From an optimization exercise on the open Yosys and OpenROAD flow, aimed at small area; shortcuts taken in it are not production practice. At most, simulation tests tie the RTL to the original design; equivalence was not proved. Some runs may be left out. An edit can pass the tests and still lose a function that they never use. Function not checked in runs 9 and 10: the RTL went through the layout flow alone.

==> flow/design.v <==
module mul1 (
    input clock,
    input reset,
    input logic FU_unit,
    input [31:0] regA,
    input [31:0] regB,
    input logic [4:0] func,
    input logic rollback,
    input logic [5:0] tag_in,
    output logic [31:0] result,
    output logic [5:0] tag_out,
    output done
);
    localparam logic [4:0] ALU_MUL    = 5'h0a;
    localparam logic [4:0] ALU_MULH   = 5'h0b;
    localparam logic [4:0] ALU_MULHSU = 5'h0c;
    localparam logic [4:0] ALU_MULHU  = 5'h0d;
    logic [5:0] tag_old;
    wire is_mul = (func == ALU_MUL) || (func == ALU_MULH) || (func == ALU_MULHSU) || (func == ALU_MULHU);
    wire start  = is_mul & ((tag_old != tag_in) | (tag_in == 6'd0) | FU_unit);
    wire sign_a = func[1] | ~func[0];    
    wire sign_b = func[1];               
    wire hi_in  = ~func[1] | func[0];    
    logic [31:0] res1, res2, res3, res4;
    logic [5:0]  tag1, tag2, tag3, tag4;
    logic        v1, v2, v3, v4;
    wire [31:0] opa = regA;
    wire [31:0] opb = regB;
    wire a32 = sign_a & regA[31];
    wire b32 = sign_b & regB[31];
    wire hi  = hi_in;
    wire [63:0] prod;
    wire neg0;
    wire one1;
    wire two2;
    wire pp3;
    wire pp4;
    wire pp5;
    wire pp6;
    wire pp7;
    wire pp8;
    wire pp9;
    wire pp10;
    wire pp11;
    wire pp12;
    wire pp13;
    wire pp14;
    wire pp15;
    wire pp16;
    wire pp17;
    wire pp18;
    wire pp19;
    wire pp20;
    wire pp21;
    wire pp22;
    wire pp23;
    wire pp24;
    wire pp25;
    wire pp26;
    wire pp27;
    wire pp28;
    wire pp29;
    wire pp30;
    wire pp31;
    wire pp32;
    wire pp33;
    wire pp34;
    wire pp35;
    wire ppn36;
    wire neg37;
    wire one38;
    wire two39;
    wire pp40;
    wire pp41;
    wire pp42;
    wire pp43;
    wire pp44;
    wire pp45;
    wire pp46;
    wire pp47;
    wire pp48;
    wire pp49;
    wire pp50;
    wire pp51;
    wire pp52;
    wire pp53;
    wire pp54;
    wire pp55;
    wire pp56;
    wire pp57;
    wire pp58;
    wire pp59;
    wire pp60;
    wire pp61;
    wire pp62;
    wire pp63;
    wire pp64;
    wire pp65;
    wire pp66;
    wire pp67;
    wire pp68;
    wire pp69;
    wire pp70;
    wire pp71;
    wire pp72;
    wire ppn73;
    wire neg74;
    wire one75;
    wire two76;
    wire pp77;
    wire pp78;
    wire pp79;
    wire pp80;
    wire pp81;
    wire pp82;
    wire pp83;
    wire pp84;
    wire pp85;
    wire pp86;
    wire pp87;
    wire pp88;
    wire pp89;
    wire pp90;
    wire pp91;
    wire pp92;
    wire pp93;
    wire pp94;
    wire pp95;
    wire pp96;
    wire pp97;
    wire pp98;
    wire pp99;
    wire pp100;
    wire pp101;
    wire pp102;
    wire pp103;
    wire pp104;
    wire pp105;
    wire pp106;
    wire pp107;
    wire pp108;
    wire pp109;
    wire ppn110;
    wire neg111;
    wire one112;
    wire two113;
    wire pp114;
    wire pp115;
    wire pp116;
    wire pp117;
    wire pp118;
    wire pp119;
    wire pp120;
    wire pp121;
    wire pp122;
    wire pp123;
    wire pp124;
    wire pp125;
    wire pp126;
    wire pp127;
    wire pp128;
    wire pp129;
    wire pp130;
    wire pp131;
    wire pp132;
    wire pp133;
    wire pp134;
    wire pp135;
    wire pp136;
    wire pp137;
    wire pp138;
    wire pp139;
    wire pp140;
    wire pp141;
    wire pp142;
    wire pp143;
    wire pp144;
    wire pp145;
    wire pp146;
    wire ppn147;
    wire neg148;
    wire one149;
    wire two150;
    wire pp151;
    wire pp152;
    wire pp153;
    wire pp154;
    wire pp155;
    wire pp156;
    wire pp157;
    wire pp158;
    wire pp159;
    wire pp160;
    wire pp161;
    wire pp162;
    wire pp163;
    wire pp164;
    wire pp165;
    wire pp166;
    wire pp167;
    wire pp168;
    wire pp169;
    wire pp170;
    wire pp171;
    wire pp172;
    wire pp173;
    wire pp174;
    wire pp175;
    wire pp176;
    wire pp177;
    wire pp178;
    wire pp179;
    wire pp180;
    wire pp181;
    wire pp182;
    wire pp183;
    wire ppn184;
    wire neg185;
    wire one186;
    wire two187;
    wire pp188;
    wire pp189;
    wire pp190;
    wire pp191;
    wire pp192;
    wire pp193;
    wire pp194;
    wire pp195;
    wire pp196;
    wire pp197;
    wire pp198;
    wire pp199;
    wire pp200;
    wire pp201;
    wire pp202;
    wire pp203;
    wire pp204;
    wire pp205;
    wire pp206;
    wire pp207;
    wire pp208;
    wire pp209;
    wire pp210;
    wire pp211;
    wire pp212;
    wire pp213;
    wire pp214;
    wire pp215;
    wire pp216;
    wire pp217;
    wire pp218;
    wire pp219;
    wire pp220;
    wire ppn221;
    wire neg222;
    wire one223;
    wire two224;
    wire pp225;
    wire pp226;
    wire pp227;
    wire pp228;
    wire pp229;
    wire pp230;
    wire pp231;
    wire pp232;
    wire pp233;
    wire pp234;
    wire pp235;
    wire pp236;
    wire pp237;
    wire pp238;
    wire pp239;
    wire pp240;
    wire pp241;
    wire pp242;
    wire pp243;
    wire pp244;
    wire pp245;
    wire pp246;
    wire pp247;
    wire pp248;
    wire pp249;
    wire pp250;
    wire pp251;
    wire pp252;
    wire pp253;
    wire pp254;
    wire pp255;
    wire pp256;
    wire pp257;
    wire ppn258;
    wire neg259;
    wire one260;
    wire two261;
    wire pp262;
    wire pp263;
    wire pp264;
    wire pp265;
    wire pp266;
    wire pp267;
    wire pp268;
    wire pp269;
    wire pp270;
    wire pp271;
    wire pp272;
    wire pp273;
    wire pp274;
    wire pp275;
    wire pp276;
    wire pp277;
    wire pp278;
    wire pp279;
    wire pp280;
    wire pp281;
    wire pp282;
    wire pp283;
    wire pp284;
    wire pp285;
    wire pp286;
    wire pp287;
    wire pp288;
    wire pp289;
    wire pp290;
    wire pp291;
    wire pp292;
    wire pp293;
    wire pp294;
    wire ppn295;
    wire neg296;
    wire one297;
    wire two298;
    wire pp299;
    wire pp300;
    wire pp301;
    wire pp302;
    wire pp303;
    wire pp304;
    wire pp305;
    wire pp306;
    wire pp307;
    wire pp308;
    wire pp309;
    wire pp310;
    wire pp311;
    wire pp312;
    wire pp313;
    wire pp314;
    wire pp315;
    wire pp316;
    wire pp317;
    wire pp318;
    wire pp319;
    wire pp320;
    wire pp321;
    wire pp322;
    wire pp323;
    wire pp324;
    wire pp325;
    wire pp326;
    wire pp327;
    wire pp328;
    wire pp329;
    wire pp330;
    wire pp331;
    wire ppn332;
    wire neg333;
    wire one334;
    wire two335;
    wire pp336;
    wire pp337;
    wire pp338;
    wire pp339;
    wire pp340;
    wire pp341;
    wire pp342;
    wire pp343;
    wire pp344;
    wire pp345;
    wire pp346;
    wire pp347;
    wire pp348;
    wire pp349;
    wire pp350;
    wire pp351;
    wire pp352;
    wire pp353;
    wire pp354;
    wire pp355;
    wire pp356;
    wire pp357;
    wire pp358;
    wire pp359;
    wire pp360;
    wire pp361;
    wire pp362;
    wire pp363;
    wire pp364;
    wire pp365;
    wire pp366;
    wire pp367;
    wire pp368;
    wire ppn369;
    wire neg370;
    wire one371;
    wire two372;
    wire pp373;
    wire pp374;
    wire pp375;
    wire pp376;
    wire pp377;
    wire pp378;
    wire pp379;
    wire pp380;
    wire pp381;
    wire pp382;
    wire pp383;
    wire pp384;
    wire pp385;
    wire pp386;
    wire pp387;
    wire pp388;
    wire pp389;
    wire pp390;
    wire pp391;
    wire pp392;
    wire pp393;
    wire pp394;
    wire pp395;
    wire pp396;
    wire pp397;
    wire pp398;
    wire pp399;
    wire pp400;
    wire pp401;
    wire pp402;
    wire pp403;
    wire pp404;
    wire pp405;
    wire ppn406;
    wire neg407;
    wire one408;
    wire two409;
    wire pp410;
    wire pp411;
    wire pp412;
    wire pp413;
    wire pp414;
    wire pp415;
    wire pp416;
    wire pp417;
    wire pp418;
    wire pp419;
    wire pp420;
    wire pp421;
    wire pp422;
    wire pp423;
    wire pp424;
    wire pp425;
    wire pp426;
    wire pp427;
    wire pp428;
    wire pp429;
    wire pp430;
    wire pp431;
    wire pp432;
    wire pp433;
    wire pp434;
    wire pp435;
    wire pp436;
    wire pp437;
    wire pp438;
    wire pp439;
    wire pp440;
    wire pp441;
    wire pp442;
    wire ppn443;
    wire neg444;
    wire one445;
    wire two446;
    wire pp447;
    wire pp448;
    wire pp449;
    wire pp450;
    wire pp451;
    wire pp452;
    wire pp453;
    wire pp454;
    wire pp455;
    wire pp456;
    wire pp457;
    wire pp458;
    wire pp459;
    wire pp460;
    wire pp461;
    wire pp462;
    wire pp463;
    wire pp464;
    wire pp465;
    wire pp466;
    wire pp467;
    wire pp468;
    wire pp469;
    wire pp470;
    wire pp471;
    wire pp472;
    wire pp473;
    wire pp474;
    wire pp475;
    wire pp476;
    wire pp477;
    wire pp478;
    wire pp479;
    wire ppn480;
    wire neg481;
    wire one482;
    wire two483;
    wire pp484;
    wire pp485;
    wire pp486;
    wire pp487;
    wire pp488;
    wire pp489;
    wire pp490;
    wire pp491;
    wire pp492;
    wire pp493;
    wire pp494;
    wire pp495;
    wire pp496;
    wire pp497;
    wire pp498;
    wire pp499;
    wire pp500;
    wire pp501;
    wire pp502;
    wire pp503;
    wire pp504;
    wire pp505;
    wire pp506;
    wire pp507;
    wire pp508;
    wire pp509;
    wire pp510;
    wire pp511;
    wire pp512;
    wire pp513;
    wire pp514;
    wire pp515;
    wire pp516;
    wire ppn517;
    wire neg518;
    wire one519;
    wire two520;
    wire pp521;
    wire pp522;
    wire pp523;
    wire pp524;
    wire pp525;
    wire pp526;
    wire pp527;
    wire pp528;
    wire pp529;
    wire pp530;
    wire pp531;
    wire pp532;
    wire pp533;
    wire pp534;
    wire pp535;
    wire pp536;
    wire pp537;
    wire pp538;
    wire pp539;
    wire pp540;
    wire pp541;
    wire pp542;
    wire pp543;
    wire pp544;
    wire pp545;
    wire pp546;
    wire pp547;
    wire pp548;
    wire pp549;
    wire pp550;
    wire pp551;
    wire pp552;
    wire pp553;
    wire ppn554;
    wire neg555;
    wire one556;
    wire two557;
    wire pp558;
    wire pp559;
    wire pp560;
    wire pp561;
    wire pp562;
    wire pp563;
    wire pp564;
    wire pp565;
    wire pp566;
    wire pp567;
    wire pp568;
    wire pp569;
    wire pp570;
    wire pp571;
    wire pp572;
    wire pp573;
    wire pp574;
    wire pp575;
    wire pp576;
    wire pp577;
    wire pp578;
    wire pp579;
    wire pp580;
    wire pp581;
    wire pp582;
    wire pp583;
    wire pp584;
    wire pp585;
    wire pp586;
    wire pp587;
    wire pp588;
    wire pp589;
    wire pp590;
    wire ppn591;
    wire one592;
    wire pp593;
    wire pp594;
    wire pp595;
    wire pp596;
    wire pp597;
    wire pp598;
    wire pp599;
    wire pp600;
    wire pp601;
    wire pp602;
    wire pp603;
    wire pp604;
    wire pp605;
    wire pp606;
    wire pp607;
    wire pp608;
    wire pp609;
    wire pp610;
    wire pp611;
    wire pp612;
    wire pp613;
    wire pp614;
    wire pp615;
    wire pp616;
    wire pp617;
    wire pp618;
    wire pp619;
    wire pp620;
    wire pp621;
    wire pp622;
    wire pp623;
    wire pp624;
    wire s625;
    wire c626;
    wire s627;
    wire c628;
    wire s629;
    wire c630;
    wire s631;
    wire c632;
    wire s633;
    wire c634;
    wire s635;
    wire c636;
    wire s637;
    wire c638;
    wire s639;
    wire c640;
    wire s641;
    wire c642;
    wire s643;
    wire c644;
    wire s645;
    wire c646;
    wire s647;
    wire c648;
    wire s649;
    wire c650;
    wire s651;
    wire c652;
    wire s653;
    wire c654;
    wire s655;
    wire c656;
    wire s657;
    wire c658;
    wire s659;
    wire c660;
    wire s661;
    wire c662;
    wire s663;
    wire c664;
    wire s665;
    wire c666;
    wire s667;
    wire c668;
    wire s669;
    wire c670;
    wire s671;
    wire c672;
    wire s673;
    wire c674;
    wire s675;
    wire c676;
    wire s677;
    wire c678;
    wire s679;
    wire c680;
    wire s681;
    wire c682;
    wire s683;
    wire c684;
    wire s685;
    wire c686;
    wire s687;
    wire c688;
    wire s689;
    wire c690;
    wire s691;
    wire c692;
    wire s693;
    wire c694;
    wire s695;
    wire c696;
    wire s697;
    wire c698;
    wire s699;
    wire c700;
    wire s701;
    wire c702;
    wire s703;
    wire c704;
    wire s705;
    wire c706;
    wire s707;
    wire c708;
    wire s709;
    wire c710;
    wire s711;
    wire c712;
    wire s713;
    wire c714;
    wire s715;
    wire c716;
    wire s717;
    wire c718;
    wire s719;
    wire c720;
    wire s721;
    wire c722;
    wire s723;
    wire c724;
    wire s725;
    wire c726;
    wire s727;
    wire c728;
    wire s729;
    wire c730;
    wire s731;
    wire c732;
    wire s733;
    wire c734;
    wire s735;
    wire c736;
    wire s737;
    wire c738;
    wire s739;
    wire c740;
    wire s741;
    wire c742;
    wire s743;
    wire c744;
    wire s745;
    wire c746;
    wire s747;
    wire c748;
    wire s749;
    wire c750;
    wire s751;
    wire c752;
    wire s753;
    wire c754;
    wire s755;
    wire c756;
    wire s757;
    wire c758;
    wire s759;
    wire c760;
    wire s761;
    wire c762;
    wire s763;
    wire c764;
    wire s765;
    wire c766;
    wire s767;
    wire c768;
    wire s769;
    wire c770;
    wire s771;
    wire c772;
    wire s773;
    wire c774;
    wire s775;
    wire c776;
    wire s777;
    wire c778;
    wire s779;
    wire c780;
    wire s781;
    wire c782;
    wire s783;
    wire c784;
    wire s785;
    wire c786;
    wire s787;
    wire c788;
    wire s789;
    wire c790;
    wire s791;
    wire c792;
    wire s793;
    wire c794;
    wire s795;
    wire c796;
    wire s797;
    wire c798;
    wire s799;
    wire c800;
    wire s801;
    wire c802;
    wire s803;
    wire c804;
    wire s805;
    wire c806;
    wire s807;
    wire c808;
    wire s809;
    wire c810;
    wire s811;
    wire c812;
    wire s813;
    wire c814;
    wire s815;
    wire c816;
    wire s817;
    wire c818;
    wire s819;
    wire c820;
    wire s821;
    wire c822;
    wire s823;
    wire c824;
    wire s825;
    wire c826;
    wire s827;
    wire c828;
    wire s829;
    wire c830;
    wire s831;
    wire c832;
    wire s833;
    wire c834;
    wire s835;
    wire c836;
    wire s837;
    wire c838;
    wire s839;
    wire c840;
    wire s841;
    wire c842;
    wire s843;
    wire c844;
    wire s845;
    wire c846;
    wire s847;
    wire c848;
    wire s849;
    wire c850;
    wire s851;
    wire c852;
    wire s853;
    wire c854;
    wire s855;
    wire c856;
    wire s857;
    wire c858;
    wire s859;
    wire c860;
    wire s861;
    wire c862;
    wire s863;
    wire c864;
    wire s865;
    wire c866;
    wire s867;
    wire c868;
    wire s869;
    wire c870;
    wire s871;
    wire c872;
    wire s873;
    wire c874;
    wire s875;
    wire c876;
    wire s877;
    wire c878;
    wire s879;
    wire c880;
    wire s881;
    wire c882;
    wire s883;
    wire c884;
    wire s885;
    wire c886;
    wire s887;
    wire c888;
    wire s889;
    wire c890;
    wire s891;
    wire c892;
    wire s893;
    wire c894;
    wire s895;
    wire c896;
    wire s897;
    wire c898;
    wire s899;
    wire c900;
    wire s901;
    wire c902;
    wire s903;
    wire c904;
    wire s905;
    wire c906;
    wire s907;
    wire c908;
    wire s909;
    wire c910;
    wire s911;
    wire c912;
    wire s913;
    wire c914;
    wire s915;
    wire c916;
    wire s917;
    wire c918;
    wire s919;
    wire c920;
    wire s921;
    wire c922;
    wire s923;
    wire c924;
    wire s925;
    wire c926;
    wire s927;
    wire c928;
    wire s929;
    wire c930;
    wire s931;
    wire c932;
    wire s933;
    wire c934;
    wire s935;
    wire c936;
    wire s937;
    wire c938;
    wire s939;
    wire c940;
    wire s941;
    wire c942;
    wire s943;
    wire c944;
    wire s945;
    wire c946;
    wire s947;
    wire c948;
    wire s949;
    wire c950;
    wire s951;
    wire c952;
    wire s953;
    wire c954;
    wire s955;
    wire c956;
    wire s957;
    wire c958;
    wire s959;
    wire c960;
    wire s961;
    wire c962;
    wire s963;
    wire c964;
    wire s965;
    wire c966;
    wire s967;
    wire c968;
    wire s969;
    wire c970;
    wire s971;
    wire c972;
    wire s973;
    wire c974;
    wire s975;
    wire c976;
    wire s977;
    wire c978;
    wire s979;
    wire c980;
    wire s981;
    wire c982;
    wire s983;
    wire c984;
    wire s985;
    wire c986;
    wire s987;
    wire c988;
    wire s989;
    wire c990;
    wire s991;
    wire c992;
    wire s993;
    wire c994;
    wire s995;
    wire c996;
    wire s997;
    wire c998;
    wire s999;
    wire c1000;
    wire s1001;
    wire c1002;
    wire s1003;
    wire c1004;
    wire s1005;
    wire c1006;
    wire s1007;
    wire c1008;
    wire s1009;
    wire c1010;
    wire s1011;
    wire c1012;
    wire s1013;
    wire c1014;
    wire s1015;
    wire c1016;
    wire s1017;
    wire c1018;
    wire s1019;
    wire c1020;
    wire s1021;
    wire c1022;
    wire s1023;
    wire c1024;
    wire s1025;
    wire c1026;
    wire s1027;
    wire c1028;
    wire s1029;
    wire c1030;
    wire s1031;
    wire c1032;
    wire s1033;
    wire c1034;
    wire s1035;
    wire c1036;
    wire s1037;
    wire c1038;
    wire s1039;
    wire c1040;
    wire s1041;
    wire c1042;
    wire s1043;
    wire c1044;
    wire s1045;
    wire c1046;
    wire s1047;
    wire c1048;
    wire s1049;
    wire c1050;
    wire s1051;
    wire c1052;
    wire s1053;
    wire c1054;
    wire s1055;
    wire c1056;
    wire s1057;
    wire c1058;
    wire s1059;
    wire c1060;
    wire s1061;
    wire c1062;
    wire s1063;
    wire c1064;
    wire s1065;
    wire c1066;
    wire s1067;
    wire c1068;
    wire s1069;
    wire c1070;
    wire s1071;
    wire c1072;
    wire s1073;
    wire c1074;
    wire s1075;
    wire c1076;
    wire s1077;
    wire c1078;
    wire s1079;
    wire c1080;
    wire s1081;
    wire c1082;
    wire s1083;
    wire c1084;
    wire s1085;
    wire c1086;
    wire s1087;
    wire c1088;
    wire s1089;
    wire c1090;
    wire s1091;
    wire c1092;
    wire s1093;
    wire c1094;
    wire s1095;
    wire c1096;
    wire s1097;
    wire c1098;
    wire s1099;
    wire c1100;
    wire s1101;
    wire c1102;
    wire s1103;
    wire c1104;
    wire s1105;
    wire c1106;
    wire s1107;
    wire c1108;
    wire s1109;
    wire c1110;
    wire s1111;
    wire c1112;
    wire s1113;
    wire c1114;
    wire s1115;
    wire c1116;
    wire s1117;
    wire c1118;
    wire s1119;
    wire c1120;
    wire s1121;
    wire c1122;
    wire s1123;
    wire c1124;
    wire s1125;
    wire c1126;
    wire s1127;
    wire c1128;
    wire s1129;
    wire c1130;
    wire s1131;
    wire c1132;
    wire s1133;
    wire c1134;
    wire s1135;
    wire c1136;
    wire s1137;
    wire c1138;
    wire s1139;
    wire c1140;
    wire s1141;
    wire c1142;
    wire s1143;
    wire c1144;
    wire s1145;
    wire c1146;
    wire s1147;
    wire c1148;
    wire s1149;
    wire c1150;
    wire s1151;
    wire c1152;
    wire s1153;
    wire c1154;
    wire s1155;
    wire c1156;
    wire s1157;
    wire c1158;
    wire s1159;
    wire c1160;
    wire s1161;
    wire c1162;
    wire s1163;
    wire c1164;
    wire s1165;
    wire c1166;
    wire s1167;
    wire c1168;
    wire s1169;
    wire c1170;
    wire s1171;
    wire c1172;
    wire s1173;
    wire c1174;
    wire s1175;
    wire c1176;
    wire s1177;
    wire c1178;
    wire s1179;
    wire c1180;
    wire s1181;
    wire c1182;
    wire s1183;
    wire c1184;
    wire s1185;
    wire c1186;
    wire s1187;
    wire c1188;
    wire s1189;
    wire c1190;
    wire s1191;
    wire c1192;
    wire s1193;
    wire c1194;
    wire s1195;
    wire c1196;
    wire s1197;
    wire c1198;
    wire s1199;
    wire c1200;
    wire s1201;
    wire c1202;
    wire s1203;
    wire c1204;
    wire s1205;
    wire c1206;
    wire s1207;
    wire c1208;
    wire s1209;
    wire c1210;
    wire s1211;
    wire c1212;
    wire s1213;
    wire c1214;
    wire s1215;
    wire c1216;
    wire s1217;
    wire c1218;
    wire s1219;
    wire c1220;
    wire s1221;
    wire c1222;
    wire s1223;
    wire c1224;
    wire s1225;
    wire c1226;
    wire s1227;
    wire c1228;
    wire s1229;
    wire c1230;
    wire s1231;
    wire c1232;
    wire s1233;
    wire c1234;
    wire s1235;
    wire c1236;
    wire s1237;
    wire c1238;
    wire s1239;
    wire c1240;
    wire s1241;
    wire c1242;
    wire s1243;
    wire c1244;
    wire s1245;
    wire c1246;
    wire s1247;
    wire c1248;
    wire s1249;
    wire c1250;
    wire s1251;
    wire c1252;
    wire s1253;
    wire c1254;
    wire s1255;
    wire c1256;
    wire s1257;
    wire c1258;
    wire s1259;
    wire c1260;
    wire s1261;
    wire c1262;
    wire s1263;
    wire c1264;
    wire s1265;
    wire c1266;
    wire s1267;
    wire c1268;
    wire s1269;
    wire c1270;
    wire s1271;
    wire c1272;
    wire s1273;
    wire c1274;
    wire s1275;
    wire c1276;
    wire s1277;
    wire c1278;
    wire s1279;
    wire c1280;
    wire s1281;
    wire c1282;
    wire s1283;
    wire c1284;
    wire s1285;
    wire c1286;
    wire s1287;
    wire c1288;
    wire s1289;
    wire c1290;
    wire s1291;
    wire c1292;
    wire s1293;
    wire c1294;
    wire s1295;
    wire c1296;
    wire s1297;
    wire c1298;
    wire s1299;
    wire c1300;
    wire s1301;
    wire c1302;
    wire s1303;
    wire c1304;
    wire s1305;
    wire c1306;
    wire s1307;
    wire c1308;
    wire s1309;
    wire c1310;
    wire s1311;
    wire c1312;
    wire s1313;
    wire c1314;
    wire s1315;
    wire c1316;
    wire s1317;
    wire c1318;
    wire s1319;
    wire c1320;
    wire s1321;
    wire c1322;
    wire s1323;
    wire c1324;
    wire s1325;
    wire c1326;
    wire s1327;
    wire c1328;
    wire s1329;
    wire c1330;
    wire s1331;
    wire c1332;
    wire s1333;
    wire c1334;
    wire s1335;
    wire c1336;
    wire s1337;
    wire c1338;
    wire s1339;
    wire c1340;
    wire s1341;
    wire c1342;
    wire s1343;
    wire c1344;
    wire s1345;
    wire c1346;
    wire s1347;
    wire c1348;
    wire s1349;
    wire c1350;
    wire s1351;
    wire c1352;
    wire s1353;
    wire c1354;
    wire s1355;
    wire c1356;
    wire s1357;
    wire c1358;
    wire s1359;
    wire c1360;
    wire s1361;
    wire c1362;
    wire s1363;
    wire c1364;
    wire s1365;
    wire c1366;
    wire s1367;
    wire c1368;
    wire s1369;
    wire c1370;
    wire s1371;
    wire c1372;
    wire s1373;
    wire c1374;
    wire s1375;
    wire c1376;
    wire s1377;
    wire c1378;
    wire s1379;
    wire c1380;
    wire s1381;
    wire c1382;
    wire s1383;
    wire c1384;
    wire s1385;
    wire c1386;
    wire s1387;
    wire c1388;
    wire s1389;
    wire c1390;
    wire s1391;
    wire c1392;
    wire s1393;
    wire c1394;
    wire s1395;
    wire c1396;
    wire s1397;
    wire c1398;
    wire s1399;
    wire c1400;
    wire s1401;
    wire c1402;
    wire s1403;
    wire c1404;
    wire s1405;
    wire c1406;
    wire s1407;
    wire c1408;
    wire s1409;
    wire c1410;
    wire s1411;
    wire c1412;
    wire s1413;
    wire c1414;
    wire s1415;
    wire c1416;
    wire s1417;
    wire c1418;
    wire s1419;
    wire c1420;
    wire s1421;
    wire c1422;
    wire s1423;
    wire c1424;
    wire s1425;
    wire c1426;
    wire s1427;
    wire c1428;
    wire s1429;
    wire c1430;
    wire s1431;
    wire c1432;
    wire s1433;
    wire c1434;
    wire s1435;
    wire c1436;
    wire s1437;
    wire c1438;
    wire s1439;
    wire c1440;
    wire s1441;
    wire c1442;
    wire s1443;
    wire c1444;
    wire s1445;
    wire c1446;
    wire s1447;
    wire c1448;
    wire s1449;
    wire c1450;
    wire s1451;
    wire c1452;
    wire s1453;
    wire c1454;
    wire s1455;
    wire c1456;
    wire s1457;
    wire c1458;
    wire s1459;
    wire c1460;
    wire s1461;
    wire c1462;
    wire s1463;
    wire c1464;
    wire s1465;
    wire c1466;
    wire s1467;
    wire c1468;
    wire s1469;
    wire c1470;
    wire s1471;
    wire c1472;
    wire s1473;
    wire c1474;
    wire s1475;
    wire c1476;
    wire s1477;
    wire c1478;
    wire s1479;
    wire c1480;
    wire s1481;
    wire c1482;
    wire s1483;
    wire c1484;
    wire s1485;
    wire c1486;
    wire s1487;
    wire c1488;
    wire s1489;
    wire c1490;
    wire s1491;
    wire c1492;
    wire s1493;
    wire c1494;
    wire s1495;
    wire c1496;
    wire s1497;
    wire c1498;
    wire s1499;
    wire c1500;
    wire s1501;
    wire c1502;
    wire s1503;
    wire c1504;
    wire s1505;
    wire c1506;
    wire s1507;
    wire c1508;
    wire s1509;
    wire c1510;
    wire s1511;
    wire c1512;
    wire s1513;
    wire c1514;
    wire s1515;
    wire c1516;
    wire s1517;
    wire c1518;
    wire s1519;
    wire c1520;
    wire s1521;
    wire c1522;
    wire s1523;
    wire c1524;
    wire s1525;
    wire c1526;
    wire s1527;
    wire c1528;
    wire s1529;
    wire c1530;
    wire s1531;
    wire c1532;
    wire s1533;
    wire c1534;
    wire s1535;
    wire c1536;
    wire s1537;
    wire c1538;
    wire s1539;
    wire c1540;
    wire s1541;
    wire c1542;
    wire s1543;
    wire c1544;
    wire s1545;
    wire c1546;
    wire s1547;
    wire c1548;
    wire s1549;
    wire c1550;
    wire s1551;
    wire c1552;
    wire s1553;
    wire c1554;
    wire s1555;
    wire c1556;
    wire s1557;
    wire c1558;
    wire s1559;
    wire c1560;
    wire s1561;
    wire c1562;
    wire s1563;
    wire c1564;
    wire s1565;
    wire c1566;
    wire s1567;
    wire c1568;
    wire s1569;
    wire c1570;
    wire s1571;
    wire c1572;
    wire s1573;
    wire c1574;
    wire s1575;
    wire c1576;
    wire s1577;
    wire c1578;
    wire s1579;
    wire c1580;
    wire s1581;
    wire c1582;
    wire s1583;
    wire c1584;
    wire s1585;
    wire c1586;
    wire s1587;
    wire c1588;
    wire s1589;
    wire c1590;
    wire s1591;
    wire c1592;
    wire s1593;
    wire c1594;
    wire s1595;
    wire c1596;
    wire s1597;
    wire c1598;
    wire s1599;
    wire c1600;
    wire s1601;
    wire c1602;
    wire s1603;
    wire c1604;
    wire s1605;
    wire c1606;
    wire s1607;
    wire c1608;
    wire s1609;
    wire c1610;
    wire s1611;
    wire c1612;
    wire s1613;
    wire c1614;
    wire s1615;
    wire c1616;
    wire s1617;
    wire c1618;
    wire s1619;
    wire c1620;
    wire s1621;
    wire c1622;
    wire s1623;
    wire c1624;
    wire s1625;
    wire c1626;
    wire s1627;
    wire c1628;
    wire s1629;
    wire c1630;
    wire s1631;
    wire c1632;
    wire s1633;
    wire c1634;
    wire s1635;
    wire c1636;
    wire s1637;
    wire c1638;
    wire s1639;
    wire c1640;
    wire s1641;
    wire c1642;
    wire s1643;
    wire c1644;
    wire s1645;
    wire c1646;
    wire s1647;
    wire c1648;
    wire s1649;
    wire c1650;
    wire s1651;
    wire c1652;
    wire s1653;
    wire c1654;
    wire s1655;
    wire c1656;
    wire s1657;
    wire c1658;
    wire s1659;
    wire c1660;
    wire s1661;
    wire c1662;
    wire s1663;
    wire c1664;
    wire s1665;
    wire c1666;
    wire s1667;
    wire c1668;
    wire s1669;
    wire c1670;
    wire s1671;
    wire c1672;
    wire s1673;
    wire c1674;
    wire s1675;
    wire c1676;
    wire g1677;
    wire p1678;
    wire g1679;
    wire p1680;
    wire g1681;
    wire p1682;
    wire g1683;
    wire p1684;
    wire g1685;
    wire p1686;
    wire g1687;
    wire p1688;
    wire g1689;
    wire p1690;
    wire g1691;
    wire p1692;
    wire g1693;
    wire p1694;
    wire g1695;
    wire p1696;
    wire g1697;
    wire p1698;
    wire g1699;
    wire p1700;
    wire g1701;
    wire p1702;
    wire g1703;
    wire p1704;
    wire g1705;
    wire p1706;
    wire g1707;
    wire p1708;
    wire g1709;
    wire p1710;
    wire g1711;
    wire p1712;
    wire g1713;
    wire p1714;
    wire g1715;
    wire p1716;
    wire g1717;
    wire p1718;
    wire g1719;
    wire p1720;
    wire g1721;
    wire p1722;
    wire g1723;
    wire p1724;
    wire g1725;
    wire p1726;
    wire g1727;
    wire p1728;
    wire g1729;
    wire p1730;
    wire g1731;
    wire p1732;
    wire g1733;
    wire p1734;
    wire g1735;
    wire p1736;
    wire g1737;
    wire p1738;
    wire g1739;
    wire p1740;
    wire g1741;
    wire p1742;
    wire g1743;
    wire p1744;
    wire g1745;
    wire p1746;
    wire g1747;
    wire p1748;
    wire g1749;
    wire p1750;
    wire g1751;
    wire p1752;
    wire g1753;
    wire p1754;
    wire g1755;
    wire p1756;
    wire g1757;
    wire p1758;
    wire g1759;
    wire p1760;
    wire g1761;
    wire p1762;
    wire g1763;
    wire p1764;
    wire g1765;
    wire p1766;
    wire g1767;
    wire p1768;
    wire g1769;
    wire p1770;
    wire g1771;
    wire p1772;
    wire g1773;
    wire p1774;
    wire g1775;
    wire p1776;
    wire g1777;
    wire p1778;
    wire g1779;
    wire p1780;
    wire g1781;
    wire p1782;
    wire g1783;
    wire p1784;
    wire g1785;
    wire p1786;
    wire g1787;
    wire p1788;
    wire g1789;
    wire p1790;
    wire g1791;
    wire p1792;
    wire g1793;
    wire p1794;
    wire g1795;
    wire p1796;
    wire g1797;
    wire p1798;
    wire g1799;
    wire p1800;
    wire g1801;
    wire p1802;
    wire g1803;
    wire p1804;
    wire G1805;
    wire P1806;
    wire G1807;
    wire P1808;
    wire G1809;
    wire P1810;
    wire G1811;
    wire P1812;
    wire G1813;
    wire P1814;
    wire G1815;
    wire P1816;
    wire G1817;
    wire P1818;
    wire G1819;
    wire P1820;
    wire G1821;
    wire P1822;
    wire G1823;
    wire P1824;
    wire G1825;
    wire P1826;
    wire G1827;
    wire P1828;
    wire G1829;
    wire P1830;
    wire G1831;
    wire P1832;
    wire G1833;
    wire P1834;
    wire G1835;
    wire P1836;
    wire G1837;
    wire P1838;
    wire G1839;
    wire P1840;
    wire G1841;
    wire P1842;
    wire G1843;
    wire P1844;
    wire G1845;
    wire P1846;
    wire G1847;
    wire P1848;
    wire G1849;
    wire P1850;
    wire G1851;
    wire P1852;
    wire G1853;
    wire P1854;
    wire G1855;
    wire P1856;
    wire G1857;
    wire P1858;
    wire G1859;
    wire P1860;
    wire G1861;
    wire P1862;
    wire G1863;
    wire P1864;
    wire G1865;
    wire P1866;
    wire G1867;
    wire P1868;
    wire G1869;
    wire P1870;
    wire G1871;
    wire P1872;
    wire G1873;
    wire P1874;
    wire G1875;
    wire P1876;
    wire G1877;
    wire P1878;
    wire G1879;
    wire P1880;
    wire G1881;
    wire P1882;
    wire G1883;
    wire P1884;
    wire G1885;
    wire P1886;
    wire G1887;
    wire P1888;
    wire G1889;
    wire P1890;
    wire G1891;
    wire P1892;
    wire G1893;
    wire P1894;
    wire G1895;
    wire P1896;
    wire G1897;
    wire P1898;
    wire G1899;
    wire P1900;
    wire G1901;
    wire P1902;
    wire G1903;
    wire P1904;
    wire G1905;
    wire P1906;
    wire G1907;
    wire P1908;
    wire G1909;
    wire P1910;
    wire G1911;
    wire P1912;
    wire G1913;
    wire P1914;
    wire G1915;
    wire P1916;
    wire G1917;
    wire P1918;
    wire G1919;
    wire P1920;
    wire G1921;
    wire P1922;
    wire G1923;
    wire P1924;
    wire G1925;
    wire P1926;
    wire G1927;
    wire P1928;
    wire G1929;
    wire P1930;
    wire G1931;
    wire P1932;
    wire G1933;
    wire P1934;
    wire G1935;
    wire P1936;
    wire G1937;
    wire P1938;
    wire G1939;
    wire P1940;
    wire G1941;
    wire P1942;
    wire G1943;
    wire P1944;
    wire G1945;
    wire P1946;
    wire G1947;
    wire P1948;
    wire G1949;
    wire P1950;
    wire G1951;
    wire P1952;
    wire G1953;
    wire P1954;
    wire G1955;
    wire P1956;
    wire G1957;
    wire P1958;
    wire G1959;
    wire P1960;
    wire G1961;
    wire P1962;
    wire G1963;
    wire P1964;
    wire G1965;
    wire P1966;
    wire G1967;
    wire P1968;
    wire G1969;
    wire P1970;
    wire G1971;
    wire P1972;
    wire G1973;
    wire P1974;
    wire G1975;
    wire P1976;
    wire G1977;
    wire P1978;
    wire G1979;
    wire P1980;
    wire G1981;
    wire P1982;
    wire G1983;
    wire P1984;
    wire G1985;
    wire P1986;
    wire G1987;
    wire P1988;
    wire G1989;
    wire P1990;
    wire G1991;
    wire P1992;
    wire G1993;
    wire P1994;
    wire G1995;
    wire P1996;
    wire G1997;
    wire P1998;
    wire G1999;
    wire P2000;
    wire G2001;
    wire P2002;
    wire G2003;
    wire P2004;
    wire G2005;
    wire P2006;
    wire G2007;
    wire P2008;
    wire G2009;
    wire P2010;
    wire G2011;
    wire P2012;
    wire G2013;
    wire P2014;
    wire G2015;
    wire P2016;
    wire G2017;
    wire P2018;
    wire G2019;
    wire P2020;
    wire G2021;
    wire P2022;
    wire G2023;
    wire P2024;
    wire G2025;
    wire P2026;
    wire G2027;
    wire P2028;
    wire G2029;
    wire P2030;
    wire G2031;
    wire P2032;
    wire G2033;
    wire P2034;
    wire G2035;
    wire P2036;
    wire G2037;
    wire P2038;
    wire G2039;
    wire P2040;
    wire G2041;
    wire P2042;
    wire G2043;
    wire P2044;
    assign neg0 = opb[1];
    assign one1 = opb[0];
    assign two2 = opb[1] & ~opb[0];
    assign pp3 = ((one1 & opa[0])) ^ neg0;
    assign pp4 = ((one1 & opa[1]) | (two2 & opa[0])) ^ neg0;
    assign pp5 = ((one1 & opa[2]) | (two2 & opa[1])) ^ neg0;
    assign pp6 = ((one1 & opa[3]) | (two2 & opa[2])) ^ neg0;
    assign pp7 = ((one1 & opa[4]) | (two2 & opa[3])) ^ neg0;
    assign pp8 = ((one1 & opa[5]) | (two2 & opa[4])) ^ neg0;
    assign pp9 = ((one1 & opa[6]) | (two2 & opa[5])) ^ neg0;
    assign pp10 = ((one1 & opa[7]) | (two2 & opa[6])) ^ neg0;
    assign pp11 = ((one1 & opa[8]) | (two2 & opa[7])) ^ neg0;
    assign pp12 = ((one1 & opa[9]) | (two2 & opa[8])) ^ neg0;
    assign pp13 = ((one1 & opa[10]) | (two2 & opa[9])) ^ neg0;
    assign pp14 = ((one1 & opa[11]) | (two2 & opa[10])) ^ neg0;
    assign pp15 = ((one1 & opa[12]) | (two2 & opa[11])) ^ neg0;
    assign pp16 = ((one1 & opa[13]) | (two2 & opa[12])) ^ neg0;
    assign pp17 = ((one1 & opa[14]) | (two2 & opa[13])) ^ neg0;
    assign pp18 = ((one1 & opa[15]) | (two2 & opa[14])) ^ neg0;
    assign pp19 = ((one1 & opa[16]) | (two2 & opa[15])) ^ neg0;
    assign pp20 = ((one1 & opa[17]) | (two2 & opa[16])) ^ neg0;
    assign pp21 = ((one1 & opa[18]) | (two2 & opa[17])) ^ neg0;
    assign pp22 = ((one1 & opa[19]) | (two2 & opa[18])) ^ neg0;
    assign pp23 = ((one1 & opa[20]) | (two2 & opa[19])) ^ neg0;
    assign pp24 = ((one1 & opa[21]) | (two2 & opa[20])) ^ neg0;
    assign pp25 = ((one1 & opa[22]) | (two2 & opa[21])) ^ neg0;
    assign pp26 = ((one1 & opa[23]) | (two2 & opa[22])) ^ neg0;
    assign pp27 = ((one1 & opa[24]) | (two2 & opa[23])) ^ neg0;
    assign pp28 = ((one1 & opa[25]) | (two2 & opa[24])) ^ neg0;
    assign pp29 = ((one1 & opa[26]) | (two2 & opa[25])) ^ neg0;
    assign pp30 = ((one1 & opa[27]) | (two2 & opa[26])) ^ neg0;
    assign pp31 = ((one1 & opa[28]) | (two2 & opa[27])) ^ neg0;
    assign pp32 = ((one1 & opa[29]) | (two2 & opa[28])) ^ neg0;
    assign pp33 = ((one1 & opa[30]) | (two2 & opa[29])) ^ neg0;
    assign pp34 = ((one1 & opa[31]) | (two2 & opa[30])) ^ neg0;
    assign pp35 = ((one1 & a32) | (two2 & opa[31])) ^ neg0;
    assign ppn36 = ~(((one1 & a32) | (two2 & a32)) ^ neg0);
    assign neg37 = opb[3];
    assign one38 = opb[2] ^ opb[1];
    assign two39 = (opb[3] & ~opb[2] & ~opb[1]) | (~opb[3] & opb[2] & opb[1]);
    assign pp40 = ((one38 & opa[0])) ^ neg37;
    assign pp41 = ((one38 & opa[1]) | (two39 & opa[0])) ^ neg37;
    assign pp42 = ((one38 & opa[2]) | (two39 & opa[1])) ^ neg37;
    assign pp43 = ((one38 & opa[3]) | (two39 & opa[2])) ^ neg37;
    assign pp44 = ((one38 & opa[4]) | (two39 & opa[3])) ^ neg37;
    assign pp45 = ((one38 & opa[5]) | (two39 & opa[4])) ^ neg37;
    assign pp46 = ((one38 & opa[6]) | (two39 & opa[5])) ^ neg37;
    assign pp47 = ((one38 & opa[7]) | (two39 & opa[6])) ^ neg37;
    assign pp48 = ((one38 & opa[8]) | (two39 & opa[7])) ^ neg37;
    assign pp49 = ((one38 & opa[9]) | (two39 & opa[8])) ^ neg37;
    assign pp50 = ((one38 & opa[10]) | (two39 & opa[9])) ^ neg37;
    assign pp51 = ((one38 & opa[11]) | (two39 & opa[10])) ^ neg37;
    assign pp52 = ((one38 & opa[12]) | (two39 & opa[11])) ^ neg37;
    assign pp53 = ((one38 & opa[13]) | (two39 & opa[12])) ^ neg37;
    assign pp54 = ((one38 & opa[14]) | (two39 & opa[13])) ^ neg37;
    assign pp55 = ((one38 & opa[15]) | (two39 & opa[14])) ^ neg37;
    assign pp56 = ((one38 & opa[16]) | (two39 & opa[15])) ^ neg37;
    assign pp57 = ((one38 & opa[17]) | (two39 & opa[16])) ^ neg37;
    assign pp58 = ((one38 & opa[18]) | (two39 & opa[17])) ^ neg37;
    assign pp59 = ((one38 & opa[19]) | (two39 & opa[18])) ^ neg37;
    assign pp60 = ((one38 & opa[20]) | (two39 & opa[19])) ^ neg37;
    assign pp61 = ((one38 & opa[21]) | (two39 & opa[20])) ^ neg37;
    assign pp62 = ((one38 & opa[22]) | (two39 & opa[21])) ^ neg37;
    assign pp63 = ((one38 & opa[23]) | (two39 & opa[22])) ^ neg37;
    assign pp64 = ((one38 & opa[24]) | (two39 & opa[23])) ^ neg37;
    assign pp65 = ((one38 & opa[25]) | (two39 & opa[24])) ^ neg37;
    assign pp66 = ((one38 & opa[26]) | (two39 & opa[25])) ^ neg37;
    assign pp67 = ((one38 & opa[27]) | (two39 & opa[26])) ^ neg37;
    assign pp68 = ((one38 & opa[28]) | (two39 & opa[27])) ^ neg37;
    assign pp69 = ((one38 & opa[29]) | (two39 & opa[28])) ^ neg37;
    assign pp70 = ((one38 & opa[30]) | (two39 & opa[29])) ^ neg37;
    assign pp71 = ((one38 & opa[31]) | (two39 & opa[30])) ^ neg37;
    assign pp72 = ((one38 & a32) | (two39 & opa[31])) ^ neg37;
    assign ppn73 = ~(((one38 & a32) | (two39 & a32)) ^ neg37);
    assign neg74 = opb[5];
    assign one75 = opb[4] ^ opb[3];
    assign two76 = (opb[5] & ~opb[4] & ~opb[3]) | (~opb[5] & opb[4] & opb[3]);
    assign pp77 = ((one75 & opa[0])) ^ neg74;
    assign pp78 = ((one75 & opa[1]) | (two76 & opa[0])) ^ neg74;
    assign pp79 = ((one75 & opa[2]) | (two76 & opa[1])) ^ neg74;
    assign pp80 = ((one75 & opa[3]) | (two76 & opa[2])) ^ neg74;
    assign pp81 = ((one75 & opa[4]) | (two76 & opa[3])) ^ neg74;
    assign pp82 = ((one75 & opa[5]) | (two76 & opa[4])) ^ neg74;
    assign pp83 = ((one75 & opa[6]) | (two76 & opa[5])) ^ neg74;
    assign pp84 = ((one75 & opa[7]) | (two76 & opa[6])) ^ neg74;
    assign pp85 = ((one75 & opa[8]) | (two76 & opa[7])) ^ neg74;
    assign pp86 = ((one75 & opa[9]) | (two76 & opa[8])) ^ neg74;
    assign pp87 = ((one75 & opa[10]) | (two76 & opa[9])) ^ neg74;
    assign pp88 = ((one75 & opa[11]) | (two76 & opa[10])) ^ neg74;
    assign pp89 = ((one75 & opa[12]) | (two76 & opa[11])) ^ neg74;
    assign pp90 = ((one75 & opa[13]) | (two76 & opa[12])) ^ neg74;
    assign pp91 = ((one75 & opa[14]) | (two76 & opa[13])) ^ neg74;
    assign pp92 = ((one75 & opa[15]) | (two76 & opa[14])) ^ neg74;
    assign pp93 = ((one75 & opa[16]) | (two76 & opa[15])) ^ neg74;
    assign pp94 = ((one75 & opa[17]) | (two76 & opa[16])) ^ neg74;
    assign pp95 = ((one75 & opa[18]) | (two76 & opa[17])) ^ neg74;
    assign pp96 = ((one75 & opa[19]) | (two76 & opa[18])) ^ neg74;
    assign pp97 = ((one75 & opa[20]) | (two76 & opa[19])) ^ neg74;
    assign pp98 = ((one75 & opa[21]) | (two76 & opa[20])) ^ neg74;
    assign pp99 = ((one75 & opa[22]) | (two76 & opa[21])) ^ neg74;
    assign pp100 = ((one75 & opa[23]) | (two76 & opa[22])) ^ neg74;
    assign pp101 = ((one75 & opa[24]) | (two76 & opa[23])) ^ neg74;
    assign pp102 = ((one75 & opa[25]) | (two76 & opa[24])) ^ neg74;
    assign pp103 = ((one75 & opa[26]) | (two76 & opa[25])) ^ neg74;
    assign pp104 = ((one75 & opa[27]) | (two76 & opa[26])) ^ neg74;
    assign pp105 = ((one75 & opa[28]) | (two76 & opa[27])) ^ neg74;
    assign pp106 = ((one75 & opa[29]) | (two76 & opa[28])) ^ neg74;
    assign pp107 = ((one75 & opa[30]) | (two76 & opa[29])) ^ neg74;
    assign pp108 = ((one75 & opa[31]) | (two76 & opa[30])) ^ neg74;
    assign pp109 = ((one75 & a32) | (two76 & opa[31])) ^ neg74;
    assign ppn110 = ~(((one75 & a32) | (two76 & a32)) ^ neg74);
    assign neg111 = opb[7];
    assign one112 = opb[6] ^ opb[5];
    assign two113 = (opb[7] & ~opb[6] & ~opb[5]) | (~opb[7] & opb[6] & opb[5]);
    assign pp114 = ((one112 & opa[0])) ^ neg111;
    assign pp115 = ((one112 & opa[1]) | (two113 & opa[0])) ^ neg111;
    assign pp116 = ((one112 & opa[2]) | (two113 & opa[1])) ^ neg111;
    assign pp117 = ((one112 & opa[3]) | (two113 & opa[2])) ^ neg111;
    assign pp118 = ((one112 & opa[4]) | (two113 & opa[3])) ^ neg111;
    assign pp119 = ((one112 & opa[5]) | (two113 & opa[4])) ^ neg111;
    assign pp120 = ((one112 & opa[6]) | (two113 & opa[5])) ^ neg111;
    assign pp121 = ((one112 & opa[7]) | (two113 & opa[6])) ^ neg111;
    assign pp122 = ((one112 & opa[8]) | (two113 & opa[7])) ^ neg111;
    assign pp123 = ((one112 & opa[9]) | (two113 & opa[8])) ^ neg111;
    assign pp124 = ((one112 & opa[10]) | (two113 & opa[9])) ^ neg111;
    assign pp125 = ((one112 & opa[11]) | (two113 & opa[10])) ^ neg111;
    assign pp126 = ((one112 & opa[12]) | (two113 & opa[11])) ^ neg111;
    assign pp127 = ((one112 & opa[13]) | (two113 & opa[12])) ^ neg111;
    assign pp128 = ((one112 & opa[14]) | (two113 & opa[13])) ^ neg111;
    assign pp129 = ((one112 & opa[15]) | (two113 & opa[14])) ^ neg111;
    assign pp130 = ((one112 & opa[16]) | (two113 & opa[15])) ^ neg111;
    assign pp131 = ((one112 & opa[17]) | (two113 & opa[16])) ^ neg111;
    assign pp132 = ((one112 & opa[18]) | (two113 & opa[17])) ^ neg111;
    assign pp133 = ((one112 & opa[19]) | (two113 & opa[18])) ^ neg111;
    assign pp134 = ((one112 & opa[20]) | (two113 & opa[19])) ^ neg111;
    assign pp135 = ((one112 & opa[21]) | (two113 & opa[20])) ^ neg111;
    assign pp136 = ((one112 & opa[22]) | (two113 & opa[21])) ^ neg111;
    assign pp137 = ((one112 & opa[23]) | (two113 & opa[22])) ^ neg111;
    assign pp138 = ((one112 & opa[24]) | (two113 & opa[23])) ^ neg111;
    assign pp139 = ((one112 & opa[25]) | (two113 & opa[24])) ^ neg111;
    assign pp140 = ((one112 & opa[26]) | (two113 & opa[25])) ^ neg111;
    assign pp141 = ((one112 & opa[27]) | (two113 & opa[26])) ^ neg111;
    assign pp142 = ((one112 & opa[28]) | (two113 & opa[27])) ^ neg111;
    assign pp143 = ((one112 & opa[29]) | (two113 & opa[28])) ^ neg111;
    assign pp144 = ((one112 & opa[30]) | (two113 & opa[29])) ^ neg111;
    assign pp145 = ((one112 & opa[31]) | (two113 & opa[30])) ^ neg111;
    assign pp146 = ((one112 & a32) | (two113 & opa[31])) ^ neg111;
    assign ppn147 = ~(((one112 & a32) | (two113 & a32)) ^ neg111);
    assign neg148 = opb[9];
    assign one149 = opb[8] ^ opb[7];
    assign two150 = (opb[9] & ~opb[8] & ~opb[7]) | (~opb[9] & opb[8] & opb[7]);
    assign pp151 = ((one149 & opa[0])) ^ neg148;
    assign pp152 = ((one149 & opa[1]) | (two150 & opa[0])) ^ neg148;
    assign pp153 = ((one149 & opa[2]) | (two150 & opa[1])) ^ neg148;
    assign pp154 = ((one149 & opa[3]) | (two150 & opa[2])) ^ neg148;
    assign pp155 = ((one149 & opa[4]) | (two150 & opa[3])) ^ neg148;
    assign pp156 = ((one149 & opa[5]) | (two150 & opa[4])) ^ neg148;
    assign pp157 = ((one149 & opa[6]) | (two150 & opa[5])) ^ neg148;
    assign pp158 = ((one149 & opa[7]) | (two150 & opa[6])) ^ neg148;
    assign pp159 = ((one149 & opa[8]) | (two150 & opa[7])) ^ neg148;
    assign pp160 = ((one149 & opa[9]) | (two150 & opa[8])) ^ neg148;
    assign pp161 = ((one149 & opa[10]) | (two150 & opa[9])) ^ neg148;
    assign pp162 = ((one149 & opa[11]) | (two150 & opa[10])) ^ neg148;
    assign pp163 = ((one149 & opa[12]) | (two150 & opa[11])) ^ neg148;
    assign pp164 = ((one149 & opa[13]) | (two150 & opa[12])) ^ neg148;
    assign pp165 = ((one149 & opa[14]) | (two150 & opa[13])) ^ neg148;
    assign pp166 = ((one149 & opa[15]) | (two150 & opa[14])) ^ neg148;
    assign pp167 = ((one149 & opa[16]) | (two150 & opa[15])) ^ neg148;
    assign pp168 = ((one149 & opa[17]) | (two150 & opa[16])) ^ neg148;
    assign pp169 = ((one149 & opa[18]) | (two150 & opa[17])) ^ neg148;
    assign pp170 = ((one149 & opa[19]) | (two150 & opa[18])) ^ neg148;
    assign pp171 = ((one149 & opa[20]) | (two150 & opa[19])) ^ neg148;
    assign pp172 = ((one149 & opa[21]) | (two150 & opa[20])) ^ neg148;
    assign pp173 = ((one149 & opa[22]) | (two150 & opa[21])) ^ neg148;
    assign pp174 = ((one149 & opa[23]) | (two150 & opa[22])) ^ neg148;
    assign pp175 = ((one149 & opa[24]) | (two150 & opa[23])) ^ neg148;
    assign pp176 = ((one149 & opa[25]) | (two150 & opa[24])) ^ neg148;
    assign pp177 = ((one149 & opa[26]) | (two150 & opa[25])) ^ neg148;
    assign pp178 = ((one149 & opa[27]) | (two150 & opa[26])) ^ neg148;
    assign pp179 = ((one149 & opa[28]) | (two150 & opa[27])) ^ neg148;
    assign pp180 = ((one149 & opa[29]) | (two150 & opa[28])) ^ neg148;
    assign pp181 = ((one149 & opa[30]) | (two150 & opa[29])) ^ neg148;
    assign pp182 = ((one149 & opa[31]) | (two150 & opa[30])) ^ neg148;
    assign pp183 = ((one149 & a32) | (two150 & opa[31])) ^ neg148;
    assign ppn184 = ~(((one149 & a32) | (two150 & a32)) ^ neg148);
    assign neg185 = opb[11];
    assign one186 = opb[10] ^ opb[9];
    assign two187 = (opb[11] & ~opb[10] & ~opb[9]) | (~opb[11] & opb[10] & opb[9]);
    assign pp188 = ((one186 & opa[0])) ^ neg185;
    assign pp189 = ((one186 & opa[1]) | (two187 & opa[0])) ^ neg185;
    assign pp190 = ((one186 & opa[2]) | (two187 & opa[1])) ^ neg185;
    assign pp191 = ((one186 & opa[3]) | (two187 & opa[2])) ^ neg185;
    assign pp192 = ((one186 & opa[4]) | (two187 & opa[3])) ^ neg185;
    assign pp193 = ((one186 & opa[5]) | (two187 & opa[4])) ^ neg185;
    assign pp194 = ((one186 & opa[6]) | (two187 & opa[5])) ^ neg185;
    assign pp195 = ((one186 & opa[7]) | (two187 & opa[6])) ^ neg185;
    assign pp196 = ((one186 & opa[8]) | (two187 & opa[7])) ^ neg185;
    assign pp197 = ((one186 & opa[9]) | (two187 & opa[8])) ^ neg185;
    assign pp198 = ((one186 & opa[10]) | (two187 & opa[9])) ^ neg185;
    assign pp199 = ((one186 & opa[11]) | (two187 & opa[10])) ^ neg185;
    assign pp200 = ((one186 & opa[12]) | (two187 & opa[11])) ^ neg185;
    assign pp201 = ((one186 & opa[13]) | (two187 & opa[12])) ^ neg185;
    assign pp202 = ((one186 & opa[14]) | (two187 & opa[13])) ^ neg185;
    assign pp203 = ((one186 & opa[15]) | (two187 & opa[14])) ^ neg185;
    assign pp204 = ((one186 & opa[16]) | (two187 & opa[15])) ^ neg185;
    assign pp205 = ((one186 & opa[17]) | (two187 & opa[16])) ^ neg185;
    assign pp206 = ((one186 & opa[18]) | (two187 & opa[17])) ^ neg185;
    assign pp207 = ((one186 & opa[19]) | (two187 & opa[18])) ^ neg185;
    assign pp208 = ((one186 & opa[20]) | (two187 & opa[19])) ^ neg185;
    assign pp209 = ((one186 & opa[21]) | (two187 & opa[20])) ^ neg185;
    assign pp210 = ((one186 & opa[22]) | (two187 & opa[21])) ^ neg185;
    assign pp211 = ((one186 & opa[23]) | (two187 & opa[22])) ^ neg185;
    assign pp212 = ((one186 & opa[24]) | (two187 & opa[23])) ^ neg185;
    assign pp213 = ((one186 & opa[25]) | (two187 & opa[24])) ^ neg185;
    assign pp214 = ((one186 & opa[26]) | (two187 & opa[25])) ^ neg185;
    assign pp215 = ((one186 & opa[27]) | (two187 & opa[26])) ^ neg185;
    assign pp216 = ((one186 & opa[28]) | (two187 & opa[27])) ^ neg185;
    assign pp217 = ((one186 & opa[29]) | (two187 & opa[28])) ^ neg185;
    assign pp218 = ((one186 & opa[30]) | (two187 & opa[29])) ^ neg185;
    assign pp219 = ((one186 & opa[31]) | (two187 & opa[30])) ^ neg185;
    assign pp220 = ((one186 & a32) | (two187 & opa[31])) ^ neg185;
    assign ppn221 = ~(((one186 & a32) | (two187 & a32)) ^ neg185);
    assign neg222 = opb[13];
    assign one223 = opb[12] ^ opb[11];
    assign two224 = (opb[13] & ~opb[12] & ~opb[11]) | (~opb[13] & opb[12] & opb[11]);
    assign pp225 = ((one223 & opa[0])) ^ neg222;
    assign pp226 = ((one223 & opa[1]) | (two224 & opa[0])) ^ neg222;
    assign pp227 = ((one223 & opa[2]) | (two224 & opa[1])) ^ neg222;
    assign pp228 = ((one223 & opa[3]) | (two224 & opa[2])) ^ neg222;
    assign pp229 = ((one223 & opa[4]) | (two224 & opa[3])) ^ neg222;
    assign pp230 = ((one223 & opa[5]) | (two224 & opa[4])) ^ neg222;
    assign pp231 = ((one223 & opa[6]) | (two224 & opa[5])) ^ neg222;
    assign pp232 = ((one223 & opa[7]) | (two224 & opa[6])) ^ neg222;
    assign pp233 = ((one223 & opa[8]) | (two224 & opa[7])) ^ neg222;
    assign pp234 = ((one223 & opa[9]) | (two224 & opa[8])) ^ neg222;
    assign pp235 = ((one223 & opa[10]) | (two224 & opa[9])) ^ neg222;
    assign pp236 = ((one223 & opa[11]) | (two224 & opa[10])) ^ neg222;
    assign pp237 = ((one223 & opa[12]) | (two224 & opa[11])) ^ neg222;
    assign pp238 = ((one223 & opa[13]) | (two224 & opa[12])) ^ neg222;
    assign pp239 = ((one223 & opa[14]) | (two224 & opa[13])) ^ neg222;
    assign pp240 = ((one223 & opa[15]) | (two224 & opa[14])) ^ neg222;
    assign pp241 = ((one223 & opa[16]) | (two224 & opa[15])) ^ neg222;
    assign pp242 = ((one223 & opa[17]) | (two224 & opa[16])) ^ neg222;
    assign pp243 = ((one223 & opa[18]) | (two224 & opa[17])) ^ neg222;
    assign pp244 = ((one223 & opa[19]) | (two224 & opa[18])) ^ neg222;
    assign pp245 = ((one223 & opa[20]) | (two224 & opa[19])) ^ neg222;
    assign pp246 = ((one223 & opa[21]) | (two224 & opa[20])) ^ neg222;
    assign pp247 = ((one223 & opa[22]) | (two224 & opa[21])) ^ neg222;
    assign pp248 = ((one223 & opa[23]) | (two224 & opa[22])) ^ neg222;
    assign pp249 = ((one223 & opa[24]) | (two224 & opa[23])) ^ neg222;
    assign pp250 = ((one223 & opa[25]) | (two224 & opa[24])) ^ neg222;
    assign pp251 = ((one223 & opa[26]) | (two224 & opa[25])) ^ neg222;
    assign pp252 = ((one223 & opa[27]) | (two224 & opa[26])) ^ neg222;
    assign pp253 = ((one223 & opa[28]) | (two224 & opa[27])) ^ neg222;
    assign pp254 = ((one223 & opa[29]) | (two224 & opa[28])) ^ neg222;
    assign pp255 = ((one223 & opa[30]) | (two224 & opa[29])) ^ neg222;
    assign pp256 = ((one223 & opa[31]) | (two224 & opa[30])) ^ neg222;
    assign pp257 = ((one223 & a32) | (two224 & opa[31])) ^ neg222;
    assign ppn258 = ~(((one223 & a32) | (two224 & a32)) ^ neg222);
    assign neg259 = opb[15];
    assign one260 = opb[14] ^ opb[13];
    assign two261 = (opb[15] & ~opb[14] & ~opb[13]) | (~opb[15] & opb[14] & opb[13]);
    assign pp262 = ((one260 & opa[0])) ^ neg259;
    assign pp263 = ((one260 & opa[1]) | (two261 & opa[0])) ^ neg259;
    assign pp264 = ((one260 & opa[2]) | (two261 & opa[1])) ^ neg259;
    assign pp265 = ((one260 & opa[3]) | (two261 & opa[2])) ^ neg259;
    assign pp266 = ((one260 & opa[4]) | (two261 & opa[3])) ^ neg259;
    assign pp267 = ((one260 & opa[5]) | (two261 & opa[4])) ^ neg259;
    assign pp268 = ((one260 & opa[6]) | (two261 & opa[5])) ^ neg259;
    assign pp269 = ((one260 & opa[7]) | (two261 & opa[6])) ^ neg259;
    assign pp270 = ((one260 & opa[8]) | (two261 & opa[7])) ^ neg259;
    assign pp271 = ((one260 & opa[9]) | (two261 & opa[8])) ^ neg259;
    assign pp272 = ((one260 & opa[10]) | (two261 & opa[9])) ^ neg259;
    assign pp273 = ((one260 & opa[11]) | (two261 & opa[10])) ^ neg259;
    assign pp274 = ((one260 & opa[12]) | (two261 & opa[11])) ^ neg259;
    assign pp275 = ((one260 & opa[13]) | (two261 & opa[12])) ^ neg259;
    assign pp276 = ((one260 & opa[14]) | (two261 & opa[13])) ^ neg259;
    assign pp277 = ((one260 & opa[15]) | (two261 & opa[14])) ^ neg259;
    assign pp278 = ((one260 & opa[16]) | (two261 & opa[15])) ^ neg259;
    assign pp279 = ((one260 & opa[17]) | (two261 & opa[16])) ^ neg259;
    assign pp280 = ((one260 & opa[18]) | (two261 & opa[17])) ^ neg259;
    assign pp281 = ((one260 & opa[19]) | (two261 & opa[18])) ^ neg259;
    assign pp282 = ((one260 & opa[20]) | (two261 & opa[19])) ^ neg259;
    assign pp283 = ((one260 & opa[21]) | (two261 & opa[20])) ^ neg259;
    assign pp284 = ((one260 & opa[22]) | (two261 & opa[21])) ^ neg259;
    assign pp285 = ((one260 & opa[23]) | (two261 & opa[22])) ^ neg259;
    assign pp286 = ((one260 & opa[24]) | (two261 & opa[23])) ^ neg259;
    assign pp287 = ((one260 & opa[25]) | (two261 & opa[24])) ^ neg259;
    assign pp288 = ((one260 & opa[26]) | (two261 & opa[25])) ^ neg259;
    assign pp289 = ((one260 & opa[27]) | (two261 & opa[26])) ^ neg259;
    assign pp290 = ((one260 & opa[28]) | (two261 & opa[27])) ^ neg259;
    assign pp291 = ((one260 & opa[29]) | (two261 & opa[28])) ^ neg259;
    assign pp292 = ((one260 & opa[30]) | (two261 & opa[29])) ^ neg259;
    assign pp293 = ((one260 & opa[31]) | (two261 & opa[30])) ^ neg259;
    assign pp294 = ((one260 & a32) | (two261 & opa[31])) ^ neg259;
    assign ppn295 = ~(((one260 & a32) | (two261 & a32)) ^ neg259);
    assign neg296 = opb[17];
    assign one297 = opb[16] ^ opb[15];
    assign two298 = (opb[17] & ~opb[16] & ~opb[15]) | (~opb[17] & opb[16] & opb[15]);
    assign pp299 = ((one297 & opa[0])) ^ neg296;
    assign pp300 = ((one297 & opa[1]) | (two298 & opa[0])) ^ neg296;
    assign pp301 = ((one297 & opa[2]) | (two298 & opa[1])) ^ neg296;
    assign pp302 = ((one297 & opa[3]) | (two298 & opa[2])) ^ neg296;
    assign pp303 = ((one297 & opa[4]) | (two298 & opa[3])) ^ neg296;
    assign pp304 = ((one297 & opa[5]) | (two298 & opa[4])) ^ neg296;
    assign pp305 = ((one297 & opa[6]) | (two298 & opa[5])) ^ neg296;
    assign pp306 = ((one297 & opa[7]) | (two298 & opa[6])) ^ neg296;
    assign pp307 = ((one297 & opa[8]) | (two298 & opa[7])) ^ neg296;
    assign pp308 = ((one297 & opa[9]) | (two298 & opa[8])) ^ neg296;
    assign pp309 = ((one297 & opa[10]) | (two298 & opa[9])) ^ neg296;
    assign pp310 = ((one297 & opa[11]) | (two298 & opa[10])) ^ neg296;
    assign pp311 = ((one297 & opa[12]) | (two298 & opa[11])) ^ neg296;
    assign pp312 = ((one297 & opa[13]) | (two298 & opa[12])) ^ neg296;
    assign pp313 = ((one297 & opa[14]) | (two298 & opa[13])) ^ neg296;
    assign pp314 = ((one297 & opa[15]) | (two298 & opa[14])) ^ neg296;
    assign pp315 = ((one297 & opa[16]) | (two298 & opa[15])) ^ neg296;
    assign pp316 = ((one297 & opa[17]) | (two298 & opa[16])) ^ neg296;
    assign pp317 = ((one297 & opa[18]) | (two298 & opa[17])) ^ neg296;
    assign pp318 = ((one297 & opa[19]) | (two298 & opa[18])) ^ neg296;
    assign pp319 = ((one297 & opa[20]) | (two298 & opa[19])) ^ neg296;
    assign pp320 = ((one297 & opa[21]) | (two298 & opa[20])) ^ neg296;
    assign pp321 = ((one297 & opa[22]) | (two298 & opa[21])) ^ neg296;
    assign pp322 = ((one297 & opa[23]) | (two298 & opa[22])) ^ neg296;
    assign pp323 = ((one297 & opa[24]) | (two298 & opa[23])) ^ neg296;
    assign pp324 = ((one297 & opa[25]) | (two298 & opa[24])) ^ neg296;
    assign pp325 = ((one297 & opa[26]) | (two298 & opa[25])) ^ neg296;
    assign pp326 = ((one297 & opa[27]) | (two298 & opa[26])) ^ neg296;
    assign pp327 = ((one297 & opa[28]) | (two298 & opa[27])) ^ neg296;
    assign pp328 = ((one297 & opa[29]) | (two298 & opa[28])) ^ neg296;
    assign pp329 = ((one297 & opa[30]) | (two298 & opa[29])) ^ neg296;
    assign pp330 = ((one297 & opa[31]) | (two298 & opa[30])) ^ neg296;
    assign pp331 = ((one297 & a32) | (two298 & opa[31])) ^ neg296;
    assign ppn332 = ~(((one297 & a32) | (two298 & a32)) ^ neg296);
    assign neg333 = opb[19];
    assign one334 = opb[18] ^ opb[17];
    assign two335 = (opb[19] & ~opb[18] & ~opb[17]) | (~opb[19] & opb[18] & opb[17]);
    assign pp336 = ((one334 & opa[0])) ^ neg333;
    assign pp337 = ((one334 & opa[1]) | (two335 & opa[0])) ^ neg333;
    assign pp338 = ((one334 & opa[2]) | (two335 & opa[1])) ^ neg333;
    assign pp339 = ((one334 & opa[3]) | (two335 & opa[2])) ^ neg333;
    assign pp340 = ((one334 & opa[4]) | (two335 & opa[3])) ^ neg333;
    assign pp341 = ((one334 & opa[5]) | (two335 & opa[4])) ^ neg333;
    assign pp342 = ((one334 & opa[6]) | (two335 & opa[5])) ^ neg333;
    assign pp343 = ((one334 & opa[7]) | (two335 & opa[6])) ^ neg333;
    assign pp344 = ((one334 & opa[8]) | (two335 & opa[7])) ^ neg333;
    assign pp345 = ((one334 & opa[9]) | (two335 & opa[8])) ^ neg333;
    assign pp346 = ((one334 & opa[10]) | (two335 & opa[9])) ^ neg333;
    assign pp347 = ((one334 & opa[11]) | (two335 & opa[10])) ^ neg333;
    assign pp348 = ((one334 & opa[12]) | (two335 & opa[11])) ^ neg333;
    assign pp349 = ((one334 & opa[13]) | (two335 & opa[12])) ^ neg333;
    assign pp350 = ((one334 & opa[14]) | (two335 & opa[13])) ^ neg333;
    assign pp351 = ((one334 & opa[15]) | (two335 & opa[14])) ^ neg333;
    assign pp352 = ((one334 & opa[16]) | (two335 & opa[15])) ^ neg333;
    assign pp353 = ((one334 & opa[17]) | (two335 & opa[16])) ^ neg333;
    assign pp354 = ((one334 & opa[18]) | (two335 & opa[17])) ^ neg333;
    assign pp355 = ((one334 & opa[19]) | (two335 & opa[18])) ^ neg333;
    assign pp356 = ((one334 & opa[20]) | (two335 & opa[19])) ^ neg333;
    assign pp357 = ((one334 & opa[21]) | (two335 & opa[20])) ^ neg333;
    assign pp358 = ((one334 & opa[22]) | (two335 & opa[21])) ^ neg333;
    assign pp359 = ((one334 & opa[23]) | (two335 & opa[22])) ^ neg333;
    assign pp360 = ((one334 & opa[24]) | (two335 & opa[23])) ^ neg333;
    assign pp361 = ((one334 & opa[25]) | (two335 & opa[24])) ^ neg333;
    assign pp362 = ((one334 & opa[26]) | (two335 & opa[25])) ^ neg333;
    assign pp363 = ((one334 & opa[27]) | (two335 & opa[26])) ^ neg333;
    assign pp364 = ((one334 & opa[28]) | (two335 & opa[27])) ^ neg333;
    assign pp365 = ((one334 & opa[29]) | (two335 & opa[28])) ^ neg333;
    assign pp366 = ((one334 & opa[30]) | (two335 & opa[29])) ^ neg333;
    assign pp367 = ((one334 & opa[31]) | (two335 & opa[30])) ^ neg333;
    assign pp368 = ((one334 & a32) | (two335 & opa[31])) ^ neg333;
    assign ppn369 = ~(((one334 & a32) | (two335 & a32)) ^ neg333);
    assign neg370 = opb[21];
    assign one371 = opb[20] ^ opb[19];
    assign two372 = (opb[21] & ~opb[20] & ~opb[19]) | (~opb[21] & opb[20] & opb[19]);
    assign pp373 = ((one371 & opa[0])) ^ neg370;
    assign pp374 = ((one371 & opa[1]) | (two372 & opa[0])) ^ neg370;
    assign pp375 = ((one371 & opa[2]) | (two372 & opa[1])) ^ neg370;
    assign pp376 = ((one371 & opa[3]) | (two372 & opa[2])) ^ neg370;
    assign pp377 = ((one371 & opa[4]) | (two372 & opa[3])) ^ neg370;
    assign pp378 = ((one371 & opa[5]) | (two372 & opa[4])) ^ neg370;
    assign pp379 = ((one371 & opa[6]) | (two372 & opa[5])) ^ neg370;
    assign pp380 = ((one371 & opa[7]) | (two372 & opa[6])) ^ neg370;
    assign pp381 = ((one371 & opa[8]) | (two372 & opa[7])) ^ neg370;
    assign pp382 = ((one371 & opa[9]) | (two372 & opa[8])) ^ neg370;
    assign pp383 = ((one371 & opa[10]) | (two372 & opa[9])) ^ neg370;
    assign pp384 = ((one371 & opa[11]) | (two372 & opa[10])) ^ neg370;
    assign pp385 = ((one371 & opa[12]) | (two372 & opa[11])) ^ neg370;
    assign pp386 = ((one371 & opa[13]) | (two372 & opa[12])) ^ neg370;
    assign pp387 = ((one371 & opa[14]) | (two372 & opa[13])) ^ neg370;
    assign pp388 = ((one371 & opa[15]) | (two372 & opa[14])) ^ neg370;
    assign pp389 = ((one371 & opa[16]) | (two372 & opa[15])) ^ neg370;
    assign pp390 = ((one371 & opa[17]) | (two372 & opa[16])) ^ neg370;
    assign pp391 = ((one371 & opa[18]) | (two372 & opa[17])) ^ neg370;
    assign pp392 = ((one371 & opa[19]) | (two372 & opa[18])) ^ neg370;
    assign pp393 = ((one371 & opa[20]) | (two372 & opa[19])) ^ neg370;
    assign pp394 = ((one371 & opa[21]) | (two372 & opa[20])) ^ neg370;
    assign pp395 = ((one371 & opa[22]) | (two372 & opa[21])) ^ neg370;
    assign pp396 = ((one371 & opa[23]) | (two372 & opa[22])) ^ neg370;
    assign pp397 = ((one371 & opa[24]) | (two372 & opa[23])) ^ neg370;
    assign pp398 = ((one371 & opa[25]) | (two372 & opa[24])) ^ neg370;
    assign pp399 = ((one371 & opa[26]) | (two372 & opa[25])) ^ neg370;
    assign pp400 = ((one371 & opa[27]) | (two372 & opa[26])) ^ neg370;
    assign pp401 = ((one371 & opa[28]) | (two372 & opa[27])) ^ neg370;
    assign pp402 = ((one371 & opa[29]) | (two372 & opa[28])) ^ neg370;
    assign pp403 = ((one371 & opa[30]) | (two372 & opa[29])) ^ neg370;
    assign pp404 = ((one371 & opa[31]) | (two372 & opa[30])) ^ neg370;
    assign pp405 = ((one371 & a32) | (two372 & opa[31])) ^ neg370;
    assign ppn406 = ~(((one371 & a32) | (two372 & a32)) ^ neg370);
    assign neg407 = opb[23];
    assign one408 = opb[22] ^ opb[21];
    assign two409 = (opb[23] & ~opb[22] & ~opb[21]) | (~opb[23] & opb[22] & opb[21]);
    assign pp410 = ((one408 & opa[0])) ^ neg407;
    assign pp411 = ((one408 & opa[1]) | (two409 & opa[0])) ^ neg407;
    assign pp412 = ((one408 & opa[2]) | (two409 & opa[1])) ^ neg407;
    assign pp413 = ((one408 & opa[3]) | (two409 & opa[2])) ^ neg407;
    assign pp414 = ((one408 & opa[4]) | (two409 & opa[3])) ^ neg407;
    assign pp415 = ((one408 & opa[5]) | (two409 & opa[4])) ^ neg407;
    assign pp416 = ((one408 & opa[6]) | (two409 & opa[5])) ^ neg407;
    assign pp417 = ((one408 & opa[7]) | (two409 & opa[6])) ^ neg407;
    assign pp418 = ((one408 & opa[8]) | (two409 & opa[7])) ^ neg407;
    assign pp419 = ((one408 & opa[9]) | (two409 & opa[8])) ^ neg407;
    assign pp420 = ((one408 & opa[10]) | (two409 & opa[9])) ^ neg407;
    assign pp421 = ((one408 & opa[11]) | (two409 & opa[10])) ^ neg407;
    assign pp422 = ((one408 & opa[12]) | (two409 & opa[11])) ^ neg407;
    assign pp423 = ((one408 & opa[13]) | (two409 & opa[12])) ^ neg407;
    assign pp424 = ((one408 & opa[14]) | (two409 & opa[13])) ^ neg407;
    assign pp425 = ((one408 & opa[15]) | (two409 & opa[14])) ^ neg407;
    assign pp426 = ((one408 & opa[16]) | (two409 & opa[15])) ^ neg407;
    assign pp427 = ((one408 & opa[17]) | (two409 & opa[16])) ^ neg407;
    assign pp428 = ((one408 & opa[18]) | (two409 & opa[17])) ^ neg407;
    assign pp429 = ((one408 & opa[19]) | (two409 & opa[18])) ^ neg407;
    assign pp430 = ((one408 & opa[20]) | (two409 & opa[19])) ^ neg407;
    assign pp431 = ((one408 & opa[21]) | (two409 & opa[20])) ^ neg407;
    assign pp432 = ((one408 & opa[22]) | (two409 & opa[21])) ^ neg407;
    assign pp433 = ((one408 & opa[23]) | (two409 & opa[22])) ^ neg407;
    assign pp434 = ((one408 & opa[24]) | (two409 & opa[23])) ^ neg407;
    assign pp435 = ((one408 & opa[25]) | (two409 & opa[24])) ^ neg407;
    assign pp436 = ((one408 & opa[26]) | (two409 & opa[25])) ^ neg407;
    assign pp437 = ((one408 & opa[27]) | (two409 & opa[26])) ^ neg407;
    assign pp438 = ((one408 & opa[28]) | (two409 & opa[27])) ^ neg407;
    assign pp439 = ((one408 & opa[29]) | (two409 & opa[28])) ^ neg407;
    assign pp440 = ((one408 & opa[30]) | (two409 & opa[29])) ^ neg407;
    assign pp441 = ((one408 & opa[31]) | (two409 & opa[30])) ^ neg407;
    assign pp442 = ((one408 & a32) | (two409 & opa[31])) ^ neg407;
    assign ppn443 = ~(((one408 & a32) | (two409 & a32)) ^ neg407);
    assign neg444 = opb[25];
    assign one445 = opb[24] ^ opb[23];
    assign two446 = (opb[25] & ~opb[24] & ~opb[23]) | (~opb[25] & opb[24] & opb[23]);
    assign pp447 = ((one445 & opa[0])) ^ neg444;
    assign pp448 = ((one445 & opa[1]) | (two446 & opa[0])) ^ neg444;
    assign pp449 = ((one445 & opa[2]) | (two446 & opa[1])) ^ neg444;
    assign pp450 = ((one445 & opa[3]) | (two446 & opa[2])) ^ neg444;
    assign pp451 = ((one445 & opa[4]) | (two446 & opa[3])) ^ neg444;
    assign pp452 = ((one445 & opa[5]) | (two446 & opa[4])) ^ neg444;
    assign pp453 = ((one445 & opa[6]) | (two446 & opa[5])) ^ neg444;
    assign pp454 = ((one445 & opa[7]) | (two446 & opa[6])) ^ neg444;
    assign pp455 = ((one445 & opa[8]) | (two446 & opa[7])) ^ neg444;
    assign pp456 = ((one445 & opa[9]) | (two446 & opa[8])) ^ neg444;
    assign pp457 = ((one445 & opa[10]) | (two446 & opa[9])) ^ neg444;
    assign pp458 = ((one445 & opa[11]) | (two446 & opa[10])) ^ neg444;
    assign pp459 = ((one445 & opa[12]) | (two446 & opa[11])) ^ neg444;
    assign pp460 = ((one445 & opa[13]) | (two446 & opa[12])) ^ neg444;
    assign pp461 = ((one445 & opa[14]) | (two446 & opa[13])) ^ neg444;
    assign pp462 = ((one445 & opa[15]) | (two446 & opa[14])) ^ neg444;
    assign pp463 = ((one445 & opa[16]) | (two446 & opa[15])) ^ neg444;
    assign pp464 = ((one445 & opa[17]) | (two446 & opa[16])) ^ neg444;
    assign pp465 = ((one445 & opa[18]) | (two446 & opa[17])) ^ neg444;
    assign pp466 = ((one445 & opa[19]) | (two446 & opa[18])) ^ neg444;
    assign pp467 = ((one445 & opa[20]) | (two446 & opa[19])) ^ neg444;
    assign pp468 = ((one445 & opa[21]) | (two446 & opa[20])) ^ neg444;
    assign pp469 = ((one445 & opa[22]) | (two446 & opa[21])) ^ neg444;
    assign pp470 = ((one445 & opa[23]) | (two446 & opa[22])) ^ neg444;
    assign pp471 = ((one445 & opa[24]) | (two446 & opa[23])) ^ neg444;
    assign pp472 = ((one445 & opa[25]) | (two446 & opa[24])) ^ neg444;
    assign pp473 = ((one445 & opa[26]) | (two446 & opa[25])) ^ neg444;
    assign pp474 = ((one445 & opa[27]) | (two446 & opa[26])) ^ neg444;
    assign pp475 = ((one445 & opa[28]) | (two446 & opa[27])) ^ neg444;
    assign pp476 = ((one445 & opa[29]) | (two446 & opa[28])) ^ neg444;
    assign pp477 = ((one445 & opa[30]) | (two446 & opa[29])) ^ neg444;
    assign pp478 = ((one445 & opa[31]) | (two446 & opa[30])) ^ neg444;
    assign pp479 = ((one445 & a32) | (two446 & opa[31])) ^ neg444;
    assign ppn480 = ~(((one445 & a32) | (two446 & a32)) ^ neg444);
    assign neg481 = opb[27];
    assign one482 = opb[26] ^ opb[25];
    assign two483 = (opb[27] & ~opb[26] & ~opb[25]) | (~opb[27] & opb[26] & opb[25]);
    assign pp484 = ((one482 & opa[0])) ^ neg481;
    assign pp485 = ((one482 & opa[1]) | (two483 & opa[0])) ^ neg481;
    assign pp486 = ((one482 & opa[2]) | (two483 & opa[1])) ^ neg481;
    assign pp487 = ((one482 & opa[3]) | (two483 & opa[2])) ^ neg481;
    assign pp488 = ((one482 & opa[4]) | (two483 & opa[3])) ^ neg481;
    assign pp489 = ((one482 & opa[5]) | (two483 & opa[4])) ^ neg481;
    assign pp490 = ((one482 & opa[6]) | (two483 & opa[5])) ^ neg481;
    assign pp491 = ((one482 & opa[7]) | (two483 & opa[6])) ^ neg481;
    assign pp492 = ((one482 & opa[8]) | (two483 & opa[7])) ^ neg481;
    assign pp493 = ((one482 & opa[9]) | (two483 & opa[8])) ^ neg481;
    assign pp494 = ((one482 & opa[10]) | (two483 & opa[9])) ^ neg481;
    assign pp495 = ((one482 & opa[11]) | (two483 & opa[10])) ^ neg481;
    assign pp496 = ((one482 & opa[12]) | (two483 & opa[11])) ^ neg481;
    assign pp497 = ((one482 & opa[13]) | (two483 & opa[12])) ^ neg481;
    assign pp498 = ((one482 & opa[14]) | (two483 & opa[13])) ^ neg481;
    assign pp499 = ((one482 & opa[15]) | (two483 & opa[14])) ^ neg481;
    assign pp500 = ((one482 & opa[16]) | (two483 & opa[15])) ^ neg481;
    assign pp501 = ((one482 & opa[17]) | (two483 & opa[16])) ^ neg481;
    assign pp502 = ((one482 & opa[18]) | (two483 & opa[17])) ^ neg481;
    assign pp503 = ((one482 & opa[19]) | (two483 & opa[18])) ^ neg481;
    assign pp504 = ((one482 & opa[20]) | (two483 & opa[19])) ^ neg481;
    assign pp505 = ((one482 & opa[21]) | (two483 & opa[20])) ^ neg481;
    assign pp506 = ((one482 & opa[22]) | (two483 & opa[21])) ^ neg481;
    assign pp507 = ((one482 & opa[23]) | (two483 & opa[22])) ^ neg481;
    assign pp508 = ((one482 & opa[24]) | (two483 & opa[23])) ^ neg481;
    assign pp509 = ((one482 & opa[25]) | (two483 & opa[24])) ^ neg481;
    assign pp510 = ((one482 & opa[26]) | (two483 & opa[25])) ^ neg481;
    assign pp511 = ((one482 & opa[27]) | (two483 & opa[26])) ^ neg481;
    assign pp512 = ((one482 & opa[28]) | (two483 & opa[27])) ^ neg481;
    assign pp513 = ((one482 & opa[29]) | (two483 & opa[28])) ^ neg481;
    assign pp514 = ((one482 & opa[30]) | (two483 & opa[29])) ^ neg481;
    assign pp515 = ((one482 & opa[31]) | (two483 & opa[30])) ^ neg481;
    assign pp516 = ((one482 & a32) | (two483 & opa[31])) ^ neg481;
    assign ppn517 = ~(((one482 & a32) | (two483 & a32)) ^ neg481);
    assign neg518 = opb[29];
    assign one519 = opb[28] ^ opb[27];
    assign two520 = (opb[29] & ~opb[28] & ~opb[27]) | (~opb[29] & opb[28] & opb[27]);
    assign pp521 = ((one519 & opa[0])) ^ neg518;
    assign pp522 = ((one519 & opa[1]) | (two520 & opa[0])) ^ neg518;
    assign pp523 = ((one519 & opa[2]) | (two520 & opa[1])) ^ neg518;
    assign pp524 = ((one519 & opa[3]) | (two520 & opa[2])) ^ neg518;
    assign pp525 = ((one519 & opa[4]) | (two520 & opa[3])) ^ neg518;
    assign pp526 = ((one519 & opa[5]) | (two520 & opa[4])) ^ neg518;
    assign pp527 = ((one519 & opa[6]) | (two520 & opa[5])) ^ neg518;
    assign pp528 = ((one519 & opa[7]) | (two520 & opa[6])) ^ neg518;
    assign pp529 = ((one519 & opa[8]) | (two520 & opa[7])) ^ neg518;
    assign pp530 = ((one519 & opa[9]) | (two520 & opa[8])) ^ neg518;
    assign pp531 = ((one519 & opa[10]) | (two520 & opa[9])) ^ neg518;
    assign pp532 = ((one519 & opa[11]) | (two520 & opa[10])) ^ neg518;
    assign pp533 = ((one519 & opa[12]) | (two520 & opa[11])) ^ neg518;
    assign pp534 = ((one519 & opa[13]) | (two520 & opa[12])) ^ neg518;
    assign pp535 = ((one519 & opa[14]) | (two520 & opa[13])) ^ neg518;
    assign pp536 = ((one519 & opa[15]) | (two520 & opa[14])) ^ neg518;
    assign pp537 = ((one519 & opa[16]) | (two520 & opa[15])) ^ neg518;
    assign pp538 = ((one519 & opa[17]) | (two520 & opa[16])) ^ neg518;
    assign pp539 = ((one519 & opa[18]) | (two520 & opa[17])) ^ neg518;
    assign pp540 = ((one519 & opa[19]) | (two520 & opa[18])) ^ neg518;
    assign pp541 = ((one519 & opa[20]) | (two520 & opa[19])) ^ neg518;
    assign pp542 = ((one519 & opa[21]) | (two520 & opa[20])) ^ neg518;
    assign pp543 = ((one519 & opa[22]) | (two520 & opa[21])) ^ neg518;
    assign pp544 = ((one519 & opa[23]) | (two520 & opa[22])) ^ neg518;
    assign pp545 = ((one519 & opa[24]) | (two520 & opa[23])) ^ neg518;
    assign pp546 = ((one519 & opa[25]) | (two520 & opa[24])) ^ neg518;
    assign pp547 = ((one519 & opa[26]) | (two520 & opa[25])) ^ neg518;
    assign pp548 = ((one519 & opa[27]) | (two520 & opa[26])) ^ neg518;
    assign pp549 = ((one519 & opa[28]) | (two520 & opa[27])) ^ neg518;
    assign pp550 = ((one519 & opa[29]) | (two520 & opa[28])) ^ neg518;
    assign pp551 = ((one519 & opa[30]) | (two520 & opa[29])) ^ neg518;
    assign pp552 = ((one519 & opa[31]) | (two520 & opa[30])) ^ neg518;
    assign pp553 = ((one519 & a32) | (two520 & opa[31])) ^ neg518;
    assign ppn554 = ~(((one519 & a32) | (two520 & a32)) ^ neg518);
    assign neg555 = opb[31];
    assign one556 = opb[30] ^ opb[29];
    assign two557 = (opb[31] & ~opb[30] & ~opb[29]) | (~opb[31] & opb[30] & opb[29]);
    assign pp558 = ((one556 & opa[0])) ^ neg555;
    assign pp559 = ((one556 & opa[1]) | (two557 & opa[0])) ^ neg555;
    assign pp560 = ((one556 & opa[2]) | (two557 & opa[1])) ^ neg555;
    assign pp561 = ((one556 & opa[3]) | (two557 & opa[2])) ^ neg555;
    assign pp562 = ((one556 & opa[4]) | (two557 & opa[3])) ^ neg555;
    assign pp563 = ((one556 & opa[5]) | (two557 & opa[4])) ^ neg555;
    assign pp564 = ((one556 & opa[6]) | (two557 & opa[5])) ^ neg555;
    assign pp565 = ((one556 & opa[7]) | (two557 & opa[6])) ^ neg555;
    assign pp566 = ((one556 & opa[8]) | (two557 & opa[7])) ^ neg555;
    assign pp567 = ((one556 & opa[9]) | (two557 & opa[8])) ^ neg555;
    assign pp568 = ((one556 & opa[10]) | (two557 & opa[9])) ^ neg555;
    assign pp569 = ((one556 & opa[11]) | (two557 & opa[10])) ^ neg555;
    assign pp570 = ((one556 & opa[12]) | (two557 & opa[11])) ^ neg555;
    assign pp571 = ((one556 & opa[13]) | (two557 & opa[12])) ^ neg555;
    assign pp572 = ((one556 & opa[14]) | (two557 & opa[13])) ^ neg555;
    assign pp573 = ((one556 & opa[15]) | (two557 & opa[14])) ^ neg555;
    assign pp574 = ((one556 & opa[16]) | (two557 & opa[15])) ^ neg555;
    assign pp575 = ((one556 & opa[17]) | (two557 & opa[16])) ^ neg555;
    assign pp576 = ((one556 & opa[18]) | (two557 & opa[17])) ^ neg555;
    assign pp577 = ((one556 & opa[19]) | (two557 & opa[18])) ^ neg555;
    assign pp578 = ((one556 & opa[20]) | (two557 & opa[19])) ^ neg555;
    assign pp579 = ((one556 & opa[21]) | (two557 & opa[20])) ^ neg555;
    assign pp580 = ((one556 & opa[22]) | (two557 & opa[21])) ^ neg555;
    assign pp581 = ((one556 & opa[23]) | (two557 & opa[22])) ^ neg555;
    assign pp582 = ((one556 & opa[24]) | (two557 & opa[23])) ^ neg555;
    assign pp583 = ((one556 & opa[25]) | (two557 & opa[24])) ^ neg555;
    assign pp584 = ((one556 & opa[26]) | (two557 & opa[25])) ^ neg555;
    assign pp585 = ((one556 & opa[27]) | (two557 & opa[26])) ^ neg555;
    assign pp586 = ((one556 & opa[28]) | (two557 & opa[27])) ^ neg555;
    assign pp587 = ((one556 & opa[29]) | (two557 & opa[28])) ^ neg555;
    assign pp588 = ((one556 & opa[30]) | (two557 & opa[29])) ^ neg555;
    assign pp589 = ((one556 & opa[31]) | (two557 & opa[30])) ^ neg555;
    assign pp590 = ((one556 & a32) | (two557 & opa[31])) ^ neg555;
    assign ppn591 = ~(((one556 & a32) | (two557 & a32)) ^ neg555);
    assign one592 = opb[31] & ~sign_b;
    assign pp593 = (one592 & opa[0]);
    assign pp594 = (one592 & opa[1]);
    assign pp595 = (one592 & opa[2]);
    assign pp596 = (one592 & opa[3]);
    assign pp597 = (one592 & opa[4]);
    assign pp598 = (one592 & opa[5]);
    assign pp599 = (one592 & opa[6]);
    assign pp600 = (one592 & opa[7]);
    assign pp601 = (one592 & opa[8]);
    assign pp602 = (one592 & opa[9]);
    assign pp603 = (one592 & opa[10]);
    assign pp604 = (one592 & opa[11]);
    assign pp605 = (one592 & opa[12]);
    assign pp606 = (one592 & opa[13]);
    assign pp607 = (one592 & opa[14]);
    assign pp608 = (one592 & opa[15]);
    assign pp609 = (one592 & opa[16]);
    assign pp610 = (one592 & opa[17]);
    assign pp611 = (one592 & opa[18]);
    assign pp612 = (one592 & opa[19]);
    assign pp613 = (one592 & opa[20]);
    assign pp614 = (one592 & opa[21]);
    assign pp615 = (one592 & opa[22]);
    assign pp616 = (one592 & opa[23]);
    assign pp617 = (one592 & opa[24]);
    assign pp618 = (one592 & opa[25]);
    assign pp619 = (one592 & opa[26]);
    assign pp620 = (one592 & opa[27]);
    assign pp621 = (one592 & opa[28]);
    assign pp622 = (one592 & opa[29]);
    assign pp623 = (one592 & opa[30]);
    assign pp624 = (one592 & opa[31]);
    mul1_fa u_s625 (.a(neg37), .b(pp40), .c(pp5), .s(s625), .co(c626));
    mul1_fa u_s627 (.a(pp41), .b(pp6), .c(c626), .s(s627), .co(c628));
    mul1_fa u_s629 (.a(neg74), .b(pp42), .c(pp7), .s(s629), .co(c630));
    mul1_fa u_s631 (.a(pp77), .b(s629), .c(c628), .s(s631), .co(c632));
    mul1_fa u_s633 (.a(pp43), .b(pp78), .c(pp8), .s(s633), .co(c634));
    mul1_fa u_s635 (.a(c630), .b(s633), .c(c632), .s(s635), .co(c636));
    mul1_fa u_s637 (.a(neg111), .b(pp114), .c(pp44), .s(s637), .co(c638));
    mul1_fa u_s639 (.a(pp79), .b(pp9), .c(c634), .s(s639), .co(c640));
    mul1_fa u_s641 (.a(s637), .b(s639), .c(c636), .s(s641), .co(c642));
    mul1_fa u_s643 (.a(pp10), .b(pp115), .c(pp45), .s(s643), .co(c644));
    mul1_fa u_s645 (.a(pp80), .b(c638), .c(s643), .s(s645), .co(c646));
    mul1_fa u_s647 (.a(c640), .b(s645), .c(c642), .s(s647), .co(c648));
    mul1_fa u_s649 (.a(neg148), .b(pp11), .c(pp116), .s(s649), .co(c650));
    mul1_fa u_s651 (.a(pp151), .b(pp46), .c(pp81), .s(s651), .co(c652));
    mul1_fa u_s653 (.a(c644), .b(s649), .c(s651), .s(s653), .co(c654));
    mul1_fa u_s655 (.a(c646), .b(s653), .c(c648), .s(s655), .co(c656));
    mul1_fa u_s657 (.a(pp117), .b(pp12), .c(pp152), .s(s657), .co(c658));
    mul1_fa u_s659 (.a(pp47), .b(pp82), .c(c650), .s(s659), .co(c660));
    mul1_fa u_s661 (.a(c652), .b(s657), .c(c654), .s(s661), .co(c662));
    mul1_ha u_s663 (.a(s659), .b(s661), .s(s663), .co(c664));
    mul1_fa u_s665 (.a(neg185), .b(pp118), .c(pp13), .s(s665), .co(c666));
    mul1_fa u_s667 (.a(pp153), .b(pp188), .c(pp48), .s(s667), .co(c668));
    mul1_fa u_s669 (.a(pp83), .b(c658), .c(s665), .s(s669), .co(c670));
    mul1_fa u_s671 (.a(s667), .b(c660), .c(s669), .s(s671), .co(c672));
    mul1_fa u_s673 (.a(c662), .b(s671), .c(c664), .s(s673), .co(c674));
    mul1_fa u_s675 (.a(pp119), .b(pp14), .c(pp154), .s(s675), .co(c676));
    mul1_fa u_s677 (.a(pp189), .b(pp49), .c(pp84), .s(s677), .co(c678));
    mul1_fa u_s679 (.a(c666), .b(c668), .c(s675), .s(s679), .co(c680));
    mul1_fa u_s681 (.a(s677), .b(c670), .c(s679), .s(s681), .co(c682));
    mul1_fa u_s683 (.a(c672), .b(s681), .c(c674), .s(s683), .co(c684));
    mul1_fa u_s685 (.a(neg222), .b(pp120), .c(pp15), .s(s685), .co(c686));
    mul1_fa u_s687 (.a(pp155), .b(pp190), .c(pp225), .s(s687), .co(c688));
    mul1_fa u_s689 (.a(pp50), .b(pp85), .c(c676), .s(s689), .co(c690));
    mul1_fa u_s691 (.a(c678), .b(s685), .c(s687), .s(s691), .co(c692));
    mul1_fa u_s693 (.a(c680), .b(s689), .c(s691), .s(s693), .co(c694));
    mul1_fa u_s695 (.a(c682), .b(s693), .c(c684), .s(s695), .co(c696));
    mul1_fa u_s697 (.a(pp121), .b(pp156), .c(pp16), .s(s697), .co(c698));
    mul1_fa u_s699 (.a(pp191), .b(pp226), .c(pp51), .s(s699), .co(c700));
    mul1_fa u_s701 (.a(pp86), .b(c686), .c(c688), .s(s701), .co(c702));
    mul1_fa u_s703 (.a(s697), .b(s699), .c(c690), .s(s703), .co(c704));
    mul1_fa u_s705 (.a(c692), .b(s701), .c(s703), .s(s705), .co(c706));
    mul1_ha u_s707 (.a(c694), .b(s705), .s(s707), .co(c708));
    mul1_fa u_s709 (.a(neg259), .b(pp122), .c(pp157), .s(s709), .co(c710));
    mul1_fa u_s711 (.a(pp17), .b(pp192), .c(pp227), .s(s711), .co(c712));
    mul1_fa u_s713 (.a(pp262), .b(pp52), .c(pp87), .s(s713), .co(c714));
    mul1_fa u_s715 (.a(c698), .b(c700), .c(s709), .s(s715), .co(c716));
    mul1_fa u_s717 (.a(s711), .b(s713), .c(c702), .s(s717), .co(c718));
    mul1_fa u_s719 (.a(s715), .b(c704), .c(s717), .s(s719), .co(c720));
    mul1_fa u_s721 (.a(c706), .b(s719), .c(c708), .s(s721), .co(c722));
    mul1_fa u_s723 (.a(pp123), .b(pp158), .c(pp18), .s(s723), .co(c724));
    mul1_fa u_s725 (.a(pp193), .b(pp228), .c(pp263), .s(s725), .co(c726));
    mul1_fa u_s727 (.a(pp53), .b(pp88), .c(c710), .s(s727), .co(c728));
    mul1_fa u_s729 (.a(c712), .b(c714), .c(s723), .s(s729), .co(c730));
    mul1_fa u_s731 (.a(s725), .b(c716), .c(s727), .s(s731), .co(c732));
    mul1_fa u_s733 (.a(s729), .b(c718), .c(s731), .s(s733), .co(c734));
    mul1_fa u_s735 (.a(c720), .b(s733), .c(c722), .s(s735), .co(c736));
    mul1_fa u_s737 (.a(neg296), .b(pp124), .c(pp159), .s(s737), .co(c738));
    mul1_fa u_s739 (.a(pp19), .b(pp194), .c(pp229), .s(s739), .co(c740));
    mul1_fa u_s741 (.a(pp264), .b(pp299), .c(pp54), .s(s741), .co(c742));
    mul1_fa u_s743 (.a(pp89), .b(c724), .c(c726), .s(s743), .co(c744));
    mul1_fa u_s745 (.a(s737), .b(s739), .c(s741), .s(s745), .co(c746));
    mul1_fa u_s747 (.a(c728), .b(c730), .c(s743), .s(s747), .co(c748));
    mul1_fa u_s749 (.a(s745), .b(c732), .c(s747), .s(s749), .co(c750));
    mul1_ha u_s751 (.a(c734), .b(s749), .s(s751), .co(c752));
    mul1_fa u_s753 (.a(pp125), .b(pp160), .c(pp195), .s(s753), .co(c754));
    mul1_fa u_s755 (.a(pp20), .b(pp230), .c(pp265), .s(s755), .co(c756));
    mul1_fa u_s757 (.a(pp300), .b(pp55), .c(pp90), .s(s757), .co(c758));
    mul1_fa u_s759 (.a(c738), .b(c740), .c(c742), .s(s759), .co(c760));
    mul1_fa u_s761 (.a(s753), .b(s755), .c(s757), .s(s761), .co(c762));
    mul1_fa u_s763 (.a(c744), .b(c746), .c(s759), .s(s763), .co(c764));
    mul1_fa u_s765 (.a(s761), .b(c748), .c(s763), .s(s765), .co(c766));
    mul1_fa u_s767 (.a(c750), .b(s765), .c(c752), .s(s767), .co(c768));
    mul1_fa u_s769 (.a(neg333), .b(pp126), .c(pp161), .s(s769), .co(c770));
    mul1_fa u_s771 (.a(pp196), .b(pp21), .c(pp231), .s(s771), .co(c772));
    mul1_fa u_s773 (.a(pp266), .b(pp301), .c(pp336), .s(s773), .co(c774));
    mul1_fa u_s775 (.a(pp56), .b(pp91), .c(c754), .s(s775), .co(c776));
    mul1_fa u_s777 (.a(c756), .b(c758), .c(s769), .s(s777), .co(c778));
    mul1_fa u_s779 (.a(s771), .b(s773), .c(c760), .s(s779), .co(c780));
    mul1_fa u_s781 (.a(c762), .b(s775), .c(s777), .s(s781), .co(c782));
    mul1_fa u_s783 (.a(c764), .b(s779), .c(s781), .s(s783), .co(c784));
    mul1_fa u_s785 (.a(c766), .b(s783), .c(c768), .s(s785), .co(c786));
    mul1_fa u_s787 (.a(pp127), .b(pp162), .c(pp197), .s(s787), .co(c788));
    mul1_fa u_s789 (.a(pp22), .b(pp232), .c(pp267), .s(s789), .co(c790));
    mul1_fa u_s791 (.a(pp302), .b(pp337), .c(pp57), .s(s791), .co(c792));
    mul1_fa u_s793 (.a(pp92), .b(c770), .c(c772), .s(s793), .co(c794));
    mul1_fa u_s795 (.a(c774), .b(s787), .c(s789), .s(s795), .co(c796));
    mul1_fa u_s797 (.a(s791), .b(c776), .c(c778), .s(s797), .co(c798));
    mul1_fa u_s799 (.a(s793), .b(s795), .c(c780), .s(s799), .co(c800));
    mul1_fa u_s801 (.a(c782), .b(s797), .c(s799), .s(s801), .co(c802));
    mul1_ha u_s803 (.a(c784), .b(s801), .s(s803), .co(c804));
    mul1_fa u_s805 (.a(neg370), .b(pp128), .c(pp163), .s(s805), .co(c806));
    mul1_fa u_s807 (.a(pp198), .b(pp23), .c(pp233), .s(s807), .co(c808));
    mul1_fa u_s809 (.a(pp268), .b(pp303), .c(pp338), .s(s809), .co(c810));
    mul1_fa u_s811 (.a(pp373), .b(pp58), .c(pp93), .s(s811), .co(c812));
    mul1_fa u_s813 (.a(c788), .b(c790), .c(c792), .s(s813), .co(c814));
    mul1_fa u_s815 (.a(s805), .b(s807), .c(s809), .s(s815), .co(c816));
    mul1_fa u_s817 (.a(s811), .b(c794), .c(c796), .s(s817), .co(c818));
    mul1_fa u_s819 (.a(s813), .b(s815), .c(c798), .s(s819), .co(c820));
    mul1_fa u_s821 (.a(s817), .b(c800), .c(s819), .s(s821), .co(c822));
    mul1_fa u_s823 (.a(c802), .b(s821), .c(c804), .s(s823), .co(c824));
    mul1_fa u_s825 (.a(pp129), .b(pp164), .c(pp199), .s(s825), .co(c826));
    mul1_fa u_s827 (.a(pp234), .b(pp24), .c(pp269), .s(s827), .co(c828));
    mul1_fa u_s829 (.a(pp304), .b(pp339), .c(pp374), .s(s829), .co(c830));
    mul1_fa u_s831 (.a(pp59), .b(pp94), .c(c806), .s(s831), .co(c832));
    mul1_fa u_s833 (.a(c808), .b(c810), .c(c812), .s(s833), .co(c834));
    mul1_fa u_s835 (.a(s825), .b(s827), .c(s829), .s(s835), .co(c836));
    mul1_fa u_s837 (.a(c814), .b(c816), .c(s831), .s(s837), .co(c838));
    mul1_fa u_s839 (.a(s833), .b(s835), .c(c818), .s(s839), .co(c840));
    mul1_fa u_s841 (.a(s837), .b(c820), .c(s839), .s(s841), .co(c842));
    mul1_ha u_s843 (.a(c822), .b(s841), .s(s843), .co(c844));
    mul1_fa u_s845 (.a(neg407), .b(pp130), .c(pp165), .s(s845), .co(c846));
    mul1_fa u_s847 (.a(pp200), .b(pp235), .c(pp25), .s(s847), .co(c848));
    mul1_fa u_s849 (.a(pp270), .b(pp305), .c(pp340), .s(s849), .co(c850));
    mul1_fa u_s851 (.a(pp375), .b(pp410), .c(pp60), .s(s851), .co(c852));
    mul1_fa u_s853 (.a(pp95), .b(c826), .c(c828), .s(s853), .co(c854));
    mul1_fa u_s855 (.a(c830), .b(s845), .c(s847), .s(s855), .co(c856));
    mul1_fa u_s857 (.a(s849), .b(s851), .c(c832), .s(s857), .co(c858));
    mul1_fa u_s859 (.a(c834), .b(c836), .c(s853), .s(s859), .co(c860));
    mul1_fa u_s861 (.a(s855), .b(c838), .c(s857), .s(s861), .co(c862));
    mul1_fa u_s863 (.a(s859), .b(c840), .c(s861), .s(s863), .co(c864));
    mul1_fa u_s865 (.a(c842), .b(s863), .c(c844), .s(s865), .co(c866));
    mul1_fa u_s867 (.a(pp131), .b(pp166), .c(pp201), .s(s867), .co(c868));
    mul1_fa u_s869 (.a(pp236), .b(pp26), .c(pp271), .s(s869), .co(c870));
    mul1_fa u_s871 (.a(pp306), .b(pp341), .c(pp376), .s(s871), .co(c872));
    mul1_fa u_s873 (.a(pp411), .b(pp61), .c(pp96), .s(s873), .co(c874));
    mul1_fa u_s875 (.a(c846), .b(c848), .c(c850), .s(s875), .co(c876));
    mul1_fa u_s877 (.a(c852), .b(s867), .c(s869), .s(s877), .co(c878));
    mul1_fa u_s879 (.a(s871), .b(s873), .c(c854), .s(s879), .co(c880));
    mul1_fa u_s881 (.a(c856), .b(s875), .c(s877), .s(s881), .co(c882));
    mul1_fa u_s883 (.a(c858), .b(c860), .c(s879), .s(s883), .co(c884));
    mul1_fa u_s885 (.a(s881), .b(c862), .c(s883), .s(s885), .co(c886));
    mul1_ha u_s887 (.a(c864), .b(s885), .s(s887), .co(c888));
    mul1_fa u_s889 (.a(neg444), .b(pp132), .c(pp167), .s(s889), .co(c890));
    mul1_fa u_s891 (.a(pp202), .b(pp237), .c(pp27), .s(s891), .co(c892));
    mul1_fa u_s893 (.a(pp272), .b(pp307), .c(pp342), .s(s893), .co(c894));
    mul1_fa u_s895 (.a(pp377), .b(pp412), .c(pp447), .s(s895), .co(c896));
    mul1_fa u_s897 (.a(pp62), .b(pp97), .c(c868), .s(s897), .co(c898));
    mul1_fa u_s899 (.a(c870), .b(c872), .c(c874), .s(s899), .co(c900));
    mul1_fa u_s901 (.a(s889), .b(s891), .c(s893), .s(s901), .co(c902));
    mul1_fa u_s903 (.a(s895), .b(c876), .c(c878), .s(s903), .co(c904));
    mul1_fa u_s905 (.a(s897), .b(s899), .c(s901), .s(s905), .co(c906));
    mul1_fa u_s907 (.a(c880), .b(c882), .c(s903), .s(s907), .co(c908));
    mul1_fa u_s909 (.a(s905), .b(c884), .c(s907), .s(s909), .co(c910));
    mul1_fa u_s911 (.a(c886), .b(s909), .c(c888), .s(s911), .co(c912));
    mul1_fa u_s913 (.a(pp133), .b(pp168), .c(pp203), .s(s913), .co(c914));
    mul1_fa u_s915 (.a(pp238), .b(pp273), .c(pp28), .s(s915), .co(c916));
    mul1_fa u_s917 (.a(pp308), .b(pp343), .c(pp378), .s(s917), .co(c918));
    mul1_fa u_s919 (.a(pp413), .b(pp448), .c(pp63), .s(s919), .co(c920));
    mul1_fa u_s921 (.a(pp98), .b(c890), .c(c892), .s(s921), .co(c922));
    mul1_fa u_s923 (.a(c894), .b(c896), .c(s913), .s(s923), .co(c924));
    mul1_fa u_s925 (.a(s915), .b(s917), .c(s919), .s(s925), .co(c926));
    mul1_fa u_s927 (.a(c898), .b(c900), .c(c902), .s(s927), .co(c928));
    mul1_fa u_s929 (.a(s921), .b(s923), .c(s925), .s(s929), .co(c930));
    mul1_fa u_s931 (.a(c904), .b(c906), .c(s927), .s(s931), .co(c932));
    mul1_fa u_s933 (.a(s929), .b(c908), .c(s931), .s(s933), .co(c934));
    mul1_ha u_s935 (.a(c910), .b(s933), .s(s935), .co(c936));
    mul1_fa u_s937 (.a(neg481), .b(pp134), .c(pp169), .s(s937), .co(c938));
    mul1_fa u_s939 (.a(pp204), .b(pp239), .c(pp274), .s(s939), .co(c940));
    mul1_fa u_s941 (.a(pp29), .b(pp309), .c(pp344), .s(s941), .co(c942));
    mul1_fa u_s943 (.a(pp379), .b(pp414), .c(pp449), .s(s943), .co(c944));
    mul1_fa u_s945 (.a(pp484), .b(pp64), .c(pp99), .s(s945), .co(c946));
    mul1_fa u_s947 (.a(c914), .b(c916), .c(c918), .s(s947), .co(c948));
    mul1_fa u_s949 (.a(c920), .b(s937), .c(s939), .s(s949), .co(c950));
    mul1_fa u_s951 (.a(s941), .b(s943), .c(s945), .s(s951), .co(c952));
    mul1_fa u_s953 (.a(c922), .b(c924), .c(c926), .s(s953), .co(c954));
    mul1_fa u_s955 (.a(s947), .b(s949), .c(s951), .s(s955), .co(c956));
    mul1_fa u_s957 (.a(c928), .b(c930), .c(s953), .s(s957), .co(c958));
    mul1_fa u_s959 (.a(s955), .b(c932), .c(s957), .s(s959), .co(c960));
    mul1_fa u_s961 (.a(c934), .b(s959), .c(c936), .s(s961), .co(c962));
    mul1_fa u_s963 (.a(pp100), .b(pp135), .c(pp170), .s(s963), .co(c964));
    mul1_fa u_s965 (.a(pp205), .b(pp240), .c(pp275), .s(s965), .co(c966));
    mul1_fa u_s967 (.a(pp30), .b(pp310), .c(pp345), .s(s967), .co(c968));
    mul1_fa u_s969 (.a(pp380), .b(pp415), .c(pp450), .s(s969), .co(c970));
    mul1_fa u_s971 (.a(pp485), .b(pp65), .c(c938), .s(s971), .co(c972));
    mul1_fa u_s973 (.a(c940), .b(c942), .c(c944), .s(s973), .co(c974));
    mul1_fa u_s975 (.a(c946), .b(s963), .c(s965), .s(s975), .co(c976));
    mul1_fa u_s977 (.a(s967), .b(s969), .c(c948), .s(s977), .co(c978));
    mul1_fa u_s979 (.a(c950), .b(c952), .c(s971), .s(s979), .co(c980));
    mul1_fa u_s981 (.a(s973), .b(s975), .c(c954), .s(s981), .co(c982));
    mul1_fa u_s983 (.a(s977), .b(c956), .c(s979), .s(s983), .co(c984));
    mul1_fa u_s985 (.a(s981), .b(c958), .c(s983), .s(s985), .co(c986));
    mul1_ha u_s987 (.a(c960), .b(s985), .s(s987), .co(c988));
    mul1_fa u_s989 (.a(neg518), .b(pp101), .c(pp136), .s(s989), .co(c990));
    mul1_fa u_s991 (.a(pp171), .b(pp206), .c(pp241), .s(s991), .co(c992));
    mul1_fa u_s993 (.a(pp276), .b(pp31), .c(pp311), .s(s993), .co(c994));
    mul1_fa u_s995 (.a(pp346), .b(pp381), .c(pp416), .s(s995), .co(c996));
    mul1_fa u_s997 (.a(pp451), .b(pp486), .c(pp521), .s(s997), .co(c998));
    mul1_fa u_s999 (.a(pp66), .b(c964), .c(c966), .s(s999), .co(c1000));
    mul1_fa u_s1001 (.a(c968), .b(c970), .c(s989), .s(s1001), .co(c1002));
    mul1_fa u_s1003 (.a(s991), .b(s993), .c(s995), .s(s1003), .co(c1004));
    mul1_fa u_s1005 (.a(s997), .b(c972), .c(c974), .s(s1005), .co(c1006));
    mul1_fa u_s1007 (.a(c976), .b(s999), .c(s1001), .s(s1007), .co(c1008));
    mul1_fa u_s1009 (.a(s1003), .b(c978), .c(c980), .s(s1009), .co(c1010));
    mul1_fa u_s1011 (.a(s1005), .b(s1007), .c(c982), .s(s1011), .co(c1012));
    mul1_fa u_s1013 (.a(s1009), .b(c984), .c(s1011), .s(s1013), .co(c1014));
    mul1_fa u_s1015 (.a(c986), .b(c988), .c(s1013), .s(s1015), .co(c1016));
    mul1_fa u_s1017 (.a(pp102), .b(pp137), .c(pp172), .s(s1017), .co(c1018));
    mul1_fa u_s1019 (.a(pp207), .b(pp242), .c(pp277), .s(s1019), .co(c1020));
    mul1_fa u_s1021 (.a(pp312), .b(pp32), .c(pp347), .s(s1021), .co(c1022));
    mul1_fa u_s1023 (.a(pp382), .b(pp417), .c(pp452), .s(s1023), .co(c1024));
    mul1_fa u_s1025 (.a(pp487), .b(pp522), .c(pp67), .s(s1025), .co(c1026));
    mul1_fa u_s1027 (.a(c990), .b(c992), .c(c994), .s(s1027), .co(c1028));
    mul1_fa u_s1029 (.a(c996), .b(c998), .c(s1017), .s(s1029), .co(c1030));
    mul1_fa u_s1031 (.a(s1019), .b(s1021), .c(s1023), .s(s1031), .co(c1032));
    mul1_fa u_s1033 (.a(s1025), .b(c1000), .c(c1002), .s(s1033), .co(c1034));
    mul1_fa u_s1035 (.a(c1004), .b(s1027), .c(s1029), .s(s1035), .co(c1036));
    mul1_fa u_s1037 (.a(s1031), .b(c1006), .c(c1008), .s(s1037), .co(c1038));
    mul1_fa u_s1039 (.a(s1033), .b(s1035), .c(c1010), .s(s1039), .co(c1040));
    mul1_fa u_s1041 (.a(s1037), .b(c1012), .c(s1039), .s(s1041), .co(c1042));
    mul1_ha u_s1043 (.a(c1014), .b(s1041), .s(s1043), .co(c1044));
    mul1_fa u_s1045 (.a(neg555), .b(pp103), .c(pp138), .s(s1045), .co(c1046));
    mul1_fa u_s1047 (.a(pp173), .b(pp208), .c(pp243), .s(s1047), .co(c1048));
    mul1_fa u_s1049 (.a(pp278), .b(pp313), .c(pp33), .s(s1049), .co(c1050));
    mul1_fa u_s1051 (.a(pp348), .b(pp383), .c(pp418), .s(s1051), .co(c1052));
    mul1_fa u_s1053 (.a(pp453), .b(pp488), .c(pp523), .s(s1053), .co(c1054));
    mul1_fa u_s1055 (.a(pp558), .b(pp68), .c(c1018), .s(s1055), .co(c1056));
    mul1_fa u_s1057 (.a(c1020), .b(c1022), .c(c1024), .s(s1057), .co(c1058));
    mul1_fa u_s1059 (.a(c1026), .b(s1045), .c(s1047), .s(s1059), .co(c1060));
    mul1_fa u_s1061 (.a(s1049), .b(s1051), .c(s1053), .s(s1061), .co(c1062));
    mul1_fa u_s1063 (.a(c1028), .b(c1030), .c(c1032), .s(s1063), .co(c1064));
    mul1_fa u_s1065 (.a(s1055), .b(s1057), .c(s1059), .s(s1065), .co(c1066));
    mul1_fa u_s1067 (.a(s1061), .b(c1034), .c(c1036), .s(s1067), .co(c1068));
    mul1_fa u_s1069 (.a(s1063), .b(s1065), .c(c1038), .s(s1069), .co(c1070));
    mul1_fa u_s1071 (.a(s1067), .b(c1040), .c(s1069), .s(s1071), .co(c1072));
    mul1_ha u_s1073 (.a(c1042), .b(s1071), .s(s1073), .co(c1074));
    mul1_fa u_s1075 (.a(pp104), .b(pp139), .c(pp174), .s(s1075), .co(c1076));
    mul1_fa u_s1077 (.a(pp209), .b(pp244), .c(pp279), .s(s1077), .co(c1078));
    mul1_fa u_s1079 (.a(pp314), .b(pp34), .c(pp349), .s(s1079), .co(c1080));
    mul1_fa u_s1081 (.a(pp384), .b(pp419), .c(pp454), .s(s1081), .co(c1082));
    mul1_fa u_s1083 (.a(pp489), .b(pp524), .c(pp559), .s(s1083), .co(c1084));
    mul1_fa u_s1085 (.a(pp69), .b(c1046), .c(c1048), .s(s1085), .co(c1086));
    mul1_fa u_s1087 (.a(c1050), .b(c1052), .c(c1054), .s(s1087), .co(c1088));
    mul1_fa u_s1089 (.a(s1075), .b(s1077), .c(s1079), .s(s1089), .co(c1090));
    mul1_fa u_s1091 (.a(s1081), .b(s1083), .c(c1056), .s(s1091), .co(c1092));
    mul1_fa u_s1093 (.a(c1058), .b(c1060), .c(c1062), .s(s1093), .co(c1094));
    mul1_fa u_s1095 (.a(s1085), .b(s1087), .c(s1089), .s(s1095), .co(c1096));
    mul1_fa u_s1097 (.a(c1064), .b(s1091), .c(c1066), .s(s1097), .co(c1098));
    mul1_fa u_s1099 (.a(s1093), .b(s1095), .c(c1068), .s(s1099), .co(c1100));
    mul1_fa u_s1101 (.a(s1097), .b(c1070), .c(s1099), .s(s1101), .co(c1102));
    mul1_ha u_s1103 (.a(c1072), .b(s1101), .s(s1103), .co(c1104));
    mul1_fa u_s1105 (.a(pp105), .b(pp140), .c(pp175), .s(s1105), .co(c1106));
    mul1_fa u_s1107 (.a(pp210), .b(pp245), .c(pp280), .s(s1107), .co(c1108));
    mul1_fa u_s1109 (.a(pp315), .b(pp35), .c(pp350), .s(s1109), .co(c1110));
    mul1_fa u_s1111 (.a(pp385), .b(pp420), .c(pp455), .s(s1111), .co(c1112));
    mul1_fa u_s1113 (.a(pp490), .b(pp525), .c(pp560), .s(s1113), .co(c1114));
    mul1_fa u_s1115 (.a(pp593), .b(pp70), .c(c1076), .s(s1115), .co(c1116));
    mul1_fa u_s1117 (.a(c1078), .b(c1080), .c(c1082), .s(s1117), .co(c1118));
    mul1_fa u_s1119 (.a(c1084), .b(s1105), .c(s1107), .s(s1119), .co(c1120));
    mul1_fa u_s1121 (.a(s1109), .b(s1111), .c(s1113), .s(s1121), .co(c1122));
    mul1_fa u_s1123 (.a(c1086), .b(c1088), .c(c1090), .s(s1123), .co(c1124));
    mul1_fa u_s1125 (.a(s1115), .b(s1117), .c(s1119), .s(s1125), .co(c1126));
    mul1_fa u_s1127 (.a(s1121), .b(c1092), .c(c1094), .s(s1127), .co(c1128));
    mul1_fa u_s1129 (.a(c1096), .b(s1123), .c(s1125), .s(s1129), .co(c1130));
    mul1_fa u_s1131 (.a(s1127), .b(c1098), .c(s1129), .s(s1131), .co(c1132));
    mul1_fa u_s1133 (.a(c1100), .b(s1131), .c(c1102), .s(s1133), .co(c1134));
    assign s1135 = ~(pp106 ^ pp141);
    assign c1136 = pp106 | pp141;
    mul1_fa u_s1137 (.a(pp176), .b(pp211), .c(pp246), .s(s1137), .co(c1138));
    mul1_fa u_s1139 (.a(pp281), .b(pp316), .c(pp351), .s(s1139), .co(c1140));
    mul1_fa u_s1141 (.a(pp386), .b(pp421), .c(pp456), .s(s1141), .co(c1142));
    mul1_fa u_s1143 (.a(pp491), .b(pp526), .c(pp561), .s(s1143), .co(c1144));
    mul1_fa u_s1145 (.a(pp594), .b(pp71), .c(ppn36), .s(s1145), .co(c1146));
    mul1_fa u_s1147 (.a(c1106), .b(c1108), .c(c1110), .s(s1147), .co(c1148));
    mul1_fa u_s1149 (.a(c1112), .b(c1114), .c(s1135), .s(s1149), .co(c1150));
    mul1_fa u_s1151 (.a(s1137), .b(s1139), .c(s1141), .s(s1151), .co(c1152));
    mul1_fa u_s1153 (.a(s1143), .b(s1145), .c(c1116), .s(s1153), .co(c1154));
    mul1_fa u_s1155 (.a(c1118), .b(c1120), .c(c1122), .s(s1155), .co(c1156));
    mul1_fa u_s1157 (.a(s1147), .b(s1149), .c(s1151), .s(s1157), .co(c1158));
    mul1_fa u_s1159 (.a(c1124), .b(s1153), .c(c1126), .s(s1159), .co(c1160));
    mul1_fa u_s1161 (.a(s1155), .b(s1157), .c(c1128), .s(s1161), .co(c1162));
    mul1_fa u_s1163 (.a(c1130), .b(s1159), .c(s1161), .s(s1163), .co(c1164));
    mul1_ha u_s1165 (.a(c1132), .b(s1163), .s(s1165), .co(c1166));
    assign s1167 = ~(pp107 ^ pp142);
    assign c1168 = pp107 | pp142;
    mul1_fa u_s1169 (.a(pp177), .b(pp212), .c(pp247), .s(s1169), .co(c1170));
    mul1_fa u_s1171 (.a(pp282), .b(pp317), .c(pp352), .s(s1171), .co(c1172));
    mul1_fa u_s1173 (.a(pp387), .b(pp422), .c(pp457), .s(s1173), .co(c1174));
    mul1_fa u_s1175 (.a(pp492), .b(pp527), .c(pp562), .s(s1175), .co(c1176));
    mul1_fa u_s1177 (.a(pp595), .b(pp72), .c(c1136), .s(s1177), .co(c1178));
    mul1_fa u_s1179 (.a(c1138), .b(c1140), .c(c1142), .s(s1179), .co(c1180));
    mul1_fa u_s1181 (.a(c1144), .b(c1146), .c(s1167), .s(s1181), .co(c1182));
    mul1_fa u_s1183 (.a(s1169), .b(s1171), .c(s1173), .s(s1183), .co(c1184));
    mul1_fa u_s1185 (.a(s1175), .b(c1148), .c(c1150), .s(s1185), .co(c1186));
    mul1_fa u_s1187 (.a(c1152), .b(s1177), .c(s1179), .s(s1187), .co(c1188));
    mul1_fa u_s1189 (.a(s1181), .b(s1183), .c(c1154), .s(s1189), .co(c1190));
    mul1_fa u_s1191 (.a(c1156), .b(c1158), .c(s1185), .s(s1191), .co(c1192));
    mul1_fa u_s1193 (.a(s1187), .b(s1189), .c(c1160), .s(s1193), .co(c1194));
    mul1_fa u_s1195 (.a(s1191), .b(c1162), .c(s1193), .s(s1195), .co(c1196));
    mul1_ha u_s1197 (.a(c1164), .b(s1195), .s(s1197), .co(c1198));
    mul1_fa u_s1199 (.a(pp108), .b(pp143), .c(pp178), .s(s1199), .co(c1200));
    mul1_fa u_s1201 (.a(pp213), .b(pp248), .c(pp283), .s(s1201), .co(c1202));
    mul1_fa u_s1203 (.a(pp318), .b(pp353), .c(pp388), .s(s1203), .co(c1204));
    mul1_fa u_s1205 (.a(pp423), .b(pp458), .c(pp493), .s(s1205), .co(c1206));
    mul1_fa u_s1207 (.a(pp528), .b(pp563), .c(pp596), .s(s1207), .co(c1208));
    mul1_fa u_s1209 (.a(ppn73), .b(c1168), .c(c1170), .s(s1209), .co(c1210));
    mul1_fa u_s1211 (.a(c1172), .b(c1174), .c(c1176), .s(s1211), .co(c1212));
    mul1_fa u_s1213 (.a(s1199), .b(s1201), .c(s1203), .s(s1213), .co(c1214));
    mul1_fa u_s1215 (.a(s1205), .b(s1207), .c(c1178), .s(s1215), .co(c1216));
    mul1_fa u_s1217 (.a(c1180), .b(c1182), .c(c1184), .s(s1217), .co(c1218));
    mul1_fa u_s1219 (.a(s1209), .b(s1211), .c(s1213), .s(s1219), .co(c1220));
    mul1_fa u_s1221 (.a(c1186), .b(c1188), .c(s1215), .s(s1221), .co(c1222));
    mul1_fa u_s1223 (.a(s1217), .b(s1219), .c(c1190), .s(s1223), .co(c1224));
    mul1_fa u_s1225 (.a(s1221), .b(c1192), .c(s1223), .s(s1225), .co(c1226));
    mul1_fa u_s1227 (.a(c1194), .b(s1225), .c(c1196), .s(s1227), .co(c1228));
    assign s1229 = ~(pp109 ^ pp144);
    assign c1230 = pp109 | pp144;
    mul1_fa u_s1231 (.a(pp179), .b(pp214), .c(pp249), .s(s1231), .co(c1232));
    mul1_fa u_s1233 (.a(pp284), .b(pp319), .c(pp354), .s(s1233), .co(c1234));
    mul1_fa u_s1235 (.a(pp389), .b(pp424), .c(pp459), .s(s1235), .co(c1236));
    mul1_fa u_s1237 (.a(pp494), .b(pp529), .c(pp564), .s(s1237), .co(c1238));
    mul1_fa u_s1239 (.a(pp597), .b(c1200), .c(c1202), .s(s1239), .co(c1240));
    mul1_fa u_s1241 (.a(c1204), .b(c1206), .c(c1208), .s(s1241), .co(c1242));
    mul1_fa u_s1243 (.a(s1229), .b(s1231), .c(s1233), .s(s1243), .co(c1244));
    mul1_fa u_s1245 (.a(s1235), .b(s1237), .c(c1210), .s(s1245), .co(c1246));
    mul1_fa u_s1247 (.a(c1212), .b(c1214), .c(s1239), .s(s1247), .co(c1248));
    mul1_fa u_s1249 (.a(s1241), .b(s1243), .c(c1216), .s(s1249), .co(c1250));
    mul1_fa u_s1251 (.a(c1218), .b(s1245), .c(c1220), .s(s1251), .co(c1252));
    mul1_fa u_s1253 (.a(s1247), .b(c1222), .c(s1249), .s(s1253), .co(c1254));
    mul1_fa u_s1255 (.a(s1251), .b(c1224), .c(s1253), .s(s1255), .co(c1256));
    mul1_ha u_s1257 (.a(c1226), .b(s1255), .s(s1257), .co(c1258));
    mul1_fa u_s1259 (.a(pp145), .b(pp180), .c(pp215), .s(s1259), .co(c1260));
    mul1_fa u_s1261 (.a(pp250), .b(pp285), .c(pp320), .s(s1261), .co(c1262));
    mul1_fa u_s1263 (.a(pp355), .b(pp390), .c(pp425), .s(s1263), .co(c1264));
    mul1_fa u_s1265 (.a(pp460), .b(pp495), .c(pp530), .s(s1265), .co(c1266));
    mul1_fa u_s1267 (.a(pp565), .b(pp598), .c(ppn110), .s(s1267), .co(c1268));
    mul1_fa u_s1269 (.a(c1230), .b(c1232), .c(c1234), .s(s1269), .co(c1270));
    mul1_fa u_s1271 (.a(c1236), .b(c1238), .c(s1259), .s(s1271), .co(c1272));
    mul1_fa u_s1273 (.a(s1261), .b(s1263), .c(s1265), .s(s1273), .co(c1274));
    mul1_fa u_s1275 (.a(s1267), .b(c1240), .c(c1242), .s(s1275), .co(c1276));
    mul1_fa u_s1277 (.a(c1244), .b(s1269), .c(s1271), .s(s1277), .co(c1278));
    mul1_fa u_s1279 (.a(s1273), .b(c1246), .c(c1248), .s(s1279), .co(c1280));
    mul1_fa u_s1281 (.a(s1275), .b(s1277), .c(c1250), .s(s1281), .co(c1282));
    mul1_fa u_s1283 (.a(s1279), .b(c1252), .c(c1254), .s(s1283), .co(c1284));
    mul1_fa u_s1285 (.a(s1281), .b(c1256), .c(s1283), .s(s1285), .co(c1286));
    assign s1287 = ~(pp146 ^ pp181);
    assign c1288 = pp146 | pp181;
    mul1_fa u_s1289 (.a(pp216), .b(pp251), .c(pp286), .s(s1289), .co(c1290));
    mul1_fa u_s1291 (.a(pp321), .b(pp356), .c(pp391), .s(s1291), .co(c1292));
    mul1_fa u_s1293 (.a(pp426), .b(pp461), .c(pp496), .s(s1293), .co(c1294));
    mul1_fa u_s1295 (.a(pp531), .b(pp566), .c(pp599), .s(s1295), .co(c1296));
    mul1_fa u_s1297 (.a(c1260), .b(c1262), .c(c1264), .s(s1297), .co(c1298));
    mul1_fa u_s1299 (.a(c1266), .b(c1268), .c(s1287), .s(s1299), .co(c1300));
    mul1_fa u_s1301 (.a(s1289), .b(s1291), .c(s1293), .s(s1301), .co(c1302));
    mul1_fa u_s1303 (.a(s1295), .b(c1270), .c(c1272), .s(s1303), .co(c1304));
    mul1_fa u_s1305 (.a(c1274), .b(s1297), .c(s1299), .s(s1305), .co(c1306));
    mul1_fa u_s1307 (.a(s1301), .b(c1276), .c(c1278), .s(s1307), .co(c1308));
    mul1_fa u_s1309 (.a(s1303), .b(s1305), .c(c1280), .s(s1309), .co(c1310));
    mul1_fa u_s1311 (.a(s1307), .b(c1282), .c(s1309), .s(s1311), .co(c1312));
    mul1_ha u_s1313 (.a(c1284), .b(s1311), .s(s1313), .co(c1314));
    mul1_fa u_s1315 (.a(pp182), .b(pp217), .c(pp252), .s(s1315), .co(c1316));
    mul1_fa u_s1317 (.a(pp287), .b(pp322), .c(pp357), .s(s1317), .co(c1318));
    mul1_fa u_s1319 (.a(pp392), .b(pp427), .c(pp462), .s(s1319), .co(c1320));
    mul1_fa u_s1321 (.a(pp497), .b(pp532), .c(pp567), .s(s1321), .co(c1322));
    mul1_fa u_s1323 (.a(pp600), .b(ppn147), .c(c1288), .s(s1323), .co(c1324));
    mul1_fa u_s1325 (.a(c1290), .b(c1292), .c(c1294), .s(s1325), .co(c1326));
    mul1_fa u_s1327 (.a(c1296), .b(s1315), .c(s1317), .s(s1327), .co(c1328));
    mul1_fa u_s1329 (.a(s1319), .b(s1321), .c(c1298), .s(s1329), .co(c1330));
    mul1_fa u_s1331 (.a(c1300), .b(c1302), .c(s1323), .s(s1331), .co(c1332));
    mul1_fa u_s1333 (.a(s1325), .b(s1327), .c(c1304), .s(s1333), .co(c1334));
    mul1_fa u_s1335 (.a(s1329), .b(c1306), .c(s1331), .s(s1335), .co(c1336));
    mul1_fa u_s1337 (.a(s1333), .b(c1308), .c(s1335), .s(s1337), .co(c1338));
    mul1_fa u_s1339 (.a(c1310), .b(s1337), .c(c1312), .s(s1339), .co(c1340));
    assign s1341 = ~(pp183 ^ pp218);
    assign c1342 = pp183 | pp218;
    mul1_fa u_s1343 (.a(pp253), .b(pp288), .c(pp323), .s(s1343), .co(c1344));
    mul1_fa u_s1345 (.a(pp358), .b(pp393), .c(pp428), .s(s1345), .co(c1346));
    mul1_fa u_s1347 (.a(pp463), .b(pp498), .c(pp533), .s(s1347), .co(c1348));
    mul1_fa u_s1349 (.a(pp568), .b(pp601), .c(c1316), .s(s1349), .co(c1350));
    mul1_fa u_s1351 (.a(c1318), .b(c1320), .c(c1322), .s(s1351), .co(c1352));
    mul1_fa u_s1353 (.a(s1341), .b(s1343), .c(s1345), .s(s1353), .co(c1354));
    mul1_fa u_s1355 (.a(s1347), .b(c1324), .c(c1326), .s(s1355), .co(c1356));
    mul1_fa u_s1357 (.a(c1328), .b(s1349), .c(s1351), .s(s1357), .co(c1358));
    mul1_fa u_s1359 (.a(s1353), .b(c1330), .c(c1332), .s(s1359), .co(c1360));
    mul1_fa u_s1361 (.a(s1355), .b(s1357), .c(c1334), .s(s1361), .co(c1362));
    mul1_fa u_s1363 (.a(s1359), .b(c1336), .c(s1361), .s(s1363), .co(c1364));
    mul1_ha u_s1365 (.a(c1338), .b(s1363), .s(s1365), .co(c1366));
    mul1_fa u_s1367 (.a(pp219), .b(pp254), .c(pp289), .s(s1367), .co(c1368));
    mul1_fa u_s1369 (.a(pp324), .b(pp359), .c(pp394), .s(s1369), .co(c1370));
    mul1_fa u_s1371 (.a(pp429), .b(pp464), .c(pp499), .s(s1371), .co(c1372));
    mul1_fa u_s1373 (.a(pp534), .b(pp569), .c(pp602), .s(s1373), .co(c1374));
    mul1_fa u_s1375 (.a(ppn184), .b(c1342), .c(c1344), .s(s1375), .co(c1376));
    mul1_fa u_s1377 (.a(c1346), .b(c1348), .c(s1367), .s(s1377), .co(c1378));
    mul1_fa u_s1379 (.a(s1369), .b(s1371), .c(s1373), .s(s1379), .co(c1380));
    mul1_fa u_s1381 (.a(c1350), .b(c1352), .c(c1354), .s(s1381), .co(c1382));
    mul1_fa u_s1383 (.a(s1375), .b(s1377), .c(s1379), .s(s1383), .co(c1384));
    mul1_fa u_s1385 (.a(c1356), .b(c1358), .c(s1381), .s(s1385), .co(c1386));
    mul1_fa u_s1387 (.a(s1383), .b(c1360), .c(s1385), .s(s1387), .co(c1388));
    mul1_fa u_s1389 (.a(c1362), .b(s1387), .c(c1364), .s(s1389), .co(c1390));
    assign s1391 = ~(pp220 ^ pp255);
    assign c1392 = pp220 | pp255;
    mul1_fa u_s1393 (.a(pp290), .b(pp325), .c(pp360), .s(s1393), .co(c1394));
    mul1_fa u_s1395 (.a(pp395), .b(pp430), .c(pp465), .s(s1395), .co(c1396));
    mul1_fa u_s1397 (.a(pp500), .b(pp535), .c(pp570), .s(s1397), .co(c1398));
    mul1_fa u_s1399 (.a(pp603), .b(c1368), .c(c1370), .s(s1399), .co(c1400));
    mul1_fa u_s1401 (.a(c1372), .b(c1374), .c(s1391), .s(s1401), .co(c1402));
    mul1_fa u_s1403 (.a(s1393), .b(s1395), .c(s1397), .s(s1403), .co(c1404));
    mul1_fa u_s1405 (.a(c1376), .b(c1378), .c(c1380), .s(s1405), .co(c1406));
    mul1_fa u_s1407 (.a(s1399), .b(s1401), .c(s1403), .s(s1407), .co(c1408));
    mul1_fa u_s1409 (.a(c1382), .b(c1384), .c(s1405), .s(s1409), .co(c1410));
    mul1_fa u_s1411 (.a(s1407), .b(c1386), .c(s1409), .s(s1411), .co(c1412));
    mul1_ha u_s1413 (.a(c1388), .b(s1411), .s(s1413), .co(c1414));
    mul1_fa u_s1415 (.a(pp256), .b(pp291), .c(pp326), .s(s1415), .co(c1416));
    mul1_fa u_s1417 (.a(pp361), .b(pp396), .c(pp431), .s(s1417), .co(c1418));
    mul1_fa u_s1419 (.a(pp466), .b(pp501), .c(pp536), .s(s1419), .co(c1420));
    mul1_fa u_s1421 (.a(pp571), .b(pp604), .c(ppn221), .s(s1421), .co(c1422));
    mul1_fa u_s1423 (.a(c1392), .b(c1394), .c(c1396), .s(s1423), .co(c1424));
    mul1_fa u_s1425 (.a(c1398), .b(s1415), .c(s1417), .s(s1425), .co(c1426));
    mul1_fa u_s1427 (.a(s1419), .b(s1421), .c(c1400), .s(s1427), .co(c1428));
    mul1_fa u_s1429 (.a(c1402), .b(c1404), .c(s1423), .s(s1429), .co(c1430));
    mul1_fa u_s1431 (.a(s1425), .b(c1406), .c(s1427), .s(s1431), .co(c1432));
    mul1_fa u_s1433 (.a(c1408), .b(s1429), .c(s1431), .s(s1433), .co(c1434));
    mul1_fa u_s1435 (.a(c1410), .b(s1433), .c(c1412), .s(s1435), .co(c1436));
    assign s1437 = ~(pp257 ^ pp292);
    assign c1438 = pp257 | pp292;
    mul1_fa u_s1439 (.a(pp327), .b(pp362), .c(pp397), .s(s1439), .co(c1440));
    mul1_fa u_s1441 (.a(pp432), .b(pp467), .c(pp502), .s(s1441), .co(c1442));
    mul1_fa u_s1443 (.a(pp537), .b(pp572), .c(pp605), .s(s1443), .co(c1444));
    mul1_fa u_s1445 (.a(c1416), .b(c1418), .c(c1420), .s(s1445), .co(c1446));
    mul1_fa u_s1447 (.a(c1422), .b(s1437), .c(s1439), .s(s1447), .co(c1448));
    mul1_fa u_s1449 (.a(s1441), .b(s1443), .c(c1424), .s(s1449), .co(c1450));
    mul1_fa u_s1451 (.a(c1426), .b(s1445), .c(s1447), .s(s1451), .co(c1452));
    mul1_fa u_s1453 (.a(c1428), .b(c1430), .c(s1449), .s(s1453), .co(c1454));
    mul1_fa u_s1455 (.a(s1451), .b(c1432), .c(s1453), .s(s1455), .co(c1456));
    mul1_fa u_s1457 (.a(c1434), .b(s1455), .c(c1436), .s(s1457), .co(c1458));
    mul1_fa u_s1459 (.a(pp293), .b(pp328), .c(pp363), .s(s1459), .co(c1460));
    mul1_fa u_s1461 (.a(pp398), .b(pp433), .c(pp468), .s(s1461), .co(c1462));
    mul1_fa u_s1463 (.a(pp503), .b(pp538), .c(pp573), .s(s1463), .co(c1464));
    mul1_fa u_s1465 (.a(pp606), .b(ppn258), .c(c1438), .s(s1465), .co(c1466));
    mul1_fa u_s1467 (.a(c1440), .b(c1442), .c(c1444), .s(s1467), .co(c1468));
    mul1_fa u_s1469 (.a(s1459), .b(s1461), .c(s1463), .s(s1469), .co(c1470));
    mul1_fa u_s1471 (.a(c1446), .b(c1448), .c(s1465), .s(s1471), .co(c1472));
    mul1_fa u_s1473 (.a(s1467), .b(s1469), .c(c1450), .s(s1473), .co(c1474));
    mul1_fa u_s1475 (.a(c1452), .b(s1471), .c(c1454), .s(s1475), .co(c1476));
    mul1_fa u_s1477 (.a(s1473), .b(c1456), .c(s1475), .s(s1477), .co(c1478));
    assign s1479 = ~(pp294 ^ pp329);
    assign c1480 = pp294 | pp329;
    mul1_fa u_s1481 (.a(pp364), .b(pp399), .c(pp434), .s(s1481), .co(c1482));
    mul1_fa u_s1483 (.a(pp469), .b(pp504), .c(pp539), .s(s1483), .co(c1484));
    mul1_fa u_s1485 (.a(pp574), .b(pp607), .c(c1460), .s(s1485), .co(c1486));
    mul1_fa u_s1487 (.a(c1462), .b(c1464), .c(s1479), .s(s1487), .co(c1488));
    mul1_fa u_s1489 (.a(s1481), .b(s1483), .c(c1466), .s(s1489), .co(c1490));
    mul1_fa u_s1491 (.a(c1468), .b(c1470), .c(s1485), .s(s1491), .co(c1492));
    mul1_fa u_s1493 (.a(s1487), .b(c1472), .c(s1489), .s(s1493), .co(c1494));
    mul1_fa u_s1495 (.a(s1491), .b(c1474), .c(s1493), .s(s1495), .co(c1496));
    mul1_fa u_s1497 (.a(c1476), .b(s1495), .c(c1478), .s(s1497), .co(c1498));
    mul1_fa u_s1499 (.a(pp330), .b(pp365), .c(pp400), .s(s1499), .co(c1500));
    mul1_fa u_s1501 (.a(pp435), .b(pp470), .c(pp505), .s(s1501), .co(c1502));
    mul1_fa u_s1503 (.a(pp540), .b(pp575), .c(pp608), .s(s1503), .co(c1504));
    mul1_fa u_s1505 (.a(ppn295), .b(c1480), .c(c1482), .s(s1505), .co(c1506));
    mul1_fa u_s1507 (.a(c1484), .b(s1499), .c(s1501), .s(s1507), .co(c1508));
    mul1_fa u_s1509 (.a(s1503), .b(c1486), .c(c1488), .s(s1509), .co(c1510));
    mul1_fa u_s1511 (.a(s1505), .b(s1507), .c(c1490), .s(s1511), .co(c1512));
    mul1_fa u_s1513 (.a(c1492), .b(s1509), .c(c1494), .s(s1513), .co(c1514));
    mul1_fa u_s1515 (.a(s1511), .b(c1496), .c(s1513), .s(s1515), .co(c1516));
    assign s1517 = ~(pp331 ^ pp366);
    assign c1518 = pp331 | pp366;
    mul1_fa u_s1519 (.a(pp401), .b(pp436), .c(pp471), .s(s1519), .co(c1520));
    mul1_fa u_s1521 (.a(pp506), .b(pp541), .c(pp576), .s(s1521), .co(c1522));
    mul1_fa u_s1523 (.a(pp609), .b(c1500), .c(c1502), .s(s1523), .co(c1524));
    mul1_fa u_s1525 (.a(c1504), .b(s1517), .c(s1519), .s(s1525), .co(c1526));
    mul1_fa u_s1527 (.a(s1521), .b(c1506), .c(c1508), .s(s1527), .co(c1528));
    mul1_fa u_s1529 (.a(s1523), .b(s1525), .c(c1510), .s(s1529), .co(c1530));
    mul1_fa u_s1531 (.a(s1527), .b(c1512), .c(s1529), .s(s1531), .co(c1532));
    mul1_fa u_s1533 (.a(c1514), .b(s1531), .c(c1516), .s(s1533), .co(c1534));
    mul1_fa u_s1535 (.a(pp367), .b(pp402), .c(pp437), .s(s1535), .co(c1536));
    mul1_fa u_s1537 (.a(pp472), .b(pp507), .c(pp542), .s(s1537), .co(c1538));
    mul1_fa u_s1539 (.a(pp577), .b(pp610), .c(ppn332), .s(s1539), .co(c1540));
    mul1_fa u_s1541 (.a(c1518), .b(c1520), .c(c1522), .s(s1541), .co(c1542));
    mul1_fa u_s1543 (.a(s1535), .b(s1537), .c(s1539), .s(s1543), .co(c1544));
    mul1_fa u_s1545 (.a(c1524), .b(c1526), .c(s1541), .s(s1545), .co(c1546));
    mul1_fa u_s1547 (.a(s1543), .b(c1528), .c(s1545), .s(s1547), .co(c1548));
    mul1_fa u_s1549 (.a(c1530), .b(s1547), .c(c1532), .s(s1549), .co(c1550));
    assign s1551 = ~(pp368 ^ pp403);
    assign c1552 = pp368 | pp403;
    mul1_fa u_s1553 (.a(pp438), .b(pp473), .c(pp508), .s(s1553), .co(c1554));
    mul1_fa u_s1555 (.a(pp543), .b(pp578), .c(pp611), .s(s1555), .co(c1556));
    mul1_fa u_s1557 (.a(c1536), .b(c1538), .c(c1540), .s(s1557), .co(c1558));
    mul1_fa u_s1559 (.a(s1551), .b(s1553), .c(s1555), .s(s1559), .co(c1560));
    mul1_fa u_s1561 (.a(c1542), .b(c1544), .c(s1557), .s(s1561), .co(c1562));
    mul1_fa u_s1563 (.a(s1559), .b(c1546), .c(s1561), .s(s1563), .co(c1564));
    mul1_fa u_s1565 (.a(c1548), .b(s1563), .c(c1550), .s(s1565), .co(c1566));
    mul1_fa u_s1567 (.a(pp404), .b(pp439), .c(pp474), .s(s1567), .co(c1568));
    mul1_fa u_s1569 (.a(pp509), .b(pp544), .c(pp579), .s(s1569), .co(c1570));
    mul1_fa u_s1571 (.a(pp612), .b(ppn369), .c(c1552), .s(s1571), .co(c1572));
    mul1_fa u_s1573 (.a(c1554), .b(c1556), .c(s1567), .s(s1573), .co(c1574));
    mul1_fa u_s1575 (.a(s1569), .b(c1558), .c(c1560), .s(s1575), .co(c1576));
    mul1_fa u_s1577 (.a(s1571), .b(s1573), .c(c1562), .s(s1577), .co(c1578));
    mul1_fa u_s1579 (.a(s1575), .b(s1577), .c(c1564), .s(s1579), .co(c1580));
    assign s1581 = ~(pp405 ^ pp440);
    assign c1582 = pp405 | pp440;
    mul1_fa u_s1583 (.a(pp475), .b(pp510), .c(pp545), .s(s1583), .co(c1584));
    mul1_fa u_s1585 (.a(pp580), .b(pp613), .c(c1568), .s(s1585), .co(c1586));
    mul1_fa u_s1587 (.a(c1570), .b(s1581), .c(s1583), .s(s1587), .co(c1588));
    mul1_fa u_s1589 (.a(c1572), .b(c1574), .c(s1585), .s(s1589), .co(c1590));
    mul1_fa u_s1591 (.a(s1587), .b(c1576), .c(s1589), .s(s1591), .co(c1592));
    mul1_fa u_s1593 (.a(c1578), .b(s1591), .c(c1580), .s(s1593), .co(c1594));
    mul1_fa u_s1595 (.a(pp441), .b(pp476), .c(pp511), .s(s1595), .co(c1596));
    mul1_fa u_s1597 (.a(pp546), .b(pp581), .c(pp614), .s(s1597), .co(c1598));
    mul1_fa u_s1599 (.a(ppn406), .b(c1582), .c(c1584), .s(s1599), .co(c1600));
    mul1_fa u_s1601 (.a(s1595), .b(s1597), .c(c1586), .s(s1601), .co(c1602));
    mul1_fa u_s1603 (.a(c1588), .b(s1599), .c(c1590), .s(s1603), .co(c1604));
    mul1_fa u_s1605 (.a(s1601), .b(s1603), .c(c1592), .s(s1605), .co(c1606));
    assign s1607 = ~(pp442 ^ pp477);
    assign c1608 = pp442 | pp477;
    mul1_fa u_s1609 (.a(pp512), .b(pp547), .c(pp582), .s(s1609), .co(c1610));
    mul1_fa u_s1611 (.a(pp615), .b(c1596), .c(c1598), .s(s1611), .co(c1612));
    mul1_fa u_s1613 (.a(s1607), .b(s1609), .c(c1600), .s(s1613), .co(c1614));
    mul1_fa u_s1615 (.a(s1611), .b(c1602), .c(s1613), .s(s1615), .co(c1616));
    mul1_fa u_s1617 (.a(c1604), .b(s1615), .c(c1606), .s(s1617), .co(c1618));
    mul1_fa u_s1619 (.a(pp478), .b(pp513), .c(pp548), .s(s1619), .co(c1620));
    mul1_fa u_s1621 (.a(pp583), .b(pp616), .c(ppn443), .s(s1621), .co(c1622));
    mul1_fa u_s1623 (.a(c1608), .b(c1610), .c(s1619), .s(s1623), .co(c1624));
    mul1_fa u_s1625 (.a(s1621), .b(c1612), .c(s1623), .s(s1625), .co(c1626));
    mul1_fa u_s1627 (.a(c1614), .b(s1625), .c(c1616), .s(s1627), .co(c1628));
    assign s1629 = ~(pp479 ^ pp514);
    assign c1630 = pp479 | pp514;
    mul1_fa u_s1631 (.a(pp549), .b(pp584), .c(pp617), .s(s1631), .co(c1632));
    mul1_fa u_s1633 (.a(c1620), .b(c1622), .c(s1629), .s(s1633), .co(c1634));
    mul1_fa u_s1635 (.a(s1631), .b(c1624), .c(s1633), .s(s1635), .co(c1636));
    mul1_fa u_s1637 (.a(c1626), .b(s1635), .c(c1628), .s(s1637), .co(c1638));
    mul1_fa u_s1639 (.a(pp515), .b(pp550), .c(pp585), .s(s1639), .co(c1640));
    mul1_fa u_s1641 (.a(pp618), .b(ppn480), .c(c1630), .s(s1641), .co(c1642));
    mul1_fa u_s1643 (.a(c1632), .b(s1639), .c(c1634), .s(s1643), .co(c1644));
    mul1_fa u_s1645 (.a(s1641), .b(c1636), .c(s1643), .s(s1645), .co(c1646));
    assign s1647 = ~(pp516 ^ pp551);
    assign c1648 = pp516 | pp551;
    mul1_fa u_s1649 (.a(pp586), .b(pp619), .c(c1640), .s(s1649), .co(c1650));
    mul1_fa u_s1651 (.a(s1647), .b(c1642), .c(s1649), .s(s1651), .co(c1652));
    mul1_fa u_s1653 (.a(c1644), .b(s1651), .c(c1646), .s(s1653), .co(c1654));
    mul1_fa u_s1655 (.a(pp552), .b(pp587), .c(pp620), .s(s1655), .co(c1656));
    mul1_fa u_s1657 (.a(ppn517), .b(c1648), .c(s1655), .s(s1657), .co(c1658));
    mul1_fa u_s1659 (.a(c1650), .b(s1657), .c(c1652), .s(s1659), .co(c1660));
    assign s1661 = ~(pp553 ^ pp588);
    assign c1662 = pp553 | pp588;
    mul1_fa u_s1663 (.a(pp621), .b(c1656), .c(s1661), .s(s1663), .co(c1664));
    mul1_fa u_s1665 (.a(c1658), .b(s1663), .c(c1660), .s(s1665), .co(c1666));
    mul1_fa u_s1667 (.a(pp589), .b(pp622), .c(ppn554), .s(s1667), .co(c1668));
    mul1_fa u_s1669 (.a(c1662), .b(s1667), .c(c1664), .s(s1669), .co(c1670));
    assign s1671 = ~(pp590 ^ pp623);
    assign c1672 = pp590 | pp623;
    mul1_fa u_s1673 (.a(c1668), .b(s1671), .c(c1670), .s(s1673), .co(c1674));
    mul1_fa u_s1675 (.a(pp624), .b(ppn591), .c(c1672), .s(s1675), .co(c1676));
    assign g1677 = neg0 & pp3;
    assign p1678 = neg0 ^ pp3;
    assign g1679 = pp4 & 1'b0;
    assign p1680 = pp4 ^ 1'b0;
    assign g1681 = s625 & 1'b0;
    assign p1682 = s625 ^ 1'b0;
    assign g1683 = s627 & 1'b0;
    assign p1684 = s627 ^ 1'b0;
    assign g1685 = s631 & 1'b0;
    assign p1686 = s631 ^ 1'b0;
    assign g1687 = s635 & 1'b0;
    assign p1688 = s635 ^ 1'b0;
    assign g1689 = s641 & 1'b0;
    assign p1690 = s641 ^ 1'b0;
    assign g1691 = s647 & 1'b0;
    assign p1692 = s647 ^ 1'b0;
    assign g1693 = s655 & 1'b0;
    assign p1694 = s655 ^ 1'b0;
    assign g1695 = s663 & c656;
    assign p1696 = s663 ^ c656;
    assign g1697 = s673 & 1'b0;
    assign p1698 = s673 ^ 1'b0;
    assign g1699 = s683 & 1'b0;
    assign p1700 = s683 ^ 1'b0;
    assign g1701 = s695 & 1'b0;
    assign p1702 = s695 ^ 1'b0;
    assign g1703 = s707 & c696;
    assign p1704 = s707 ^ c696;
    assign g1705 = s721 & 1'b0;
    assign p1706 = s721 ^ 1'b0;
    assign g1707 = s735 & 1'b0;
    assign p1708 = s735 ^ 1'b0;
    assign g1709 = s751 & c736;
    assign p1710 = s751 ^ c736;
    assign g1711 = s767 & 1'b0;
    assign p1712 = s767 ^ 1'b0;
    assign g1713 = s785 & 1'b0;
    assign p1714 = s785 ^ 1'b0;
    assign g1715 = s803 & c786;
    assign p1716 = s803 ^ c786;
    assign g1717 = s823 & 1'b0;
    assign p1718 = s823 ^ 1'b0;
    assign g1719 = s843 & c824;
    assign p1720 = s843 ^ c824;
    assign g1721 = s865 & 1'b0;
    assign p1722 = s865 ^ 1'b0;
    assign g1723 = s887 & c866;
    assign p1724 = s887 ^ c866;
    assign g1725 = s911 & 1'b0;
    assign p1726 = s911 ^ 1'b0;
    assign g1727 = s935 & c912;
    assign p1728 = s935 ^ c912;
    assign g1729 = s961 & 1'b0;
    assign p1730 = s961 ^ 1'b0;
    assign g1731 = s987 & c962;
    assign p1732 = s987 ^ c962;
    assign g1733 = s1015 & 1'b0;
    assign p1734 = s1015 ^ 1'b0;
    assign g1735 = s1043 & c1016;
    assign p1736 = s1043 ^ c1016;
    assign g1737 = c1044 & s1073;
    assign p1738 = c1044 ^ s1073;
    assign g1739 = c1074 & s1103;
    assign p1740 = c1074 ^ s1103;
    assign g1741 = c1104 & s1133;
    assign p1742 = c1104 ^ s1133;
    assign g1743 = s1165 & c1134;
    assign p1744 = s1165 ^ c1134;
    assign g1745 = c1166 & s1197;
    assign p1746 = c1166 ^ s1197;
    assign g1747 = c1198 & s1227;
    assign p1748 = c1198 ^ s1227;
    assign g1749 = s1257 & c1228;
    assign p1750 = s1257 ^ c1228;
    assign g1751 = c1258 & s1285;
    assign p1752 = c1258 ^ s1285;
    assign g1753 = s1313 & c1286;
    assign p1754 = s1313 ^ c1286;
    assign g1755 = c1314 & s1339;
    assign p1756 = c1314 ^ s1339;
    assign g1757 = s1365 & c1340;
    assign p1758 = s1365 ^ c1340;
    assign g1759 = c1366 & s1389;
    assign p1760 = c1366 ^ s1389;
    assign g1761 = s1413 & c1390;
    assign p1762 = s1413 ^ c1390;
    assign g1763 = c1414 & s1435;
    assign p1764 = c1414 ^ s1435;
    assign g1765 = s1457 & 1'b0;
    assign p1766 = s1457 ^ 1'b0;
    assign g1767 = s1477 & c1458;
    assign p1768 = s1477 ^ c1458;
    assign g1769 = s1497 & 1'b0;
    assign p1770 = s1497 ^ 1'b0;
    assign g1771 = s1515 & c1498;
    assign p1772 = s1515 ^ c1498;
    assign g1773 = s1533 & 1'b0;
    assign p1774 = s1533 ^ 1'b0;
    assign g1775 = s1549 & c1534;
    assign p1776 = s1549 ^ c1534;
    assign g1777 = s1565 & 1'b0;
    assign p1778 = s1565 ^ 1'b0;
    assign g1779 = s1579 & c1566;
    assign p1780 = s1579 ^ c1566;
    assign g1781 = s1593 & 1'b0;
    assign p1782 = s1593 ^ 1'b0;
    assign g1783 = s1605 & c1594;
    assign p1784 = s1605 ^ c1594;
    assign g1785 = s1617 & 1'b0;
    assign p1786 = s1617 ^ 1'b0;
    assign g1787 = s1627 & c1618;
    assign p1788 = s1627 ^ c1618;
    assign g1789 = s1637 & 1'b0;
    assign p1790 = s1637 ^ 1'b0;
    assign g1791 = s1645 & c1638;
    assign p1792 = s1645 ^ c1638;
    assign g1793 = s1653 & 1'b0;
    assign p1794 = s1653 ^ 1'b0;
    assign g1795 = s1659 & c1654;
    assign p1796 = s1659 ^ c1654;
    assign g1797 = s1665 & 1'b0;
    assign p1798 = s1665 ^ 1'b0;
    assign g1799 = s1669 & c1666;
    assign p1800 = s1669 ^ c1666;
    assign g1801 = s1673 & 1'b0;
    assign p1802 = s1673 ^ 1'b0;
    assign g1803 = s1675 & c1674;
    assign p1804 = s1675 ^ c1674;
    assign G1805 = g1679 | (p1680 & g1677);
    assign P1806 = p1680 & p1678;
    assign G1807 = g1683 | (p1684 & g1681);
    assign P1808 = p1684 & p1682;
    assign G1809 = g1687 | (p1688 & g1685);
    assign P1810 = p1688 & p1686;
    assign G1811 = g1691 | (p1692 & g1689);
    assign P1812 = p1692 & p1690;
    assign G1813 = g1695 | (p1696 & g1693);
    assign P1814 = p1696 & p1694;
    assign G1815 = g1699 | (p1700 & g1697);
    assign P1816 = p1700 & p1698;
    assign G1817 = g1703 | (p1704 & g1701);
    assign P1818 = p1704 & p1702;
    assign G1819 = g1707 | (p1708 & g1705);
    assign P1820 = p1708 & p1706;
    assign G1821 = g1711 | (p1712 & g1709);
    assign P1822 = p1712 & p1710;
    assign G1823 = g1715 | (p1716 & g1713);
    assign P1824 = p1716 & p1714;
    assign G1825 = g1719 | (p1720 & g1717);
    assign P1826 = p1720 & p1718;
    assign G1827 = g1723 | (p1724 & g1721);
    assign P1828 = p1724 & p1722;
    assign G1829 = g1727 | (p1728 & g1725);
    assign P1830 = p1728 & p1726;
    assign G1831 = g1731 | (p1732 & g1729);
    assign P1832 = p1732 & p1730;
    assign G1833 = g1735 | (p1736 & g1733);
    assign P1834 = p1736 & p1734;
    assign G1835 = g1739 | (p1740 & g1737);
    assign P1836 = p1740 & p1738;
    assign G1837 = g1743 | (p1744 & g1741);
    assign P1838 = p1744 & p1742;
    assign G1839 = g1747 | (p1748 & g1745);
    assign P1840 = p1748 & p1746;
    assign G1841 = g1751 | (p1752 & g1749);
    assign P1842 = p1752 & p1750;
    assign G1843 = g1755 | (p1756 & g1753);
    assign P1844 = p1756 & p1754;
    assign G1845 = g1759 | (p1760 & g1757);
    assign P1846 = p1760 & p1758;
    assign G1847 = g1763 | (p1764 & g1761);
    assign P1848 = p1764 & p1762;
    assign G1849 = g1767 | (p1768 & g1765);
    assign P1850 = p1768 & p1766;
    assign G1851 = g1771 | (p1772 & g1769);
    assign P1852 = p1772 & p1770;
    assign G1853 = g1775 | (p1776 & g1773);
    assign P1854 = p1776 & p1774;
    assign G1855 = g1779 | (p1780 & g1777);
    assign P1856 = p1780 & p1778;
    assign G1857 = g1783 | (p1784 & g1781);
    assign P1858 = p1784 & p1782;
    assign G1859 = g1787 | (p1788 & g1785);
    assign P1860 = p1788 & p1786;
    assign G1861 = g1791 | (p1792 & g1789);
    assign P1862 = p1792 & p1790;
    assign G1863 = g1795 | (p1796 & g1793);
    assign P1864 = p1796 & p1794;
    assign G1865 = g1799 | (p1800 & g1797);
    assign P1866 = p1800 & p1798;
    assign G1867 = g1803 | (p1804 & g1801);
    assign P1868 = p1804 & p1802;
    assign G1869 = G1807 | (P1808 & G1805);
    assign P1870 = P1808 & P1806;
    assign G1871 = G1811 | (P1812 & G1809);
    assign P1872 = P1812 & P1810;
    assign G1873 = G1815 | (P1816 & G1813);
    assign P1874 = P1816 & P1814;
    assign G1875 = G1819 | (P1820 & G1817);
    assign P1876 = P1820 & P1818;
    assign G1877 = G1823 | (P1824 & G1821);
    assign P1878 = P1824 & P1822;
    assign G1879 = G1827 | (P1828 & G1825);
    assign P1880 = P1828 & P1826;
    assign G1881 = G1831 | (P1832 & G1829);
    assign P1882 = P1832 & P1830;
    assign G1883 = G1835 | (P1836 & G1833);
    assign P1884 = P1836 & P1834;
    assign G1885 = G1839 | (P1840 & G1837);
    assign P1886 = P1840 & P1838;
    assign G1887 = G1843 | (P1844 & G1841);
    assign P1888 = P1844 & P1842;
    assign G1889 = G1847 | (P1848 & G1845);
    assign P1890 = P1848 & P1846;
    assign G1891 = G1851 | (P1852 & G1849);
    assign P1892 = P1852 & P1850;
    assign G1893 = G1855 | (P1856 & G1853);
    assign P1894 = P1856 & P1854;
    assign G1895 = G1859 | (P1860 & G1857);
    assign P1896 = P1860 & P1858;
    assign G1897 = G1863 | (P1864 & G1861);
    assign P1898 = P1864 & P1862;
    assign G1899 = G1867 | (P1868 & G1865);
    assign P1900 = P1868 & P1866;
    assign G1901 = G1871 | (P1872 & G1869);
    assign P1902 = P1872 & P1870;
    assign G1903 = G1875 | (P1876 & G1873);
    assign P1904 = P1876 & P1874;
    assign G1905 = G1879 | (P1880 & G1877);
    assign P1906 = P1880 & P1878;
    assign G1907 = G1883 | (P1884 & G1881);
    assign P1908 = P1884 & P1882;
    assign G1909 = G1887 | (P1888 & G1885);
    assign P1910 = P1888 & P1886;
    assign G1911 = G1891 | (P1892 & G1889);
    assign P1912 = P1892 & P1890;
    assign G1913 = G1895 | (P1896 & G1893);
    assign P1914 = P1896 & P1894;
    assign G1915 = G1899 | (P1900 & G1897);
    assign P1916 = P1900 & P1898;
    assign G1917 = G1903 | (P1904 & G1901);
    assign P1918 = P1904 & P1902;
    assign G1919 = G1907 | (P1908 & G1905);
    assign P1920 = P1908 & P1906;
    assign G1921 = G1911 | (P1912 & G1909);
    assign P1922 = P1912 & P1910;
    assign G1923 = G1915 | (P1916 & G1913);
    assign P1924 = P1916 & P1914;
    assign G1925 = G1919 | (P1920 & G1917);
    assign P1926 = P1920 & P1918;
    assign G1927 = G1923 | (P1924 & G1921);
    assign P1928 = P1924 & P1922;
    assign G1929 = G1927 | (P1928 & G1925);
    assign P1930 = P1928 & P1926;
    assign G1931 = G1921 | (P1922 & G1925);
    assign P1932 = P1922 & P1926;
    assign G1933 = G1905 | (P1906 & G1917);
    assign P1934 = P1906 & P1918;
    assign G1935 = G1909 | (P1910 & G1925);
    assign P1936 = P1910 & P1926;
    assign G1937 = G1913 | (P1914 & G1931);
    assign P1938 = P1914 & P1932;
    assign G1939 = G1873 | (P1874 & G1901);
    assign P1940 = P1874 & P1902;
    assign G1941 = G1877 | (P1878 & G1917);
    assign P1942 = P1878 & P1918;
    assign G1943 = G1881 | (P1882 & G1933);
    assign P1944 = P1882 & P1934;
    assign G1945 = G1885 | (P1886 & G1925);
    assign P1946 = P1886 & P1926;
    assign G1947 = G1889 | (P1890 & G1935);
    assign P1948 = P1890 & P1936;
    assign G1949 = G1893 | (P1894 & G1931);
    assign P1950 = P1894 & P1932;
    assign G1951 = G1897 | (P1898 & G1937);
    assign P1952 = P1898 & P1938;
    assign G1953 = G1809 | (P1810 & G1869);
    assign P1954 = P1810 & P1870;
    assign G1955 = G1813 | (P1814 & G1901);
    assign P1956 = P1814 & P1902;
    assign G1957 = G1817 | (P1818 & G1939);
    assign P1958 = P1818 & P1940;
    assign G1959 = G1821 | (P1822 & G1917);
    assign P1960 = P1822 & P1918;
    assign G1961 = G1825 | (P1826 & G1941);
    assign P1962 = P1826 & P1942;
    assign G1963 = G1829 | (P1830 & G1933);
    assign P1964 = P1830 & P1934;
    assign G1965 = G1833 | (P1834 & G1943);
    assign P1966 = P1834 & P1944;
    assign G1967 = G1837 | (P1838 & G1925);
    assign P1968 = P1838 & P1926;
    assign G1969 = G1841 | (P1842 & G1945);
    assign P1970 = P1842 & P1946;
    assign G1971 = G1845 | (P1846 & G1935);
    assign P1972 = P1846 & P1936;
    assign G1973 = G1849 | (P1850 & G1947);
    assign P1974 = P1850 & P1948;
    assign G1975 = G1853 | (P1854 & G1931);
    assign P1976 = P1854 & P1932;
    assign G1977 = G1857 | (P1858 & G1949);
    assign P1978 = P1858 & P1950;
    assign G1979 = G1861 | (P1862 & G1937);
    assign P1980 = P1862 & P1938;
    assign G1981 = G1865 | (P1866 & G1951);
    assign P1982 = P1866 & P1952;
    assign G1983 = g1681 | (p1682 & G1805);
    assign P1984 = p1682 & P1806;
    assign G1985 = g1685 | (p1686 & G1869);
    assign P1986 = p1686 & P1870;
    assign G1987 = g1689 | (p1690 & G1953);
    assign P1988 = p1690 & P1954;
    assign G1989 = g1693 | (p1694 & G1901);
    assign P1990 = p1694 & P1902;
    assign G1991 = g1697 | (p1698 & G1955);
    assign P1992 = p1698 & P1956;
    assign G1993 = g1701 | (p1702 & G1939);
    assign P1994 = p1702 & P1940;
    assign G1995 = g1705 | (p1706 & G1957);
    assign P1996 = p1706 & P1958;
    assign G1997 = g1709 | (p1710 & G1917);
    assign P1998 = p1710 & P1918;
    assign G1999 = g1713 | (p1714 & G1959);
    assign P2000 = p1714 & P1960;
    assign G2001 = g1717 | (p1718 & G1941);
    assign P2002 = p1718 & P1942;
    assign G2003 = g1721 | (p1722 & G1961);
    assign P2004 = p1722 & P1962;
    assign G2005 = g1725 | (p1726 & G1933);
    assign P2006 = p1726 & P1934;
    assign G2007 = g1729 | (p1730 & G1963);
    assign P2008 = p1730 & P1964;
    assign G2009 = g1733 | (p1734 & G1943);
    assign P2010 = p1734 & P1944;
    assign G2011 = g1737 | (p1738 & G1965);
    assign P2012 = p1738 & P1966;
    assign G2013 = g1741 | (p1742 & G1925);
    assign P2014 = p1742 & P1926;
    assign G2015 = g1745 | (p1746 & G1967);
    assign P2016 = p1746 & P1968;
    assign G2017 = g1749 | (p1750 & G1945);
    assign P2018 = p1750 & P1946;
    assign G2019 = g1753 | (p1754 & G1969);
    assign P2020 = p1754 & P1970;
    assign G2021 = g1757 | (p1758 & G1935);
    assign P2022 = p1758 & P1936;
    assign G2023 = g1761 | (p1762 & G1971);
    assign P2024 = p1762 & P1972;
    assign G2025 = g1765 | (p1766 & G1947);
    assign P2026 = p1766 & P1948;
    assign G2027 = g1769 | (p1770 & G1973);
    assign P2028 = p1770 & P1974;
    assign G2029 = g1773 | (p1774 & G1931);
    assign P2030 = p1774 & P1932;
    assign G2031 = g1777 | (p1778 & G1975);
    assign P2032 = p1778 & P1976;
    assign G2033 = g1781 | (p1782 & G1949);
    assign P2034 = p1782 & P1950;
    assign G2035 = g1785 | (p1786 & G1977);
    assign P2036 = p1786 & P1978;
    assign G2037 = g1789 | (p1790 & G1937);
    assign P2038 = p1790 & P1938;
    assign G2039 = g1793 | (p1794 & G1979);
    assign P2040 = p1794 & P1980;
    assign G2041 = g1797 | (p1798 & G1951);
    assign P2042 = p1798 & P1952;
    assign G2043 = g1801 | (p1802 & G1981);
    assign P2044 = p1802 & P1982;
    assign prod[0] = p1678;
    assign prod[1] = p1680 ^ g1677;
    assign prod[2] = p1682 ^ G1805;
    assign prod[3] = p1684 ^ G1983;
    assign prod[4] = p1686 ^ G1869;
    assign prod[5] = p1688 ^ G1985;
    assign prod[6] = p1690 ^ G1953;
    assign prod[7] = p1692 ^ G1987;
    assign prod[8] = p1694 ^ G1901;
    assign prod[9] = p1696 ^ G1989;
    assign prod[10] = p1698 ^ G1955;
    assign prod[11] = p1700 ^ G1991;
    assign prod[12] = p1702 ^ G1939;
    assign prod[13] = p1704 ^ G1993;
    assign prod[14] = p1706 ^ G1957;
    assign prod[15] = p1708 ^ G1995;
    assign prod[16] = p1710 ^ G1917;
    assign prod[17] = p1712 ^ G1997;
    assign prod[18] = p1714 ^ G1959;
    assign prod[19] = p1716 ^ G1999;
    assign prod[20] = p1718 ^ G1941;
    assign prod[21] = p1720 ^ G2001;
    assign prod[22] = p1722 ^ G1961;
    assign prod[23] = p1724 ^ G2003;
    assign prod[24] = p1726 ^ G1933;
    assign prod[25] = p1728 ^ G2005;
    assign prod[26] = p1730 ^ G1963;
    assign prod[27] = p1732 ^ G2007;
    assign prod[28] = p1734 ^ G1943;
    assign prod[29] = p1736 ^ G2009;
    assign prod[30] = p1738 ^ G1965;
    assign prod[31] = p1740 ^ G2011;
    assign prod[32] = p1742 ^ G1925;
    assign prod[33] = p1744 ^ G2013;
    assign prod[34] = p1746 ^ G1967;
    assign prod[35] = p1748 ^ G2015;
    assign prod[36] = p1750 ^ G1945;
    assign prod[37] = p1752 ^ G2017;
    assign prod[38] = p1754 ^ G1969;
    assign prod[39] = p1756 ^ G2019;
    assign prod[40] = p1758 ^ G1935;
    assign prod[41] = p1760 ^ G2021;
    assign prod[42] = p1762 ^ G1971;
    assign prod[43] = p1764 ^ G2023;
    assign prod[44] = p1766 ^ G1947;
    assign prod[45] = p1768 ^ G2025;
    assign prod[46] = p1770 ^ G1973;
    assign prod[47] = p1772 ^ G2027;
    assign prod[48] = p1774 ^ G1931;
    assign prod[49] = p1776 ^ G2029;
    assign prod[50] = p1778 ^ G1975;
    assign prod[51] = p1780 ^ G2031;
    assign prod[52] = p1782 ^ G1949;
    assign prod[53] = p1784 ^ G2033;
    assign prod[54] = p1786 ^ G1977;
    assign prod[55] = p1788 ^ G2035;
    assign prod[56] = p1790 ^ G1937;
    assign prod[57] = p1792 ^ G2037;
    assign prod[58] = p1794 ^ G1979;
    assign prod[59] = p1796 ^ G2039;
    assign prod[60] = p1798 ^ G1951;
    assign prod[61] = p1800 ^ G2041;
    assign prod[62] = p1802 ^ G1981;
    assign prod[63] = p1804 ^ G2043;
    wire [31:0] r0 = hi ? prod[63:32] : prod[31:0];
    always_ff @(posedge clock) begin
        tag1 <= tag_in; tag2 <= tag1; tag3 <= tag2; tag4 <= tag3;
    end
    always_ff @(posedge clock) begin
        res1 <= r0; res2 <= res1; res3 <= res2; res4 <= res3;
    end
    always_ff @(posedge clock) begin
        if (reset) begin
            v1 <= 1'b0; v2 <= 1'b0; v3 <= 1'b0; v4 <= 1'b0;
        end else begin
            v1 <= start;
            v2 <= v1 & ~rollback;
            v3 <= v2 & ~rollback;
            v4 <= v3 & ~rollback;
        end
    end
    always_ff @(posedge clock) begin
        if (reset)
            tag_old <= 6'h3f;
        else if (FU_unit)
            tag_old <= tag_in;
    end
    assign result  = res4;
    assign tag_out = tag4;
    assign done    = v4;
endmodule
module mul1_fa (input a, input b, input c, output s, output co);
    assign s  = a ^ b ^ c;
    assign co = (a & b) | (a & c) | (b & c);
endmodule
module mul1_ha (input a, input b, output s, output co);
    assign s  = a ^ b;
    assign co = a & b;
endmodule
module mul1_bsel (input one, input two, input neg, input a0, input a1, output pp);
    assign pp = ((one & a0) | (two & a1)) ^ neg;
endmodule
module mul1_bseln (input one, input two, input neg, input a0, input a1, output pp);
    assign pp = ~(((one & a0) | (two & a1)) ^ neg);
endmodule
==> flow/flow/run.sh <==
#!/bin/bash
# Standard ORFS layout (standard.sh, standard synthesis unchanged) with
# minimum-size port buffers, no CTS dummy loads, and power/area recovery after
# global routing.
set -euo pipefail
bash standard.sh BUFFER_PORTS_ARGS="-buffer_cell sky130_fd_sc_hd__buf_1" \
  CTS_ARGS="-sink_clustering_enable -repair_clock_nets -dont_use_dummy_load -buf_list sky130_fd_sc_hd__clkbuf_8" \
  RECOVER_POWER=100 finish > standard.log 2>&1
==> flow/standard.sh <==
#!/bin/bash
# synth_recipe.tcl (not shown) runs the flow's synth.tcl, then flattens the netlist and writes it again
# the make line also repeats each setting of config.mk as NAME=value (left out here)
make -C /OpenROAD-flow-scripts/flow DESIGN_CONFIG=/design/flow/config.mk WORK_HOME=/design/flow/orfs CLKGATE_MAP_FILE= SYNTH_SCRIPT=/design/flow/synth_recipe.tcl "${@:-finish}"
==> flow/config.mk <==
export PLATFORM = sky130hd
export DESIGN_NAME = mul1
export DESIGN_NICKNAME = mul1
export VERILOG_FILES = /design/flow/design.v
export SDC_FILE = /design/flow/constraint.sdc
export NUM_CORES = 4
export LEC_CHECK = 0
export ABC_AREA = 1
export CAP_MARGIN = 20
export CORE_MARGIN = 2
export CORE_UTILIZATION = 60
export CTS_BUF_LIST = sky130_fd_sc_hd__clkbuf_8
export PLACE_DENSITY = 0.85
export SLEW_MARGIN = 20
export SYNTH_HIERARCHICAL = 1
export SYNTH_MINIMUM_KEEP_SIZE = 0
==> flow/constraint.sdc <==
create_clock -name core_clock -period 10.0 [get_ports {clock}]
set_input_delay 2.0000 -clock core_clock [delete_from_list [all_inputs] [get_ports {clock}]]
set_output_delay 2.0000 -clock core_clock [all_outputs]
set_load 0.01 [all_outputs]
### Met4 routing, run 1

Scale: 2 px per um. Supply wires on this layer in grey.
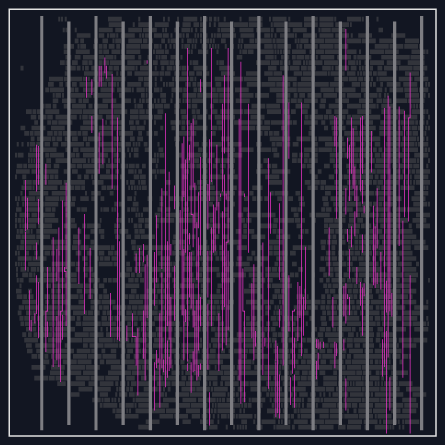
longest straight run: 171 um
main direction: vertical
nets with wire on the layer: 171
share of all routed wire: 6.9%

### Routing congestion, run 1

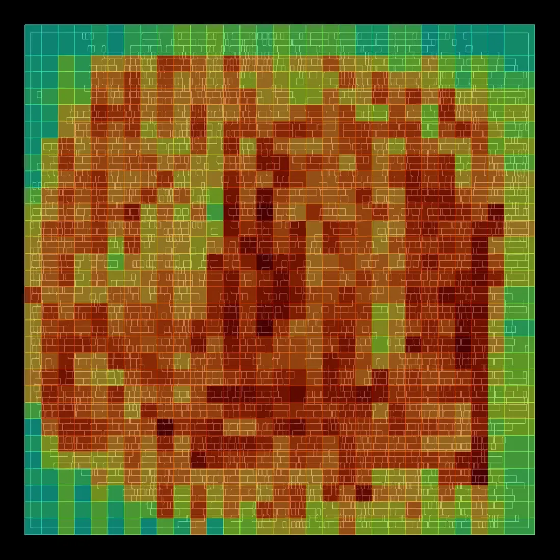
GRT Resource Usage Total: 42.10%
Avg WL per Cell: 28.69 um
Final Util: 64.27%
grt met2 use: 64.48%
met1 track demand over resource: 54.41%

==> run_results.csv, run 1 <==
group,metric,value,unit
status,status,"no timing/DRC/antenna violations",
layout,inverters,151,
critical_path,worst-path-buf-inv,3,
layout,design_area,27620,um2
layout,multi_input_gates,2064,
layout,seqCellArea,3243,um2
timing,fin_tns_setup,0,ps
critical_path,path_delay_family,"adder cells",
timing,fin_ws,667.6,ps
yosys,synth_top_area_share,38.39,%
grt,use_met3,11.49,%
route,wl_met3,12200,um
yosys,synth_cell_types,39,
layout,instances_no_fill,3247,
timing,finalClockSkew,26.97,ps
hold_path,min_to,"res2[18]$_DFF_P_",
timing,worstMarginPinSlew,992.3,ps
timing,fin_crit_sh,93.32,%
floorplan,pin_count,118,
critical_path,r2r_end,"v1$_SDFF_PP0_",
yosys,synth_edf_count,0,
clock_network,clk_path_buf_depth,2,
layout,seq_cell_count,162,
grt,grt_max_degree,36,
critical_path,r2r_cells,4,
layout,multi_input_area_share,76.79,%
floorplan,design.die.area,45220,um2
timing,maxSlewHeadroom,33.84,%
yosys,synth_top_family_by_area,"adder cells",
timing,period_needed,9332,ps
yosys,synth_area,26120,um2
yosys,synth_compound_area_share,14.60,%
placement,dp_hpwl,72510,um
yosys,synth_mux_area_share,0,%
clock_network,post_cts_resized,0,
yosys,synth_cells,2646,
floorplan,start_util,60.78,%
timing,whs,304.8,ps
yosys,synth_simple_gate_area_share,4.847,%
hold_path,holdPathStages,0,
yosys,avgSynthCellArea,9.872,um2
yosys,yosys_warnings,7,
critical_path,worstSetupPathType,"in2reg",
grt,grt_pass1_wl,138800,um
floorplan,fp.dieH,212.7,um
critical_path,start_kind,"primary input",
critical_path,worst-path-stages,27,
critical_path,required,10390,ps
### M1 wires, run 1

Scale: 2 px per um. Supply wires on this layer in grey.
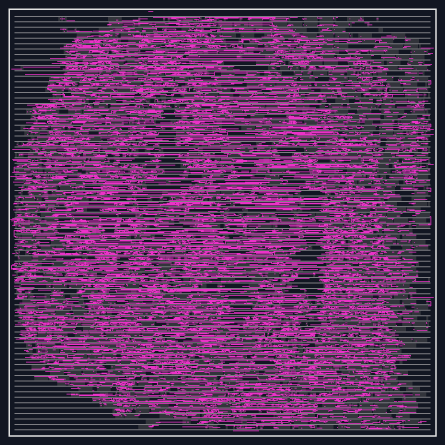
longest straight run: 95.2 um
wire length on this layer: 33.5 mm
nets with wire on the layer: 3056
main direction: horizontal
share of all routed wire: 36%

### Gate-type map, run 1

Scale: 2 px per um.
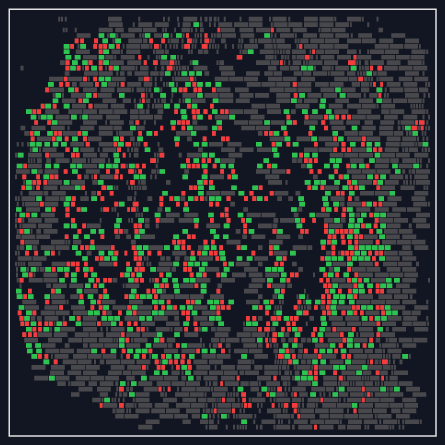

==> run 2: changes to the inputs <==
--- a/flow/config.mk
+++ b/flow/config.mk
@@ -9,5 +9,5 @@
 export CAP_MARGIN = 20
 export CORE_MARGIN = 2
-export CORE_UTILIZATION = 60
+export CORE_UTILIZATION = 75
 export CTS_BUF_LIST = sky130_fd_sc_hd__clkbuf_8
 export PLACE_DENSITY = 0.85
### Gate-type map, run 2

Scale: 2 px per um.
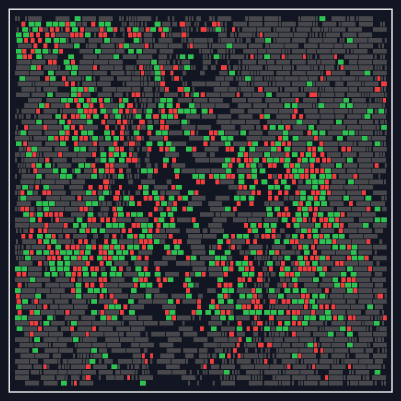
| colour | family | cells | where |
|---|---|---|---|
| green | xor and xnor cells | 564 | spread over the die |
| red | aoi and oai cells | 605 | spread over the die |

==> run 2 against run 1 <==
- first-iteration DRC count is 60% higher
- synthesized cell count stayed put
- count of clock-buffer cells in the layout stayed put
- setup slack lost 220 ps
- routed wire length grew 5.3%
- register-to-register slack about the same
- global-route usage grew 13 points
- flip-flop and latch count is the same
- die area is 20% lower
- maximum frequency is 2.3% lower
- highest routed layer unchanged
==> run_results.csv, run 2 <==
group,metric,value,unit
grt,track_usage,55.23,%
grt,grt_max_degree,43,
layout,multi_input_area_share,77.58,%
grt,use_met3,24.16,%
floorplan,design.die.area,36340,um2
layout,design_area,27360,um2
grt,grtUsageMet2,79.13,%
hold_path,holdPathStages,0,
clock_network,ctsRootBufferMaster,"clkbuf_8",
critical_path,required,10360,ps
yosys,synth_simple_gate_area_share,4.847,%
yosys,yosys_warnings,7,
timing,whs,296.5,ps
floorplan,start_util,75.81,%
layout,utilization,79.39,%
grt,grtUsageMet1,65.96,%
hold_path,min_to,"tag4[5]$_DFF_P_",
yosys,synth_area,26120,um2
yosys,synth_top_family_by_area,"adder cells",
floorplan,pin_count,118,
critical_path,worst-path-buf-inv,3,
yosys,synth_mux_area_share,0,%
critical_path,path_delay_family,"adder cells",
yosys,synth_cells,2646,
timing,finalClockSkew,43.09,ps
layout,instances_no_fill,3105,
layout,seq_cell_count,162,
timing,fin_crit_sh,95.55,%
yosys,avgSynthCellArea,9.872,um2
yosys,synth_compound_area_share,14.60,%
grt,grt_pass1_wl,145100,um
critical_path,start_kind,"primary input",
yosys,synth_cell_types,39,
yosys,synth_edf_count,0,
critical_path,worstSetupPathType,"in2reg",
critical_path,worst-path-stages,33,
timing,fin_tns_setup,0,ps
status,status,"no timing/DRC/antenna violations",
critical_path,r2r_cells,4,
critical_path,r2r_end,"v1$_SDFF_PP0_",
route,wl_met3,16230,um
layout,seqCellArea,3243,um2
layout,multi_input_gates,2064,
timing,worstMarginPinSlew,1122,ps
timing,maxSlewHeadroom,25.10,%
yosys,synth_top_area_share,38.39,%
clock_network,post_cts_resized,0,
floorplan,fp.dieH,190.6,um
clock_network,clk_path_buf_depth,2,
timing,period_needed,9555,ps
### M1 wires, run 2

Scale: 2 px per um. Supply wires on this layer in grey.
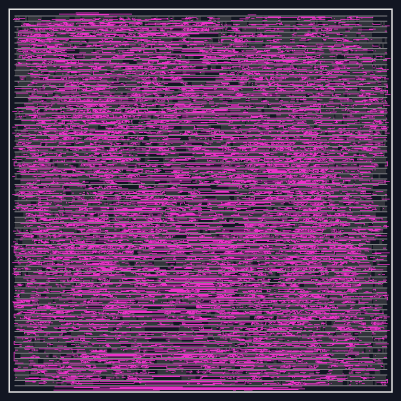
wire length on this layer: 31.2 mm
longest straight run: 109 um
share of all routed wire: 32%

### Ports around the boundary, run 2

Scale: 2 px per um. Pins as bars across the die edge, other pins in grey.
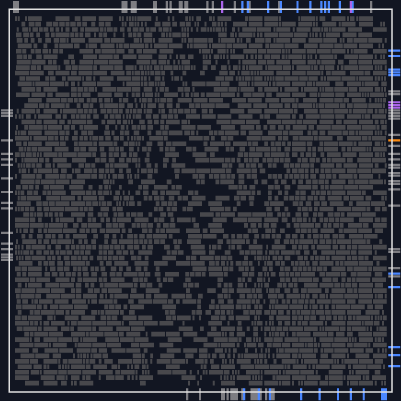

==> run 3: changes to the inputs <==
--- a/flow/config.mk
+++ b/flow/config.mk
@@ -9,7 +9,7 @@
 export CAP_MARGIN = 20
 export CORE_MARGIN = 2
-export CORE_UTILIZATION = 75
+export CORE_UTILIZATION = 70
 export CTS_BUF_LIST = sky130_fd_sc_hd__clkbuf_8
-export PLACE_DENSITY = 0.85
+export PLACE_DENSITY = 0.7999999999999999
 export SLEW_MARGIN = 20
 export SYNTH_HIERARCHICAL = 1
### Ports around the boundary, run 3

Scale: 2 px per um. Pins as bars across the die edge, other pins in grey.
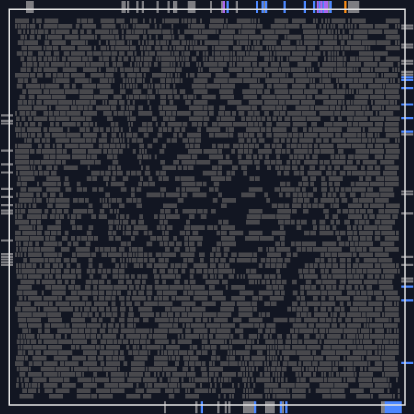
| colour | port | pins | direction | edge |
|---|---|---|---|---|
| purple | func | 5 | input | top |
| orange | FU_unit | 1 | input | top |
| blue | result | 32 | output | 13 bottom, 10 top, 9 right |
all pins by edge: 44 top, 32 bottom, 25 right, 17 left

### Met4 routing, run 3

Scale: 2 px per um. Supply wires on this layer in grey.
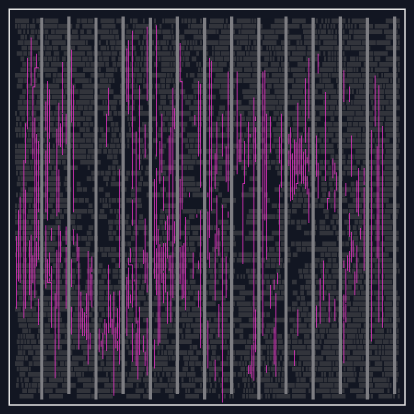
share of all routed wire: 7.0%
nets with wire on the layer: 190
main direction: vertical
wire length on this layer: 6420 um
longest straight run: 132 um

==> run 3 against run 2 <==
- first-iteration DRC count decreased by 35%
- via count is 3.9% lower
- critical path depth shrank 6
- die area rose by 7.0%
- utilization fell by 4.4 points
- cell area rose by 0.55%
- critical path type unchanged
==> run_results.csv, run 3 <==
group,metric,value,unit
clock_network,clk_path_buf_depth,2,
floorplan,start_util,71.18,%
layout,design_area,27510,um2
layout,inverters,151,
grt,grt_max_degree,38,
yosys,avgSynthCellArea,9.872,um2
placement,dp_hpwl,68740,um
yosys,synth_compound_area_share,14.60,%
status,status,"no timing/DRC/antenna violations",
yosys,synth_top_family_by_area,"adder cells",
critical_path,worstSetupPathType,"in2reg",
grt,use_met3,17.48,%
timing,maxSlewHeadroom,31.71,%
critical_path,r2r_end,"v1$_SDFF_PP0_",
critical_path,path_delay_family,"adder cells",
grt,grtUsageMet1,59.43,%
timing,finalClockSkew,37.67,ps
timing,worstMarginPinSlew,1023,ps
grt,track_usage,48.01,%
clock_network,ctsRootBufferMaster,"clkbuf_8",
yosys,synth_cells,2646,
layout,multi_input_gates,2064,
critical_path,start_kind,"primary input",
hold_path,holdPathStages,0,
### The whole layout, all layers, run 3

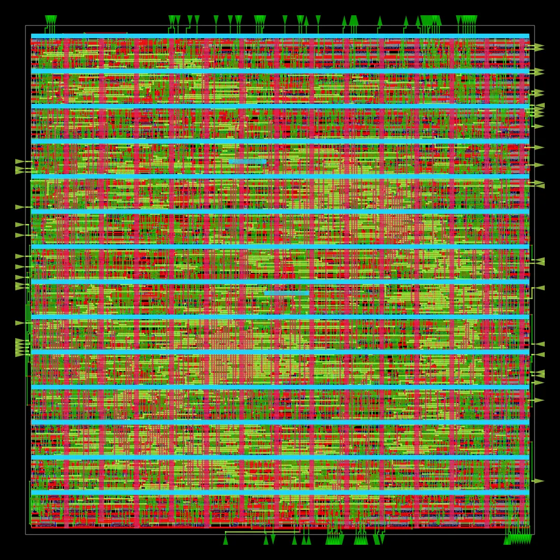

==> run 4: changes to the inputs <==
--- a/flow/config.mk
+++ b/flow/config.mk
@@ -9,7 +9,7 @@
 export CAP_MARGIN = 20
 export CORE_MARGIN = 2
-export CORE_UTILIZATION = 70
+export CORE_UTILIZATION = 60
 export CTS_BUF_LIST = sky130_fd_sc_hd__clkbuf_8
-export PLACE_DENSITY = 0.7999999999999999
+export PLACE_DENSITY = 0.7
 export SLEW_MARGIN = 20
 export SYNTH_HIERARCHICAL = 1
### The whole layout, all layers, run 4

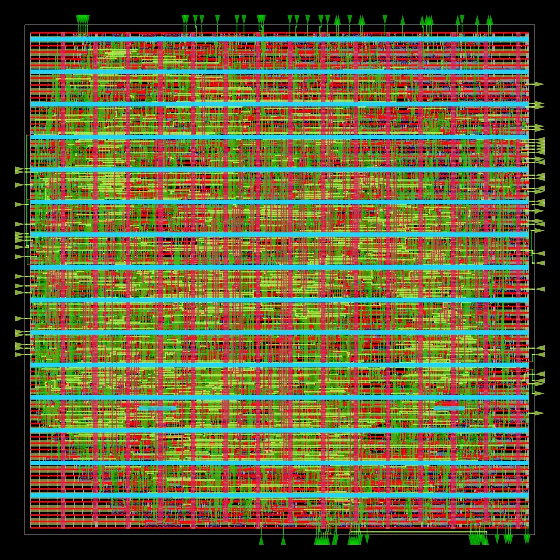
Final Util: 64.24%
die area: 45220 um2

### Met4 routing, run 4

Scale: 2 px per um. Supply wires on this layer in grey.
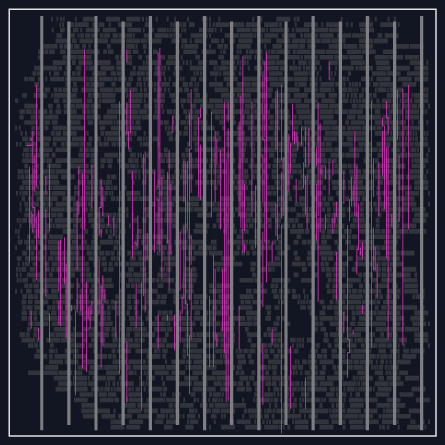
main direction: vertical
wire length on this layer: 5810 um
nets with wire on the layer: 152

==> run 4 against run 3 <==
- sequential share of layout area hardly changed
- count of clock-buffer cells in the layout did not move
- clock skew is 7.4 ps lower
- first-iteration DRC count is 15% lower
- routed wire length is 1.4% lower
- setup slack got worse by 160 ps
- flip-flop and latch count unchanged
- non-clock buffer count fell by 9
- critical endpoint is now res1[31]$_DFF_P_
- largest cell class unchanged
==> run_results.csv, run 4 <==
group,metric,value,unit
status,status,"no timing/DRC/antenna violations",
timing,maxSlewHeadroom,34.66,%
yosys,synth_edf_count,0,
yosys,synth_area,26120,um2
layout,multi_input_area_share,76.81,%
yosys,synth_cell_types,39,
route,via_per_inst,6.718,
yosys,synth_mux_area_share,0,%
critical_path,worst-path-buf-inv,3,
floorplan,start_util,60.78,%
route,post_drt_wl_per_cell,27.87,um
timing,fin_crit_sh,95.34,%
layout,seq_cell_count,162,
grt,use_met3,13.62,%
yosys,synth_top_area_share,38.39,%
hold_path,min_to,"res4[21]$_DFF_P_",
yosys,synth_compound_area_share,14.60,%
yosys,synth_simple_gate_area_share,4.847,%
floorplan,fp.dieH,212.7,um
critical_path,path_delay_family,"adder cells",
layout,instances_no_fill,3243,
timing,fin_ws,465.8,ps
critical_path,r2r_cells,4,
timing,whs,302.7,ps
hold_path,holdPathStages,0,
timing,period_needed,9534,ps
yosys,synth_cells,2646,
route,postRouteAntennaNets,0,
critical_path,worstSetupPathType,"in2reg",
grt,grt_max_degree,39,
critical_path,worst-path-stages,34,
layout,multi_input_gates,2064,
grt,track_usage,41.08,%
timing,finalClockSkew,30.27,ps
grt,grt_pass1_wl,135800,um
critical_path,r2r_end,"v1$_SDFF_PP0_",
critical_path,start_kind,"primary input",
yosys,yosys_warnings,7,
yosys,avgSynthCellArea,9.872,um2
layout,design_area,27610,um2
critical_path,required,10340,ps
yosys,synth_top_family_by_area,"adder cells",
timing,worstMarginPinSlew,979.0,ps
layout,seqCellArea,3243,um2
layout,inverters,151,
clock_network,post_cts_resized,0,
route,wl_met3,11990,um
### Gate-type map, run 4

Scale: 2 px per um.
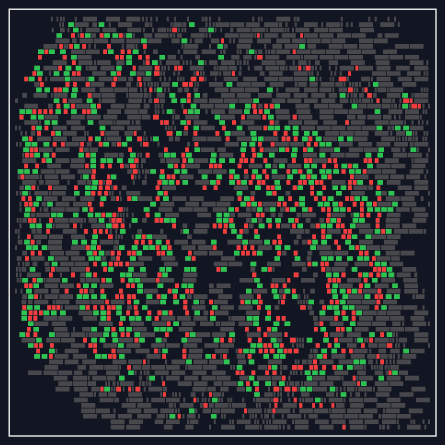

==> run 5: changes to the inputs <==
--- a/flow/config.mk
+++ b/flow/config.mk
@@ -9,7 +9,7 @@
 export CAP_MARGIN = 20
 export CORE_MARGIN = 2
-export CORE_UTILIZATION = 60
+export CORE_UTILIZATION = 65
 export CTS_BUF_LIST = sky130_fd_sc_hd__clkbuf_8
-export PLACE_DENSITY = 0.7
+export PLACE_DENSITY = 0.75
 export SLEW_MARGIN = 20
 export SYNTH_HIERARCHICAL = 1
### Gate-type map, run 5

Scale: 2 px per um.
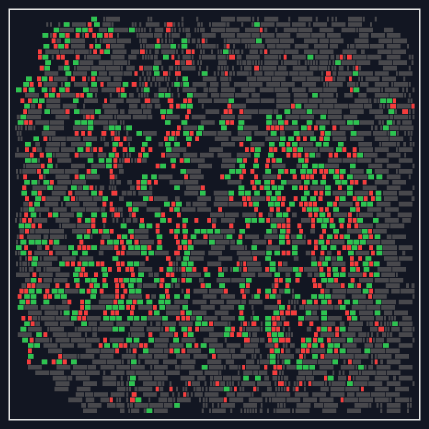
| colour | family | cells |
|---|---|---|
| green | xor and xnor cells | 564 |
| red | aoi and oai cells | 605 |

==> run 5 against run 4 <==
- setup slack better by 220 ps
- register-to-register slack worse by 100 ps
- non-clock buffer count down 16
- global-route usage up 2.1 points
- still clean on timing, DRC and antenna
- utilization up 4.8 points
- via count up 0.34%
- flip-flop and latch count unchanged
==> run_results.csv, run 5 <==
group,metric,value,unit
layout,inverters,151,
critical_path,path_delay_family,"adder cells",
clock_network,clk_path_buf_depth,2,
yosys,yosys_warnings,7,
route,via_per_inst,6.904,
layout,multi_input_gates,2064,
critical_path,required,10350,ps
critical_path,worstSetupPathType,"in2reg",
hold_path,min_to,"res3[18]$_DFF_P_",
floorplan,start_util,65.75,%
yosys,synth_cells,2646,
yosys,synth_top_family_by_area,"adder cells",
clock_network,post_cts_resized,0,
grt,track_usage,43.18,%
route,post_drt_wl_per_cell,27.87,um
layout,multi_input_area_share,77.42,%
timing,worstMarginPinSlew,1171,ps
clock_network,ctsRootBufferMaster,"clkbuf_8",
timing,fin_crit_sh,93.10,%
grt,grtUsageMet1,55.96,%
yosys,synth_simple_gate_area_share,4.847,%
grt,grtUsageMet2,65.42,%
yosys,synth_edf_count,0,
route,postRouteAntennaNets,0,
timing,period_needed,9310,ps
timing,fin_ws,690.0,ps
floorplan,design.die.area,41810,um2
timing,maxSlewHeadroom,21.82,%
yosys,synth_mux_area_share,0,%
timing,fin_tns_setup,0,ps
status,status,"no timing/DRC/antenna violations",
yosys,synth_area,26120,um2
route,wl_met3,12060,um
critical_path,start_kind,"primary input",
grt,use_met3,13.38,%
layout,instances_no_fill,3166,
timing,whs,299.4,ps
critical_path,worst-path-stages,34,
yosys,synth_compound_area_share,14.60,%
placement,dp_hpwl,66880,um
### M1 wires, run 5

Scale: 2 px per um. Supply wires on this layer in grey.
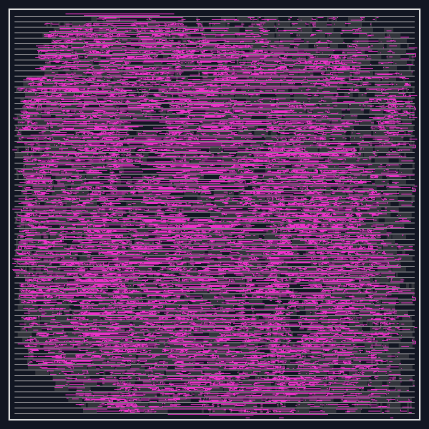
wire length on this layer: 32.1 mm
share of all routed wire: 36%

### Ports around the boundary, run 5

Scale: 2 px per um. Pins as bars across the die edge, other pins in grey.
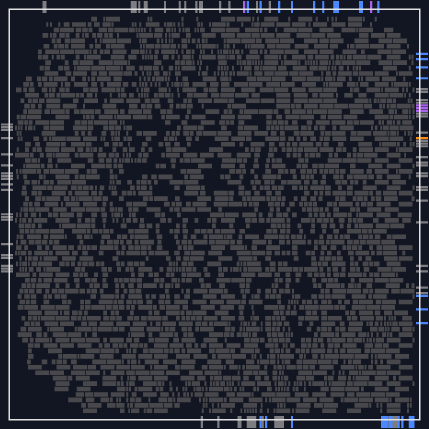

==> run 6: changes to the inputs <==
--- a/flow/config.mk
+++ b/flow/config.mk
@@ -11,4 +11,5 @@
 export CORE_UTILIZATION = 65
 export CTS_BUF_LIST = sky130_fd_sc_hd__clkbuf_8
+export GPL_ROUTABILITY_DRIVEN = 0
 export PLACE_DENSITY = 0.75
 export SLEW_MARGIN = 20
### Ports around the boundary, run 6

Scale: 2 px per um. Pins as bars across the die edge, other pins in grey.
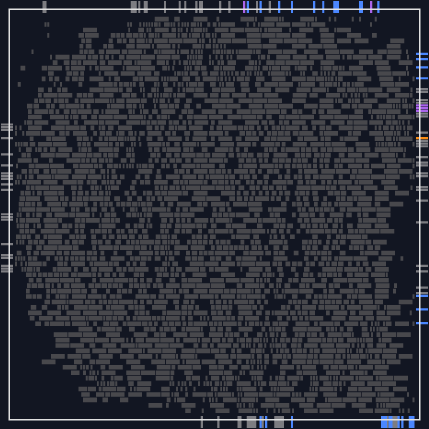
| colour | port | pins | direction | edge |
|---|---|---|---|---|
| purple | func | 5 | input | 3 right, 2 top |
| blue | result | 32 | output | 13 bottom, 12 top, 7 right |
| orange | FU_unit | 1 | input | right |

==> run 6 against run 5 <==
- still clean
- first-iteration DRC count is 37% higher
- utilization hardly changed
- synthesized cell count stayed put
- global-route usage is 0.62 points lower
- clock skew is 2.9 ps higher
- sequential share of layout area hardly changed
==> run_results.csv, run 6 <==
group,metric,value,unit
layout,utilization,69.01,%
critical_path,worstSetupPathType,"in2reg",
critical_path,r2r_end,"v1$_SDFF_PP0_",
yosys,synth_simple_gate_area_share,4.847,%
yosys,synth_area,26120,um2
timing,fin_crit_sh,96.49,%
yosys,synth_cells,2646,
status,status,"no timing/DRC/antenna violations",
grt,use_met3,17.09,%
timing,fin_tns_setup,0,ps
critical_path,start_kind,"primary input",
critical_path,r2r_cells,4,
critical_path,worst-path-buf-inv,4,
layout,instances_no_fill,3171,
hold_path,holdPathStages,0,
yosys,synth_compound_area_share,14.60,%
clock_network,post_cts_resized,0,
placement,dp_hpwl,65140,um
route,post_drt_wl_per_cell,27.48,um
layout,design_area,27420,um2
floorplan,design.die.area,41810,um2
floorplan,start_util,65.75,%
yosys,synth_top_area_share,38.39,%
yosys,synth_mux_area_share,0,%
route,via_per_inst,7.040,
yosys,synth_edf_count,0,
layout,multi_input_area_share,77.41,%
layout,multi_input_gates,2064,
layout,inverters,151,
yosys,yosys_warnings,7,
timing,fin_ws,350.6,ps
### Met4 routing, run 6

Scale: 2 px per um. Supply wires on this layer in grey.
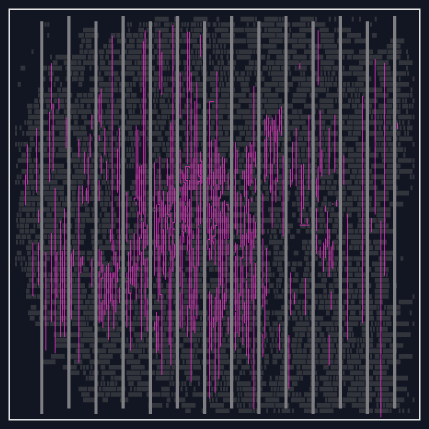
share of all routed wire: 7.8%
main direction: vertical
wire length on this layer: 6770 um
nets with wire on the layer: 198
longest straight run: 154 um

### Routing congestion, run 6

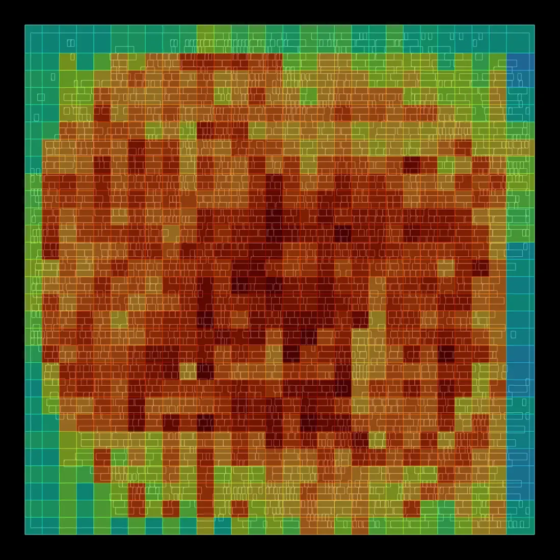

==> run 7: changes to the inputs <==
--- a/flow/config.mk
+++ b/flow/config.mk
@@ -11,6 +11,6 @@
 export CORE_UTILIZATION = 65
 export CTS_BUF_LIST = sky130_fd_sc_hd__clkbuf_8
-export GPL_ROUTABILITY_DRIVEN = 0
-export PLACE_DENSITY = 0.75
+export GPL_ROUTABILITY_DRIVEN = 1
+export PLACE_DENSITY = 0.65
 export SLEW_MARGIN = 20
 export SYNTH_HIERARCHICAL = 1
### Routing congestion, run 7

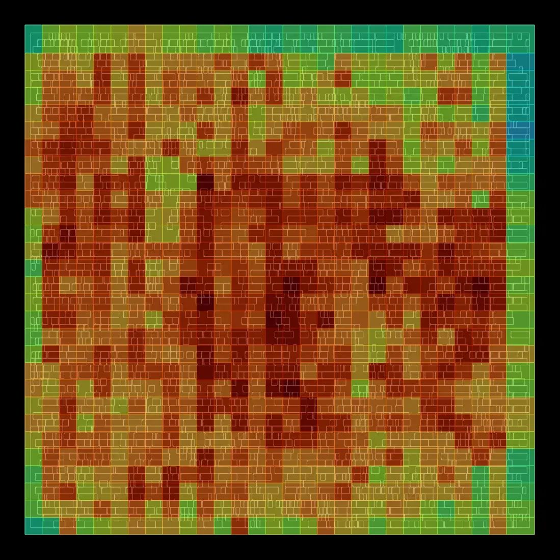
grt met2 use: 66.86%
grt met3 use: 13.55%

==> run 7 against run 6 <==
- still clean
- die area unchanged
- synthesized cell count unchanged
- first-iteration DRC count decreased by 28%
- worst hold slack got worse by 11 ps
- setup slack improved by 97 ps
- utilization decreased by 0.088 points
- area after synthesis unchanged
- count of clock-buffer cells in the layout unchanged
- largest cell class unchanged
==> run_results.csv, run 7 <==
group,metric,value,unit
status,status,"no timing/DRC/antenna violations",
critical_path,start_kind,"primary input",
layout,fill_cells,3140,
yosys,synth_simple_gate_area_share,4.847,%
grt,grtUsageMet1,57.80,%
yosys,synth_edf_count,0,
clock_network,post_cts_resized,0,
floorplan,fp.dieH,204.5,um
route,post_drt_wl_per_cell,28.92,um
yosys,synth_top_area_share,38.39,%
layout,seqCellArea,3243,um2
critical_path,worstSetupPathType,"in2reg",
grt,track_usage,44.74,%
route,drt-total-wl,91760,um
critical_path,r2r_end,"v1$_SDFF_PP0_",
layout,inverters,151,
yosys,synth_cells,2646,
route,wl_met3,12160,um
floorplan,die-width,204.5,um
critical_path,r2r_cells,4,
timing,maxSlewHeadroom,25.77,%
layout,design_area,27390,um2
critical_path,worst-path-stages,33,
critical_path,worst-path-buf-inv,3,
grt,grt_max_degree,42,
hold_path,holdPathStages,0,
yosys,synth_cell_types,39,
grt,grt_pass1_wl,137700,um
yosys,ys_ff_latch,162,
route,via_per_inst,6.922,
placement,dp_hpwl,69430,um
layout,instances_no_fill,3173,
floorplan,design.die.area,41810,um2
yosys,synth_top_family_by_area,"adder cells",
timing,worstMarginPinSlew,1113,ps
critical_path,crit_fanout,13,
critical_path,required,10340,ps
floorplan,pin_count,118,
clock_network,ctsRootBufferMaster,"clkbuf_8",
yosys,synth_compound_area_share,14.60,%
timing,whs,285.6,ps
yosys,synth_mux_area_share,0,%
hold_path,min_to,"res2[12]$_DFF_P_",
timing,finalClockSkew,35.42,ps
floorplan,start_util,65.75,%
timing,fin_crit_sh,95.52,%
layout,multi_input_gates,2064,
route,postRouteAntennaNets,0,
timing,fin_tns_setup,0,ps
critical_path,path_delay_family,"adder cells",
### Ports around the boundary, run 7

Scale: 2 px per um. Pins as bars across the die edge, other pins in grey.
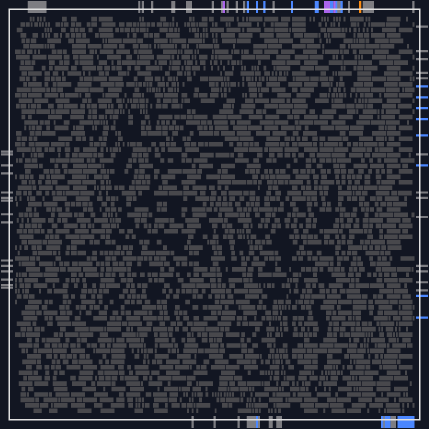
| colour | port | pins | direction | edge |
|---|---|---|---|---|
| orange | FU_unit | 1 | input | top |
| purple | func | 5 | input | top |
| blue | result | 32 | output | 14 bottom, 10 top, 8 right |

### M1 wires, run 7

Scale: 2 px per um. Supply wires on this layer in grey.
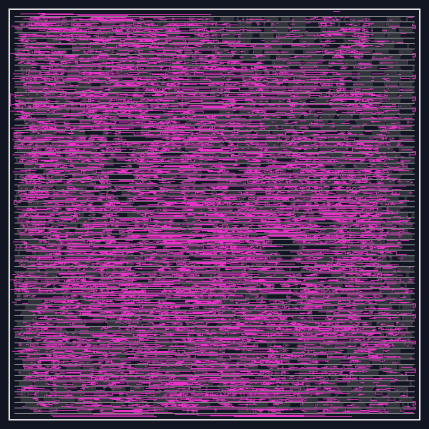

==> run 8: changes to the inputs <==
==> flow/flow/run.sh (replaced) <==
#!/bin/bash
# Standard ORFS layout (standard.sh, standard synthesis unchanged) with
# minimum-size port buffers, no CTS dummy loads, and power/area recovery after
# global routing.
set -euo pipefail
bash standard.sh BUFFER_PORTS_ARGS="-buffer_cell sky130_fd_sc_hd__buf_1" \
  CTS_ARGS="-sink_clustering_enable -repair_clock_nets -dont_use_dummy_load -sink_clustering_size 24 -sink_clustering_max_diameter 120 -buf_list sky130_fd_sc_hd__clkbuf_8" \
  RECOVER_POWER=100 finish > standard.log 2>&1
--- a/flow/config.mk
+++ b/flow/config.mk
@@ -9,8 +9,7 @@
 export CAP_MARGIN = 20
 export CORE_MARGIN = 2
-export CORE_UTILIZATION = 65
+export CORE_UTILIZATION = 60
 export CTS_BUF_LIST = sky130_fd_sc_hd__clkbuf_8
-export GPL_ROUTABILITY_DRIVEN = 1
-export PLACE_DENSITY = 0.65
+export PLACE_DENSITY = 0.7
 export SLEW_MARGIN = 20
 export SYNTH_HIERARCHICAL = 1
### M1 wires, run 8

Scale: 2 px per um. Supply wires on this layer in grey.
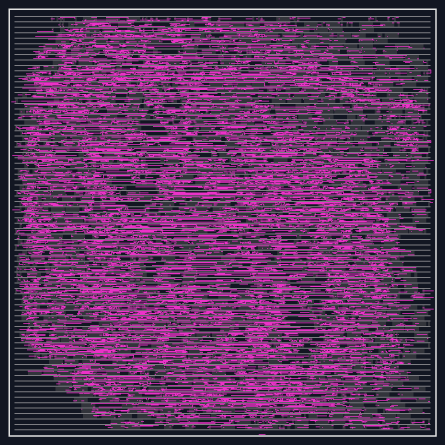
nets with wire on the layer: 3006
wire length on this layer: 32.7 mm

### Ports around the boundary, run 8

Scale: 2 px per um. Pins as bars across the die edge, other pins in grey.
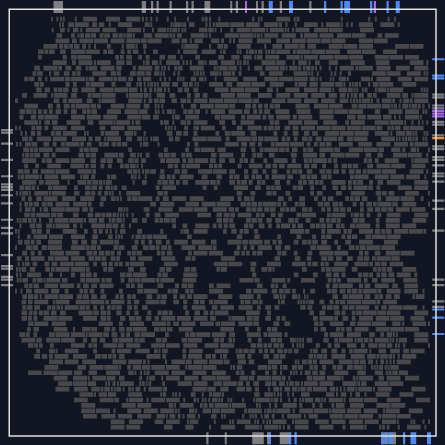
| colour | port | pins | direction | edge |
|---|---|---|---|---|
| purple | func | 5 | input | 3 right, 2 top |
| orange | FU_unit | 1 | input | right |
| blue | result | 32 | output | 13 bottom, 13 top, 6 right |
all pins by edge: 36 top, 32 right, 31 bottom, 19 left

==> run 8 against run 7 <==
- routed wire length shrank 1.5%
- cell area grew 0.83%
- clock skew shrank 5.1 ps
- critical path type unchanged
- area after synthesis is the same
- first-iteration DRC count shrank 6.1%
- non-clock buffer count grew 12
- sequential share of layout area shrank 0.097 points
- setup slack gained 18 ps
- die area grew 8.2%
==> run_results.csv, run 8 <==
group,metric,value,unit
status,status,"no timing/DRC/antenna violations",
route,post_drt_wl_per_cell,27.87,um
yosys,yosys_warnings,7,
floorplan,start_util,60.78,%
route,drt-total-wl,90400,um
layout,multi_input_area_share,76.81,%
layout,seqCellArea,3243,um2
timing,finalClockSkew,30.27,ps
critical_path,worstSetupPathType,"in2reg",
critical_path,required,10340,ps
route,postRouteAntennaNets,0,
timing,fin_ws,465.8,ps
yosys,synth_edf_count,0,
grt,track_usage,41.08,%
critical_path,start_kind,"primary input",
layout,design_area,27610,um2
layout,seq_cell_count,162,
layout,multi_input_gates,2064,
grt,grt_pass1_wl,135800,um
floorplan,pin_count,118,
critical_path,path_delay_family,"adder cells",
critical_path,r2r_end,"v1$_SDFF_PP0_",
layout,inverters,151,
placement,dp_hpwl,68020,um
### Routing congestion, run 8

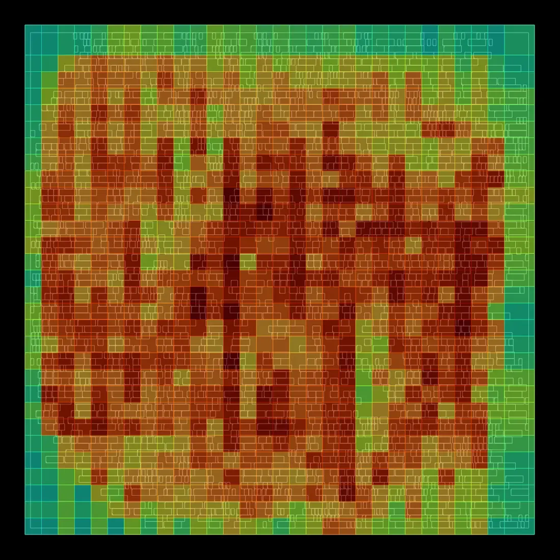

--- run 9: outline of the changes from run 8 ---
flow/design.v: 3717 -> 3741 lines; modules unchanged: 4
  mul1: edited, 3703 -> 3727 lines
==> flow/flow/run.sh (replaced) <==
#!/bin/bash
# Standard ORFS layout (standard.sh, standard synthesis unchanged) with
# minimum-size port buffers, no CTS dummy loads, and power/area recovery after
# global routing.
set -euo pipefail
bash standard.sh BUFFER_PORTS_ARGS="-buffer_cell sky130_fd_sc_hd__buf_1" \
  CTS_ARGS="-sink_clustering_enable -repair_clock_nets -dont_use_dummy_load -buf_list sky130_fd_sc_hd__clkbuf_8" \
  RECOVER_POWER=100 finish > standard.log 2>&1
### Routing congestion, run 9

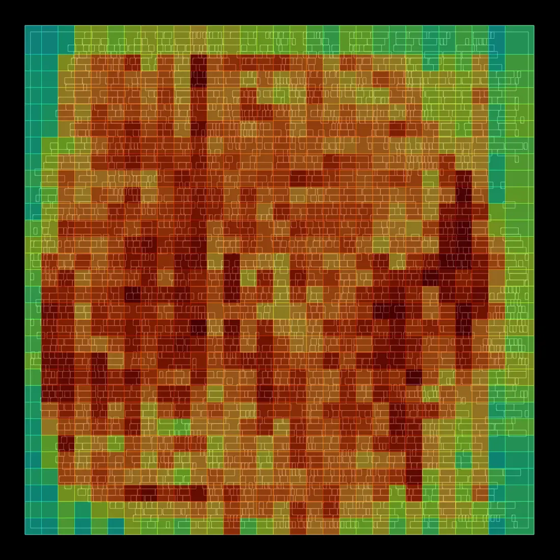
grt met2 use: 63.08%
grt met3 use: 12.88%
met1 track demand over resource: 57.13%
GRT busiest layer: met2

### Met4 routing, run 9

Scale: 2 px per um. Supply wires on this layer in grey.
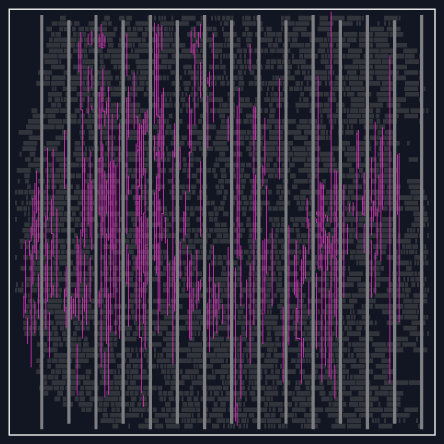
longest straight run: 164 um
nets with wire on the layer: 175
main direction: vertical

==> run 9 against run 8 <==
- highest routed layer is now met4
- non-clock buffer count up 28
- flip-flop and latch count unchanged
- via count up 2.5%
- largest cell class unchanged
- maximum frequency up 0.81%
- sequential share of layout area about the same
==> run_results.csv, run 9 <==
group,metric,value,unit
floorplan,die-width,212.1,um
timing,fin_ws,542.0,ps
layout,multi_input_area_share,76.23,%
yosys,synth_mux_area_share,0.5200,%
grt,track_usage,43.35,%
critical_path,worstSetupPathType,"in2reg",
timing,finalClockSkew,33.39,ps
yosys,ys_ff_latch,162,
layout,inverters,144,
route,post_drt_wl_per_cell,29.79,um
grt,grt_max_degree,37,
yosys,synth_cells,2603,
floorplan,fp.dieH,212.1,um
yosys,yosys_warnings,7,
timing,worstMarginPinSlew,1012,ps
floorplan,start_util,60.60,%
critical_path,crit_fanout,15,
status,status,"no timing/DRC/antenna violations",
critical_path,worst-path-stages,33,
placement,dp_hpwl,73090,um
yosys,synth_top_area_share,38.67,%
timing,period_needed,9458,ps
grt,grt_pass1_wl,141700,um
clock_network,post_cts_resized,0,
floorplan,pin_count,118,
timing,maxSlewHeadroom,32.34,%
layout,design_area,27680,um2
yosys,synth_compound_area_share,14.63,%
layout,multi_input_gates,2028,
timing,fin_tns_setup,0,ps
critical_path,r2r_end,"v1$_SDFF_PP0_",
layout,seq_cell_count,162,
critical_path,worst-path-buf-inv,3,
route,wl_met3,14840,um
yosys,synth_simple_gate_area_share,3.938,%
route,postRouteAntennaNets,0,
hold_path,holdPathStages,0,
timing,whs,288.7,ps
yosys,synth_top_family_by_area,"adder cells",
critical_path,r2r_cells,4,
yosys,synth_area,25990,um2
layout,seqCellArea,3243,um2
hold_path,min_to,"res2[13]$_DFF_P_",
layout,utilization,64.55,%
critical_path,start_kind,"primary input",
layout,instances_no_fill,3230,
route,drt-total-wl,96230,um
### The whole layout, all layers, run 9

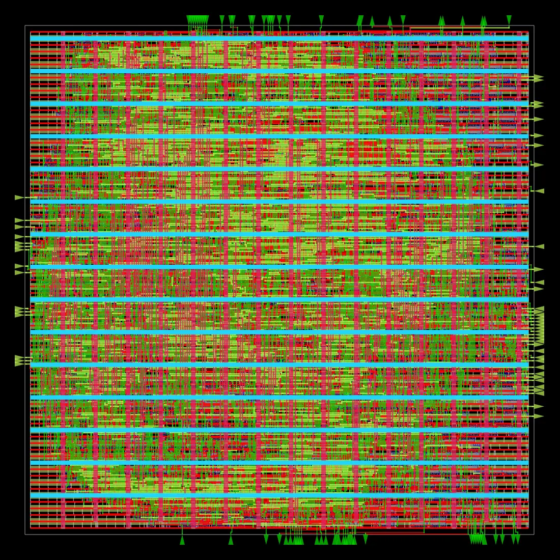

==> run 10: changes to the inputs <==
--- a/flow/design.v
+++ b/flow/design.v
@@ -2744,10 +2744,10 @@
     mul1_fa u_s675 (.a(pp47), .b(pp82), .c(c666), .s(s675), .co(c676));
     mul1_fa u_s677 (.a(c668), .b(s673), .c(c670), .s(s677), .co(c678));
-    mul1_ha u_s679 (.a(s675), .b(s677), .s(s679), .co(c680));
+    mul1_fa u_s679 (.a(s675), .b(s677), .c(c672), .s(s679), .co(c680));
     mul1_fa u_s681 (.a(neg185), .b(pp118), .c(pp13), .s(s681), .co(c682));
     mul1_fa u_s683 (.a(pp153), .b(pp188), .c(pp48), .s(s683), .co(c684));
     mul1_fa u_s685 (.a(pp83), .b(c674), .c(s681), .s(s685), .co(c686));
     mul1_fa u_s687 (.a(s683), .b(c676), .c(s685), .s(s687), .co(c688));
-    mul1_fa u_s689 (.a(c678), .b(s687), .c(c680), .s(s689), .co(c690));
+    mul1_ha u_s689 (.a(c678), .b(s687), .s(s689), .co(c690));
     mul1_fa u_s691 (.a(pp119), .b(pp14), .c(pp154), .s(s691), .co(c692));
     mul1_fa u_s693 (.a(pp189), .b(pp49), .c(pp84), .s(s693), .co(c694));
@@ -2766,5 +2766,5 @@
     mul1_fa u_s719 (.a(s713), .b(s715), .c(c706), .s(s719), .co(c720));
     mul1_fa u_s721 (.a(c708), .b(s717), .c(s719), .s(s721), .co(c722));
-    mul1_ha u_s723 (.a(c710), .b(s721), .s(s723), .co(c724));
+    mul1_fa u_s723 (.a(c710), .b(s721), .c(c712), .s(s723), .co(c724));
     mul1_fa u_s725 (.a(neg259), .b(pp122), .c(pp157), .s(s725), .co(c726));
     mul1_fa u_s727 (.a(pp17), .b(pp192), .c(pp227), .s(s727), .co(c728));
@@ -2780,5 +2780,5 @@
     mul1_fa u_s747 (.a(s741), .b(c732), .c(s743), .s(s747), .co(c748));
     mul1_fa u_s749 (.a(s745), .b(c734), .c(s747), .s(s749), .co(c750));
-    mul1_fa u_s751 (.a(c736), .b(s749), .c(c738), .s(s751), .co(c752));
+    mul1_ha u_s751 (.a(c736), .b(s749), .s(s751), .co(c752));
     mul1_fa u_s753 (.a(neg296), .b(pp124), .c(pp159), .s(s753), .co(c754));
     mul1_fa u_s755 (.a(pp19), .b(pp194), .c(pp229), .s(s755), .co(c756));
@@ -2788,5 +2788,5 @@
     mul1_fa u_s763 (.a(c744), .b(c746), .c(s759), .s(s763), .co(c764));
     mul1_fa u_s765 (.a(s761), .b(c748), .c(s763), .s(s765), .co(c766));
-    mul1_ha u_s767 (.a(c750), .b(s765), .s(s767), .co(c768));
+    mul1_fa u_s767 (.a(c750), .b(s765), .c(c752), .s(s767), .co(c768));
     mul1_fa u_s769 (.a(pp125), .b(pp160), .c(pp195), .s(s769), .co(c770));
     mul1_fa u_s771 (.a(pp20), .b(pp230), .c(pp265), .s(s771), .co(c772));
@@ -2834,5 +2834,5 @@
     mul1_fa u_s855 (.a(s849), .b(s851), .c(c834), .s(s855), .co(c856));
     mul1_fa u_s857 (.a(s853), .b(c836), .c(s855), .s(s857), .co(c858));
-    mul1_ha u_s859 (.a(c838), .b(s857), .s(s859), .co(c860));
+    mul1_fa u_s859 (.a(c838), .b(s857), .c(c840), .s(s859), .co(c860));
     mul1_fa u_s861 (.a(neg407), .b(pp130), .c(pp165), .s(s861), .co(c862));
     mul1_fa u_s863 (.a(pp200), .b(pp235), .c(pp25), .s(s863), .co(c864));
@@ -2845,5 +2845,5 @@
     mul1_fa u_s877 (.a(s871), .b(c854), .c(s873), .s(s877), .co(c878));
     mul1_fa u_s879 (.a(s875), .b(c856), .c(s877), .s(s879), .co(c880));
-    mul1_fa u_s881 (.a(c858), .b(s879), .c(c860), .s(s881), .co(c882));
+    mul1_ha u_s881 (.a(c858), .b(s879), .s(s881), .co(c882));
     mul1_fa u_s883 (.a(pp131), .b(pp166), .c(pp201), .s(s883), .co(c884));
     mul1_fa u_s885 (.a(pp236), .b(pp26), .c(pp271), .s(s885), .co(c886));
@@ -2856,5 +2856,5 @@
     mul1_fa u_s899 (.a(c874), .b(c876), .c(s895), .s(s899), .co(c900));
     mul1_fa u_s901 (.a(s897), .b(c878), .c(s899), .s(s901), .co(c902));
-    mul1_ha u_s903 (.a(c880), .b(s901), .s(s903), .co(c904));
+    mul1_fa u_s903 (.a(c880), .b(s901), .c(c882), .s(s903), .co(c904));
     mul1_fa u_s905 (.a(neg444), .b(pp132), .c(pp167), .s(s905), .co(c906));
     mul1_fa u_s907 (.a(pp202), .b(pp237), .c(pp27), .s(s907), .co(c908));
@@ -2906,5 +2906,5 @@
     mul1_fa u_s999 (.a(s993), .b(c972), .c(s995), .s(s999), .co(c1000));
     mul1_fa u_s1001 (.a(s997), .b(c974), .c(s999), .s(s1001), .co(c1002));
-    mul1_ha u_s1003 (.a(c976), .b(s1001), .s(s1003), .co(c1004));
+    mul1_fa u_s1003 (.a(c976), .b(s1001), .c(c978), .s(s1003), .co(c1004));
     mul1_fa u_s1005 (.a(neg518), .b(pp101), .c(pp136), .s(s1005), .co(c1006));
     mul1_fa u_s1007 (.a(pp171), .b(pp206), .c(pp241), .s(s1007), .co(c1008));
@@ -2920,5 +2920,5 @@
     mul1_fa u_s1027 (.a(s1021), .b(s1023), .c(c998), .s(s1027), .co(c1028));
     mul1_fa u_s1029 (.a(s1025), .b(c1000), .c(s1027), .s(s1029), .co(c1030));
-    mul1_fa u_s1031 (.a(c1002), .b(c1004), .c(s1029), .s(s1031), .co(c1032));
+    mul1_ha u_s1031 (.a(c1002), .b(s1029), .s(s1031), .co(c1032));
     mul1_fa u_s1033 (.a(pp102), .b(pp137), .c(pp172), .s(s1033), .co(c1034));
     mul1_fa u_s1035 (.a(pp207), .b(pp242), .c(pp277), .s(s1035), .co(c1036));
@@ -2934,5 +2934,5 @@
     mul1_fa u_s1055 (.a(s1049), .b(s1051), .c(c1026), .s(s1055), .co(c1056));
     mul1_fa u_s1057 (.a(s1053), .b(c1028), .c(s1055), .s(s1057), .co(c1058));
-    mul1_ha u_s1059 (.a(c1030), .b(s1057), .s(s1059), .co(c1060));
+    mul1_fa u_s1059 (.a(c1030), .b(s1057), .c(c1032), .s(s1059), .co(c1060));
     mul1_fa u_s1061 (.a(neg555), .b(pp103), .c(pp138), .s(s1061), .co(c1062));
     mul1_fa u_s1063 (.a(pp173), .b(pp208), .c(pp243), .s(s1063), .co(c1064));
@@ -2964,5 +2964,5 @@
     mul1_fa u_s1115 (.a(s1109), .b(s1111), .c(c1084), .s(s1115), .co(c1116));
     mul1_fa u_s1117 (.a(s1113), .b(c1086), .c(s1115), .s(s1117), .co(c1118));
-    mul1_ha u_s1119 (.a(c1088), .b(s1117), .s(s1119), .co(c1120));
+    mul1_fa u_s1119 (.a(c1088), .b(s1117), .c(c1090), .s(s1119), .co(c1120));
     mul1_fa u_s1121 (.a(pp105), .b(pp140), .c(pp175), .s(s1121), .co(c1122));
     mul1_fa u_s1123 (.a(pp210), .b(pp245), .c(pp280), .s(s1123), .co(c1124));
@@ -3013,5 +3013,5 @@
     mul1_fa u_s1209 (.a(s1203), .b(s1205), .c(c1176), .s(s1209), .co(c1210));
     mul1_fa u_s1211 (.a(s1207), .b(c1178), .c(s1209), .s(s1211), .co(c1212));
-    mul1_ha u_s1213 (.a(c1180), .b(s1211), .s(s1213), .co(c1214));
+    mul1_fa u_s1213 (.a(c1180), .b(s1211), .c(c1182), .s(s1213), .co(c1214));
     mul1_fa u_s1215 (.a(pp108), .b(pp143), .c(pp178), .s(s1215), .co(c1216));
     mul1_fa u_s1217 (.a(pp213), .b(pp248), .c(pp283), .s(s1217), .co(c1218));
@@ -3073,5 +3073,5 @@
     mul1_fa u_s1325 (.a(s1319), .b(s1321), .c(c1296), .s(s1325), .co(c1326));
     mul1_fa u_s1327 (.a(s1323), .b(c1298), .c(s1325), .s(s1327), .co(c1328));
-    mul1_ha u_s1329 (.a(c1300), .b(s1327), .s(s1329), .co(c1330));
+    mul1_fa u_s1329 (.a(c1300), .b(s1327), .c(c1302), .s(s1329), .co(c1330));
     mul1_fa u_s1331 (.a(pp182), .b(pp217), .c(pp252), .s(s1331), .co(c1332));
     mul1_fa u_s1333 (.a(pp287), .b(pp322), .c(pp357), .s(s1333), .co(c1334));
@@ -3100,5 +3100,5 @@
     mul1_fa u_s1377 (.a(s1371), .b(s1373), .c(c1350), .s(s1377), .co(c1378));
     mul1_fa u_s1379 (.a(s1375), .b(c1352), .c(s1377), .s(s1379), .co(c1380));
-    mul1_ha u_s1381 (.a(c1354), .b(s1379), .s(s1381), .co(c1382));
+    mul1_fa u_s1381 (.a(c1354), .b(s1379), .c(c1356), .s(s1381), .co(c1382));
     mul1_fa u_s1383 (.a(pp219), .b(pp254), .c(pp289), .s(s1383), .co(c1384));
     mul1_fa u_s1385 (.a(pp324), .b(pp359), .c(pp394), .s(s1385), .co(c1386));
@@ -3125,5 +3125,5 @@
     mul1_fa u_s1425 (.a(c1398), .b(c1400), .c(s1421), .s(s1425), .co(c1426));
     mul1_fa u_s1427 (.a(s1423), .b(c1402), .c(s1425), .s(s1427), .co(c1428));
-    mul1_ha u_s1429 (.a(c1404), .b(s1427), .s(s1429), .co(c1430));
+    mul1_fa u_s1429 (.a(c1404), .b(s1427), .c(c1406), .s(s1429), .co(c1430));
     mul1_fa u_s1431 (.a(pp256), .b(pp291), .c(pp326), .s(s1431), .co(c1432));
     mul1_fa u_s1433 (.a(pp361), .b(pp396), .c(pp431), .s(s1433), .co(c1434));
@@ -3285,20 +3285,20 @@
     assign g1709 = c664 & s671;
     assign p1710 = c664 ^ s671;
-    assign g1711 = s679 & c672;
-    assign p1712 = s679 ^ c672;
-    assign g1713 = s689 & 1'b0;
-    assign p1714 = s689 ^ 1'b0;
+    assign g1711 = s679 & 1'b0;
+    assign p1712 = s679 ^ 1'b0;
+    assign g1713 = s689 & c680;
+    assign p1714 = s689 ^ c680;
     assign g1715 = s699 & 1'b0;
     assign p1716 = s699 ^ 1'b0;
     assign g1717 = s711 & 1'b0;
     assign p1718 = s711 ^ 1'b0;
-    assign g1719 = s723 & c712;
-    assign p1720 = s723 ^ c712;
+    assign g1719 = s723 & 1'b0;
+    assign p1720 = s723 ^ 1'b0;
     assign g1721 = s737 & 1'b0;
     assign p1722 = s737 ^ 1'b0;
-    assign g1723 = s751 & 1'b0;
-    assign p1724 = s751 ^ 1'b0;
-    assign g1725 = s767 & c752;
-    assign p1726 = s767 ^ c752;
+    assign g1723 = s751 & c738;
+    assign p1724 = s751 ^ c738;
+    assign g1725 = s767 & 1'b0;
+    assign p1726 = s767 ^ 1'b0;
     assign g1727 = s783 & 1'b0;
     assign p1728 = s783 ^ 1'b0;
@@ -3309,10 +3309,10 @@
     assign g1733 = s839 & 1'b0;
     assign p1734 = s839 ^ 1'b0;
-    assign g1735 = s859 & c840;
-    assign p1736 = s859 ^ c840;
-    assign g1737 = s881 & 1'b0;
-    assign p1738 = s881 ^ 1'b0;
-    assign g1739 = s903 & c882;
-    assign p1740 = s903 ^ c882;
+    assign g1735 = s859 & 1'b0;
+    assign p1736 = s859 ^ 1'b0;
+    assign g1737 = s881 & c860;
+    assign p1738 = s881 ^ c860;
+    assign g1739 = s903 & 1'b0;
+    assign p1740 = s903 ^ 1'b0;
     assign g1741 = s927 & 1'b0;
     assign p1742 = s927 ^ 1'b0;
@@ -3321,38 +3321,38 @@
     assign g1745 = s977 & 1'b0;
     assign p1746 = s977 ^ 1'b0;
-    assign g1747 = s1003 & c978;
-    assign p1748 = s1003 ^ c978;
-    assign g1749 = s1031 & 1'b0;
-    assign p1750 = s1031 ^ 1'b0;
-    assign g1751 = s1059 & c1032;
-    assign p1752 = s1059 ^ c1032;
-    assign g1753 = c1060 & s1089;
-    assign p1754 = c1060 ^ s1089;
-    assign g1755 = c1090 & s1119;
-    assign p1756 = c1090 ^ s1119;
-    assign g1757 = c1120 & s1149;
-    assign p1758 = c1120 ^ s1149;
+    assign g1747 = s1003 & 1'b0;
+    assign p1748 = s1003 ^ 1'b0;
+    assign g1749 = s1031 & c1004;
+    assign p1750 = s1031 ^ c1004;
+    assign g1751 = s1059 & 1'b0;
+    assign p1752 = s1059 ^ 1'b0;
+    assign g1753 = s1089 & c1060;
+    assign p1754 = s1089 ^ c1060;
+    assign g1755 = s1119 & 1'b0;
+    assign p1756 = s1119 ^ 1'b0;
+    assign g1757 = s1149 & c1120;
+    assign p1758 = s1149 ^ c1120;
     assign g1759 = s1181 & c1150;
     assign p1760 = s1181 ^ c1150;
-    assign g1761 = c1182 & s1213;
-    assign p1762 = c1182 ^ s1213;
-    assign g1763 = c1214 & s1243;
-    assign p1764 = c1214 ^ s1243;
+    assign g1761 = s1213 & 1'b0;
+    assign p1762 = s1213 ^ 1'b0;
+    assign g1763 = s1243 & c1214;
+    assign p1764 = s1243 ^ c1214;
     assign g1765 = s1273 & c1244;
     assign p1766 = s1273 ^ c1244;
     assign g1767 = c1274 & s1301;
     assign p1768 = c1274 ^ s1301;
-    assign g1769 = s1329 & c1302;
-    assign p1770 = s1329 ^ c1302;
-    assign g1771 = c1330 & s1355;
-    assign p1772 = c1330 ^ s1355;
-    assign g1773 = s1381 & c1356;
-    assign p1774 = s1381 ^ c1356;
-    assign g1775 = c1382 & s1405;
-    assign p1776 = c1382 ^ s1405;
-    assign g1777 = s1429 & c1406;
-    assign p1778 = s1429 ^ c1406;
-    assign g1779 = c1430 & s1451;
-    assign p1780 = c1430 ^ s1451;
+    assign g1769 = s1329 & 1'b0;
+    assign p1770 = s1329 ^ 1'b0;
+    assign g1771 = s1355 & c1330;
+    assign p1772 = s1355 ^ c1330;
+    assign g1773 = s1381 & 1'b0;
+    assign p1774 = s1381 ^ 1'b0;
+    assign g1775 = s1405 & c1382;
+    assign p1776 = s1405 ^ c1382;
+    assign g1777 = s1429 & 1'b0;
+    assign p1778 = s1429 ^ 1'b0;
+    assign g1779 = s1451 & c1430;
+    assign p1780 = s1451 ^ c1430;
     assign g1781 = s1473 & 1'b0;
     assign p1782 = s1473 ^ 1'b0;
### The whole layout, all layers, run 10

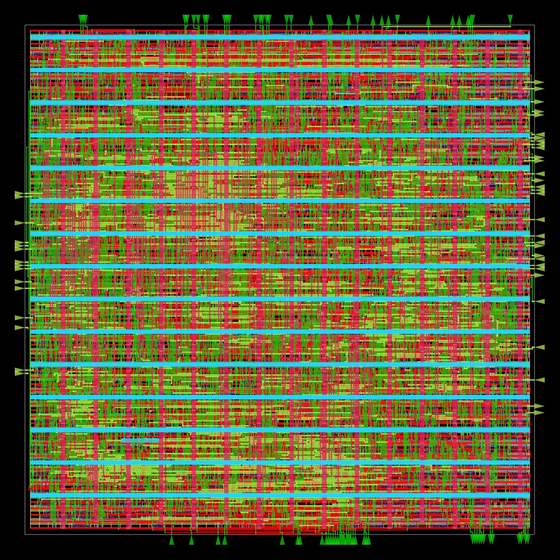
Die Ht: 211.8 um
Die W: 211.8 um

==> run 10 against run 9 <==
- cell area hardly changed
- worst hold slack better by 3.6 ps
- critical path depth is 1 higher
- final cell count is 0.25% lower
- critical endpoint unchanged
- largest cell class unchanged
- clock skew is 2.5 ps lower
- still clean
- sequential share of layout area hardly changed
- via count is 2.2% lower
- flip-flop and latch count stayed put
==> run_results.csv, run 10 <==
group,metric,value,unit
status,status,"no timing/DRC/antenna violations",
critical_path,crit_fanout,8,
layout,design_area,27690,um2
yosys,synth_area,25910,um2
critical_path,r2r_cells,5,
grt,grtUsageMet1,57.73,%
layout,inverters,147,
yosys,synth_compound_area_share,14.65,%
timing,maxSlewHeadroom,32.37,%
yosys,synth_simple_gate_area_share,3.849,%
layout,seqCellArea,3243,um2
placement,dp_hpwl,74310,um
hold_path,holdPathStages,0,
clock_network,post_cts_resized,0,
yosys,synth_mux_area_share,0.6084,%
timing,worstMarginPinSlew,1013,ps
critical_path,start_kind,"primary input",
yosys,ys_ff_latch,162,
yosys,synth_edf_count,0,
timing,fin_ws,375.4,ps
hold_path,min_to,"tag4[2]$_DFF_P_",
timing,fin_tns_setup,0,ps
yosys,synth_top_area_share,39.17,%
layout,multi_input_gates,2011,
timing,period_needed,9625,ps
clock_network,ctsRootBufferMaster,"clkbuf_8",
yosys,synth_cells,2589,
layout,instances_no_fill,3222,
timing,finalClockSkew,30.89,ps
grt,use_met3,11.94,%
layout,utilization,64.56,%
critical_path,r2r_end,"v1$_SDFF_PP0_",
critical_path,path_delay_family,"adder cells",
yosys,avgSynthCellArea,10.01,um2
route,drt-total-wl,96940,um
### Ports around the boundary, run 10

Scale: 2 px per um. Pins as bars across the die edge, other pins in grey.
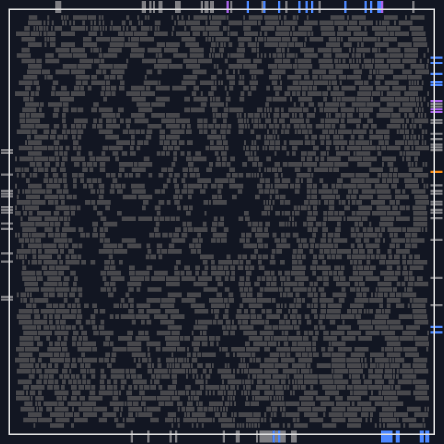
| colour | port | pins | direction | edge |
|---|---|---|---|---|
| purple | func | 5 | input | 3 right, 2 top |
| blue | result | 32 | output | 14 bottom, 11 top, 7 right |
| orange | FU_unit | 1 | input | right |


==> screenshots <==
Met4 routing.
Scale: 2 px per um. Supply wires on this layer in grey.
shot_01.png
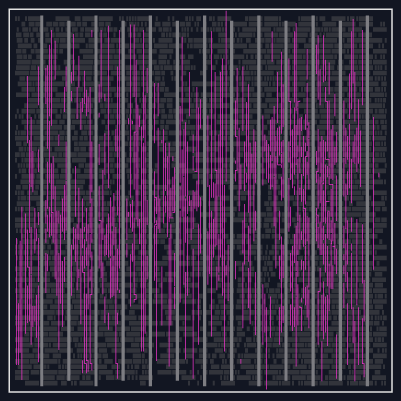
shot_02.png
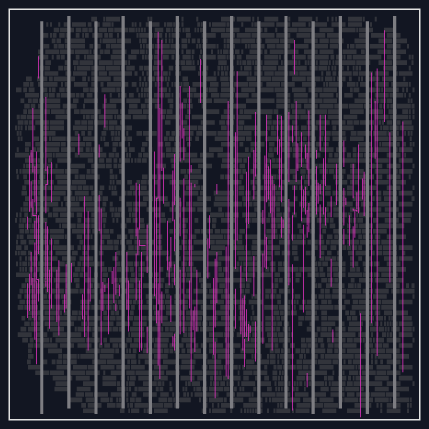
shot_03.png
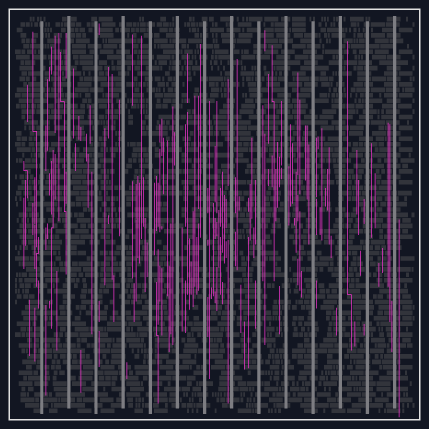
shot_04.png
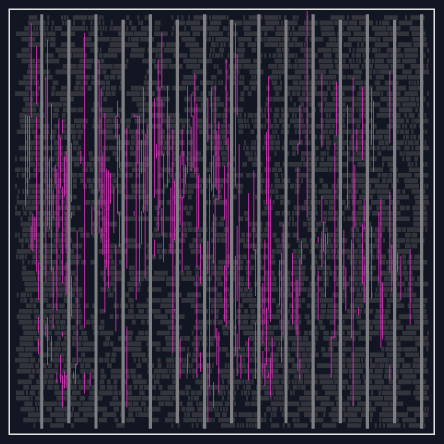
The one with the smallest die is shot_01.png.
shot_02.png is run 5.
shot_01.png is run 2.
shot_04.png is run 10.
shot_03.png is run 7.

Key to shot_02.png:
wire length on this layer: 5190 um
share of all routed wire: 5.9%
main direction: vertical
longest straight run: 144 um
nets with wire on the layer: 148


==> notes/layouts.md <==
Pictures saved along the way, in no particular order.

The whole layout, all layers.
picture 1
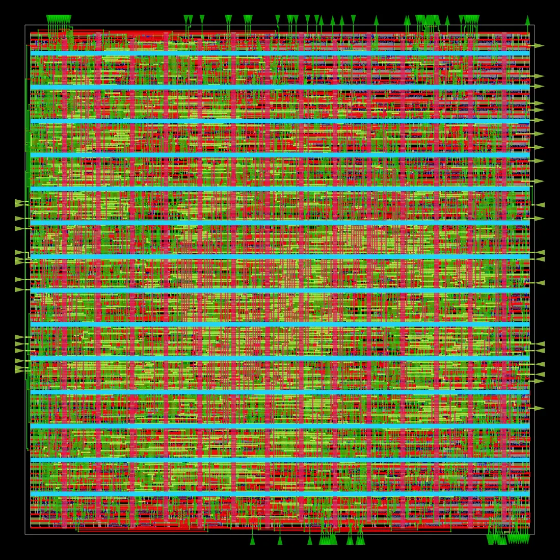
picture 2
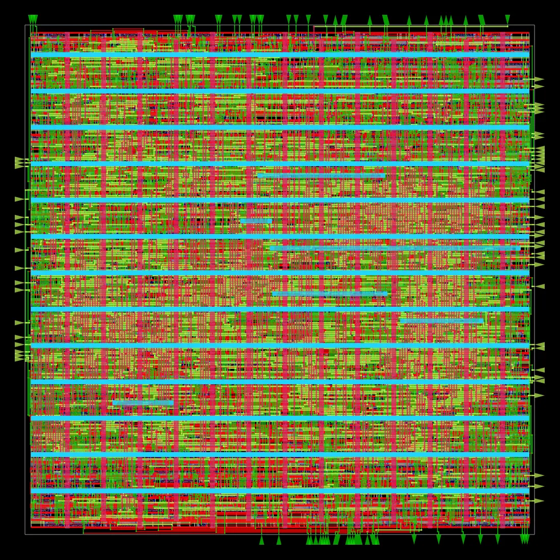
Of these, largest die: picture 1
Of these, highest utilization: picture 2
picture 2 -> run 2
picture 1 -> run 7

[what the ideal ports hide]
In the flow no input, the clock included, has a driving cell. The finished layouts below were timed again as built, in two steps. Step 1 assumes that a clkbuf_16 drives the clock port and a buf_2 every other input. Step 2 moves the port delays by t, midway between the first and last clock arrival at a register: inputs arrive t later, outputs are due t later. That takes back most of the time a late clock gives input paths. Slacks: ideal ports / drivers / drivers and shift; pairs: ideal ports / drivers.
| run | t (ns) | setup slack, ns | hold slack, ns | latest minus earliest clock arrival (ns) | worst register clock-pin slew, ns |
|---|---|---|---|---|---|
| run 1 | 0.517 | 0.668 / 0.659 / 0.142 | 0.305 / 0.305 / 0.305 | 0.028 / 0.028 | 0.09 / 0.09 |
| run 2 | 0.544 | 0.445 / 0.425 / -0.119 | 0.297 / 0.297 / 0.297 | 0.050 / 0.050 | 0.11 / 0.11 |
| run 3 | 0.510 | 0.622 / 0.512 / 0.002 | 0.303 / 0.303 / 0.303 | 0.053 / 0.053 | 0.11 / 0.11 |
| run 4 | 0.522 | 0.466 / 0.485 / -0.037 | 0.303 / 0.303 / 0.303 | 0.047 / 0.046 | 0.11 / 0.11 |
| run 5 | 0.516 | 0.690 / 0.699 / 0.182 | 0.299 / 0.299 / 0.299 | 0.034 / 0.035 | 0.09 / 0.09 |
| run 6 | 0.510 | 0.351 / 0.367 / -0.142 | 0.296 / 0.296 / 0.296 | 0.038 / 0.039 | 0.10 / 0.10 |
| run 7 | 0.508 | 0.448 / 0.475 / -0.034 | 0.286 / 0.286 / 0.286 | 0.050 / 0.051 | 0.10 / 0.10 |
| run 8 | 0.522 | 0.466 / 0.485 / -0.037 | 0.303 / 0.303 / 0.303 | 0.047 / 0.046 | 0.11 / 0.11 |
| run 9 | 0.493 | 0.542 / 0.563 / 0.070 | 0.289 / 0.289 / 0.289 | 0.038 / 0.038 | 0.09 / 0.09 |
| run 10 | 0.508 | 0.375 / 0.394 / -0.113 | 0.292 / 0.292 / 0.292 | 0.046 / 0.045 | 0.10 / 0.10 |
Met with ideal ports but missed after step 2: setup timing in 6 of these runs. For run 3, which loses most, drivers alone change the setup slack by -0.110 ns; drivers and shift together by -0.620 ns.
